What follows belongs to an exercise in optimizing a design on an open flow for small area; a production flow would make more cautious choices.
RTL that was checked went through simulation tests only; none was proved equivalent to the original.
Not every run is shown, and edits may drop behaviour that the tests do not exercise.
No functional check of the RTL was part of runs 5 to 8.

==> run_1/cell_classes.png <==
(1 px per um) Fill, decap, tap and diode cells in grey.
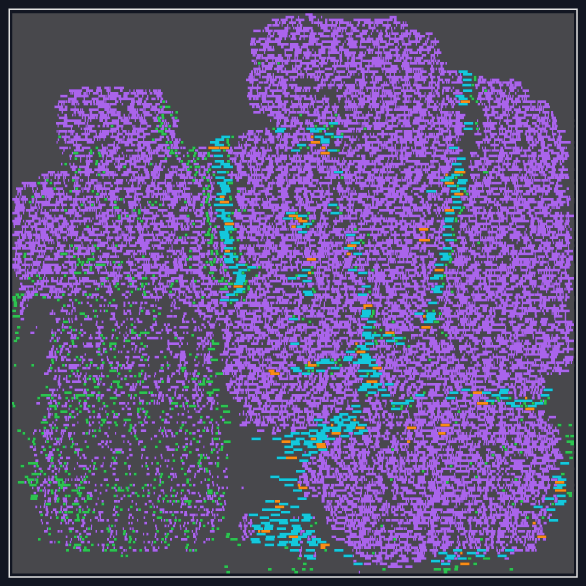
==> run_1/registers.png <==
(1 px per um) Other sequential cells in the stronger grey, the rest of the logic in the fainter grey.
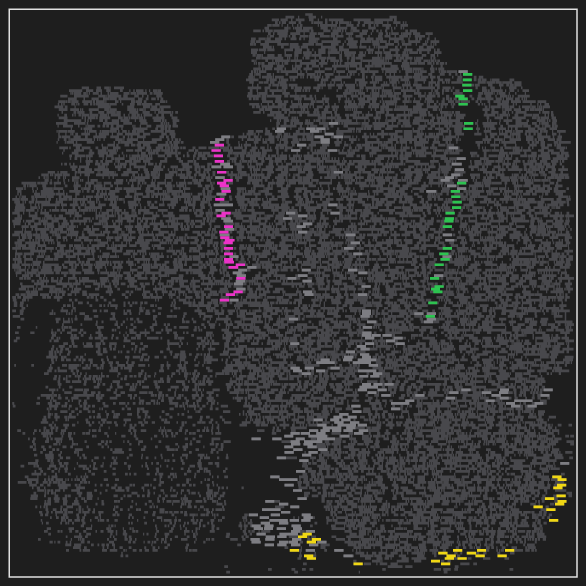
==> run_1/pdn.png <==
Pins as bars on the die edge.
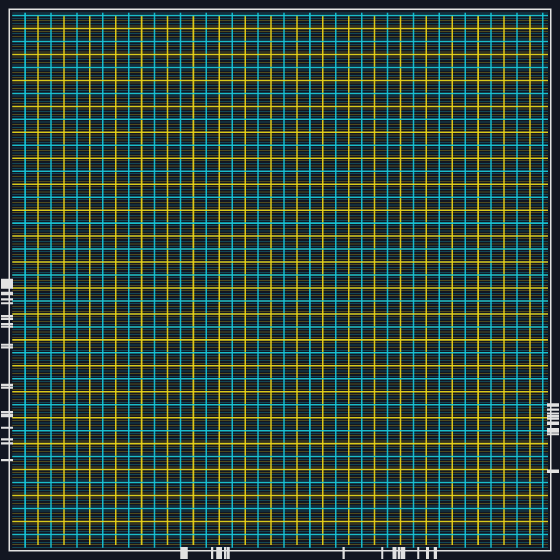
## flow/config.mk

```make
export PLATFORM = sky130hd
export DESIGN_NAME = math_sqrtf32
export DESIGN_NICKNAME = math_sqrtf32
export VERILOG_FILES = /design/flow/design.v
export SDC_FILE = /design/flow/constraint.sdc
export NUM_CORES = 4
export LEC_CHECK = 0
export CAP_MARGIN = 20
export CORE_MARGIN = 2
export CORE_UTILIZATION = 40
export SLEW_MARGIN = 20
export SYNTH_MEMORY_MAX_BITS = 65536
```

## flow/constraint.sdc

```tcl
create_clock -name core_clock -period 16.0 [get_ports {clk}]
set_input_delay 3.2000 -clock core_clock [delete_from_list [all_inputs] [get_ports {clk}]]
set_output_delay 3.2000 -clock core_clock [all_outputs]
set_load 0.01 [all_outputs]
```

## flow/design.v

```verilog
module LutZ
(
	input  logic [7:0]  index,
	output logic [24:0] lut_value
);
always_comb begin
    case (index)
		8'b00000000:	lut_value = 25'b0010110100010100001111110;
		8'b00000001:	lut_value = 25'b0010110011100111110001101;
		8'b00000010:	lut_value = 25'b0010110010111011110100001;
		8'b00000011:	lut_value = 25'b0010110010010000010110101;
		8'b00000100:	lut_value = 25'b0010110001100101011000100;
		8'b00000101:	lut_value = 25'b0010110000111010111001011;
		8'b00000110:	lut_value = 25'b0010110000010000111000100;
		8'b00000111:	lut_value = 25'b0010101111100111010101010;
		8'b00001000:	lut_value = 25'b0010101110111110001111001;
		8'b00001001:	lut_value = 25'b0010101110010101100101110;
		8'b00001010:	lut_value = 25'b0010101101101101011000100;
		8'b00001011:	lut_value = 25'b0010101101000101100110110;
		8'b00001100:	lut_value = 25'b0010101100011110010000010;
		8'b00001101:	lut_value = 25'b0010101011110111010100011;
		8'b00001110:	lut_value = 25'b0010101011010000110010101;
		8'b00001111:	lut_value = 25'b0010101010101010101010110;
		8'b00010000:	lut_value = 25'b0010101010000100111100000;
		8'b00010001:	lut_value = 25'b0010101001011111100110001;
		8'b00010010:	lut_value = 25'b0010101000111010101000110;
		8'b00010011:	lut_value = 25'b0010101000010110000011011;
		8'b00010100:	lut_value = 25'b0010100111110001110101100;
		8'b00010101:	lut_value = 25'b0010100111001101111111000;
		8'b00010110:	lut_value = 25'b0010100110101010011111010;
		8'b00010111:	lut_value = 25'b0010100110000111010101111;
		8'b00011000:	lut_value = 25'b0010100101100100100010110;
		8'b00011001:	lut_value = 25'b0010100101000010000101011;
		8'b00011010:	lut_value = 25'b0010100100011111111101010;
		8'b00011011:	lut_value = 25'b0010100011111110001010001;
		8'b00011100:	lut_value = 25'b0010100011011100101011110;
		8'b00011101:	lut_value = 25'b0010100010111011100001111;
		8'b00011110:	lut_value = 25'b0010100010011010101011111;
		8'b00011111:	lut_value = 25'b0010100001111010001001110;
		8'b00100000:	lut_value = 25'b0010100001011001111011000;
		8'b00100001:	lut_value = 25'b0010100000111001111111010;
		8'b00100010:	lut_value = 25'b0010100000011010010110100;
		8'b00100011:	lut_value = 25'b0010011111111011000000010;
		8'b00100100:	lut_value = 25'b0010011111011011111100010;
		8'b00100101:	lut_value = 25'b0010011110111101001010010;
		8'b00100110:	lut_value = 25'b0010011110011110101010000;
		8'b00100111:	lut_value = 25'b0010011110000000011011001;
		8'b00101000:	lut_value = 25'b0010011101100010011101100;
		8'b00101001:	lut_value = 25'b0010011101000100110000111;
		8'b00101010:	lut_value = 25'b0010011100100111010100111;
		8'b00101011:	lut_value = 25'b0010011100001010001001011;
		8'b00101100:	lut_value = 25'b0010011011101101001110001;
		8'b00101101:	lut_value = 25'b0010011011010000100010110;
		8'b00101110:	lut_value = 25'b0010011010110100000111001;
		8'b00101111:	lut_value = 25'b0010011010010111111011001;
		8'b00110000:	lut_value = 25'b0010011001111011111110011;
		8'b00110001:	lut_value = 25'b0010011001100000010000110;
		8'b00110010:	lut_value = 25'b0010011001000100110010000;
		8'b00110011:	lut_value = 25'b0010011000101001100001111;
		8'b00110100:	lut_value = 25'b0010011000001110100000010;
		8'b00110101:	lut_value = 25'b0010010111110011101101000;
		8'b00110110:	lut_value = 25'b0010010111011001000111110;
		8'b00110111:	lut_value = 25'b0010010110111110110000011;
		8'b00111000:	lut_value = 25'b0010010110100100100110110;
		8'b00111001:	lut_value = 25'b0010010110001010101010101;
		8'b00111010:	lut_value = 25'b0010010101110000111011110;
		8'b00111011:	lut_value = 25'b0010010101010111011010001;
		8'b00111100:	lut_value = 25'b0010010100111110000101100;
		8'b00111101:	lut_value = 25'b0010010100100100111101101;
		8'b00111110:	lut_value = 25'b0010010100001100000010011;
		8'b00111111:	lut_value = 25'b0010010011110011010011101;
		8'b01000000:	lut_value = 25'b0010010011011010110001010;
		8'b01000001:	lut_value = 25'b0010010011000010011011000;
		8'b01000010:	lut_value = 25'b0010010010101010010000110;
		8'b01000011:	lut_value = 25'b0010010010010010010010010;
		8'b01000100:	lut_value = 25'b0010010001111010011111100;
		8'b01000101:	lut_value = 25'b0010010001100010111000011;
		8'b01000110:	lut_value = 25'b0010010001001011011100101;
		8'b01000111:	lut_value = 25'b0010010000110100001100001;
		8'b01001000:	lut_value = 25'b0010010000011101000110110;
		8'b01001001:	lut_value = 25'b0010010000000110001100011;
		8'b01001010:	lut_value = 25'b0010001111101111011100111;
		8'b01001011:	lut_value = 25'b0010001111011000111000000;
		8'b01001100:	lut_value = 25'b0010001111000010011101110;
		8'b01001101:	lut_value = 25'b0010001110101100001110000;
		8'b01001110:	lut_value = 25'b0010001110010110001000100;
		8'b01001111:	lut_value = 25'b0010001110000000001101010;
		8'b01010000:	lut_value = 25'b0010001101101010011100001;
		8'b01010001:	lut_value = 25'b0010001101010100110101000;
		8'b01010010:	lut_value = 25'b0010001100111111010111101;
		8'b01010011:	lut_value = 25'b0010001100101010000100000;
		8'b01010100:	lut_value = 25'b0010001100010100111010000;
		8'b01010101:	lut_value = 25'b0010001011111111111001011;
		8'b01010110:	lut_value = 25'b0010001011101011000010010;
		8'b01010111:	lut_value = 25'b0010001011010110010100100;
		8'b01011000:	lut_value = 25'b0010001011000001101111111;
		8'b01011001:	lut_value = 25'b0010001010101101010100010;
		8'b01011010:	lut_value = 25'b0010001010011001000001101;
		8'b01011011:	lut_value = 25'b0010001010000100110111111;
		8'b01011100:	lut_value = 25'b0010001001110000110110111;
		8'b01011101:	lut_value = 25'b0010001001011100111110100;
		8'b01011110:	lut_value = 25'b0010001001001001001110110;
		8'b01011111:	lut_value = 25'b0010001000110101100111011;
		8'b01100000:	lut_value = 25'b0010001000100010001000100;
		8'b01100001:	lut_value = 25'b0010001000001110110001111;
		8'b01100010:	lut_value = 25'b0010000111111011100011100;
		8'b01100011:	lut_value = 25'b0010000111101000011101001;
		8'b01100100:	lut_value = 25'b0010000111010101011110110;
		8'b01100101:	lut_value = 25'b0010000111000010101000011;
		8'b01100110:	lut_value = 25'b0010000110101111111001111;
		8'b01100111:	lut_value = 25'b0010000110011101010011001;
		8'b01101000:	lut_value = 25'b0010000110001010110100000;
		8'b01101001:	lut_value = 25'b0010000101111000011100100;
		8'b01101010:	lut_value = 25'b0010000101100110001100100;
		8'b01101011:	lut_value = 25'b0010000101010100000011111;
		8'b01101100:	lut_value = 25'b0010000101000010000010101;
		8'b01101101:	lut_value = 25'b0010000100110000001000101;
		8'b01101110:	lut_value = 25'b0010000100011110010101111;
		8'b01101111:	lut_value = 25'b0010000100001100101010010;
		8'b01110000:	lut_value = 25'b0010000011111011000101110;
		8'b01110001:	lut_value = 25'b0010000011101001101000001;
		8'b01110010:	lut_value = 25'b0010000011011000010001011;
		8'b01110011:	lut_value = 25'b0010000011000111000001101;
		8'b01110100:	lut_value = 25'b0010000010110101111000100;
		8'b01110101:	lut_value = 25'b0010000010100100110110001;
		8'b01110110:	lut_value = 25'b0010000010010011111010011;
		8'b01110111:	lut_value = 25'b0010000010000011000101001;
		8'b01111000:	lut_value = 25'b0010000001110010010110011;
		8'b01111001:	lut_value = 25'b0010000001100001101110001;
		8'b01111010:	lut_value = 25'b0010000001010001001100010;
		8'b01111011:	lut_value = 25'b0010000001000000110000101;
		8'b01111100:	lut_value = 25'b0010000000110000011011010;
		8'b01111101:	lut_value = 25'b0010000000100000001100001;
		8'b01111110:	lut_value = 25'b0010000000010000000011000;
		8'b01111111:	lut_value = 25'b0010000000000000000000000;
		8'b10000000:	lut_value = 25'b0011111110000001011110111;
		8'b10000001:	lut_value = 25'b0011111110000001011110111;
		8'b10000010:	lut_value = 25'b0011111100000101110110011;
		8'b10000011:	lut_value = 25'b0011111100000101110110011;
		8'b10000100:	lut_value = 25'b0011111010001100111111101;
		8'b10000101:	lut_value = 25'b0011111010001100111111101;
		8'b10000110:	lut_value = 25'b0011111000010110110100001;
		8'b10000111:	lut_value = 25'b0011111000010110110100001;
		8'b10001000:	lut_value = 25'b0011110110100011001101110;
		8'b10001001:	lut_value = 25'b0011110110100011001101110;
		8'b10001010:	lut_value = 25'b0011110100110010000110011;
		8'b10001011:	lut_value = 25'b0011110100110010000110011;
		8'b10001100:	lut_value = 25'b0011110011000011011000101;
		8'b10001101:	lut_value = 25'b0011110011000011011000101;
		8'b10001110:	lut_value = 25'b0011110001010110111111000;
		8'b10001111:	lut_value = 25'b0011110001010110111111000;
		8'b10010000:	lut_value = 25'b0011101111101100110100010;
		8'b10010001:	lut_value = 25'b0011101111101100110100010;
		8'b10010010:	lut_value = 25'b0011101110000100110011111;
		8'b10010011:	lut_value = 25'b0011101110000100110011111;
		8'b10010100:	lut_value = 25'b0011101100011110111001000;
		8'b10010101:	lut_value = 25'b0011101100011110111001000;
		8'b10010110:	lut_value = 25'b0011101010111010111111011;
		8'b10010111:	lut_value = 25'b0011101010111010111111011;
		8'b10011000:	lut_value = 25'b0011101001011001000010101;
		8'b10011001:	lut_value = 25'b0011101001011001000010101;
		8'b10011010:	lut_value = 25'b0011100111111000111110111;
		8'b10011011:	lut_value = 25'b0011100111111000111110111;
		8'b10011100:	lut_value = 25'b0011100110011010110000001;
		8'b10011101:	lut_value = 25'b0011100110011010110000001;
		8'b10011110:	lut_value = 25'b0011100100111110010011000;
		8'b10011111:	lut_value = 25'b0011100100111110010011000;
		8'b10100000:	lut_value = 25'b0011100011100011100011100;
		8'b10100001:	lut_value = 25'b0011100011100011100011100;
		8'b10100010:	lut_value = 25'b0011100010001010011110110;
		8'b10100011:	lut_value = 25'b0011100010001010011110110;
		8'b10100100:	lut_value = 25'b0011100000110011000001011;
		8'b10100101:	lut_value = 25'b0011100000110011000001011;
		8'b10100110:	lut_value = 25'b0011011111011101001000010;
		8'b10100111:	lut_value = 25'b0011011111011101001000010;
		8'b10101000:	lut_value = 25'b0011011110001000110000010;
		8'b10101001:	lut_value = 25'b0011011110001000110000010;
		8'b10101010:	lut_value = 25'b0011011100110101110110111;
		8'b10101011:	lut_value = 25'b0011011100110101110110111;
		8'b10101100:	lut_value = 25'b0011011011100100011001010;
		8'b10101101:	lut_value = 25'b0011011011100100011001010;
		8'b10101110:	lut_value = 25'b0011011010010100010100101;
		8'b10101111:	lut_value = 25'b0011011010010100010100101;
		8'b10110000:	lut_value = 25'b0011011001000101100110101;
		8'b10110001:	lut_value = 25'b0011011001000101100110101;
		8'b10110010:	lut_value = 25'b0011010111111000001100111;
		8'b10110011:	lut_value = 25'b0011010111111000001100111;
		8'b10110100:	lut_value = 25'b0011010110101100000101001;
		8'b10110101:	lut_value = 25'b0011010110101100000101001;
		8'b10110110:	lut_value = 25'b0011010101100001001100111;
		8'b10110111:	lut_value = 25'b0011010101100001001100111;
		8'b10111000:	lut_value = 25'b0011010100010111100010001;
		8'b10111001:	lut_value = 25'b0011010100010111100010001;
		8'b10111010:	lut_value = 25'b0011010011001111000010111;
		8'b10111011:	lut_value = 25'b0011010011001111000010111;
		8'b10111100:	lut_value = 25'b0011010010000111101101000;
		8'b10111101:	lut_value = 25'b0011010010000111101101000;
		8'b10111110:	lut_value = 25'b0011010001000001011110110;
		8'b10111111:	lut_value = 25'b0011010001000001011110110;
		8'b11000000:	lut_value = 25'b0011001111111100010110000;
		8'b11000001:	lut_value = 25'b0011001111111100010110000;
		8'b11000010:	lut_value = 25'b0011001110111000010001011;
		8'b11000011:	lut_value = 25'b0011001110111000010001011;
		8'b11000100:	lut_value = 25'b0011001101110101001110111;
		8'b11000101:	lut_value = 25'b0011001101110101001110111;
		8'b11000110:	lut_value = 25'b0011001100110011001100110;
		8'b11000111:	lut_value = 25'b0011001100110011001100110;
		8'b11001000:	lut_value = 25'b0011001011110010001001110;
		8'b11001001:	lut_value = 25'b0011001011110010001001110;
		8'b11001010:	lut_value = 25'b0011001010110010000100000;
		8'b11001011:	lut_value = 25'b0011001010110010000100000;
		8'b11001100:	lut_value = 25'b0011001001110010111010001;
		8'b11001101:	lut_value = 25'b0011001001110010111010001;
		8'b11001110:	lut_value = 25'b0011001000110100101010101;
		8'b11001111:	lut_value = 25'b0011001000110100101010101;
		8'b11010000:	lut_value = 25'b0011000111110111010100011;
		8'b11010001:	lut_value = 25'b0011000111110111010100011;
		8'b11010010:	lut_value = 25'b0011000110111010110101101;
		8'b11010011:	lut_value = 25'b0011000110111010110101101;
		8'b11010100:	lut_value = 25'b0011000101111111001101011;
		8'b11010101:	lut_value = 25'b0011000101111111001101011;
		8'b11010110:	lut_value = 25'b0011000101000100011010001;
		8'b11010111:	lut_value = 25'b0011000101000100011010001;
		8'b11011000:	lut_value = 25'b0011000100001010011011000;
		8'b11011001:	lut_value = 25'b0011000100001010011011000;
		8'b11011010:	lut_value = 25'b0011000011010001001110011;
		8'b11011011:	lut_value = 25'b0011000011010001001110011;
		8'b11011100:	lut_value = 25'b0011000010011000110011100;
		8'b11011101:	lut_value = 25'b0011000010011000110011100;
		8'b11011110:	lut_value = 25'b0011000001100001001001000;
		8'b11011111:	lut_value = 25'b0011000001100001001001000;
		8'b11100000:	lut_value = 25'b0011000000101010001101111;
		8'b11100001:	lut_value = 25'b0011000000101010001101111;
		8'b11100010:	lut_value = 25'b0010111111110100000001001;
		8'b11100011:	lut_value = 25'b0010111111110100000001001;
		8'b11100100:	lut_value = 25'b0010111110111110100001110;
		8'b11100101:	lut_value = 25'b0010111110111110100001110;
		8'b11100110:	lut_value = 25'b0010111110001001101110101;
		8'b11100111:	lut_value = 25'b0010111110001001101110101;
		8'b11101000:	lut_value = 25'b0010111101010101100111001;
		8'b11101001:	lut_value = 25'b0010111101010101100111001;
		8'b11101010:	lut_value = 25'b0010111100100010001001111;
		8'b11101011:	lut_value = 25'b0010111100100010001001111;
		8'b11101100:	lut_value = 25'b0010111011101111010110100;
		8'b11101101:	lut_value = 25'b0010111011101111010110100;
		8'b11101110:	lut_value = 25'b0010111010111101001011101;
		8'b11101111:	lut_value = 25'b0010111010111101001011101;
		8'b11110000:	lut_value = 25'b0010111010001011101000110;
		8'b11110001:	lut_value = 25'b0010111010001011101000110;
		8'b11110010:	lut_value = 25'b0010111001011010101100111;
		8'b11110011:	lut_value = 25'b0010111001011010101100111;
		8'b11110100:	lut_value = 25'b0010111000101010010111010;
		8'b11110101:	lut_value = 25'b0010111000101010010111010;
		8'b11110110:	lut_value = 25'b0010110111111010100111010;
		8'b11110111:	lut_value = 25'b0010110111111010100111010;
		8'b11111000:	lut_value = 25'b0010110111001011011011111;
		8'b11111001:	lut_value = 25'b0010110111001011011011111;
		8'b11111010:	lut_value = 25'b0010110110011100110100101;
		8'b11111011:	lut_value = 25'b0010110110011100110100101;
		8'b11111100:	lut_value = 25'b0010110101101110110000101;
		8'b11111101:	lut_value = 25'b0010110101101110110000101;
		8'b11111110:	lut_value = 25'b0010110101000001001111001;
		8'b11111111:	lut_value = 25'b0010110101000001001111001;
	endcase
end
endmodule
module LutZ3
(
	input  logic [7:0]  index,
	output logic [24:0] lut_value
);
always_comb begin
    case (index)
		8'b00000000:	lut_value = 25'b0001011001011101011001000;
		8'b00000001:	lut_value = 25'b0001011000011011011101010;
		8'b00000010:	lut_value = 25'b0001010111011010110001110;
		8'b00000011:	lut_value = 25'b0001010110011011010100101;
		8'b00000100:	lut_value = 25'b0001010101011101000011011;
		8'b00000101:	lut_value = 25'b0001010100011111111100110;
		8'b00000110:	lut_value = 25'b0001010011100011111110011;
		8'b00000111:	lut_value = 25'b0001010010101001000110001;
		8'b00001000:	lut_value = 25'b0001010001101111010010101;
		8'b00001001:	lut_value = 25'b0001010000110110100010001;
		8'b00001010:	lut_value = 25'b0001001111111110110010111;
		8'b00001011:	lut_value = 25'b0001001111001000000010111;
		8'b00001100:	lut_value = 25'b0001001110010010010001010;
		8'b00001101:	lut_value = 25'b0001001101011101011100000;
		8'b00001110:	lut_value = 25'b0001001100101001100001110;
		8'b00001111:	lut_value = 25'b0001001011110110100001010;
		8'b00010000:	lut_value = 25'b0001001011000100011000101;
		8'b00010001:	lut_value = 25'b0001001010010011000110111;
		8'b00010010:	lut_value = 25'b0001001001100010101010111;
		8'b00010011:	lut_value = 25'b0001001000110011000011001;
		8'b00010100:	lut_value = 25'b0001001000000100001110010;
		8'b00010101:	lut_value = 25'b0001000111010110001011011;
		8'b00010110:	lut_value = 25'b0001000110101000111001010;
		8'b00010111:	lut_value = 25'b0001000101111100010110100;
		8'b00011000:	lut_value = 25'b0001000101010000100010100;
		8'b00011001:	lut_value = 25'b0001000100100101011100000;
		8'b00011010:	lut_value = 25'b0001000011111011000001101;
		8'b00011011:	lut_value = 25'b0001000011010001010010110;
		8'b00011100:	lut_value = 25'b0001000010101000001110011;
		8'b00011101:	lut_value = 25'b0001000001111111110011110;
		8'b00011110:	lut_value = 25'b0001000001011000000001100;
		8'b00011111:	lut_value = 25'b0001000000110000110111000;
		8'b00100000:	lut_value = 25'b0001000000001010010011011;
		8'b00100001:	lut_value = 25'b0000111111100100010101110;
		8'b00100010:	lut_value = 25'b0000111110111110111101011;
		8'b00100011:	lut_value = 25'b0000111110011010001001011;
		8'b00100100:	lut_value = 25'b0000111101110101111001000;
		8'b00100101:	lut_value = 25'b0000111101010010001011101;
		8'b00100110:	lut_value = 25'b0000111100101111000000011;
		8'b00100111:	lut_value = 25'b0000111100001100010110011;
		8'b00101000:	lut_value = 25'b0000111011101010001101010;
		8'b00101001:	lut_value = 25'b0000111011001000100100011;
		8'b00101010:	lut_value = 25'b0000111010100111011010110;
		8'b00101011:	lut_value = 25'b0000111010000110110000000;
		8'b00101100:	lut_value = 25'b0000111001100110100011100;
		8'b00101101:	lut_value = 25'b0000111001000110110100100;
		8'b00101110:	lut_value = 25'b0000111000100111100010010;
		8'b00101111:	lut_value = 25'b0000111000001000101100101;
		8'b00110000:	lut_value = 25'b0000110111101010010010110;
		8'b00110001:	lut_value = 25'b0000110111001100010100010;
		8'b00110010:	lut_value = 25'b0000110110101110110000100;
		8'b00110011:	lut_value = 25'b0000110110010001100110111;
		8'b00110100:	lut_value = 25'b0000110101110100110111001;
		8'b00110101:	lut_value = 25'b0000110101011000100000101;
		8'b00110110:	lut_value = 25'b0000110100111100100010110;
		8'b00110111:	lut_value = 25'b0000110100100000111101010;
		8'b00111000:	lut_value = 25'b0000110100000101101111101;
		8'b00111001:	lut_value = 25'b0000110011101010111001010;
		8'b00111010:	lut_value = 25'b0000110011010000011001111;
		8'b00111011:	lut_value = 25'b0000110010110110010001000;
		8'b00111100:	lut_value = 25'b0000110010011100011110010;
		8'b00111101:	lut_value = 25'b0000110010000011000001001;
		8'b00111110:	lut_value = 25'b0000110001101001111001011;
		8'b00111111:	lut_value = 25'b0000110001010001000110011;
		8'b01000000:	lut_value = 25'b0000110000111000101000001;
		8'b01000001:	lut_value = 25'b0000110000100000011110000;
		8'b01000010:	lut_value = 25'b0000110000001000100111100;
		8'b01000011:	lut_value = 25'b0000101111110001000100100;
		8'b01000100:	lut_value = 25'b0000101111011001110100101;
		8'b01000101:	lut_value = 25'b0000101111000010110111101;
		8'b01000110:	lut_value = 25'b0000101110101100001101000;
		8'b01000111:	lut_value = 25'b0000101110010101110100011;
		8'b01001000:	lut_value = 25'b0000101101111111101101101;
		8'b01001001:	lut_value = 25'b0000101101101001111000011;
		8'b01001010:	lut_value = 25'b0000101101010100010100011;
		8'b01001011:	lut_value = 25'b0000101100111111000001001;
		8'b01001100:	lut_value = 25'b0000101100101001111110101;
		8'b01001101:	lut_value = 25'b0000101100010101001100011;
		8'b01001110:	lut_value = 25'b0000101100000000101010000;
		8'b01001111:	lut_value = 25'b0000101011101100010111101;
		8'b01010000:	lut_value = 25'b0000101011011000010100110;
		8'b01010001:	lut_value = 25'b0000101011000100100001001;
		8'b01010010:	lut_value = 25'b0000101010110000111100100;
		8'b01010011:	lut_value = 25'b0000101010011101100110101;
		8'b01010100:	lut_value = 25'b0000101010001010011111010;
		8'b01010101:	lut_value = 25'b0000101001110111100110000;
		8'b01010110:	lut_value = 25'b0000101001100100111010111;
		8'b01010111:	lut_value = 25'b0000101001010010011101101;
		8'b01011000:	lut_value = 25'b0000101001000000001110001;
		8'b01011001:	lut_value = 25'b0000101000101110001011110;
		8'b01011010:	lut_value = 25'b0000101000011100010110101;
		8'b01011011:	lut_value = 25'b0000101000001010101110011;
		8'b01011100:	lut_value = 25'b0000100111111001010011000;
		8'b01011101:	lut_value = 25'b0000100111101000000100001;
		8'b01011110:	lut_value = 25'b0000100111010111000001100;
		8'b01011111:	lut_value = 25'b0000100111000110001011001;
		8'b01100000:	lut_value = 25'b0000100110110101100000110;
		8'b01100001:	lut_value = 25'b0000100110100101000010001;
		8'b01100010:	lut_value = 25'b0000100110010100101111001;
		8'b01100011:	lut_value = 25'b0000100110000100100111100;
		8'b01100100:	lut_value = 25'b0000100101110100101011001;
		8'b01100101:	lut_value = 25'b0000100101100100111001111;
		8'b01100110:	lut_value = 25'b0000100101010101010011100;
		8'b01100111:	lut_value = 25'b0000100101000101110111111;
		8'b01101000:	lut_value = 25'b0000100100110110100111000;
		8'b01101001:	lut_value = 25'b0000100100100111100000011;
		8'b01101010:	lut_value = 25'b0000100100011000100100000;
		8'b01101011:	lut_value = 25'b0000100100001001110001110;
		8'b01101100:	lut_value = 25'b0000100011111011001001100;
		8'b01101101:	lut_value = 25'b0000100011101100101011000;
		8'b01101110:	lut_value = 25'b0000100011011110010110011;
		8'b01101111:	lut_value = 25'b0000100011010000001011001;
		8'b01110000:	lut_value = 25'b0000100011000010001001011;
		8'b01110001:	lut_value = 25'b0000100010110100010000111;
		8'b01110010:	lut_value = 25'b0000100010100110100001011;
		8'b01110011:	lut_value = 25'b0000100010011000111011001;
		8'b01110100:	lut_value = 25'b0000100010001011011101100;
		8'b01110101:	lut_value = 25'b0000100001111110001000110;
		8'b01110110:	lut_value = 25'b0000100001110000111100101;
		8'b01110111:	lut_value = 25'b0000100001100011111000111;
		8'b01111000:	lut_value = 25'b0000100001010110111101101;
		8'b01111001:	lut_value = 25'b0000100001001010001010101;
		8'b01111010:	lut_value = 25'b0000100000111101011111111;
		8'b01111011:	lut_value = 25'b0000100000110000111101000;
		8'b01111100:	lut_value = 25'b0000100000100100100010001;
		8'b01111101:	lut_value = 25'b0000100000011000001111001;
		8'b01111110:	lut_value = 25'b0000100000001100000011110;
		8'b01111111:	lut_value = 25'b0000100000000000000000000;
		8'b10000000:	lut_value = 25'b0011111010000111010111101;
		8'b10000001:	lut_value = 25'b0011111010000111010111101;
		8'b10000010:	lut_value = 25'b0011110100011100111100101;
		8'b10000011:	lut_value = 25'b0011110100011100111100101;
		8'b10000100:	lut_value = 25'b0011101110111111111111101;
		8'b10000101:	lut_value = 25'b0011101110111111111111101;
		8'b10000110:	lut_value = 25'b0011101001101111110100110;
		8'b10000111:	lut_value = 25'b0011101001101111110100110;
		8'b10001000:	lut_value = 25'b0011100100101011110010110;
		8'b10001001:	lut_value = 25'b0011100100101011110010110;
		8'b10001010:	lut_value = 25'b0011011111110011010010011;
		8'b10001011:	lut_value = 25'b0011011111110011010010011;
		8'b10001100:	lut_value = 25'b0011011011000101110000010;
		8'b10001101:	lut_value = 25'b0011011011000101110000010;
		8'b10001110:	lut_value = 25'b0011010110100010101001110;
		8'b10001111:	lut_value = 25'b0011010110100010101001110;
		8'b10010000:	lut_value = 25'b0011010010001001011110110;
		8'b10010001:	lut_value = 25'b0011010010001001011110110;
		8'b10010010:	lut_value = 25'b0011001101111001110010000;
		8'b10010011:	lut_value = 25'b0011001101111001110010000;
		8'b10010100:	lut_value = 25'b0011001001110011000110101;
		8'b10010101:	lut_value = 25'b0011001001110011000110101;
		8'b10010110:	lut_value = 25'b0011000101110101000010110;
		8'b10010111:	lut_value = 25'b0011000101110101000010110;
		8'b10011000:	lut_value = 25'b0011000001111111001100111;
		8'b10011001:	lut_value = 25'b0011000001111111001100111;
		8'b10011010:	lut_value = 25'b0010111110010001001101111;
		8'b10011011:	lut_value = 25'b0010111110010001001101111;
		8'b10011100:	lut_value = 25'b0010111010101010101111000;
		8'b10011101:	lut_value = 25'b0010111010101010101111000;
		8'b10011110:	lut_value = 25'b0010110111001011011100001;
		8'b10011111:	lut_value = 25'b0010110111001011011100001;
		8'b10100000:	lut_value = 25'b0010110011110011000000010;
		8'b10100001:	lut_value = 25'b0010110011110011000000010;
		8'b10100010:	lut_value = 25'b0010110000100001001001110;
		8'b10100011:	lut_value = 25'b0010110000100001001001110;
		8'b10100100:	lut_value = 25'b0010101101010101100110110;
		8'b10100101:	lut_value = 25'b0010101101010101100110110;
		8'b10100110:	lut_value = 25'b0010101010010000000110010;
		8'b10100111:	lut_value = 25'b0010101010010000000110010;
		8'b10101000:	lut_value = 25'b0010100111010000011000001;
		8'b10101001:	lut_value = 25'b0010100111010000011000001;
		8'b10101010:	lut_value = 25'b0010100100010110001110000;
		8'b10101011:	lut_value = 25'b0010100100010110001110000;
		8'b10101100:	lut_value = 25'b0010100001100001011001010;
		8'b10101101:	lut_value = 25'b0010100001100001011001010;
		8'b10101110:	lut_value = 25'b0010011110110001101100000;
		8'b10101111:	lut_value = 25'b0010011110110001101100000;
		8'b10110000:	lut_value = 25'b0010011100000110111001110;
		8'b10110001:	lut_value = 25'b0010011100000110111001110;
		8'b10110010:	lut_value = 25'b0010011001100000110110100;
		8'b10110011:	lut_value = 25'b0010011001100000110110100;
		8'b10110100:	lut_value = 25'b0010010110111111010110101;
		8'b10110101:	lut_value = 25'b0010010110111111010110101;
		8'b10110110:	lut_value = 25'b0010010100100010001110011;
		8'b10110111:	lut_value = 25'b0010010100100010001110011;
		8'b10111000:	lut_value = 25'b0010010010001001010011111;
		8'b10111001:	lut_value = 25'b0010010010001001010011111;
		8'b10111010:	lut_value = 25'b0010001111110100011101000;
		8'b10111011:	lut_value = 25'b0010001111110100011101000;
		8'b10111100:	lut_value = 25'b0010001101100011100000010;
		8'b10111101:	lut_value = 25'b0010001101100011100000010;
		8'b10111110:	lut_value = 25'b0010001011010110010100011;
		8'b10111111:	lut_value = 25'b0010001011010110010100011;
		8'b11000000:	lut_value = 25'b0010001001001100110000101;
		8'b11000001:	lut_value = 25'b0010001001001100110000101;
		8'b11000010:	lut_value = 25'b0010000111000110101101001;
		8'b11000011:	lut_value = 25'b0010000111000110101101001;
		8'b11000100:	lut_value = 25'b0010000101000100000001111;
		8'b11000101:	lut_value = 25'b0010000101000100000001111;
		8'b11000110:	lut_value = 25'b0010000011000100100110110;
		8'b11000111:	lut_value = 25'b0010000011000100100110110;
		8'b11001000:	lut_value = 25'b0010000001001000010101011;
		8'b11001001:	lut_value = 25'b0010000001001000010101011;
		8'b11001010:	lut_value = 25'b0001111111001111000110001;
		8'b11001011:	lut_value = 25'b0001111111001111000110001;
		8'b11001100:	lut_value = 25'b0001111101011000110011000;
		8'b11001101:	lut_value = 25'b0001111101011000110011000;
		8'b11001110:	lut_value = 25'b0001111011100101010101001;
		8'b11001111:	lut_value = 25'b0001111011100101010101001;
		8'b11010000:	lut_value = 25'b0001111001110100100111010;
		8'b11010001:	lut_value = 25'b0001111001110100100111010;
		8'b11010010:	lut_value = 25'b0001111000000110100010101;
		8'b11010011:	lut_value = 25'b0001111000000110100010101;
		8'b11010100:	lut_value = 25'b0001110110011011000010100;
		8'b11010101:	lut_value = 25'b0001110110011011000010100;
		8'b11010110:	lut_value = 25'b0001110100110010000001001;
		8'b11010111:	lut_value = 25'b0001110100110010000001001;
		8'b11011000:	lut_value = 25'b0001110011001011011001111;
		8'b11011001:	lut_value = 25'b0001110011001011011001111;
		8'b11011010:	lut_value = 25'b0001110001100111000111001;
		8'b11011011:	lut_value = 25'b0001110001100111000111001;
		8'b11011100:	lut_value = 25'b0001110000000101000100111;
		8'b11011101:	lut_value = 25'b0001110000000101000100111;
		8'b11011110:	lut_value = 25'b0001101110100101001110010;
		8'b11011111:	lut_value = 25'b0001101110100101001110010;
		8'b11100000:	lut_value = 25'b0001101101000111011111000;
		8'b11100001:	lut_value = 25'b0001101101000111011111000;
		8'b11100010:	lut_value = 25'b0001101011101011110011000;
		8'b11100011:	lut_value = 25'b0001101011101011110011000;
		8'b11100100:	lut_value = 25'b0001101010010010000110011;
		8'b11100101:	lut_value = 25'b0001101010010010000110011;
		8'b11100110:	lut_value = 25'b0001101000111010010101001;
		8'b11100111:	lut_value = 25'b0001101000111010010101001;
		8'b11101000:	lut_value = 25'b0001100111100100011011111;
		8'b11101001:	lut_value = 25'b0001100111100100011011111;
		8'b11101010:	lut_value = 25'b0001100110010000010110100;
		8'b11101011:	lut_value = 25'b0001100110010000010110100;
		8'b11101100:	lut_value = 25'b0001100100111110000010011;
		8'b11101101:	lut_value = 25'b0001100100111110000010011;
		8'b11101110:	lut_value = 25'b0001100011101101011011100;
		8'b11101111:	lut_value = 25'b0001100011101101011011100;
		8'b11110000:	lut_value = 25'b0001100010011110011111000;
		8'b11110001:	lut_value = 25'b0001100010011110011111000;
		8'b11110010:	lut_value = 25'b0001100001010001001001111;
		8'b11110011:	lut_value = 25'b0001100001010001001001111;
		8'b11110100:	lut_value = 25'b0001100000000101011001000;
		8'b11110101:	lut_value = 25'b0001100000000101011001000;
		8'b11110110:	lut_value = 25'b0001011110111011001001111;
		8'b11110111:	lut_value = 25'b0001011110111011001001111;
		8'b11111000:	lut_value = 25'b0001011101110010011001011;
		8'b11111001:	lut_value = 25'b0001011101110010011001011;
		8'b11111010:	lut_value = 25'b0001011100101011000101010;
		8'b11111011:	lut_value = 25'b0001011100101011000101010;
		8'b11111100:	lut_value = 25'b0001011011100101001010111;
		8'b11111101:	lut_value = 25'b0001011011100101001010111;
		8'b11111110:	lut_value = 25'b0001011010100000100111011;
		8'b11111111:	lut_value = 25'b0001011010100000100111011;
	endcase
end
endmodule
module math_sqrtf32
(
	input logic 		clk,
	input logic 		rst_n,
	input logic 		sqrt_op_en,
	input logic [31:0] 	sqrt_rb,
	output logic 		sqrt_ra_en,
	output logic [31:0] sqrt_ra,
	output logic 		sqrt_lvf_flag
);
logic [4:0] shift_reg_sqrt;
always_ff @(posedge clk or negedge rst_n)
begin
	if (~rst_n)
		shift_reg_sqrt <= 5'b0;
	else
		shift_reg_sqrt <= {shift_reg_sqrt[3:0], sqrt_op_en};
end
logic [7:0] exp;
assign exp = sqrt_rb[23] ? sqrt_rb[30:24] + 8'd64 : sqrt_rb[30:24] + 8'd63;
logic [31:0] enabled_sqrt_rb;
logic [7:0] index;
logic [24:0] B;
logic [24:0] Z;
logic [24:0] Z3;
logic [55:0] BZ3;
logic [27:0] temp_x;
logic [27:0] temp_x1;
logic minus_flag;
logic inf_flag;
logic zero_flag;
assign enabled_sqrt_rb = sqrt_op_en ? sqrt_rb : 32'h00000000;
assign minus_flag 	= enabled_sqrt_rb[31];
assign inf_flag 	= (enabled_sqrt_rb[30:23] == 8'hff) ? 1'b1 : 1'b0;
assign zero_flag 	= (enabled_sqrt_rb[30:23] == 8'h00) ? 1'b1 : 1'b0;
assign index = enabled_sqrt_rb[23:16];
assign B = enabled_sqrt_rb[23] ? {2'b01, enabled_sqrt_rb[22:0]} : {1'b1, enabled_sqrt_rb[22:0], 1'b0};
LutZ u_LutZ
(
	.index		(	index		),
	.lut_value	(	Z			)
);
LutZ3 u_LutZ3
(
	.index		(	index		),
	.lut_value	(	Z3			)
);
assign BZ3 		= {B, 3'b0} * {Z3, 3'b0};
assign temp_x 	= {Z, 3'b0} + {Z[23:0], 4'b0} - BZ3[53:26];
assign temp_x1 	= {1'b0, temp_x[27:1]};
logic [27:0] reg_X1_L1;
logic [24:0] reg_B_L1;
logic [7:0] reg_exp_L1;
logic reg_minus_flag_L1; 
logic reg_inf_flag_L1;
logic reg_zero_flag_L1;
always_ff @(posedge clk or negedge rst_n)
begin
	if (~rst_n) begin
		reg_X1_L1	<=	28'h0;
		reg_B_L1	<=	25'h0;	
		reg_exp_L1	<=	8'h0;
		reg_minus_flag_L1	<=	1'h0; 
		reg_inf_flag_L1		<=	1'h0;
		reg_zero_flag_L1	<=	1'h0;
	end
	else begin
		reg_X1_L1	<=	temp_x1;
		reg_B_L1	<=	B;
		reg_exp_L1	<=	exp;
		reg_minus_flag_L1	<=	minus_flag; 
		reg_inf_flag_L1		<=	inf_flag;
		reg_zero_flag_L1	<=	zero_flag;
	end
end	
logic [55:0] temp_y1;
logic [27:0] reg_X1_L2;
logic [24:0] reg_B_L2;
logic [27:0] reg_Y1_L2;
logic [7:0] reg_exp_L2;
logic reg_minus_flag_L2; 
logic reg_inf_flag_L2;
logic reg_zero_flag_L2;
assign temp_y1 = reg_X1_L1 * {reg_B_L1, 3'b0};
always_ff @(posedge clk or negedge rst_n)
begin
	if (~rst_n) begin
		reg_X1_L2	<=	28'h0;
		reg_B_L2	<=	25'h0;
		reg_Y1_L2	<=	28'h0;
		reg_exp_L2	<=	8'h0;
		reg_minus_flag_L2	<= 1'h0; 
		reg_inf_flag_L2		<= 1'h0;
		reg_zero_flag_L2	<= 1'h0;
	end
	else begin
		reg_X1_L2	<=	reg_X1_L1;
		reg_B_L2	<=	reg_B_L1;
		reg_Y1_L2	<=	temp_y1[53:26];
		reg_exp_L2	<=	reg_exp_L1;
		reg_minus_flag_L2	<= reg_minus_flag_L1; 
		reg_inf_flag_L2		<= reg_inf_flag_L1;
		reg_zero_flag_L2	<= reg_zero_flag_L1;
	end
end	
logic [55:0] temp_xy;
logic [27:0] temp_sub;
logic [27:0] reg_T0_L3;
logic [27:0] reg_Y1_L3;
logic [24:0] reg_B_L3;
logic [7:0]  reg_exp_L3;
logic reg_minus_flag_L3; 
logic reg_inf_flag_L3;
logic reg_zero_flag_L3;
parameter THREE = 28'b1100000000000000000000000000;
assign temp_xy = reg_X1_L2 * reg_Y1_L2;
assign temp_sub = THREE - temp_xy[53:26];
always_ff @(posedge clk or negedge rst_n)
begin
	if (~rst_n) begin
		reg_T0_L3	<= 28'h0;
		reg_Y1_L3	<= 28'h0;
		reg_B_L3	<= 25'h0;
		reg_exp_L3	<= 8'h0;
		reg_minus_flag_L3	<= 1'h0; 
		reg_inf_flag_L3		<= 1'h0;
		reg_zero_flag_L3	<= 1'h0;
	end 
	else begin 
		reg_T0_L3	<= temp_sub;
		reg_Y1_L3	<= reg_Y1_L2;
		reg_B_L3	<= reg_B_L2;
		reg_exp_L3	<= reg_exp_L2;	
		reg_minus_flag_L3	<= reg_minus_flag_L2; 
		reg_inf_flag_L3		<= reg_inf_flag_L2;
		reg_zero_flag_L3	<= reg_zero_flag_L2;
	end
end
logic [55:0] temp_yt;
logic [27:0] temp_t;
logic [27:0] reg_T_L4;
logic [24:0] reg_B_L4;
logic [7:0]  reg_exp_L4;
logic reg_minus_flag_L4; 
logic reg_inf_flag_L4;
logic reg_zero_flag_L4;
logic temp_overflow_flag;
logic overflow_flag;
assign temp_yt = reg_T0_L3 * reg_Y1_L3;
assign temp_t = {1'b0, temp_yt[53:27]};
assign temp_overflow_flag = (reg_minus_flag_L3 | reg_inf_flag_L3) & ~reg_zero_flag_L3;
always_ff @(posedge clk or negedge rst_n)
begin
	if (~rst_n)
		overflow_flag <= 1'b0;
	else
		overflow_flag <= temp_overflow_flag;
end
always_ff @(posedge clk or negedge rst_n)
begin
	if (~rst_n) begin
		reg_T_L4	<= 28'h0;
		reg_B_L4	<= 25'h0;
		reg_exp_L4	<= 8'h0;
		reg_minus_flag_L4	<= 1'h0; 
		reg_inf_flag_L4		<= 1'h0;
		reg_zero_flag_L4	<= 1'h0;
	end 
	else begin 
		reg_T_L4	<= temp_t;
		reg_B_L4	<= reg_B_L3;
		reg_exp_L4	<= reg_exp_L3;	
		reg_minus_flag_L4	<= reg_minus_flag_L3; 
		reg_inf_flag_L4		<= reg_inf_flag_L3;
		reg_zero_flag_L4	<= reg_zero_flag_L3;
	end
end
logic [24:0] R;
logic [49:0] R_square;
logic [50:0] D1, D2;
logic [24:0] R_plus_1;
logic [24:0] R_minus_1;
logic bor1, bor2;
logic [24:0] R_new;
logic [7:0] ra_exp;
logic [22:0] ra_tail;
logic [31:0] output_value;
assign R 		 = reg_T_L4[27:3];
assign R_square  = R * R;
assign R_plus_1  = R + 1'b1;
assign R_minus_1 = R - 1'b1;
assign D1		 = {reg_B_L4, 23'b0} + R - R_square;
assign D2		 = R_square + R - {reg_B_L4, 23'b0};
assign bor1		 = D1[50];
assign bor2		 = D2[50];
always_comb begin
	case({bor1, bor2})
		2'b00:		R_new = R;
		2'b01:		R_new = R_plus_1;
		2'b10:		R_new = R_minus_1;
		2'b11:		R_new = R;
		default:	R_new = R;
	endcase	
end
always_comb begin
	if (reg_zero_flag_L4)
		ra_exp = 8'h00;
	else if (reg_minus_flag_L4)
		ra_exp = 8'h00;
	else if (reg_inf_flag_L4)
		ra_exp = 8'hff;
	else
		ra_exp = reg_exp_L4;
end
always_comb begin
	if (reg_zero_flag_L4)
		ra_tail = 23'h0;
	else if (reg_minus_flag_L4)
		ra_tail = 23'h0;
	else if (reg_inf_flag_L4)
		ra_tail = 23'h0;
	else
		ra_tail = R_new;
end		
always_ff @(posedge clk or negedge rst_n)
begin
	if (~rst_n)
		output_value <= 32'h0;
	else if (shift_reg_sqrt[3])
		output_value <= {1'b0, ra_exp, ra_tail};
	else
		output_value <= output_value;
end
assign sqrt_ra 		 = 	output_value;
assign sqrt_ra_en	 =	shift_reg_sqrt[4];
assign sqrt_lvf_flag =	overflow_flag;
endmodule
```

## flow/run.sh

```bash
#!/bin/bash
# synth_recipe.tcl (not shown) runs the flow's synth.tcl, then flattens the netlist and writes it again
# the make line also repeats each setting of config.mk as NAME=value (left out here)
make -C /OpenROAD-flow-scripts/flow DESIGN_CONFIG=/design/flow/config.mk WORK_HOME=/design/flow/orfs CLKGATE_MAP_FILE= SYNTH_SCRIPT=/design/flow/synth_recipe.tcl finish
```

==> out/qor.yml, run 1 <==
netlist_top_cells_count: "inv_1 (3263), fa_1 (2817), nand2_1 (2510)"
ys.flop_type: "dfrtp_1"
nonClkBufAreaFrac_pct: 5.88
layout_setup_ws_ns: 0.646
num_vias: 100970
final_cell_mix: "inv_1 (3263), fa_1 (2817), nand2_1 (2507)"
top_register: "output_value"
startpoint_type: "input port"
grt_use_total_pct: 28.0
synth_top_family_by_area: "adder cells"
dp_slack_ns: -0.0366
ys_seq_area_share_pct: 6.79
outcome: "timing/DRC/antenna clean"
synthCells: 14503
synthAdderAreaFrac_pct: 56.3
rsz0062_at_grt: "no"
cts.sinks: 343
grt_pass1_wl_mm: 681
fin_cells: 18899
ios: 69
setup_viol: 0
tightest_slew_ns: 1.26
async_reset_ff_share_pct: 100
cts_setup_buffers: 0
hold_viol_final: 0
slew_viol_final: 0
synth_top_cell_area_share_pct: 44.6
r2r-end: "output_value[22]"
grt_use_met1_pct: 38.0
endpoint_kind: "flop"
largest_cell_class: "multi-input gates"
drt_first_pass_iters: 7
final_common_cell: "inv_1"
synth_edf_count: 0
slowest_delay_ns: 0.54
die_area_um2: 321000
met1_length_mm: 187
routed_via_density: 5.34
cp_top_family: "compound AO/OA/AOI/OAI gates"
maxCapViolCount: 0
comb.multi_input.count: 10043
path_class: "input port to flop"
rr_startpoint: "reg_T_L4[24]"
multi_input_area_um2: 102000
yosys-top-cells-area: "fa_1 (45%), ha_1 (12%), inv_1 (9.7%)"
gp_congestion: 1.03
hold_start: "reg_B_L2[5]"
ff2ff_setup_slack_ns: 1.10
arrival_ns: 15.88
ys_ff_latch: 343
clk_path_buf_depth: 3
fmax_mhz: 65.1
cts_resized: 0
ant_nets: 0
remaining_drc_errors: 0
dr_wl_met3_mm: 35.9
synth.largest_area_cell: "fa_1"
synth_warnings: 3
placed_area_um2: 137000
About cell_classes.png:
| class | colour | cells | share of their area |
|---|---|---|---|
| flip-flops | cyan | 343 | 6.5% |
| clock drivers and dummy loads | orange | 74 | 1.1% |
| all other logic | purple | 13333 | 86% |
| other buffers and delay cells | green | 983 | 6.1% |
design area: 138000 um2
core footprint: 315000 um2
final core utilization: 43.9%
sequential share of cell area: 6.23%

About registers.png:
| netlist name | colour | placed flops |
|---|---|---|
| reg_T0_L3 | green | 28 |
| reg_X1_L1 | magenta | 27 |
| output_value | yellow | 31 |
not coloured: 257
total area of sequential cells: 8610 um2

About pdn.png:
| net | colour |
|---|---|
| VDD | yellow |
| VSS | cyan |
met4 straps: 41
met1 rails: 207
die height: 566 um
DIE WIDTH: 566 um

## Run 2: files that changed since run 1, shown whole
==> flow/design.v <==
module math_sqrtf32
(
	input logic 		clk,
	input logic 		rst_n,
	input logic 		sqrt_op_en,
	input logic [31:0] 	sqrt_rb,
	output logic 		sqrt_ra_en,
	output logic [31:0] sqrt_ra,
	output logic 		sqrt_lvf_flag
);
logic [4:0] vld;
always_ff @(posedge clk or negedge rst_n)
begin
	if (~rst_n)
		vld <= 5'b0;
	else
		vld <= {vld[3:0], sqrt_op_en};
end
logic [1:0] rem24;
assign rem24 = sqrt_rb[23] ? 2'b00 : {sqrt_rb[22], ~sqrt_rb[22]};
logic [3:0] T23, S23, D23;
logic ge23;
assign T23 = {rem24, (sqrt_rb[23] ? sqrt_rb[22] : sqrt_rb[21]), (sqrt_rb[23] ? sqrt_rb[21] : sqrt_rb[20])};
assign S23 = {1'b0, 1'b1, 1'b0, 1'b1};
assign {ge23, D23} = {1'b1, T23} - {1'b0, S23};
logic [2:0] rem23;
assign rem23 = ge23 ? D23[2:0] : T23[2:0];
logic [4:0] T22, S22, D22;
logic ge22;
assign T22 = {rem23, (sqrt_rb[23] ? sqrt_rb[20] : sqrt_rb[19]), (sqrt_rb[23] ? sqrt_rb[19] : sqrt_rb[18])};
assign S22 = {1'b0, 1'b1, ge23, 1'b0, 1'b1};
assign {ge22, D22} = {1'b1, T22} - {1'b0, S22};
logic [3:0] rem22;
assign rem22 = ge22 ? D22[3:0] : T22[3:0];
logic [5:0] T21, S21, D21;
logic ge21;
assign T21 = {rem22, (sqrt_rb[23] ? sqrt_rb[18] : sqrt_rb[17]), (sqrt_rb[23] ? sqrt_rb[17] : sqrt_rb[16])};
assign S21 = {1'b0, 1'b1, ge23, ge22, 1'b0, 1'b1};
assign {ge21, D21} = {1'b1, T21} - {1'b0, S21};
logic [4:0] rem21;
assign rem21 = ge21 ? D21[4:0] : T21[4:0];
logic [6:0] T20, S20, D20;
logic ge20;
assign T20 = {rem21, (sqrt_rb[23] ? sqrt_rb[16] : sqrt_rb[15]), (sqrt_rb[23] ? sqrt_rb[15] : sqrt_rb[14])};
assign S20 = {1'b0, 1'b1, ge23, ge22, ge21, 1'b0, 1'b1};
assign {ge20, D20} = {1'b1, T20} - {1'b0, S20};
logic [5:0] rem20;
assign rem20 = ge20 ? D20[5:0] : T20[5:0];
logic [7:0] T19, S19, D19;
logic ge19;
assign T19 = {rem20, (sqrt_rb[23] ? sqrt_rb[14] : sqrt_rb[13]), (sqrt_rb[23] ? sqrt_rb[13] : sqrt_rb[12])};
assign S19 = {1'b0, 1'b1, ge23, ge22, ge21, ge20, 1'b0, 1'b1};
assign {ge19, D19} = {1'b1, T19} - {1'b0, S19};
logic [6:0] rem19;
assign rem19 = ge19 ? D19[6:0] : T19[6:0];
logic [8:0] T18, S18, D18;
logic ge18;
assign T18 = {rem19, (sqrt_rb[23] ? sqrt_rb[12] : sqrt_rb[11]), (sqrt_rb[23] ? sqrt_rb[11] : sqrt_rb[10])};
assign S18 = {1'b0, 1'b1, ge23, ge22, ge21, ge20, ge19, 1'b0, 1'b1};
assign {ge18, D18} = {1'b1, T18} - {1'b0, S18};
logic [7:0] rem18;
assign rem18 = ge18 ? D18[7:0] : T18[7:0];
logic [9:0] T17, S17, D17;
logic ge17;
assign T17 = {rem18, (sqrt_rb[23] ? sqrt_rb[10] : sqrt_rb[9]), (sqrt_rb[23] ? sqrt_rb[9] : sqrt_rb[8])};
assign S17 = {1'b0, 1'b1, ge23, ge22, ge21, ge20, ge19, ge18, 1'b0, 1'b1};
assign {ge17, D17} = {1'b1, T17} - {1'b0, S17};
logic [8:0] rem17;
assign rem17 = ge17 ? D17[8:0] : T17[8:0];
logic [10:0] T16, S16, D16;
logic ge16;
assign T16 = {rem17, (sqrt_rb[23] ? sqrt_rb[8] : sqrt_rb[7]), (sqrt_rb[23] ? sqrt_rb[7] : sqrt_rb[6])};
assign S16 = {1'b0, 1'b1, ge23, ge22, ge21, ge20, ge19, ge18, ge17, 1'b0, 1'b1};
assign {ge16, D16} = {1'b1, T16} - {1'b0, S16};
logic [9:0] rem16;
assign rem16 = ge16 ? D16[9:0] : T16[9:0];
logic [7:0] q_r1;
logic [9:0] rem_r1;
logic [31:0] n_r1;
logic [6:0] k_r1;
logic par_r1, sgn_r1;
always_ff @(posedge clk)
begin
	q_r1 <= {ge23, ge22, ge21, ge20, ge19, ge18, ge17, ge16};
	rem_r1 <= rem16;
	n_r1[25] <= (sqrt_rb[23] & sqrt_rb[0]);
	n_r1[26] <= (sqrt_rb[23] ? sqrt_rb[1] : sqrt_rb[0]);
	n_r1[27] <= (sqrt_rb[23] ? sqrt_rb[2] : sqrt_rb[1]);
	n_r1[28] <= (sqrt_rb[23] ? sqrt_rb[3] : sqrt_rb[2]);
	n_r1[29] <= (sqrt_rb[23] ? sqrt_rb[4] : sqrt_rb[3]);
	n_r1[30] <= (sqrt_rb[23] ? sqrt_rb[5] : sqrt_rb[4]);
	n_r1[31] <= (sqrt_rb[23] ? sqrt_rb[6] : sqrt_rb[5]);
	k_r1 <= sqrt_rb[30:24];
	par_r1 <= sqrt_rb[23];
	sgn_r1 <= sqrt_rb[31];
end
logic [11:0] T15, S15, D15;
logic ge15;
assign T15 = {rem_r1, n_r1[31], n_r1[30]};
assign S15 = {1'b0, 1'b1, q_r1[7], q_r1[6], q_r1[5], q_r1[4], q_r1[3], q_r1[2], q_r1[1], q_r1[0], 1'b0, 1'b1};
assign {ge15, D15} = {1'b1, T15} - {1'b0, S15};
logic [10:0] rem15;
assign rem15 = ge15 ? D15[10:0] : T15[10:0];
logic [12:0] T14, S14, D14;
logic ge14;
assign T14 = {rem15, n_r1[29], n_r1[28]};
assign S14 = {1'b0, 1'b1, q_r1[7], q_r1[6], q_r1[5], q_r1[4], q_r1[3], q_r1[2], q_r1[1], q_r1[0], ge15, 1'b0, 1'b1};
assign {ge14, D14} = {1'b1, T14} - {1'b0, S14};
logic [11:0] rem14;
assign rem14 = ge14 ? D14[11:0] : T14[11:0];
logic [13:0] T13, S13, D13;
logic ge13;
assign T13 = {rem14, n_r1[27], n_r1[26]};
assign S13 = {1'b0, 1'b1, q_r1[7], q_r1[6], q_r1[5], q_r1[4], q_r1[3], q_r1[2], q_r1[1], q_r1[0], ge15, ge14, 1'b0, 1'b1};
assign {ge13, D13} = {1'b1, T13} - {1'b0, S13};
logic [12:0] rem13;
assign rem13 = ge13 ? D13[12:0] : T13[12:0];
logic [14:0] T12, S12, D12;
logic ge12;
assign T12 = {rem13, n_r1[25], 1'b0};
assign S12 = {1'b0, 1'b1, q_r1[7], q_r1[6], q_r1[5], q_r1[4], q_r1[3], q_r1[2], q_r1[1], q_r1[0], ge15, ge14, ge13, 1'b0, 1'b1};
assign {ge12, D12} = {1'b1, T12} - {1'b0, S12};
logic [13:0] rem12;
assign rem12 = ge12 ? D12[13:0] : T12[13:0];
logic [15:0] T11, S11, D11;
logic ge11;
assign T11 = {rem12, 1'b0, 1'b0};
assign S11 = {1'b0, 1'b1, q_r1[7], q_r1[6], q_r1[5], q_r1[4], q_r1[3], q_r1[2], q_r1[1], q_r1[0], ge15, ge14, ge13, ge12, 1'b0, 1'b1};
assign {ge11, D11} = {1'b1, T11} - {1'b0, S11};
logic [14:0] rem11;
assign rem11 = ge11 ? D11[14:0] : T11[14:0];
logic [12:0] q_r2;
logic [14:0] rem_r2;
logic [6:0] k_r2;
logic par_r2, sgn_r2;
always_ff @(posedge clk)
begin
	q_r2 <= {q_r1[7], q_r1[6], q_r1[5], q_r1[4], q_r1[3], q_r1[2], q_r1[1], q_r1[0], ge15, ge14, ge13, ge12, ge11};
	rem_r2 <= rem11;
	k_r2 <= k_r1;
	par_r2 <= par_r1;
	sgn_r2 <= sgn_r1;
end
logic [16:0] T10, S10, D10;
logic ge10;
assign T10 = {rem_r2, 1'b0, 1'b0};
assign S10 = {1'b0, 1'b1, q_r2[12], q_r2[11], q_r2[10], q_r2[9], q_r2[8], q_r2[7], q_r2[6], q_r2[5], q_r2[4], q_r2[3], q_r2[2], q_r2[1], q_r2[0], 1'b0, 1'b1};
assign {ge10, D10} = {1'b1, T10} - {1'b0, S10};
logic [15:0] rem10;
assign rem10 = ge10 ? D10[15:0] : T10[15:0];
logic [17:0] T9, S9, D9;
logic ge9;
assign T9 = {rem10, 1'b0, 1'b0};
assign S9 = {1'b0, 1'b1, q_r2[12], q_r2[11], q_r2[10], q_r2[9], q_r2[8], q_r2[7], q_r2[6], q_r2[5], q_r2[4], q_r2[3], q_r2[2], q_r2[1], q_r2[0], ge10, 1'b0, 1'b1};
assign {ge9, D9} = {1'b1, T9} - {1'b0, S9};
logic [16:0] rem9;
assign rem9 = ge9 ? D9[16:0] : T9[16:0];
logic [18:0] T8, S8, D8;
logic ge8;
assign T8 = {rem9, 1'b0, 1'b0};
assign S8 = {1'b0, 1'b1, q_r2[12], q_r2[11], q_r2[10], q_r2[9], q_r2[8], q_r2[7], q_r2[6], q_r2[5], q_r2[4], q_r2[3], q_r2[2], q_r2[1], q_r2[0], ge10, ge9, 1'b0, 1'b1};
assign {ge8, D8} = {1'b1, T8} - {1'b0, S8};
logic [17:0] rem8;
assign rem8 = ge8 ? D8[17:0] : T8[17:0];
logic [19:0] T7, S7, D7;
logic ge7;
assign T7 = {rem8, 1'b0, 1'b0};
assign S7 = {1'b0, 1'b1, q_r2[12], q_r2[11], q_r2[10], q_r2[9], q_r2[8], q_r2[7], q_r2[6], q_r2[5], q_r2[4], q_r2[3], q_r2[2], q_r2[1], q_r2[0], ge10, ge9, ge8, 1'b0, 1'b1};
assign {ge7, D7} = {1'b1, T7} - {1'b0, S7};
logic [18:0] rem7;
assign rem7 = ge7 ? D7[18:0] : T7[18:0];
logic [16:0] q_r3;
logic [18:0] rem_r3;
logic [6:0] k_r3;
logic par_r3, sgn_r3;
always_ff @(posedge clk)
begin
	q_r3 <= {q_r2[12], q_r2[11], q_r2[10], q_r2[9], q_r2[8], q_r2[7], q_r2[6], q_r2[5], q_r2[4], q_r2[3], q_r2[2], q_r2[1], q_r2[0], ge10, ge9, ge8, ge7};
	rem_r3 <= rem7;
	k_r3 <= k_r2;
	par_r3 <= par_r2;
	sgn_r3 <= sgn_r2;
end
logic [20:0] T6, S6, D6;
logic ge6;
assign T6 = {rem_r3, 1'b0, 1'b0};
assign S6 = {1'b0, 1'b1, q_r3[16], q_r3[15], q_r3[14], q_r3[13], q_r3[12], q_r3[11], q_r3[10], q_r3[9], q_r3[8], q_r3[7], q_r3[6], q_r3[5], q_r3[4], q_r3[3], q_r3[2], q_r3[1], q_r3[0], 1'b0, 1'b1};
assign {ge6, D6} = {1'b1, T6} - {1'b0, S6};
logic [19:0] rem6;
assign rem6 = ge6 ? D6[19:0] : T6[19:0];
logic [21:0] T5, S5, D5;
logic ge5;
assign T5 = {rem6, 1'b0, 1'b0};
assign S5 = {1'b0, 1'b1, q_r3[16], q_r3[15], q_r3[14], q_r3[13], q_r3[12], q_r3[11], q_r3[10], q_r3[9], q_r3[8], q_r3[7], q_r3[6], q_r3[5], q_r3[4], q_r3[3], q_r3[2], q_r3[1], q_r3[0], ge6, 1'b0, 1'b1};
assign {ge5, D5} = {1'b1, T5} - {1'b0, S5};
logic [20:0] rem5;
assign rem5 = ge5 ? D5[20:0] : T5[20:0];
logic [22:0] T4, S4, D4;
logic ge4;
assign T4 = {rem5, 1'b0, 1'b0};
assign S4 = {1'b0, 1'b1, q_r3[16], q_r3[15], q_r3[14], q_r3[13], q_r3[12], q_r3[11], q_r3[10], q_r3[9], q_r3[8], q_r3[7], q_r3[6], q_r3[5], q_r3[4], q_r3[3], q_r3[2], q_r3[1], q_r3[0], ge6, ge5, 1'b0, 1'b1};
assign {ge4, D4} = {1'b1, T4} - {1'b0, S4};
logic [21:0] rem4;
assign rem4 = ge4 ? D4[21:0] : T4[21:0];
logic [23:0] T3, S3, D3;
logic ge3;
assign T3 = {rem4, 1'b0, 1'b0};
assign S3 = {1'b0, 1'b1, q_r3[16], q_r3[15], q_r3[14], q_r3[13], q_r3[12], q_r3[11], q_r3[10], q_r3[9], q_r3[8], q_r3[7], q_r3[6], q_r3[5], q_r3[4], q_r3[3], q_r3[2], q_r3[1], q_r3[0], ge6, ge5, ge4, 1'b0, 1'b1};
assign {ge3, D3} = {1'b1, T3} - {1'b0, S3};
logic [22:0] rem3;
assign rem3 = ge3 ? D3[22:0] : T3[22:0];
logic [20:0] q_r4;
logic [22:0] rem_r4;
logic [6:0] k_r4;
logic par_r4, sgn_r4;
always_ff @(posedge clk)
begin
	q_r4 <= {q_r3[16], q_r3[15], q_r3[14], q_r3[13], q_r3[12], q_r3[11], q_r3[10], q_r3[9], q_r3[8], q_r3[7], q_r3[6], q_r3[5], q_r3[4], q_r3[3], q_r3[2], q_r3[1], q_r3[0], ge6, ge5, ge4, ge3};
	rem_r4 <= rem3;
	k_r4 <= k_r3;
	par_r4 <= par_r3;
	sgn_r4 <= sgn_r3;
end
logic [24:0] T2, S2, D2;
logic ge2;
assign T2 = {rem_r4, 1'b0, 1'b0};
assign S2 = {1'b0, 1'b1, q_r4[20], q_r4[19], q_r4[18], q_r4[17], q_r4[16], q_r4[15], q_r4[14], q_r4[13], q_r4[12], q_r4[11], q_r4[10], q_r4[9], q_r4[8], q_r4[7], q_r4[6], q_r4[5], q_r4[4], q_r4[3], q_r4[2], q_r4[1], q_r4[0], 1'b0, 1'b1};
assign {ge2, D2} = {1'b1, T2} - {1'b0, S2};
logic [23:0] rem2;
assign rem2 = ge2 ? D2[23:0] : T2[23:0];
logic [25:0] T1, S1, D1;
logic ge1;
assign T1 = {rem2, 1'b0, 1'b0};
assign S1 = {1'b0, 1'b1, q_r4[20], q_r4[19], q_r4[18], q_r4[17], q_r4[16], q_r4[15], q_r4[14], q_r4[13], q_r4[12], q_r4[11], q_r4[10], q_r4[9], q_r4[8], q_r4[7], q_r4[6], q_r4[5], q_r4[4], q_r4[3], q_r4[2], q_r4[1], q_r4[0], ge2, 1'b0, 1'b1};
assign {ge1, D1} = {1'b1, T1} - {1'b0, S1};
logic [24:0] rem1;
assign rem1 = ge1 ? D1[24:0] : T1[24:0];
logic [26:0] T0, S0, D0;
logic ge0;
assign T0 = {rem1, 1'b0, 1'b0};
assign S0 = {1'b0, 1'b1, q_r4[20], q_r4[19], q_r4[18], q_r4[17], q_r4[16], q_r4[15], q_r4[14], q_r4[13], q_r4[12], q_r4[11], q_r4[10], q_r4[9], q_r4[8], q_r4[7], q_r4[6], q_r4[5], q_r4[4], q_r4[3], q_r4[2], q_r4[1], q_r4[0], ge2, ge1, 1'b0, 1'b1};
assign {ge0, D0} = {1'b1, T0} - {1'b0, S0};
logic [23:0] q_r5;
logic [6:0] k_r5;
logic par_r5, sgn_r5;
always_ff @(posedge clk)
begin
	q_r5 <= {q_r4[20], q_r4[19], q_r4[18], q_r4[17], q_r4[16], q_r4[15], q_r4[14], q_r4[13], q_r4[12], q_r4[11], q_r4[10], q_r4[9], q_r4[8], q_r4[7], q_r4[6], q_r4[5], q_r4[4], q_r4[3], q_r4[2], q_r4[1], q_r4[0], ge2, ge1, ge0};
	k_r5 <= k_r4;
	par_r5 <= par_r4;
	sgn_r5 <= sgn_r4;
end
logic zero4, inf4;
assign zero4 = (k_r4 == 7'd0) & ~par_r4;
assign inf4  = (k_r4 == 7'h7f) & par_r4;
assign sqrt_lvf_flag = vld[3] & ~zero4 & (sgn_r4 | inf4);
logic zero5, inf5;
logic [22:0] mant;
logic [7:0] expo;
assign zero5 = (k_r5 == 7'd0) & ~par_r5;
assign inf5  = (k_r5 == 7'h7f) & par_r5;
assign mant = q_r5[23:1] + q_r5[0];
assign expo = {1'b0, k_r5} + 8'd63 + par_r5;
assign sqrt_ra = (zero5 | sgn_r5) ? 32'h0 : inf5 ? 32'h7f800000 : {1'b0, expo, mant};
assign sqrt_ra_en = vld[4];
endmodule
==> run_2/pdn.png <==
(2 px per um) Pins as bars on the die edge.
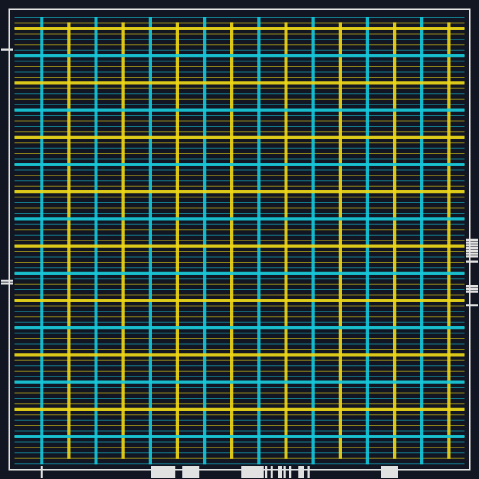
| net | colour |
|---|---|
| VDD | yellow |
| VSS | cyan |
rows: 82
met1 rails: 83
signal pins: 69
met5 straps: 16
met4 straps: 16
core footprint: 50200 um2
die height: 230 um
DIE WIDTH: 230 um

==> run_2/cell_classes.png <==
(1.5 px per um) Fill, decap, tap and diode cells in grey.
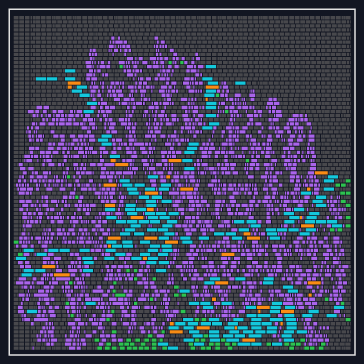
| class | colour | cells | share of their area |
|---|---|---|---|
| all other logic | purple | 2258 | 74% |
| clock drivers and dummy loads | orange | 41 | 3.4% |
| other buffers and delay cells | green | 93 | 4.0% |
| flip-flops | cyan | 204 | 19% |
sequential share of cell area: 18.2%
design area: 22600 um2
final core utilization: 45.1%
Site Rows: 82

==> out/qor.yml, run 2 <==
final_common_cell: "ha_1"
rr_startpoint: "q_r1[3]"
grt_use_total_pct: 20.1  # -7.9 points
path_common_cell: "ha_1"
cts.reportedPaths.clkPinSlew_ns: 0.07
largest_cell_class: "multi-input gates"
yosys-top-cells-area: "dfxtp_1 (20%), ha_1 (17%), a21oi_1 (6.4%)"
hold_viol_final: 0  # unchanged
met1_length_mm: 26.0  # -86%
clock_skew_ns: 0.0369
synthCells: 2510  # -83%
wl_met2_mm: 24.6
async_reset_ff_share_pct: 2.45  # -98 points
fmax_mhz: 67.1  # +3.1%
maxCapViolCount: 0  # unchanged
ys.flop_type: "dfxtp_1"
arrival_ns: 15.33  # -0.55 ns
setup_viol: 0  # unchanged
placed_area_um2: 21800  # -84%
ant_nets: 0  # unchanged
remaining_drc_errors: 0  # unchanged
ys_ff_latch: 204  # -41%
final_cell_mix: "ha_1 (283), a21oi_1 (257), nor2_1 (229)"
synth_edf_count: 0  # unchanged
path_class: "input port to flop"
cts.sinks: 204  # -41%
gp_congestion: 0.856  # -17%
inverters_excl_clock: 189
overflow: 0
nonClkBufAreaFrac_pct: 3.88  # -2.0 points
yosysMostFrequentCell: "ha_1"
ys_seq_area_share_pct: 20.2  # +13 points
drt_first_pass_iters: 6  # -1
top_register: "q_r5"
fillers: 4953
clockRootBuffer: "clkbuf_16"
routed_via_density: 5.52  # +3.3%
multi_input_area_um2: 15300  # -85%
grt_use_met1_pct: 26.9  # -11 points
synthAdderAreaFrac_pct: 17.9  # -38 points
synth_warnings: 1  # -2
reg_top3: "q_r5 x24, rem_r4 x22, q_r4 x21"
synth.largest_area_cell: "dfxtp_1"
cts_buffers: 23
nClkBuffers: 29
antenna_found_initial: 0
endpoint_kind: "flop"
comb.multi_input.count: 2069  # -79%
relSlewSlack_pct: 33.0
insertion_delay_ns: 0.57
worstHoldPathCells: 0
clk_path_buf_depth: 3  # unchanged
slew_viol_final: 0  # unchanged
grt-busiest-layer: "met2"
synth_top_cell_area_share_pct: 19.6  # -25 points
regArea_um2: 4110  # -52%
dr_wl_met3_mm: 1.92  # -95%
grt_pass1_wl_mm: 88.0  # -87%
hold_slack_ns: 0.319
synth_top_family_by_area: "compound AO/OA/AOI/OAI gates"
tightest_slew_ns: 1.01  # -0.253 ns
dp_slack_ns: -0.214  # -0.177 ns
slowest_delay_ns: 0.52  # -0.02 ns
rsz0062_at_grt: "no"
netlist_top_cells_count: "ha_1 (283), a21oi_1 (260), nor2_1 (229)"
hold_start: "sgn_r3"
initial_utilization_pct: 40.6
num_vias: 18030  # -82%
cp_top_family: "compound AO/OA/AOI/OAI gates"
cts_resized: 0  # unchanged
r2r-end: "rem_r2[10]"
cts_setup_buffers: 0  # unchanged
r2r_cells: 57
drive_gt1_share_pct: 9.24
outcome: "timing/DRC/antenna clean"
startpoint_type: "input port"
ff2ff_setup_slack_ns: 1.45  # +0.35 ns
layout_setup_ws_ns: 1.10  # +0.457 ns
==> run_2/final_all.png <==
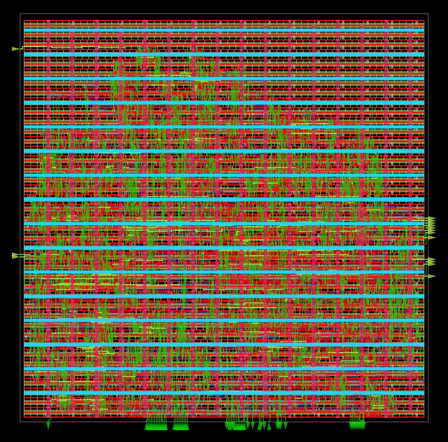
drt total wl: 54.0 mm
post-route non-filler standard cell count: 3268
total die area: 52700 um2
IO Count: 69

## Run 3: files that changed since run 2, shown whole
==> flow/design.v <==
module math_sqrtf32
(
	input logic 		clk,
	input logic 		rst_n,
	input logic 		sqrt_op_en,
	input logic [31:0] 	sqrt_rb,
	output logic 		sqrt_ra_en,
	output logic [31:0] sqrt_ra,
	output logic 		sqrt_lvf_flag
);
logic [4:0] vld;
always_ff @(posedge clk or negedge rst_n)
begin
	if (~rst_n)
		vld <= 5'b0;
	else
		vld <= {vld[3:0], sqrt_op_en};
end
logic       in_zero, in_inf;
logic [7:0] in_exp, code_r0;
assign in_zero = (sqrt_rb[30:23] == 8'h00);
assign in_inf  = (sqrt_rb[30:23] == 8'hff);
assign in_exp  = {1'b0, sqrt_rb[30:24]} + 8'd63 + {7'd0, sqrt_rb[23]};
assign code_r0 = in_zero ? 8'd0 : sqrt_rb[31] ? 8'd1 : in_inf ? 8'd255 : in_exp;
logic [2:0] R24;
assign R24 = sqrt_rb[23] ? 3'b000 : {1'b0, sqrt_rb[22], ~sqrt_rb[22]};
logic [3:0] A23, B23, R23;
logic s23;
assign s23 = 1'b1;
assign A23 = {R24[1:0], (sqrt_rb[23] ? sqrt_rb[22] : sqrt_rb[21]), (sqrt_rb[23] ? sqrt_rb[21] : sqrt_rb[20])};
assign B23 = {s23, 1'b0, 1'b1, 1'b1};
logic [3:0] c23;
assign c23[0] = 1'b0;
assign R23[0] = A23[0] ^ B23[0] ^ c23[0];
assign c23[1] = (A23[0] & B23[0]) | (A23[0] & c23[0]) | (B23[0] & c23[0]);
assign R23[1] = A23[1] ^ B23[1] ^ c23[1];
assign c23[2] = (A23[1] & B23[1]) | (A23[1] & c23[1]) | (B23[1] & c23[1]);
assign R23[2] = A23[2] ^ B23[2] ^ c23[2];
assign c23[3] = (A23[2] & B23[2]) | (A23[2] & c23[2]) | (B23[2] & c23[2]);
assign R23[3] = A23[3] ^ B23[3] ^ c23[3];
logic [4:0] A22, B22, R22;
logic s22;
assign s22 = ~R23[3];
assign A22 = {R23[2:0], (sqrt_rb[23] ? sqrt_rb[20] : sqrt_rb[19]), (sqrt_rb[23] ? sqrt_rb[19] : sqrt_rb[18])};
assign B22 = {s22, (1'b1 ^ s22), 1'b0, 1'b1, 1'b1};
logic [4:0] c22;
assign c22[0] = 1'b0;
assign R22[0] = A22[0] ^ B22[0] ^ c22[0];
assign c22[1] = (A22[0] & B22[0]) | (A22[0] & c22[0]) | (B22[0] & c22[0]);
assign R22[1] = A22[1] ^ B22[1] ^ c22[1];
assign c22[2] = (A22[1] & B22[1]) | (A22[1] & c22[1]) | (B22[1] & c22[1]);
assign R22[2] = A22[2] ^ B22[2] ^ c22[2];
assign c22[3] = (A22[2] & B22[2]) | (A22[2] & c22[2]) | (B22[2] & c22[2]);
assign R22[3] = A22[3] ^ B22[3] ^ c22[3];
assign c22[4] = (A22[3] & B22[3]) | (A22[3] & c22[3]) | (B22[3] & c22[3]);
assign R22[4] = A22[4] ^ B22[4] ^ c22[4];
logic [5:0] A21, B21, R21;
logic s21;
assign s21 = ~R22[4];
assign A21 = {R22[3:0], (sqrt_rb[23] ? sqrt_rb[18] : sqrt_rb[17]), (sqrt_rb[23] ? sqrt_rb[17] : sqrt_rb[16])};
assign B21 = {s21, (1'b1 ^ s21), (~R23[3] ^ s21), 1'b0, 1'b1, 1'b1};
logic [5:0] c21;
assign c21[0] = 1'b0;
assign R21[0] = A21[0] ^ B21[0] ^ c21[0];
assign c21[1] = (A21[0] & B21[0]) | (A21[0] & c21[0]) | (B21[0] & c21[0]);
assign R21[1] = A21[1] ^ B21[1] ^ c21[1];
assign c21[2] = (A21[1] & B21[1]) | (A21[1] & c21[1]) | (B21[1] & c21[1]);
assign R21[2] = A21[2] ^ B21[2] ^ c21[2];
assign c21[3] = (A21[2] & B21[2]) | (A21[2] & c21[2]) | (B21[2] & c21[2]);
assign R21[3] = A21[3] ^ B21[3] ^ c21[3];
assign c21[4] = (A21[3] & B21[3]) | (A21[3] & c21[3]) | (B21[3] & c21[3]);
assign R21[4] = A21[4] ^ B21[4] ^ c21[4];
assign c21[5] = (A21[4] & B21[4]) | (A21[4] & c21[4]) | (B21[4] & c21[4]);
assign R21[5] = A21[5] ^ B21[5] ^ c21[5];
logic [6:0] A20, B20, R20;
logic s20;
assign s20 = ~R21[5];
assign A20 = {R21[4:0], (sqrt_rb[23] ? sqrt_rb[16] : sqrt_rb[15]), (sqrt_rb[23] ? sqrt_rb[15] : sqrt_rb[14])};
assign B20 = {s20, (1'b1 ^ s20), (~R23[3] ^ s20), (~R22[4] ^ s20), 1'b0, 1'b1, 1'b1};
logic [6:0] c20;
assign c20[0] = 1'b0;
assign R20[0] = A20[0] ^ B20[0] ^ c20[0];
assign c20[1] = (A20[0] & B20[0]) | (A20[0] & c20[0]) | (B20[0] & c20[0]);
assign R20[1] = A20[1] ^ B20[1] ^ c20[1];
assign c20[2] = (A20[1] & B20[1]) | (A20[1] & c20[1]) | (B20[1] & c20[1]);
assign R20[2] = A20[2] ^ B20[2] ^ c20[2];
assign c20[3] = (A20[2] & B20[2]) | (A20[2] & c20[2]) | (B20[2] & c20[2]);
assign R20[3] = A20[3] ^ B20[3] ^ c20[3];
assign c20[4] = (A20[3] & B20[3]) | (A20[3] & c20[3]) | (B20[3] & c20[3]);
assign R20[4] = A20[4] ^ B20[4] ^ c20[4];
assign c20[5] = (A20[4] & B20[4]) | (A20[4] & c20[4]) | (B20[4] & c20[4]);
assign R20[5] = A20[5] ^ B20[5] ^ c20[5];
assign c20[6] = (A20[5] & B20[5]) | (A20[5] & c20[5]) | (B20[5] & c20[5]);
assign R20[6] = A20[6] ^ B20[6] ^ c20[6];
logic [7:0] A19, B19, R19;
logic s19;
assign s19 = ~R20[6];
assign A19 = {R20[5:0], (sqrt_rb[23] ? sqrt_rb[14] : sqrt_rb[13]), (sqrt_rb[23] ? sqrt_rb[13] : sqrt_rb[12])};
assign B19 = {s19, (1'b1 ^ s19), (~R23[3] ^ s19), (~R22[4] ^ s19), (~R21[5] ^ s19), 1'b0, 1'b1, 1'b1};
logic [7:0] c19;
assign c19[0] = 1'b0;
assign R19[0] = A19[0] ^ B19[0] ^ c19[0];
assign c19[1] = (A19[0] & B19[0]) | (A19[0] & c19[0]) | (B19[0] & c19[0]);
assign R19[1] = A19[1] ^ B19[1] ^ c19[1];
assign c19[2] = (A19[1] & B19[1]) | (A19[1] & c19[1]) | (B19[1] & c19[1]);
assign R19[2] = A19[2] ^ B19[2] ^ c19[2];
assign c19[3] = (A19[2] & B19[2]) | (A19[2] & c19[2]) | (B19[2] & c19[2]);
assign R19[3] = A19[3] ^ B19[3] ^ c19[3];
assign c19[4] = (A19[3] & B19[3]) | (A19[3] & c19[3]) | (B19[3] & c19[3]);
assign R19[4] = A19[4] ^ B19[4] ^ c19[4];
assign c19[5] = (A19[4] & B19[4]) | (A19[4] & c19[4]) | (B19[4] & c19[4]);
assign R19[5] = A19[5] ^ B19[5] ^ c19[5];
assign c19[6] = (A19[5] & B19[5]) | (A19[5] & c19[5]) | (B19[5] & c19[5]);
assign R19[6] = A19[6] ^ B19[6] ^ c19[6];
assign c19[7] = (A19[6] & B19[6]) | (A19[6] & c19[6]) | (B19[6] & c19[6]);
assign R19[7] = A19[7] ^ B19[7] ^ c19[7];
logic [8:0] A18, B18, R18;
logic s18;
assign s18 = ~R19[7];
assign A18 = {R19[6:0], (sqrt_rb[23] ? sqrt_rb[12] : sqrt_rb[11]), (sqrt_rb[23] ? sqrt_rb[11] : sqrt_rb[10])};
assign B18 = {s18, (1'b1 ^ s18), (~R23[3] ^ s18), (~R22[4] ^ s18), (~R21[5] ^ s18), (~R20[6] ^ s18), 1'b0, 1'b1, 1'b1};
logic [8:0] c18;
assign c18[0] = 1'b0;
assign R18[0] = A18[0] ^ B18[0] ^ c18[0];
assign c18[1] = (A18[0] & B18[0]) | (A18[0] & c18[0]) | (B18[0] & c18[0]);
assign R18[1] = A18[1] ^ B18[1] ^ c18[1];
assign c18[2] = (A18[1] & B18[1]) | (A18[1] & c18[1]) | (B18[1] & c18[1]);
assign R18[2] = A18[2] ^ B18[2] ^ c18[2];
assign c18[3] = (A18[2] & B18[2]) | (A18[2] & c18[2]) | (B18[2] & c18[2]);
assign R18[3] = A18[3] ^ B18[3] ^ c18[3];
assign c18[4] = (A18[3] & B18[3]) | (A18[3] & c18[3]) | (B18[3] & c18[3]);
assign R18[4] = A18[4] ^ B18[4] ^ c18[4];
assign c18[5] = (A18[4] & B18[4]) | (A18[4] & c18[4]) | (B18[4] & c18[4]);
assign R18[5] = A18[5] ^ B18[5] ^ c18[5];
assign c18[6] = (A18[5] & B18[5]) | (A18[5] & c18[5]) | (B18[5] & c18[5]);
assign R18[6] = A18[6] ^ B18[6] ^ c18[6];
assign c18[7] = (A18[6] & B18[6]) | (A18[6] & c18[6]) | (B18[6] & c18[6]);
assign R18[7] = A18[7] ^ B18[7] ^ c18[7];
assign c18[8] = (A18[7] & B18[7]) | (A18[7] & c18[7]) | (B18[7] & c18[7]);
assign R18[8] = A18[8] ^ B18[8] ^ c18[8];
logic [9:0] A17, B17, R17;
logic s17;
assign s17 = ~R18[8];
assign A17 = {R18[7:0], (sqrt_rb[23] ? sqrt_rb[10] : sqrt_rb[9]), (sqrt_rb[23] ? sqrt_rb[9] : sqrt_rb[8])};
assign B17 = {s17, (1'b1 ^ s17), (~R23[3] ^ s17), (~R22[4] ^ s17), (~R21[5] ^ s17), (~R20[6] ^ s17), (~R19[7] ^ s17), 1'b0, 1'b1, 1'b1};
logic [9:0] c17;
assign c17[0] = 1'b0;
assign R17[0] = A17[0] ^ B17[0] ^ c17[0];
assign c17[1] = (A17[0] & B17[0]) | (A17[0] & c17[0]) | (B17[0] & c17[0]);
assign R17[1] = A17[1] ^ B17[1] ^ c17[1];
assign c17[2] = (A17[1] & B17[1]) | (A17[1] & c17[1]) | (B17[1] & c17[1]);
assign R17[2] = A17[2] ^ B17[2] ^ c17[2];
assign c17[3] = (A17[2] & B17[2]) | (A17[2] & c17[2]) | (B17[2] & c17[2]);
assign R17[3] = A17[3] ^ B17[3] ^ c17[3];
assign c17[4] = (A17[3] & B17[3]) | (A17[3] & c17[3]) | (B17[3] & c17[3]);
assign R17[4] = A17[4] ^ B17[4] ^ c17[4];
assign c17[5] = (A17[4] & B17[4]) | (A17[4] & c17[4]) | (B17[4] & c17[4]);
assign R17[5] = A17[5] ^ B17[5] ^ c17[5];
assign c17[6] = (A17[5] & B17[5]) | (A17[5] & c17[5]) | (B17[5] & c17[5]);
assign R17[6] = A17[6] ^ B17[6] ^ c17[6];
assign c17[7] = (A17[6] & B17[6]) | (A17[6] & c17[6]) | (B17[6] & c17[6]);
assign R17[7] = A17[7] ^ B17[7] ^ c17[7];
assign c17[8] = (A17[7] & B17[7]) | (A17[7] & c17[7]) | (B17[7] & c17[7]);
assign R17[8] = A17[8] ^ B17[8] ^ c17[8];
assign c17[9] = (A17[8] & B17[8]) | (A17[8] & c17[8]) | (B17[8] & c17[8]);
assign R17[9] = A17[9] ^ B17[9] ^ c17[9];
logic [6:0] q_r1;
logic [9:0] rm_r1;
logic [33:25] n_r1;
logic [7:0] code_r1;
always_ff @(posedge clk)
begin
	q_r1 <= {~R23[3], ~R22[4], ~R21[5], ~R20[6], ~R19[7], ~R18[8], ~R17[9]};
	rm_r1 <= R17;
	n_r1[25] <= (sqrt_rb[23] & sqrt_rb[0]);
	n_r1[26] <= (sqrt_rb[23] ? sqrt_rb[1] : sqrt_rb[0]);
	n_r1[27] <= (sqrt_rb[23] ? sqrt_rb[2] : sqrt_rb[1]);
	n_r1[28] <= (sqrt_rb[23] ? sqrt_rb[3] : sqrt_rb[2]);
	n_r1[29] <= (sqrt_rb[23] ? sqrt_rb[4] : sqrt_rb[3]);
	n_r1[30] <= (sqrt_rb[23] ? sqrt_rb[5] : sqrt_rb[4]);
	n_r1[31] <= (sqrt_rb[23] ? sqrt_rb[6] : sqrt_rb[5]);
	n_r1[32] <= (sqrt_rb[23] ? sqrt_rb[7] : sqrt_rb[6]);
	n_r1[33] <= (sqrt_rb[23] ? sqrt_rb[8] : sqrt_rb[7]);
	code_r1 <= code_r0;
end
logic [10:0] A16, B16, R16;
logic s16;
assign s16 = q_r1[0];
assign A16 = {rm_r1[8:0], n_r1[33], n_r1[32]};
assign B16 = {s16, (1'b1 ^ s16), (q_r1[6] ^ s16), (q_r1[5] ^ s16), (q_r1[4] ^ s16), (q_r1[3] ^ s16), (q_r1[2] ^ s16), (q_r1[1] ^ s16), 1'b0, 1'b1, 1'b1};
logic [10:0] c16;
assign c16[0] = 1'b0;
assign R16[0] = A16[0] ^ B16[0] ^ c16[0];
assign c16[1] = (A16[0] & B16[0]) | (A16[0] & c16[0]) | (B16[0] & c16[0]);
assign R16[1] = A16[1] ^ B16[1] ^ c16[1];
assign c16[2] = (A16[1] & B16[1]) | (A16[1] & c16[1]) | (B16[1] & c16[1]);
assign R16[2] = A16[2] ^ B16[2] ^ c16[2];
assign c16[3] = (A16[2] & B16[2]) | (A16[2] & c16[2]) | (B16[2] & c16[2]);
assign R16[3] = A16[3] ^ B16[3] ^ c16[3];
assign c16[4] = (A16[3] & B16[3]) | (A16[3] & c16[3]) | (B16[3] & c16[3]);
assign R16[4] = A16[4] ^ B16[4] ^ c16[4];
assign c16[5] = (A16[4] & B16[4]) | (A16[4] & c16[4]) | (B16[4] & c16[4]);
assign R16[5] = A16[5] ^ B16[5] ^ c16[5];
assign c16[6] = (A16[5] & B16[5]) | (A16[5] & c16[5]) | (B16[5] & c16[5]);
assign R16[6] = A16[6] ^ B16[6] ^ c16[6];
assign c16[7] = (A16[6] & B16[6]) | (A16[6] & c16[6]) | (B16[6] & c16[6]);
assign R16[7] = A16[7] ^ B16[7] ^ c16[7];
assign c16[8] = (A16[7] & B16[7]) | (A16[7] & c16[7]) | (B16[7] & c16[7]);
assign R16[8] = A16[8] ^ B16[8] ^ c16[8];
assign c16[9] = (A16[8] & B16[8]) | (A16[8] & c16[8]) | (B16[8] & c16[8]);
assign R16[9] = A16[9] ^ B16[9] ^ c16[9];
assign c16[10] = (A16[9] & B16[9]) | (A16[9] & c16[9]) | (B16[9] & c16[9]);
assign R16[10] = A16[10] ^ B16[10] ^ c16[10];
logic [11:0] A15, B15, R15;
logic s15;
assign s15 = ~R16[10];
assign A15 = {R16[9:0], n_r1[31], n_r1[30]};
assign B15 = {s15, (1'b1 ^ s15), (q_r1[6] ^ s15), (q_r1[5] ^ s15), (q_r1[4] ^ s15), (q_r1[3] ^ s15), (q_r1[2] ^ s15), (q_r1[1] ^ s15), (q_r1[0] ^ s15), 1'b0, 1'b1, 1'b1};
logic [11:0] c15;
assign c15[0] = 1'b0;
assign R15[0] = A15[0] ^ B15[0] ^ c15[0];
assign c15[1] = (A15[0] & B15[0]) | (A15[0] & c15[0]) | (B15[0] & c15[0]);
assign R15[1] = A15[1] ^ B15[1] ^ c15[1];
assign c15[2] = (A15[1] & B15[1]) | (A15[1] & c15[1]) | (B15[1] & c15[1]);
assign R15[2] = A15[2] ^ B15[2] ^ c15[2];
assign c15[3] = (A15[2] & B15[2]) | (A15[2] & c15[2]) | (B15[2] & c15[2]);
assign R15[3] = A15[3] ^ B15[3] ^ c15[3];
assign c15[4] = (A15[3] & B15[3]) | (A15[3] & c15[3]) | (B15[3] & c15[3]);
assign R15[4] = A15[4] ^ B15[4] ^ c15[4];
assign c15[5] = (A15[4] & B15[4]) | (A15[4] & c15[4]) | (B15[4] & c15[4]);
assign R15[5] = A15[5] ^ B15[5] ^ c15[5];
assign c15[6] = (A15[5] & B15[5]) | (A15[5] & c15[5]) | (B15[5] & c15[5]);
assign R15[6] = A15[6] ^ B15[6] ^ c15[6];
assign c15[7] = (A15[6] & B15[6]) | (A15[6] & c15[6]) | (B15[6] & c15[6]);
assign R15[7] = A15[7] ^ B15[7] ^ c15[7];
assign c15[8] = (A15[7] & B15[7]) | (A15[7] & c15[7]) | (B15[7] & c15[7]);
assign R15[8] = A15[8] ^ B15[8] ^ c15[8];
assign c15[9] = (A15[8] & B15[8]) | (A15[8] & c15[8]) | (B15[8] & c15[8]);
assign R15[9] = A15[9] ^ B15[9] ^ c15[9];
assign c15[10] = (A15[9] & B15[9]) | (A15[9] & c15[9]) | (B15[9] & c15[9]);
assign R15[10] = A15[10] ^ B15[10] ^ c15[10];
assign c15[11] = (A15[10] & B15[10]) | (A15[10] & c15[10]) | (B15[10] & c15[10]);
assign R15[11] = A15[11] ^ B15[11] ^ c15[11];
logic [12:0] A14, B14, R14;
logic s14;
assign s14 = ~R15[11];
assign A14 = {R15[10:0], n_r1[29], n_r1[28]};
assign B14 = {s14, (1'b1 ^ s14), (q_r1[6] ^ s14), (q_r1[5] ^ s14), (q_r1[4] ^ s14), (q_r1[3] ^ s14), (q_r1[2] ^ s14), (q_r1[1] ^ s14), (q_r1[0] ^ s14), (~R16[10] ^ s14), 1'b0, 1'b1, 1'b1};
logic [12:0] c14;
assign c14[0] = 1'b0;
assign R14[0] = A14[0] ^ B14[0] ^ c14[0];
assign c14[1] = (A14[0] & B14[0]) | (A14[0] & c14[0]) | (B14[0] & c14[0]);
assign R14[1] = A14[1] ^ B14[1] ^ c14[1];
assign c14[2] = (A14[1] & B14[1]) | (A14[1] & c14[1]) | (B14[1] & c14[1]);
assign R14[2] = A14[2] ^ B14[2] ^ c14[2];
assign c14[3] = (A14[2] & B14[2]) | (A14[2] & c14[2]) | (B14[2] & c14[2]);
assign R14[3] = A14[3] ^ B14[3] ^ c14[3];
assign c14[4] = (A14[3] & B14[3]) | (A14[3] & c14[3]) | (B14[3] & c14[3]);
assign R14[4] = A14[4] ^ B14[4] ^ c14[4];
assign c14[5] = (A14[4] & B14[4]) | (A14[4] & c14[4]) | (B14[4] & c14[4]);
assign R14[5] = A14[5] ^ B14[5] ^ c14[5];
assign c14[6] = (A14[5] & B14[5]) | (A14[5] & c14[5]) | (B14[5] & c14[5]);
assign R14[6] = A14[6] ^ B14[6] ^ c14[6];
assign c14[7] = (A14[6] & B14[6]) | (A14[6] & c14[6]) | (B14[6] & c14[6]);
assign R14[7] = A14[7] ^ B14[7] ^ c14[7];
assign c14[8] = (A14[7] & B14[7]) | (A14[7] & c14[7]) | (B14[7] & c14[7]);
assign R14[8] = A14[8] ^ B14[8] ^ c14[8];
assign c14[9] = (A14[8] & B14[8]) | (A14[8] & c14[8]) | (B14[8] & c14[8]);
assign R14[9] = A14[9] ^ B14[9] ^ c14[9];
assign c14[10] = (A14[9] & B14[9]) | (A14[9] & c14[9]) | (B14[9] & c14[9]);
assign R14[10] = A14[10] ^ B14[10] ^ c14[10];
assign c14[11] = (A14[10] & B14[10]) | (A14[10] & c14[10]) | (B14[10] & c14[10]);
assign R14[11] = A14[11] ^ B14[11] ^ c14[11];
assign c14[12] = (A14[11] & B14[11]) | (A14[11] & c14[11]) | (B14[11] & c14[11]);
assign R14[12] = A14[12] ^ B14[12] ^ c14[12];
logic [13:0] A13, B13, R13;
logic s13;
assign s13 = ~R14[12];
assign A13 = {R14[11:0], n_r1[27], n_r1[26]};
assign B13 = {s13, (1'b1 ^ s13), (q_r1[6] ^ s13), (q_r1[5] ^ s13), (q_r1[4] ^ s13), (q_r1[3] ^ s13), (q_r1[2] ^ s13), (q_r1[1] ^ s13), (q_r1[0] ^ s13), (~R16[10] ^ s13), (~R15[11] ^ s13), 1'b0, 1'b1, 1'b1};
logic [13:0] c13;
assign c13[0] = 1'b0;
assign R13[0] = A13[0] ^ B13[0] ^ c13[0];
assign c13[1] = (A13[0] & B13[0]) | (A13[0] & c13[0]) | (B13[0] & c13[0]);
assign R13[1] = A13[1] ^ B13[1] ^ c13[1];
assign c13[2] = (A13[1] & B13[1]) | (A13[1] & c13[1]) | (B13[1] & c13[1]);
assign R13[2] = A13[2] ^ B13[2] ^ c13[2];
assign c13[3] = (A13[2] & B13[2]) | (A13[2] & c13[2]) | (B13[2] & c13[2]);
assign R13[3] = A13[3] ^ B13[3] ^ c13[3];
assign c13[4] = (A13[3] & B13[3]) | (A13[3] & c13[3]) | (B13[3] & c13[3]);
assign R13[4] = A13[4] ^ B13[4] ^ c13[4];
assign c13[5] = (A13[4] & B13[4]) | (A13[4] & c13[4]) | (B13[4] & c13[4]);
assign R13[5] = A13[5] ^ B13[5] ^ c13[5];
assign c13[6] = (A13[5] & B13[5]) | (A13[5] & c13[5]) | (B13[5] & c13[5]);
assign R13[6] = A13[6] ^ B13[6] ^ c13[6];
assign c13[7] = (A13[6] & B13[6]) | (A13[6] & c13[6]) | (B13[6] & c13[6]);
assign R13[7] = A13[7] ^ B13[7] ^ c13[7];
assign c13[8] = (A13[7] & B13[7]) | (A13[7] & c13[7]) | (B13[7] & c13[7]);
assign R13[8] = A13[8] ^ B13[8] ^ c13[8];
assign c13[9] = (A13[8] & B13[8]) | (A13[8] & c13[8]) | (B13[8] & c13[8]);
assign R13[9] = A13[9] ^ B13[9] ^ c13[9];
assign c13[10] = (A13[9] & B13[9]) | (A13[9] & c13[9]) | (B13[9] & c13[9]);
assign R13[10] = A13[10] ^ B13[10] ^ c13[10];
assign c13[11] = (A13[10] & B13[10]) | (A13[10] & c13[10]) | (B13[10] & c13[10]);
assign R13[11] = A13[11] ^ B13[11] ^ c13[11];
assign c13[12] = (A13[11] & B13[11]) | (A13[11] & c13[11]) | (B13[11] & c13[11]);
assign R13[12] = A13[12] ^ B13[12] ^ c13[12];
assign c13[13] = (A13[12] & B13[12]) | (A13[12] & c13[12]) | (B13[12] & c13[12]);
assign R13[13] = A13[13] ^ B13[13] ^ c13[13];
logic [10:0] q_r2;
logic [13:0] rm_r2;
logic [25:25] n_r2;
logic [7:0] code_r2;
always_ff @(posedge clk)
begin
	q_r2 <= {q_r1[6], q_r1[5], q_r1[4], q_r1[3], q_r1[2], q_r1[1], q_r1[0], ~R16[10], ~R15[11], ~R14[12], ~R13[13]};
	rm_r2 <= R13;
	n_r2[25] <= n_r1[25];
	code_r2 <= code_r1;
end
logic [14:0] A12, B12, R12;
logic s12;
assign s12 = q_r2[0];
assign A12 = {rm_r2[12:0], n_r2[25], 1'b0};
assign B12 = {s12, (1'b1 ^ s12), (q_r2[10] ^ s12), (q_r2[9] ^ s12), (q_r2[8] ^ s12), (q_r2[7] ^ s12), (q_r2[6] ^ s12), (q_r2[5] ^ s12), (q_r2[4] ^ s12), (q_r2[3] ^ s12), (q_r2[2] ^ s12), (q_r2[1] ^ s12), 1'b0, 1'b1, 1'b1};
logic [14:0] c12;
assign c12[0] = 1'b0;
assign R12[0] = A12[0] ^ B12[0] ^ c12[0];
assign c12[1] = (A12[0] & B12[0]) | (A12[0] & c12[0]) | (B12[0] & c12[0]);
assign R12[1] = A12[1] ^ B12[1] ^ c12[1];
assign c12[2] = (A12[1] & B12[1]) | (A12[1] & c12[1]) | (B12[1] & c12[1]);
assign R12[2] = A12[2] ^ B12[2] ^ c12[2];
assign c12[3] = (A12[2] & B12[2]) | (A12[2] & c12[2]) | (B12[2] & c12[2]);
assign R12[3] = A12[3] ^ B12[3] ^ c12[3];
assign c12[4] = (A12[3] & B12[3]) | (A12[3] & c12[3]) | (B12[3] & c12[3]);
assign R12[4] = A12[4] ^ B12[4] ^ c12[4];
assign c12[5] = (A12[4] & B12[4]) | (A12[4] & c12[4]) | (B12[4] & c12[4]);
assign R12[5] = A12[5] ^ B12[5] ^ c12[5];
assign c12[6] = (A12[5] & B12[5]) | (A12[5] & c12[5]) | (B12[5] & c12[5]);
assign R12[6] = A12[6] ^ B12[6] ^ c12[6];
assign c12[7] = (A12[6] & B12[6]) | (A12[6] & c12[6]) | (B12[6] & c12[6]);
assign R12[7] = A12[7] ^ B12[7] ^ c12[7];
assign c12[8] = (A12[7] & B12[7]) | (A12[7] & c12[7]) | (B12[7] & c12[7]);
assign R12[8] = A12[8] ^ B12[8] ^ c12[8];
assign c12[9] = (A12[8] & B12[8]) | (A12[8] & c12[8]) | (B12[8] & c12[8]);
assign R12[9] = A12[9] ^ B12[9] ^ c12[9];
assign c12[10] = (A12[9] & B12[9]) | (A12[9] & c12[9]) | (B12[9] & c12[9]);
assign R12[10] = A12[10] ^ B12[10] ^ c12[10];
assign c12[11] = (A12[10] & B12[10]) | (A12[10] & c12[10]) | (B12[10] & c12[10]);
assign R12[11] = A12[11] ^ B12[11] ^ c12[11];
assign c12[12] = (A12[11] & B12[11]) | (A12[11] & c12[11]) | (B12[11] & c12[11]);
assign R12[12] = A12[12] ^ B12[12] ^ c12[12];
assign c12[13] = (A12[12] & B12[12]) | (A12[12] & c12[12]) | (B12[12] & c12[12]);
assign R12[13] = A12[13] ^ B12[13] ^ c12[13];
assign c12[14] = (A12[13] & B12[13]) | (A12[13] & c12[13]) | (B12[13] & c12[13]);
assign R12[14] = A12[14] ^ B12[14] ^ c12[14];
logic [15:0] A11, B11, R11;
logic s11;
assign s11 = ~R12[14];
assign A11 = {R12[13:0], 1'b0, 1'b0};
assign B11 = {s11, (1'b1 ^ s11), (q_r2[10] ^ s11), (q_r2[9] ^ s11), (q_r2[8] ^ s11), (q_r2[7] ^ s11), (q_r2[6] ^ s11), (q_r2[5] ^ s11), (q_r2[4] ^ s11), (q_r2[3] ^ s11), (q_r2[2] ^ s11), (q_r2[1] ^ s11), (q_r2[0] ^ s11), 1'b0, 1'b1, 1'b1};
logic [15:0] c11;
assign c11[0] = 1'b0;
assign R11[0] = A11[0] ^ B11[0] ^ c11[0];
assign c11[1] = (A11[0] & B11[0]) | (A11[0] & c11[0]) | (B11[0] & c11[0]);
assign R11[1] = A11[1] ^ B11[1] ^ c11[1];
assign c11[2] = (A11[1] & B11[1]) | (A11[1] & c11[1]) | (B11[1] & c11[1]);
assign R11[2] = A11[2] ^ B11[2] ^ c11[2];
assign c11[3] = (A11[2] & B11[2]) | (A11[2] & c11[2]) | (B11[2] & c11[2]);
assign R11[3] = A11[3] ^ B11[3] ^ c11[3];
assign c11[4] = (A11[3] & B11[3]) | (A11[3] & c11[3]) | (B11[3] & c11[3]);
assign R11[4] = A11[4] ^ B11[4] ^ c11[4];
assign c11[5] = (A11[4] & B11[4]) | (A11[4] & c11[4]) | (B11[4] & c11[4]);
assign R11[5] = A11[5] ^ B11[5] ^ c11[5];
assign c11[6] = (A11[5] & B11[5]) | (A11[5] & c11[5]) | (B11[5] & c11[5]);
assign R11[6] = A11[6] ^ B11[6] ^ c11[6];
assign c11[7] = (A11[6] & B11[6]) | (A11[6] & c11[6]) | (B11[6] & c11[6]);
assign R11[7] = A11[7] ^ B11[7] ^ c11[7];
assign c11[8] = (A11[7] & B11[7]) | (A11[7] & c11[7]) | (B11[7] & c11[7]);
assign R11[8] = A11[8] ^ B11[8] ^ c11[8];
assign c11[9] = (A11[8] & B11[8]) | (A11[8] & c11[8]) | (B11[8] & c11[8]);
assign R11[9] = A11[9] ^ B11[9] ^ c11[9];
assign c11[10] = (A11[9] & B11[9]) | (A11[9] & c11[9]) | (B11[9] & c11[9]);
assign R11[10] = A11[10] ^ B11[10] ^ c11[10];
assign c11[11] = (A11[10] & B11[10]) | (A11[10] & c11[10]) | (B11[10] & c11[10]);
assign R11[11] = A11[11] ^ B11[11] ^ c11[11];
assign c11[12] = (A11[11] & B11[11]) | (A11[11] & c11[11]) | (B11[11] & c11[11]);
assign R11[12] = A11[12] ^ B11[12] ^ c11[12];
assign c11[13] = (A11[12] & B11[12]) | (A11[12] & c11[12]) | (B11[12] & c11[12]);
assign R11[13] = A11[13] ^ B11[13] ^ c11[13];
assign c11[14] = (A11[13] & B11[13]) | (A11[13] & c11[13]) | (B11[13] & c11[13]);
assign R11[14] = A11[14] ^ B11[14] ^ c11[14];
assign c11[15] = (A11[14] & B11[14]) | (A11[14] & c11[14]) | (B11[14] & c11[14]);
assign R11[15] = A11[15] ^ B11[15] ^ c11[15];
logic [16:0] A10, B10, R10;
logic s10;
assign s10 = ~R11[15];
assign A10 = {R11[14:0], 1'b0, 1'b0};
assign B10 = {s10, (1'b1 ^ s10), (q_r2[10] ^ s10), (q_r2[9] ^ s10), (q_r2[8] ^ s10), (q_r2[7] ^ s10), (q_r2[6] ^ s10), (q_r2[5] ^ s10), (q_r2[4] ^ s10), (q_r2[3] ^ s10), (q_r2[2] ^ s10), (q_r2[1] ^ s10), (q_r2[0] ^ s10), (~R12[14] ^ s10), 1'b0, 1'b1, 1'b1};
logic [16:0] c10;
assign c10[0] = 1'b0;
assign R10[0] = A10[0] ^ B10[0] ^ c10[0];
assign c10[1] = (A10[0] & B10[0]) | (A10[0] & c10[0]) | (B10[0] & c10[0]);
assign R10[1] = A10[1] ^ B10[1] ^ c10[1];
assign c10[2] = (A10[1] & B10[1]) | (A10[1] & c10[1]) | (B10[1] & c10[1]);
assign R10[2] = A10[2] ^ B10[2] ^ c10[2];
assign c10[3] = (A10[2] & B10[2]) | (A10[2] & c10[2]) | (B10[2] & c10[2]);
assign R10[3] = A10[3] ^ B10[3] ^ c10[3];
assign c10[4] = (A10[3] & B10[3]) | (A10[3] & c10[3]) | (B10[3] & c10[3]);
assign R10[4] = A10[4] ^ B10[4] ^ c10[4];
assign c10[5] = (A10[4] & B10[4]) | (A10[4] & c10[4]) | (B10[4] & c10[4]);
assign R10[5] = A10[5] ^ B10[5] ^ c10[5];
assign c10[6] = (A10[5] & B10[5]) | (A10[5] & c10[5]) | (B10[5] & c10[5]);
assign R10[6] = A10[6] ^ B10[6] ^ c10[6];
assign c10[7] = (A10[6] & B10[6]) | (A10[6] & c10[6]) | (B10[6] & c10[6]);
assign R10[7] = A10[7] ^ B10[7] ^ c10[7];
assign c10[8] = (A10[7] & B10[7]) | (A10[7] & c10[7]) | (B10[7] & c10[7]);
assign R10[8] = A10[8] ^ B10[8] ^ c10[8];
assign c10[9] = (A10[8] & B10[8]) | (A10[8] & c10[8]) | (B10[8] & c10[8]);
assign R10[9] = A10[9] ^ B10[9] ^ c10[9];
assign c10[10] = (A10[9] & B10[9]) | (A10[9] & c10[9]) | (B10[9] & c10[9]);
assign R10[10] = A10[10] ^ B10[10] ^ c10[10];
assign c10[11] = (A10[10] & B10[10]) | (A10[10] & c10[10]) | (B10[10] & c10[10]);
assign R10[11] = A10[11] ^ B10[11] ^ c10[11];
assign c10[12] = (A10[11] & B10[11]) | (A10[11] & c10[11]) | (B10[11] & c10[11]);
assign R10[12] = A10[12] ^ B10[12] ^ c10[12];
assign c10[13] = (A10[12] & B10[12]) | (A10[12] & c10[12]) | (B10[12] & c10[12]);
assign R10[13] = A10[13] ^ B10[13] ^ c10[13];
assign c10[14] = (A10[13] & B10[13]) | (A10[13] & c10[13]) | (B10[13] & c10[13]);
assign R10[14] = A10[14] ^ B10[14] ^ c10[14];
assign c10[15] = (A10[14] & B10[14]) | (A10[14] & c10[14]) | (B10[14] & c10[14]);
assign R10[15] = A10[15] ^ B10[15] ^ c10[15];
assign c10[16] = (A10[15] & B10[15]) | (A10[15] & c10[15]) | (B10[15] & c10[15]);
assign R10[16] = A10[16] ^ B10[16] ^ c10[16];
logic [13:0] q_r3;
logic [16:0] rm_r3;
logic [7:0] code_r3;
always_ff @(posedge clk)
begin
	q_r3 <= {q_r2[10], q_r2[9], q_r2[8], q_r2[7], q_r2[6], q_r2[5], q_r2[4], q_r2[3], q_r2[2], q_r2[1], q_r2[0], ~R12[14], ~R11[15], ~R10[16]};
	rm_r3 <= R10;
	code_r3 <= code_r2;
end
logic [17:0] A9, B9, R9;
logic s9;
assign s9 = q_r3[0];
assign A9 = {rm_r3[15:0], 1'b0, 1'b0};
assign B9 = {s9, (1'b1 ^ s9), (q_r3[13] ^ s9), (q_r3[12] ^ s9), (q_r3[11] ^ s9), (q_r3[10] ^ s9), (q_r3[9] ^ s9), (q_r3[8] ^ s9), (q_r3[7] ^ s9), (q_r3[6] ^ s9), (q_r3[5] ^ s9), (q_r3[4] ^ s9), (q_r3[3] ^ s9), (q_r3[2] ^ s9), (q_r3[1] ^ s9), 1'b0, 1'b1, 1'b1};
assign R9 = A9 + B9;
logic [18:0] A8, B8, R8;
logic s8;
assign s8 = ~R9[17];
assign A8 = {R9[16:0], 1'b0, 1'b0};
assign B8 = {s8, (1'b1 ^ s8), (q_r3[13] ^ s8), (q_r3[12] ^ s8), (q_r3[11] ^ s8), (q_r3[10] ^ s8), (q_r3[9] ^ s8), (q_r3[8] ^ s8), (q_r3[7] ^ s8), (q_r3[6] ^ s8), (q_r3[5] ^ s8), (q_r3[4] ^ s8), (q_r3[3] ^ s8), (q_r3[2] ^ s8), (q_r3[1] ^ s8), (q_r3[0] ^ s8), 1'b0, 1'b1, 1'b1};
assign R8 = A8 + B8;
logic [19:0] A7, B7, R7;
logic s7;
assign s7 = ~R8[18];
assign A7 = {R8[17:0], 1'b0, 1'b0};
assign B7 = {s7, (1'b1 ^ s7), (q_r3[13] ^ s7), (q_r3[12] ^ s7), (q_r3[11] ^ s7), (q_r3[10] ^ s7), (q_r3[9] ^ s7), (q_r3[8] ^ s7), (q_r3[7] ^ s7), (q_r3[6] ^ s7), (q_r3[5] ^ s7), (q_r3[4] ^ s7), (q_r3[3] ^ s7), (q_r3[2] ^ s7), (q_r3[1] ^ s7), (q_r3[0] ^ s7), (~R9[17] ^ s7), 1'b0, 1'b1, 1'b1};
assign R7 = A7 + B7;
logic [20:0] A6, B6, R6;
logic s6;
assign s6 = ~R7[19];
assign A6 = {R7[18:0], 1'b0, 1'b0};
assign B6 = {s6, (1'b1 ^ s6), (q_r3[13] ^ s6), (q_r3[12] ^ s6), (q_r3[11] ^ s6), (q_r3[10] ^ s6), (q_r3[9] ^ s6), (q_r3[8] ^ s6), (q_r3[7] ^ s6), (q_r3[6] ^ s6), (q_r3[5] ^ s6), (q_r3[4] ^ s6), (q_r3[3] ^ s6), (q_r3[2] ^ s6), (q_r3[1] ^ s6), (q_r3[0] ^ s6), (~R9[17] ^ s6), (~R8[18] ^ s6), 1'b0, 1'b1, 1'b1};
assign R6 = A6 + B6;
logic [21:0] A5, B5, R5;
logic s5;
assign s5 = ~R6[20];
assign A5 = {R6[19:0], 1'b0, 1'b0};
assign B5 = {s5, (1'b1 ^ s5), (q_r3[13] ^ s5), (q_r3[12] ^ s5), (q_r3[11] ^ s5), (q_r3[10] ^ s5), (q_r3[9] ^ s5), (q_r3[8] ^ s5), (q_r3[7] ^ s5), (q_r3[6] ^ s5), (q_r3[5] ^ s5), (q_r3[4] ^ s5), (q_r3[3] ^ s5), (q_r3[2] ^ s5), (q_r3[1] ^ s5), (q_r3[0] ^ s5), (~R9[17] ^ s5), (~R8[18] ^ s5), (~R7[19] ^ s5), 1'b0, 1'b1, 1'b1};
assign R5 = A5 + B5;
logic [22:0] A4, B4, R4;
logic s4;
assign s4 = ~R5[21];
assign A4 = {R5[20:0], 1'b0, 1'b0};
assign B4 = {s4, (1'b1 ^ s4), (q_r3[13] ^ s4), (q_r3[12] ^ s4), (q_r3[11] ^ s4), (q_r3[10] ^ s4), (q_r3[9] ^ s4), (q_r3[8] ^ s4), (q_r3[7] ^ s4), (q_r3[6] ^ s4), (q_r3[5] ^ s4), (q_r3[4] ^ s4), (q_r3[3] ^ s4), (q_r3[2] ^ s4), (q_r3[1] ^ s4), (q_r3[0] ^ s4), (~R9[17] ^ s4), (~R8[18] ^ s4), (~R7[19] ^ s4), (~R6[20] ^ s4), 1'b0, 1'b1, 1'b1};
assign R4 = A4 + B4;
logic [23:0] A3, B3, R3;
logic s3;
assign s3 = ~R4[22];
assign A3 = {R4[21:0], 1'b0, 1'b0};
assign B3 = {s3, (1'b1 ^ s3), (q_r3[13] ^ s3), (q_r3[12] ^ s3), (q_r3[11] ^ s3), (q_r3[10] ^ s3), (q_r3[9] ^ s3), (q_r3[8] ^ s3), (q_r3[7] ^ s3), (q_r3[6] ^ s3), (q_r3[5] ^ s3), (q_r3[4] ^ s3), (q_r3[3] ^ s3), (q_r3[2] ^ s3), (q_r3[1] ^ s3), (q_r3[0] ^ s3), (~R9[17] ^ s3), (~R8[18] ^ s3), (~R7[19] ^ s3), (~R6[20] ^ s3), (~R5[21] ^ s3), 1'b0, 1'b1, 1'b1};
assign R3 = A3 + B3;
logic [20:0] q_r4;
logic [23:0] rm_r4;
logic [7:0] code_r4;
always_ff @(posedge clk)
begin
	q_r4 <= {q_r3[13], q_r3[12], q_r3[11], q_r3[10], q_r3[9], q_r3[8], q_r3[7], q_r3[6], q_r3[5], q_r3[4], q_r3[3], q_r3[2], q_r3[1], q_r3[0], ~R9[17], ~R8[18], ~R7[19], ~R6[20], ~R5[21], ~R4[22], ~R3[23]};
	rm_r4 <= R3;
	code_r4 <= code_r3;
end
logic [24:0] A2, B2, R2;
logic s2;
assign s2 = q_r4[0];
assign A2 = {rm_r4[22:0], 1'b0, 1'b0};
assign B2 = {s2, (1'b1 ^ s2), (q_r4[20] ^ s2), (q_r4[19] ^ s2), (q_r4[18] ^ s2), (q_r4[17] ^ s2), (q_r4[16] ^ s2), (q_r4[15] ^ s2), (q_r4[14] ^ s2), (q_r4[13] ^ s2), (q_r4[12] ^ s2), (q_r4[11] ^ s2), (q_r4[10] ^ s2), (q_r4[9] ^ s2), (q_r4[8] ^ s2), (q_r4[7] ^ s2), (q_r4[6] ^ s2), (q_r4[5] ^ s2), (q_r4[4] ^ s2), (q_r4[3] ^ s2), (q_r4[2] ^ s2), (q_r4[1] ^ s2), 1'b0, 1'b1, 1'b1};
assign R2 = A2 + B2;
logic [25:0] A1, B1, R1;
logic s1;
assign s1 = ~R2[24];
assign A1 = {R2[23:0], 1'b0, 1'b0};
assign B1 = {s1, (1'b1 ^ s1), (q_r4[20] ^ s1), (q_r4[19] ^ s1), (q_r4[18] ^ s1), (q_r4[17] ^ s1), (q_r4[16] ^ s1), (q_r4[15] ^ s1), (q_r4[14] ^ s1), (q_r4[13] ^ s1), (q_r4[12] ^ s1), (q_r4[11] ^ s1), (q_r4[10] ^ s1), (q_r4[9] ^ s1), (q_r4[8] ^ s1), (q_r4[7] ^ s1), (q_r4[6] ^ s1), (q_r4[5] ^ s1), (q_r4[4] ^ s1), (q_r4[3] ^ s1), (q_r4[2] ^ s1), (q_r4[1] ^ s1), (q_r4[0] ^ s1), 1'b0, 1'b1, 1'b1};
logic [25:0] c1;
assign c1[0] = 1'b0;
assign R1[0] = A1[0] ^ B1[0] ^ c1[0];
assign c1[1] = (A1[0] & B1[0]) | (A1[0] & c1[0]) | (B1[0] & c1[0]);
assign R1[1] = A1[1] ^ B1[1] ^ c1[1];
assign c1[2] = (A1[1] & B1[1]) | (A1[1] & c1[1]) | (B1[1] & c1[1]);
assign R1[2] = A1[2] ^ B1[2] ^ c1[2];
assign c1[3] = (A1[2] & B1[2]) | (A1[2] & c1[2]) | (B1[2] & c1[2]);
assign R1[3] = A1[3] ^ B1[3] ^ c1[3];
assign c1[4] = (A1[3] & B1[3]) | (A1[3] & c1[3]) | (B1[3] & c1[3]);
assign R1[4] = A1[4] ^ B1[4] ^ c1[4];
assign c1[5] = (A1[4] & B1[4]) | (A1[4] & c1[4]) | (B1[4] & c1[4]);
assign R1[5] = A1[5] ^ B1[5] ^ c1[5];
assign c1[6] = (A1[5] & B1[5]) | (A1[5] & c1[5]) | (B1[5] & c1[5]);
assign R1[6] = A1[6] ^ B1[6] ^ c1[6];
assign c1[7] = (A1[6] & B1[6]) | (A1[6] & c1[6]) | (B1[6] & c1[6]);
assign R1[7] = A1[7] ^ B1[7] ^ c1[7];
assign c1[8] = (A1[7] & B1[7]) | (A1[7] & c1[7]) | (B1[7] & c1[7]);
assign R1[8] = A1[8] ^ B1[8] ^ c1[8];
assign c1[9] = (A1[8] & B1[8]) | (A1[8] & c1[8]) | (B1[8] & c1[8]);
assign R1[9] = A1[9] ^ B1[9] ^ c1[9];
assign c1[10] = (A1[9] & B1[9]) | (A1[9] & c1[9]) | (B1[9] & c1[9]);
assign R1[10] = A1[10] ^ B1[10] ^ c1[10];
assign c1[11] = (A1[10] & B1[10]) | (A1[10] & c1[10]) | (B1[10] & c1[10]);
assign R1[11] = A1[11] ^ B1[11] ^ c1[11];
assign c1[12] = (A1[11] & B1[11]) | (A1[11] & c1[11]) | (B1[11] & c1[11]);
assign R1[12] = A1[12] ^ B1[12] ^ c1[12];
assign c1[13] = (A1[12] & B1[12]) | (A1[12] & c1[12]) | (B1[12] & c1[12]);
assign R1[13] = A1[13] ^ B1[13] ^ c1[13];
assign c1[14] = (A1[13] & B1[13]) | (A1[13] & c1[13]) | (B1[13] & c1[13]);
assign R1[14] = A1[14] ^ B1[14] ^ c1[14];
assign c1[15] = (A1[14] & B1[14]) | (A1[14] & c1[14]) | (B1[14] & c1[14]);
assign R1[15] = A1[15] ^ B1[15] ^ c1[15];
assign c1[16] = (A1[15] & B1[15]) | (A1[15] & c1[15]) | (B1[15] & c1[15]);
assign R1[16] = A1[16] ^ B1[16] ^ c1[16];
assign c1[17] = (A1[16] & B1[16]) | (A1[16] & c1[16]) | (B1[16] & c1[16]);
assign R1[17] = A1[17] ^ B1[17] ^ c1[17];
assign c1[18] = (A1[17] & B1[17]) | (A1[17] & c1[17]) | (B1[17] & c1[17]);
assign R1[18] = A1[18] ^ B1[18] ^ c1[18];
assign c1[19] = (A1[18] & B1[18]) | (A1[18] & c1[18]) | (B1[18] & c1[18]);
assign R1[19] = A1[19] ^ B1[19] ^ c1[19];
assign c1[20] = (A1[19] & B1[19]) | (A1[19] & c1[19]) | (B1[19] & c1[19]);
assign R1[20] = A1[20] ^ B1[20] ^ c1[20];
assign c1[21] = (A1[20] & B1[20]) | (A1[20] & c1[20]) | (B1[20] & c1[20]);
assign R1[21] = A1[21] ^ B1[21] ^ c1[21];
assign c1[22] = (A1[21] & B1[21]) | (A1[21] & c1[21]) | (B1[21] & c1[21]);
assign R1[22] = A1[22] ^ B1[22] ^ c1[22];
assign c1[23] = (A1[22] & B1[22]) | (A1[22] & c1[22]) | (B1[22] & c1[22]);
assign R1[23] = A1[23] ^ B1[23] ^ c1[23];
assign c1[24] = (A1[23] & B1[23]) | (A1[23] & c1[23]) | (B1[23] & c1[23]);
assign R1[24] = A1[24] ^ B1[24] ^ c1[24];
assign c1[25] = (A1[24] & B1[24]) | (A1[24] & c1[24]) | (B1[24] & c1[24]);
assign R1[25] = A1[25] ^ B1[25] ^ c1[25];
logic [26:0] A0, B0, R0;
logic s0;
assign s0 = ~R1[25];
assign A0 = {R1[24:0], 1'b0, 1'b0};
assign B0 = {s0, (1'b1 ^ s0), (q_r4[20] ^ s0), (q_r4[19] ^ s0), (q_r4[18] ^ s0), (q_r4[17] ^ s0), (q_r4[16] ^ s0), (q_r4[15] ^ s0), (q_r4[14] ^ s0), (q_r4[13] ^ s0), (q_r4[12] ^ s0), (q_r4[11] ^ s0), (q_r4[10] ^ s0), (q_r4[9] ^ s0), (q_r4[8] ^ s0), (q_r4[7] ^ s0), (q_r4[6] ^ s0), (q_r4[5] ^ s0), (q_r4[4] ^ s0), (q_r4[3] ^ s0), (q_r4[2] ^ s0), (q_r4[1] ^ s0), (q_r4[0] ^ s0), (~R2[24] ^ s0), 1'b0, 1'b1, 1'b1};
logic [26:0] c0;
assign c0[0] = 1'b0;
assign R0[0] = A0[0] ^ B0[0] ^ c0[0];
assign c0[1] = (A0[0] & B0[0]) | (A0[0] & c0[0]) | (B0[0] & c0[0]);
assign R0[1] = A0[1] ^ B0[1] ^ c0[1];
assign c0[2] = (A0[1] & B0[1]) | (A0[1] & c0[1]) | (B0[1] & c0[1]);
assign R0[2] = A0[2] ^ B0[2] ^ c0[2];
assign c0[3] = (A0[2] & B0[2]) | (A0[2] & c0[2]) | (B0[2] & c0[2]);
assign R0[3] = A0[3] ^ B0[3] ^ c0[3];
assign c0[4] = (A0[3] & B0[3]) | (A0[3] & c0[3]) | (B0[3] & c0[3]);
assign R0[4] = A0[4] ^ B0[4] ^ c0[4];
assign c0[5] = (A0[4] & B0[4]) | (A0[4] & c0[4]) | (B0[4] & c0[4]);
assign R0[5] = A0[5] ^ B0[5] ^ c0[5];
assign c0[6] = (A0[5] & B0[5]) | (A0[5] & c0[5]) | (B0[5] & c0[5]);
assign R0[6] = A0[6] ^ B0[6] ^ c0[6];
assign c0[7] = (A0[6] & B0[6]) | (A0[6] & c0[6]) | (B0[6] & c0[6]);
assign R0[7] = A0[7] ^ B0[7] ^ c0[7];
assign c0[8] = (A0[7] & B0[7]) | (A0[7] & c0[7]) | (B0[7] & c0[7]);
assign R0[8] = A0[8] ^ B0[8] ^ c0[8];
assign c0[9] = (A0[8] & B0[8]) | (A0[8] & c0[8]) | (B0[8] & c0[8]);
assign R0[9] = A0[9] ^ B0[9] ^ c0[9];
assign c0[10] = (A0[9] & B0[9]) | (A0[9] & c0[9]) | (B0[9] & c0[9]);
assign R0[10] = A0[10] ^ B0[10] ^ c0[10];
assign c0[11] = (A0[10] & B0[10]) | (A0[10] & c0[10]) | (B0[10] & c0[10]);
assign R0[11] = A0[11] ^ B0[11] ^ c0[11];
assign c0[12] = (A0[11] & B0[11]) | (A0[11] & c0[11]) | (B0[11] & c0[11]);
assign R0[12] = A0[12] ^ B0[12] ^ c0[12];
assign c0[13] = (A0[12] & B0[12]) | (A0[12] & c0[12]) | (B0[12] & c0[12]);
assign R0[13] = A0[13] ^ B0[13] ^ c0[13];
assign c0[14] = (A0[13] & B0[13]) | (A0[13] & c0[13]) | (B0[13] & c0[13]);
assign R0[14] = A0[14] ^ B0[14] ^ c0[14];
assign c0[15] = (A0[14] & B0[14]) | (A0[14] & c0[14]) | (B0[14] & c0[14]);
assign R0[15] = A0[15] ^ B0[15] ^ c0[15];
assign c0[16] = (A0[15] & B0[15]) | (A0[15] & c0[15]) | (B0[15] & c0[15]);
assign R0[16] = A0[16] ^ B0[16] ^ c0[16];
assign c0[17] = (A0[16] & B0[16]) | (A0[16] & c0[16]) | (B0[16] & c0[16]);
assign R0[17] = A0[17] ^ B0[17] ^ c0[17];
assign c0[18] = (A0[17] & B0[17]) | (A0[17] & c0[17]) | (B0[17] & c0[17]);
assign R0[18] = A0[18] ^ B0[18] ^ c0[18];
assign c0[19] = (A0[18] & B0[18]) | (A0[18] & c0[18]) | (B0[18] & c0[18]);
assign R0[19] = A0[19] ^ B0[19] ^ c0[19];
assign c0[20] = (A0[19] & B0[19]) | (A0[19] & c0[19]) | (B0[19] & c0[19]);
assign R0[20] = A0[20] ^ B0[20] ^ c0[20];
assign c0[21] = (A0[20] & B0[20]) | (A0[20] & c0[20]) | (B0[20] & c0[20]);
assign R0[21] = A0[21] ^ B0[21] ^ c0[21];
assign c0[22] = (A0[21] & B0[21]) | (A0[21] & c0[21]) | (B0[21] & c0[21]);
assign R0[22] = A0[22] ^ B0[22] ^ c0[22];
assign c0[23] = (A0[22] & B0[22]) | (A0[22] & c0[22]) | (B0[22] & c0[22]);
assign R0[23] = A0[23] ^ B0[23] ^ c0[23];
assign c0[24] = (A0[23] & B0[23]) | (A0[23] & c0[23]) | (B0[23] & c0[23]);
assign R0[24] = A0[24] ^ B0[24] ^ c0[24];
assign c0[25] = (A0[24] & B0[24]) | (A0[24] & c0[24]) | (B0[24] & c0[24]);
assign R0[25] = A0[25] ^ B0[25] ^ c0[25];
assign c0[26] = (A0[25] & B0[25]) | (A0[25] & c0[25]) | (B0[25] & c0[25]);
assign R0[26] = A0[26] ^ B0[26] ^ c0[26];
logic [23:0] q_r5;
logic [7:0] code_r5;
always_ff @(posedge clk)
begin
	q_r5 <= {q_r4[20], q_r4[19], q_r4[18], q_r4[17], q_r4[16], q_r4[15], q_r4[14], q_r4[13], q_r4[12], q_r4[11], q_r4[10], q_r4[9], q_r4[8], q_r4[7], q_r4[6], q_r4[5], q_r4[4], q_r4[3], q_r4[2], q_r4[1], q_r4[0], ~R2[24], ~R1[25], ~R0[26]};
	code_r5 <= code_r4;
end
assign sqrt_lvf_flag = vld[3] & ((code_r4 == 8'd1) | (code_r4 == 8'd255));
logic        zero_out, special;
logic [22:0] mant;
assign zero_out = (code_r5[7:1] == 7'd0);
assign special  = zero_out | (code_r5 == 8'd255);
assign mant     = q_r5[23:1] + {22'd0, q_r5[0]};
assign sqrt_ra  = {1'b0, zero_out ? 8'd0 : code_r5, special ? 23'd0 : mant};
assign sqrt_ra_en = vld[4];
endmodule
==> flow/config.mk <==
export PLATFORM = sky130hd
export DESIGN_NAME = math_sqrtf32
export DESIGN_NICKNAME = math_sqrtf32
export VERILOG_FILES = /design/flow/design.v
export SDC_FILE = /design/flow/constraint.sdc
export NUM_CORES = 4
export LEC_CHECK = 0
export ABC_AREA = 1
export CAP_MARGIN = 20
export CORE_MARGIN = 2
export CORE_UTILIZATION = 40
export CTS_BUF_LIST = sky130_fd_sc_hd__clkbuf_8
export CTS_CLUSTER_SIZE = 20
export SLEW_MARGIN = 20
export SYNTH_MEMORY_MAX_BITS = 65536
==> run_3/pdn.png <==
(2 px per um) Pins as bars on the die edge.
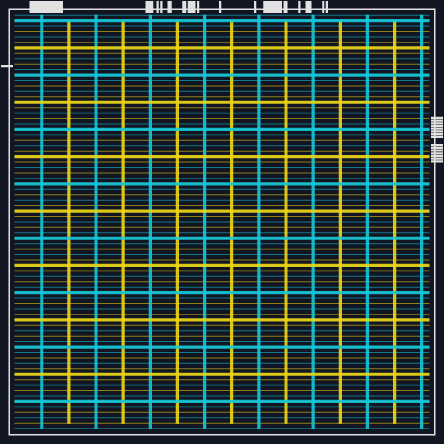
| net | colour |
|---|---|
| VDD | yellow |
| VSS | cyan |
met4 straps: 15
met1 rails: 77
core footprint: 42900 um2
die height: 212 um

==> run_3/final_all.png <==
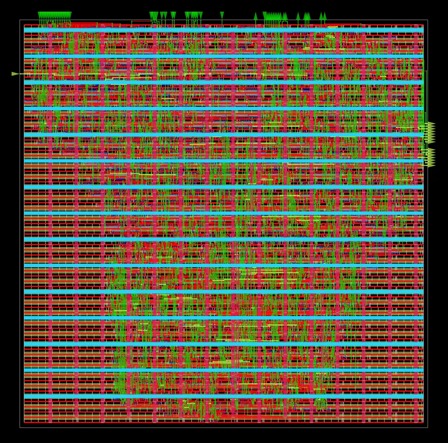
post-route non-filler standard cell count: 2845
final core utilization: 44.8%
design area: 19200 um2
total die area: 45000 um2
Site Rows: 76

==> out/qor.yml, run 3 <==
outcome: "timing/DRC/antenna clean"
comb.multi_input.count: 1580  # -24%
synthCells: 2175  # -13%
layout_setup_ws_ns: 0.753  # -0.350 ns
met1_length_mm: 19.1  # -27%
remaining_drc_errors: 0  # unchanged
final_common_cell: "inv_1"
gp_congestion: 0.889  # +3.9%
die_w_um: 212  # -7.6%
reg_top3: "q_r5 x24, q_r4 x21, rm_r4 x20"
drt-total-wl_mm: 41.6  # -23%
relSlewSlack_pct: 37.5  # +4.5 points
yosysMostFrequentCell: "inv_1"
final_cell_mix: "inv_1 (361), nand2_1 (337), xor2_1 (292)"
multi_input_area_um2: 12100  # -21%
maxCapViolCount: 0  # unchanged
clockRootBuffer: "clkbuf_8"
hold_start: "code_r1[7]"
cts.reportedPaths.clkPinSlew_ns: 0.11  # +0.04 ns
synth_edf_count: 0  # unchanged
grt-busiest-layer: "met2"
worstHoldPathCells: 0  # unchanged
regArea_um2: 3770  # -8.3%
synth_top_cell_area_share_pct: 21.0  # +1.5 points
insertion_delay_ns: 0.48  # -0.09 ns
dp_slack_ns: 0.293  # +0.507 ns
seq_share_pct: 19.6  # +1.4 points
grt_use_met1_pct: 24.1  # -2.8 points
ios: 69  # unchanged
hold_slack_ns: 0.319  # -0.0000300 ns
synth_warnings: 1  # unchanged
startpoint_type: "flop"
grt_pass1_wl_mm: 67.6  # -23%
overflow: 0  # unchanged
cts_setup_buffers: 0  # unchanged
clock_skew_ns: 0.0181  # -0.0188 ns
placed_area_um2: 18700  # -14%
path_common_cell: "fa_1"
tightest_slew_ns: 0.937  # -0.0679 ns
top_register: "q_r5"
rsz0062_at_grt: "no"
wl_met2_mm: 20.7  # -16%
cts.sinks: 187  # -8.3%
path_class: "flop to flop"
setup_viol: 0  # unchanged
ys.flop_type: "dfxtp_1"
synth.largest_area_cell: "dfxtp_1"
async_reset_ff_share_pct: 2.67  # +0.22 points
initial_utilization_pct: 40.4  # -0.20 points
yosys-top-cells-area: "dfxtp_1 (21%), xor2_1 (15%), fa_1 (12%)"
==> run_3/port_nets.png <==
(2 px per um)
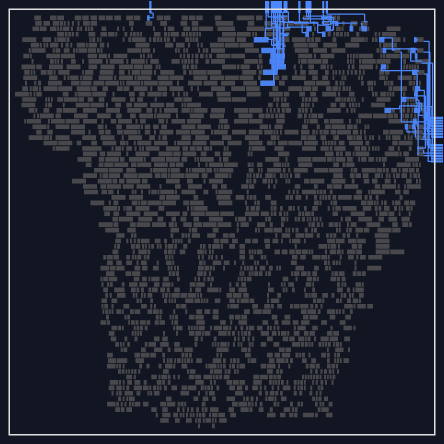
| port | colour | bits | direction | edge | end cells | buffers | wire |
|---|---|---|---|---|---|---|---|
| sqrt_ra | blue | 32 | output | 17 north, 15 east | 32 | 31 | 1060 um |
I/O Buffers: 67

==> run 3 -> run 4 <==
--- a/flow/config.mk
+++ b/flow/config.mk
@@ -10,6 +10,4 @@
 export CORE_MARGIN = 2
 export CORE_UTILIZATION = 40
-export CTS_BUF_LIST = sky130_fd_sc_hd__clkbuf_8
-export CTS_CLUSTER_SIZE = 20
 export SLEW_MARGIN = 20
 export SYNTH_MEMORY_MAX_BITS = 65536
==> run_4/registers.png <==
(3 px per um) Other sequential cells in the stronger grey, the rest of the logic in the fainter grey.
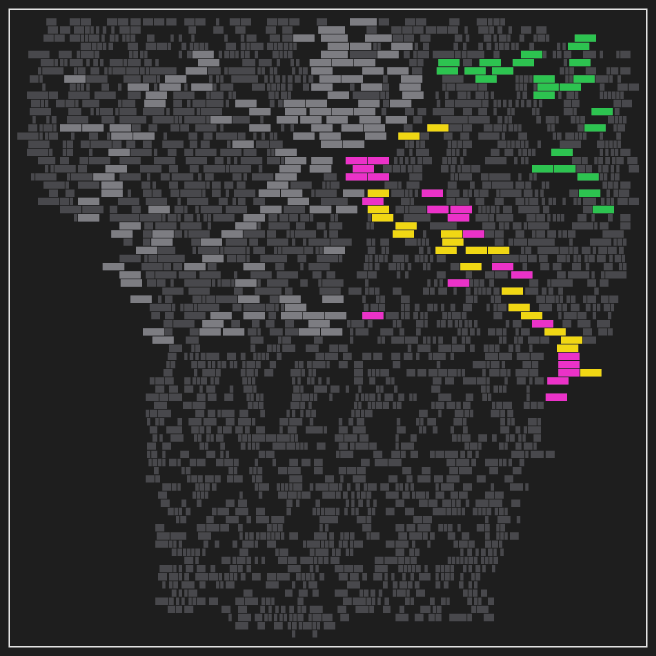
| netlist name | colour | placed flops |
|---|---|---|
| q_r5 | green | 24 |
| q_r4 | magenta | 21 |
| rm_r4 | yellow | 20 |
not coloured: 122
sequential share of cell area: 19.4%
total area of sequential cells: 3770 um2
final core utilization: 45.3%

==> run_4/final_all.png <==
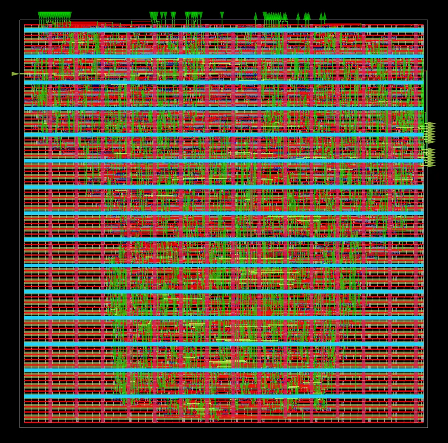
drt total wl: 41.7 mm
design area: 19400 um2
DIE WIDTH: 212 um

==> out/qor.yml, run 4 <==
die_area_um2: 45000  # unchanged
io_buffers: 67  # unchanged
setup_viol: 0  # unchanged
cts_setup_buffers: 0  # unchanged
maxCapViolCount: 0  # unchanged
tap_cells: 585
overflow: 0  # unchanged
final_common_cell: "inv_1"
holdCritPathClass: "flop to flop"
worstHoldPathCells: 0  # unchanged
hold_slack_ns: 0.319  # +0.000530 ns
rows: 76  # unchanged
fp.coreArea_um2: 42900  # unchanged
clock_skew_ns: 0.0165  # -0.00164 ns
yosys-top-cells-area: "dfxtp_1 (21%), xor2_1 (15%), fa_1 (12%)"
ys.flop_type: "dfxtp_1"
path_class: "flop to flop"
seq_cell_count: 187
dp_hpwl_mm: 34.7
synth-xor-area-share_pct: 19.1
met1_length_mm: 19.0  # -0.13%
clockRootBuffer: "clkbuf_16"
remaining_drc_errors: 0  # unchanged
top_register: "q_r5"
layout_setup_ws_ns: 0.732  # -0.0207 ns
ios: 69  # unchanged
multi_input_area_um2: 12100  # about the same
relSlewSlack_pct: 37.9  # +0.40 points
synth_compound_area_share_pct: 9.33
rsz0062_at_grt: "no"
async_reset_ff_share_pct: 2.67  # unchanged
synth_top_cell_area_share_pct: 21.0  # unchanged
insertion_delay_ns: 0.44  # -0.04 ns
grt_pass1_wl_mm: 67.8  # +0.37%
final_cell_mix: "inv_1 (361), nand2_1 (336), xor2_1 (291)"
cts.reportedPaths.clkPinSlew_ns: 0.08  # -0.03 ns
wl_met2_mm: 20.8  # about the same
initial_utilization_pct: 40.4  # unchanged
gp_congestion: 0.889  # unchanged
yosysMostFrequentCell: "inv_1"
synthCells: 2175  # unchanged
path_common_cell: "fa_1"
dp_slack_ns: 0.293  # unchanged
reg_top3: "q_r5 x24, q_r4 x21, rm_r4 x20"
synth_edf_count: 0  # unchanged
tightest_slew_ns: 0.931  # -0.00599 ns
fmax_mhz: 65.5
outcome: "timing/DRC/antenna clean"
hold_start: "code_r1[7]"
grt_use_met1_pct: 24.3  # +0.15 points
synth.largest_area_cell: "dfxtp_1"
synth_warnings: 1  # unchanged
antenna_found_initial: 0
place_inst: 2813
comb.multi_input.count: 1580  # unchanged
placed_area_um2: 18700  # unchanged
ys_seq_area_share_pct: 21.8
cts.sinks: 187  # unchanged
fin_cells: 2845  # unchanged
==> run_4/port_nets.png <==
(2 px per um)
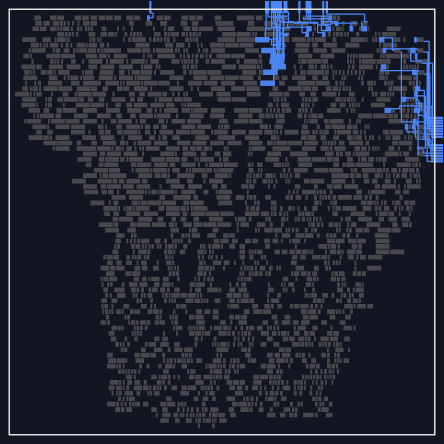
| port | colour | bits | direction | edge | end cells | buffers | wire |
|---|---|---|---|---|---|---|---|
| sqrt_ra | blue | 32 | output | 17 north, 15 east | 32 | 31 | 1060 um |

--- run 5: outline of the changes from run 4 ---
flow/design.v: 634 -> 1677 lines; modules unchanged: 0
  math_sqrtf32: edited, 634 -> 1677 lines
new, not shown: flow/flow/run.sh
new, not shown: flow/flow/gen4.py
new, not shown: flow/flow/params.txt
new, not shown: flow/standard.sh
removed: flow/run.sh
--- a/flow/config.mk
+++ b/flow/config.mk
@@ -10,4 +10,5 @@
 export CORE_MARGIN = 2
 export CORE_UTILIZATION = 40
+export CTS_BUF_LIST = sky130_fd_sc_hd__clkbuf_8
 export SLEW_MARGIN = 20
 export SYNTH_MEMORY_MAX_BITS = 65536
==> run_5/port_nets.png <==
(2 px per um)
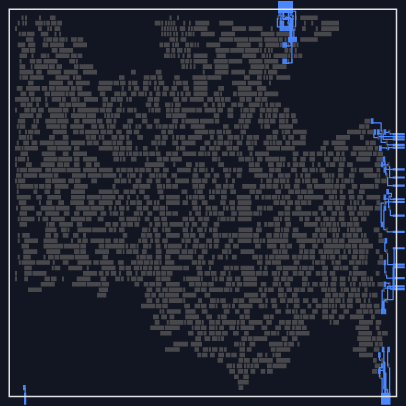
| port | colour | bits | direction | edge | end cells | buffers | wire |
|---|---|---|---|---|---|---|---|
| sqrt_ra | blue | 32 | output | 18 east, 8 north, 6 south | 32 | 31 | 474 um |

==> run_5/final_all.png <==
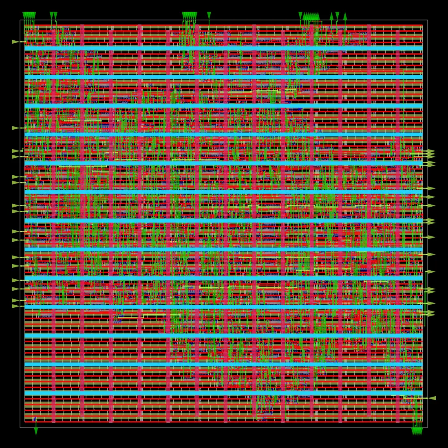
die height: 193 um
DIE WIDTH: 193 um

==> out/qor.yml, run 5 <==
fmax_mhz: 64.3  # -1.8%
die_area_um2: 37200  # -17%
layout_setup_ws_ns: 0.451  # -0.281 ns
ios: 69  # unchanged
grt_pass1_wl_mm: 42.9  # -37%
final_common_cell: "xor2_1"
worstHoldPathCells: 0  # unchanged
initial_utilization_pct: 40.4  # +0.054 points
cts.reportedPaths.clkPinSlew_ns: 0.10  # +0.02 ns
tightest_slew_ns: 0.837  # -0.0938 ns
clock_skew_ns: 0.0132  # -0.00323 ns
fin_util_pct: 47.8  # +2.5 points
path_class: "flop to flop"
seq_cell_count: 189  # +1.1%
gp_congestion: 0.867  # -2.5%
io_buffers: 67  # unchanged
rr_startpoint: "q_r1[1]"
cts_setup_buffers: 0  # unchanged
place_inst: 2199  # -22%
arrival_ns: 15.97
maxCapViolCount: 0  # unchanged
fin_cells: 2248  # -21%
hold_slack_ns: 0.325  # +0.00625 ns
rows: 69  # -9.2%
top_register: "q_r5"
multi_input_area_um2: 10800  # -10%
drt-total-wl_mm: 25.7  # -39%
hold_start: "code_r3[6]"
drtIter0Drc: 187
cts.sinks: 189  # +1.1%
overflow: 0  # unchanged
tap_cells: 461  # -21%
reg_top3: "q_r5 x24, q_r4 x20, rm_r4 x19"
holdCritPathClass: "flop to flop"
postLayoutCellArea_um2: 16900  # -13%
clockRootBuffer: "clkbuf_8"
final_cell_mix: "xor2_1 (375), xnor2_1 (340), dfxtp_1 (178)"
antenna_found_initial: 0  # unchanged
path_common_cell: "fa_1"
comb.multi_input.count: 1367  # -13%
wl_met2_mm: 14.0  # -33%
outcome: "timing/DRC/antenna clean"
min_period_ns: 15.55
area_growth_pct: 18.2
dp_slack_ns: -0.304  # -0.598 ns
remaining_drc_errors: 0  # unchanged
synthCells: 1575  # -28%
placed_area_um2: 16000  # -15%
fp.coreArea_um2: 35300  # -18%
crit_path_max_fanout: 11
relSlewSlack_pct: 44.2  # +6.3 points
met1_length_mm: 10.6  # -44%
synth_warnings: 1  # unchanged
cts_resized: 5
rsz0062_at_grt: "yes"
signal_buffers: 181
insertion_delay_ns: 0.48  # +0.04 ns
==> run_5/registers.png <==
(3 px per um) Other sequential cells in the stronger grey, the rest of the logic in the fainter grey.
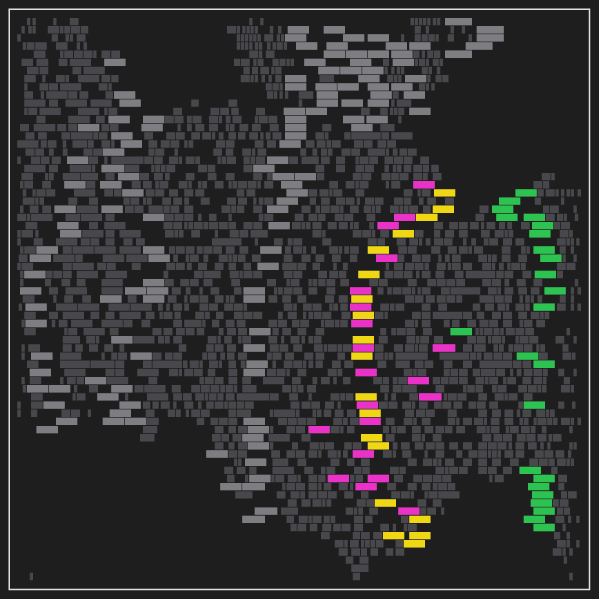
| netlist name | colour | placed flops |
|---|---|---|
| q_r5 | green | 24 |
| q_r4 | magenta | 20 |
| rm_r4 | yellow | 19 |
not coloured: 126
total area of sequential cells: 3820 um2
sequential share of cell area: 22.6%

==> run 5 -> run 6 <==
--- a/flow/config.mk
+++ b/flow/config.mk
@@ -11,4 +11,5 @@
 export CORE_UTILIZATION = 40
 export CTS_BUF_LIST = sky130_fd_sc_hd__clkbuf_8
+export GPL_TIMING_DRIVEN = 0
 export SLEW_MARGIN = 20
 export SYNTH_MEMORY_MAX_BITS = 65536
==> run_6/pdn.png <==
(2 px per um) Pins as bars on the die edge.
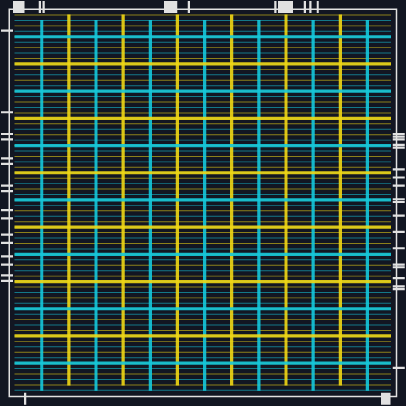
| net | colour |
|---|---|
| VSS | cyan |
| VDD | yellow |
signal pins: 69
met5 straps: 13
core footprint: 35300 um2

==> run_6/registers.png <==
(3 px per um) Other sequential cells in the stronger grey, the rest of the logic in the fainter grey.
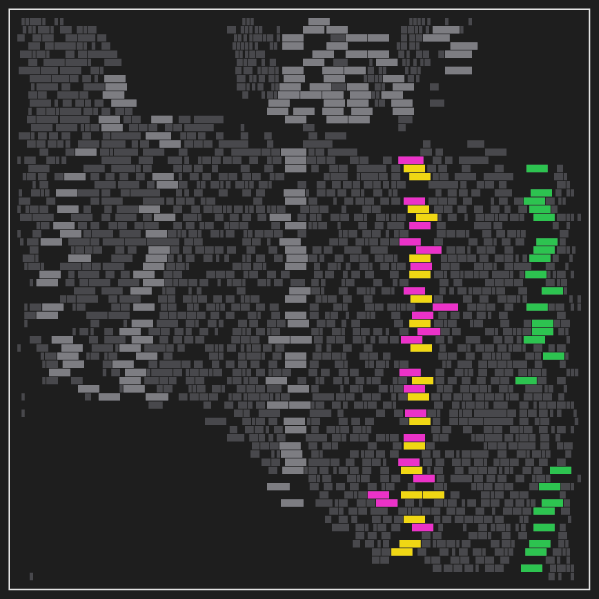
| netlist name | colour | placed flops |
|---|---|---|
| q_r5 | green | 24 |
| q_r4 | magenta | 20 |
| rm_r4 | yellow | 19 |
not coloured: 126
sequential share of cell area: 22.7%
final core utilization: 48.0%
total area of sequential cells: 3840 um2

==> out/qor.yml, run 6 <==
tightest_slew_ns: 0.956  # +0.118 ns
drive_gt1_share_pct: 13.2
maxCapViolCount: 0  # unchanged
hold_start: "code_r2[4]"
synth_warnings: 1  # unchanged
layout_setup_ws_ns: 0.564  # +0.113 ns
reg_top3: "q_r5 x24, q_r4 x20, rm_r4 x19"
clock_skew_ns: 0.0144  # +0.00120 ns
wl_met2_mm: 14.1  # +1.1%
seq_cell_count: 189  # unchanged
final_cell_mix: "xor2_1 (366), xnor2_1 (339), dfxtp_1 (173)"
nonClkBufAreaFrac_pct: 4.62
path_common_cell: "fa_1"
hold_buffers: 0
initial_utilization_pct: 40.4  # unchanged
path_class: "flop to flop"
worstHoldPathCells: 0  # unchanged
dp_slack_ns: -2.81  # -2.50 ns
clockRootBuffer: "clkbuf_8"
n_antenna_cell: 0
met1_length_mm: 9.53  # -9.9%
cts_resized: 41  # +36
finalSetupTns_ns: 0
fmax_mhz: 64.8  # +0.74%
placed_area_um2: 15300  # -4.4%
signal_buffers: 128  # -29%
outcome: "timing/DRC/antenna clean"
remaining_drc_errors: 0  # unchanged
synthCells: 1575  # unchanged
postLayoutCellArea_um2: 16900  # +0.37%
rows: 69  # unchanged
grt_pass1_wl_mm: 41.8  # -2.6%
arrival_ns: 15.84  # -0.13 ns
crit_path_max_fanout: 9  # -2
die_w_um: 193  # unchanged
final_common_cell: "xor2_1"
rr_startpoint: "q_r1[0]"
cts_setup_buffers: 35  # +35
insertion_delay_ns: 0.48  # about the same
ios: 69  # unchanged
top_register: "q_r5"
multi_input_area_um2: 11200  # +3.7%
io_buffers: 67  # unchanged
cts.sinks: 189  # unchanged
drt-total-wl_mm: 24.5  # -4.5%
relSlewSlack_pct: 36.0  # -8.2 points
holdCritPathClass: "flop to flop"
place_inst: 2103  # -4.4%
hold_slack_ns: 0.334  # +0.00849 ns
gp_congestion: 0.771  # -11%
drtIter0Drc: 146  # -22%
die_area_um2: 37200  # unchanged
comb.multi_input.count: 1373  # +0.44%
period_share_pct: 96.5
antenna_found_initial: 0  # unchanged
area_growth_pct: 18.7
tap_cells: 461  # unchanged
min_period_ns: 15.44  # -0.113 ns
syn_nets: 1668
grt_use_met1_pct: 13.6
overflow: 0  # unchanged
fin_cells: 2202  # -2.0%
cts.reportedPaths.clkPinSlew_ns: 0.09  # about the same
fp.dieH_um: 193  # unchanged
==> run_6/port_nets.png <==
(2 px per um)
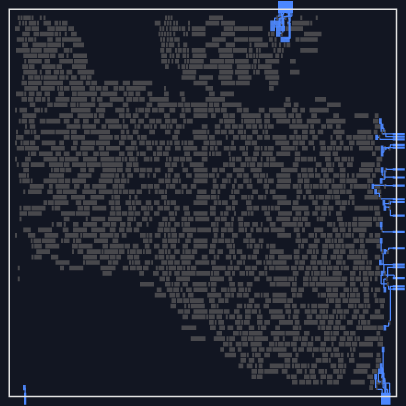
| port | colour | bits | direction | edge | end cells | buffers | wire |
|---|---|---|---|---|---|---|---|
| sqrt_ra | blue | 32 | output | 18 east, 8 north, 6 south | 32 | 31 | 363 um |

## Run 7: large edit since run 6, in outline
flow/design.v: 1677 -> 1714 lines; modules unchanged: 0
  math_sqrtf32: edited, 1677 -> 1714 lines
--- a/flow/flow/gen4.py
+++ b/flow/flow/gen4.py
@@ -127,7 +127,7 @@
         if style == "f":
             g = self.AND(a, b)
-            p = self.XOR(a, b)
-            cy = self.node("cf", g, p, c)
-            return self.XOR(p, c), cy
+            t = self.OR(a, b)
+            cy = self.node("cf", g, t, c)
+            return self.XOR(self.AND(t, inv(g)), c), cy
         # full adder; self-dual, so keep at most one inverted input
         p = 0
==> flow/flow/params.txt (replaced) <==
17,13,8,4
0,0,0,0,0,0,0,0,0,0,0,6,9,9,9,9,9,12,12,12,15,15,18,18
--- a/flow/config.mk
+++ b/flow/config.mk
@@ -11,5 +11,4 @@
 export CORE_UTILIZATION = 40
 export CTS_BUF_LIST = sky130_fd_sc_hd__clkbuf_8
-export GPL_TIMING_DRIVEN = 0
 export SLEW_MARGIN = 20
 export SYNTH_MEMORY_MAX_BITS = 65536
==> run_7/pdn.png <==
(2 px per um) Pins as bars on the die edge.
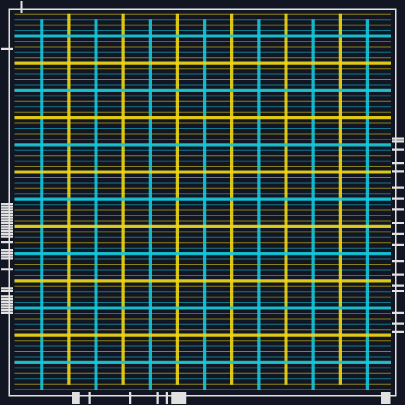
| net | colour |
|---|---|
| VDD | yellow |
| VSS | cyan |
rows: 69
met1 rails: 70
signal pins: 69
met5 straps: 13
die height: 193 um
DIE WIDTH: 193 um

==> run_7/registers.png <==
(3 px per um) Other sequential cells in the stronger grey, the rest of the logic in the fainter grey.
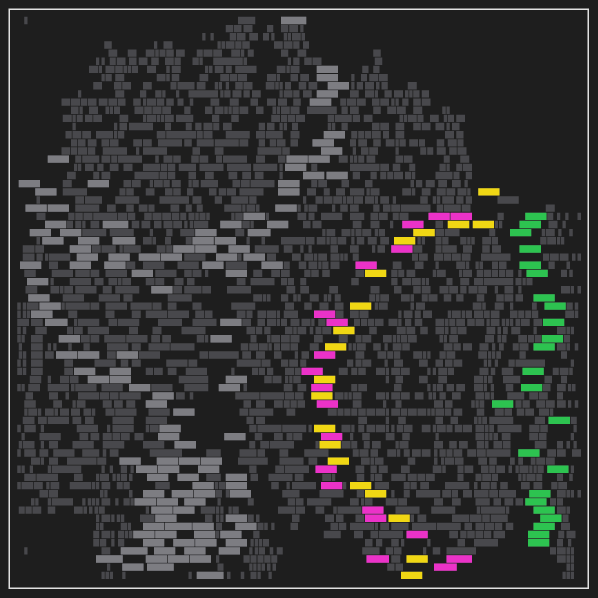
| netlist name | colour | placed flops |
|---|---|---|
| q_r5 | green | 24 |
| rm_r4 | yellow | 19 |
| q_r4 | magenta | 20 |
not coloured: 126
sequential share of cell area: 20.9%
final core utilization: 51.8%
total area of sequential cells: 3830 um2

==> out/qor.yml, run 7 <==
clock_skew_ns: 0.0152  # +0.000742 ns
grt_use_total_pct: 16.2
area_growth_pct: 28.8
hold_buffers: 0  # unchanged
drive_gt1_share_pct: 25.8  # +13 points
syn_nets: 1727  # +3.5%
cp_data_required_time_ns: 16.35
signal_buffers: 285  # +120%
hold_slack_ns: 0.324  # -0.0101 ns
fp.coreArea_um2: 35300  # unchanged
cts_resized: 6  # -85%
synth.avg_cell_area_um2: 8.98
cts_setup_buffers: 10  # -71%
dp_hpwl_mm: 23.3
clockRootBuffer: "clkbuf_8"
fin_cells: 2361  # +7.2%
postLayoutCellArea_um2: 18300  # +8.1%
placed_area_um2: 17400  # +13%
grt_pass1_wl_mm: 47.9  # +15%
tightest_slew_ns: 0.870  # -0.0857 ns
outcome: "timing/DRC/antenna clean"
min_period_ns: 15.75  # +0.312 ns
crit_start: "q_r3[0]"
nonClkBufAreaFrac_pct: 10.6  # +6.0 points
fmax_mhz: 63.5  # -2.0%
remaining_drc_errors: 0  # unchanged
rr_startpoint: "q_r3[0]"
top_register: "q_r5"
cp_slowest_cell: "dfxtp_4"
ios: 69  # unchanged
cts_tree: "done"
period_share_pct: 98.4  # +1.9 points
layout_setup_ws_ns: 0.252  # -0.312 ns
critPathBufInv: 1
path_common_cell: "o21ai_2"
nClkBuffers: 18
drt_first_pass_iters: 4
multi_input_area_share_pct: 62.4
first_global_vias: 10473
cts_buffers: 17
arrival_ns: 16.10  # +0.26 ns
io_buffers: 67  # unchanged
syn-cell-area_um2: 14200
fillers: 3269
cts.reportedPaths.clkPinSlew_ns: 0.10  # about the same
hold_viol_final: 0
wire_per_inst_um: 11.9
wl_met2_mm: 14.7  # +4.0%
comb.multi_input.count: 1355  # -1.3%
met1_length_mm: 12.5  # +31%
grt_use_met1_pct: 19.2  # +5.6 points
reg_top3: "q_r5 x24, q_r4 x20, rm_r4 x19"
seq_cell_count: 189  # unchanged
relSlewSlack_pct: 42.0  # +6.0 points
gp_congestion: 0.808  # +4.8%
ant_nets: 0
rows: 69  # unchanged
slowest_delay_ns: 0.46
cts_max_level: 4
hold_start: "code_r2[7]"
dp_slack_ns: -0.476  # +2.33 ns
synth_warnings: 1  # unchanged
finalSetupTns_ns: 0  # unchanged
maxCapViolCount: 0  # unchanged
worstHoldEndpoint: "code_r3[7]"
synthCells: 1583  # +0.51%
final_common_cell: "xnor2_1"
highest_layer: "met4"
cts.sinks: 189  # unchanged
worstHoldPathCells: 0  # unchanged
insertion_delay_ns: 0.47  # about the same
n_antenna_cell: 0  # unchanged
final-clk-cell-share_pct: 2.09
drt-total-wl_mm: 28.0  # +14%
antenna_found_initial: 0  # unchanged
endpoint_kind: "flop"
crit_path_max_fanout: 5  # -4
final_cell_mix: "xnor2_1 (224), buf_4 (212), xor2_1 (211)"
path_class: "flop to flop"
multi_input_area_um2: 11400  # +1.6%
place_inst: 2284  # +8.6%
initial_utilization_pct: 40.3  # -0.16 points
largest_cell_class: "multi-input gates"
overflow: 0  # unchanged
drtIter0Drc: 242  # +66%
die_area_um2: 37100  # -0.38%
holdCritPathClass: "flop to flop"
tap_cells: 461  # unchanged
rsz0062_at_grt: "yes"
setup_viol: 0
startpoint_type: "flop"
==> run_7/port_nets.png <==
(2 px per um)
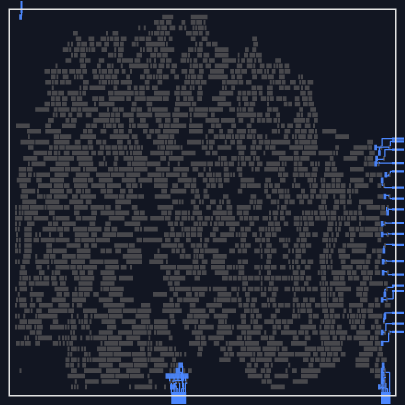
| port | colour | bits | direction | edge | end cells | buffers | wire |
|---|---|---|---|---|---|---|---|
| sqrt_ra | blue | 32 | output | 18 east, 13 south, 1 north | 32 | 31 | 265 um |

==> run 8: too many edits to list; what changed since run 7 <==
flow/design.v: 1714 -> 2079 lines; modules unchanged: 0
  math_sqrtf32: edited, 1714 -> 2079 lines
--- a/flow/flow/gen4.py
+++ b/flow/flow/gen4.py
@@ -434,5 +434,5 @@
 # ---------------------------------------------------------------- netlist
 class Net:
-    def __init__(self, ir, hint=None):
+    def __init__(self, ir):
         self.ir = ir
         self.cells = []   # (type, name, {pin: net})
@@ -456,6 +456,4 @@
                 self.need_c.add(ir.args[n])
         self.tie = None
-        self.votes = {}
-        self.hint = hint or {}
 
     def new(self):
@@ -479,14 +477,6 @@
         if n == 0:
             return self.const(i), 0
-        if pref is not None:
-            v = self.votes.setdefault(n, [0, 0])
-            v[pref ^ i] += 1
         if n not in self.real:
-            if pref is not None:
-                want = pref ^ i
-            else:
-                h = self.hint.get(n)
-                want = 0 if h is None or h[0] >= h[1] else 1
-            self.realize(n, want)
+            self.realize(n, (pref ^ i) if pref is not None else 0)
         net, p = self.real[n]
         return net, p ^ i
@@ -637,18 +627,14 @@
             print("register kind differs for", qn)
             return False
-    hint = None
-    for rnd in range(3):
-        nt = Net(ir, hint)
-        # outputs first so that they may take the driving net's name
-        outnets = {}
-        for o, s in ir.outs.items():
-            if s[0] == 0:
-                outnets[o] = ("const", s[1])
-            else:
-                outnets[o] = nt.exact(s)
-        for f in ir.flops:
-            f["dnet"] = nt.exact(f["d"])
-        print("round %d: %d cells" % (rnd, len(nt.cells)))
-        hint = nt.votes
+    nt = Net(ir)
+    # outputs first so that they may take the driving net's name
+    outnets = {}
+    for o, s in ir.outs.items():
+        if s[0] == 0:
+            outnets[o] = ("const", s[1])
+        else:
+            outnets[o] = nt.exact(s)
+    for f in ir.flops:
+        f["dnet"] = nt.exact(f["d"])
     # rename: a net that drives an output port takes the port's name
     ren = {}
==> flow/flow/params.txt (replaced) <==
17,13,8,4
4,5,6,7,8,9,10,11,12,13,14,15,16,17,18,19,20,21,22,23,24,25,26,27
--- a/flow/config.mk
+++ b/flow/config.mk
@@ -11,4 +11,5 @@
 export CORE_UTILIZATION = 40
 export CTS_BUF_LIST = sky130_fd_sc_hd__clkbuf_8
+export PLACE_DENSITY = 0.85
 export SLEW_MARGIN = 20
 export SYNTH_MEMORY_MAX_BITS = 65536
==> run_8/final_all.png <==
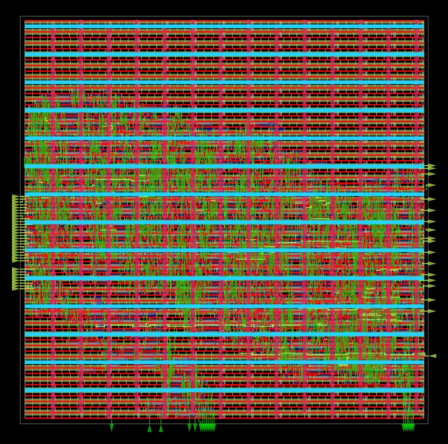
design area: 17100 um2
post-route non-filler standard cell count: 2666

==> run_8/port_nets.png <==
(2 px per um)
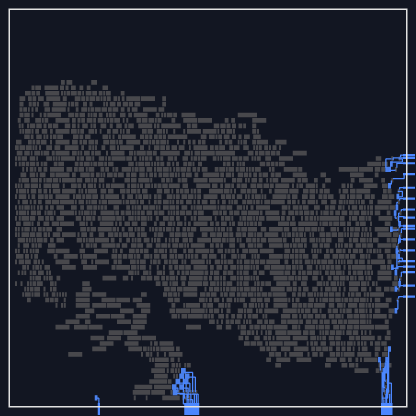
| port | colour | bits | direction | edge | end cells | buffers | wire |
|---|---|---|---|---|---|---|---|
| sqrt_ra | blue | 32 | output | 17 east, 15 south | 32 | 31 | 390 um |

==> out/qor.yml, run 8 <==
outcome: "timing/DRC/antenna clean"
cts.sinks: 189  # unchanged
met1_length_mm: 11.7  # -6.2%
layout_setup_ws_ns: 1.21  # +0.958 ns
signal_buffers: 111  # -61%
final_cell_mix: "xnor2_1 (352), nor2b_1 (331), nor2_1 (312)"
nClkBuffers: 17  # -1
seq_cell_count: 189  # unchanged
relSlewSlack_pct: 29.3  # -13 points
fillers: 3485  # +6.6%
grt_use_met1_pct: 14.6  # -4.7 points
multi_input_area_share_pct: 67.7  # +5.3 points
grt_use_total_pct: 14.4  # -1.8 points
gp_congestion: 0.828  # +2.5%
fp.dieH_um: 198  # +2.8%
wl_met2_mm: 15.2  # +3.5%
path_common_cell: "o21ai_1"
cp_slowest_cell: "dfxtp_1"
largest_cell_class: "multi-input gates"
ant_nets: 0  # unchanged
maxCapViolCount: 0  # unchanged
arrival_ns: 15.17  # -0.93 ns
cts_resized: 2  # -4
setup_viol: 0  # unchanged
clockRootBuffer: "clkbuf_8"
remaining_drc_errors: 0  # unchanged
finalSetupTns_ns: 0  # unchanged
hold_buffers: 0  # unchanged
critPathBufInv: 3  # +2
cp_data_required_time_ns: 16.38  # +0.03 ns
tap_cells: 511  # +11%
endpoint_kind: "flop"
io_buffers: 67  # unchanged
cts_tree: "done"
final_common_cell: "xnor2_1"
syn-cell-area_um2: 15100  # +5.9%
min_period_ns: 14.79  # -0.958 ns
cts_max_level: 4  # unchanged
regArea_um2: 3820  # -0.20%
drt_first_pass_iters: 6  # +2
initial_utilization_pct: 40.3  # about the same
antenna_found_initial: 0  # unchanged
cts_setup_buffers: 5  # -5
placed_area_um2: 16200  # -6.7%
dp_slack_ns: -0.504  # -0.0284 ns
drtIter0Drc: 325  # +34%
place_inst: 2610  # +14%
holdCritPathClass: "flop to flop"
crit_path_max_fanout: 8  # +3
drive_gt1_share_pct: 6.45  # -19 points
clock_skew_ns: 0.0228  # +0.00759 ns
n_antenna_cell: 0  # unchanged
reg_top3: "q_r5 x24, q_r4 x20, rm_r4 x19"
final-clk-cell-share_pct: 2.46  # +0.37 points
comb.multi_input.count: 1819  # +34%
highest_layer: "met4"
dr_wl_met3_um: 717
grt_pass1_wl_mm: 48.1  # +0.49%
slowest_delay_ns: 0.51  # +0.05 ns
hold_viol_final: 0  # unchanged
startpoint_type: "flop"
syn_nets: 2047  # +19%
worstHoldEndpoint: "code_r3[7]"
first_global_vias: 12160  # +16%
path_class: "flop to flop"
nonClkBufAreaFrac_pct: 3.73  # -6.9 points
period_share_pct: 92.4  # -6.0 points
synth.avg_cell_area_um2: 7.48  # -17%
drt-total-wl_mm: 28.3  # +1.1%
cts.reportedPaths.clkPinSlew_ns: 0.11  # about the same
hold_slack_ns: 0.331  # +0.00715 ns
top_register: "q_r5"
cts_buffers: 17  # unchanged
rsz0062_at_grt: "yes"
crit_start: "q_r4[3]"
multi_input_area_um2: 11600  # +1.4%
synthCells: 2012  # +27%
ios: 69  # unchanged
clk_path_buf_depth: 2
die_area_um2: 39200  # +5.8%
hold_start: "code_r2[7]"
ff2ff_setup_slack_ns: 1.21
rr_startpoint: "q_r4[3]"
dp_hpwl_mm: 22.1  # -4.9%
worstHoldPathCells: 0  # unchanged
synth_warnings: 1  # unchanged
==> run_8/cell_classes.png <==
(2 px per um) Fill, decap, tap and diode cells in grey.
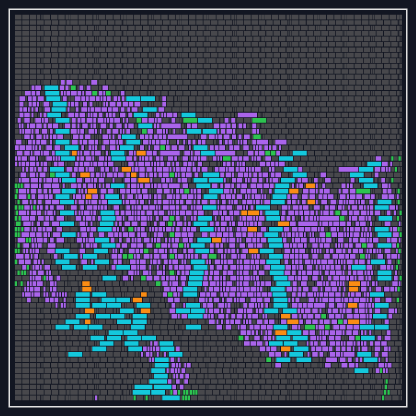
| class | colour | cells | share of their area |
|---|---|---|---|
| all other logic | purple | 1823 | 70% |
| clock drivers and dummy loads | orange | 32 | 2.6% |
| other buffers and delay cells | green | 111 | 3.9% |
| flip-flops | cyan | 189 | 23% |
final core utilization: 45.8%
Site Rows: 71
core footprint: 37400 um2
sequential share of cell area: 22.3%

==> what the ideal ports hide <==
Ports are ideal in the flow. The routed layouts listed here were re-timed in OpenROAD. Step 1 assumes that a clkbuf_16 drives the clock port and a buf_2 every other input. Step 2 also shifts input and output timing later by t, the mid clock arrival at the registers, as if the neighbouring blocks saw the same clock. a / b / c = ideal ports / drivers / drivers and shift; a / b = the first two.
run	t, ns	setup slack, ns	worst setup path at the end	latest minus earliest clock arrival (ns)
run 1	0.715	0.646 / 0.684 / -0.031	input to register	0.067 / 0.066
run 2	0.608	1.103 / 1.138 / 0.530	input to register	0.038 / 0.038
run 3	0.508	0.753 / 0.753 / 0.356	input to register	0.021 / 0.021
run 4	0.481	0.732 / 0.732 / 0.446	input to register	0.017 / 0.017
run 5	0.527	0.451 / 0.451 / 0.451	register to register	0.015 / 0.014
run 6	0.524	0.564 / 0.564 / 0.365	input to register	0.015 / 0.015
run 7	0.514	0.252 / 0.252 / 0.173	input to register	0.018 / 0.019
run 8	0.526	1.210 / 1.210 / 1.210	register to register	0.023 / 0.023
Met with ideal ports but missed after step 2: setup timing in run 1. The setup slack of run 1, which loses most, moves by +0.038 ns with the drivers and by -0.677 ns with both steps.
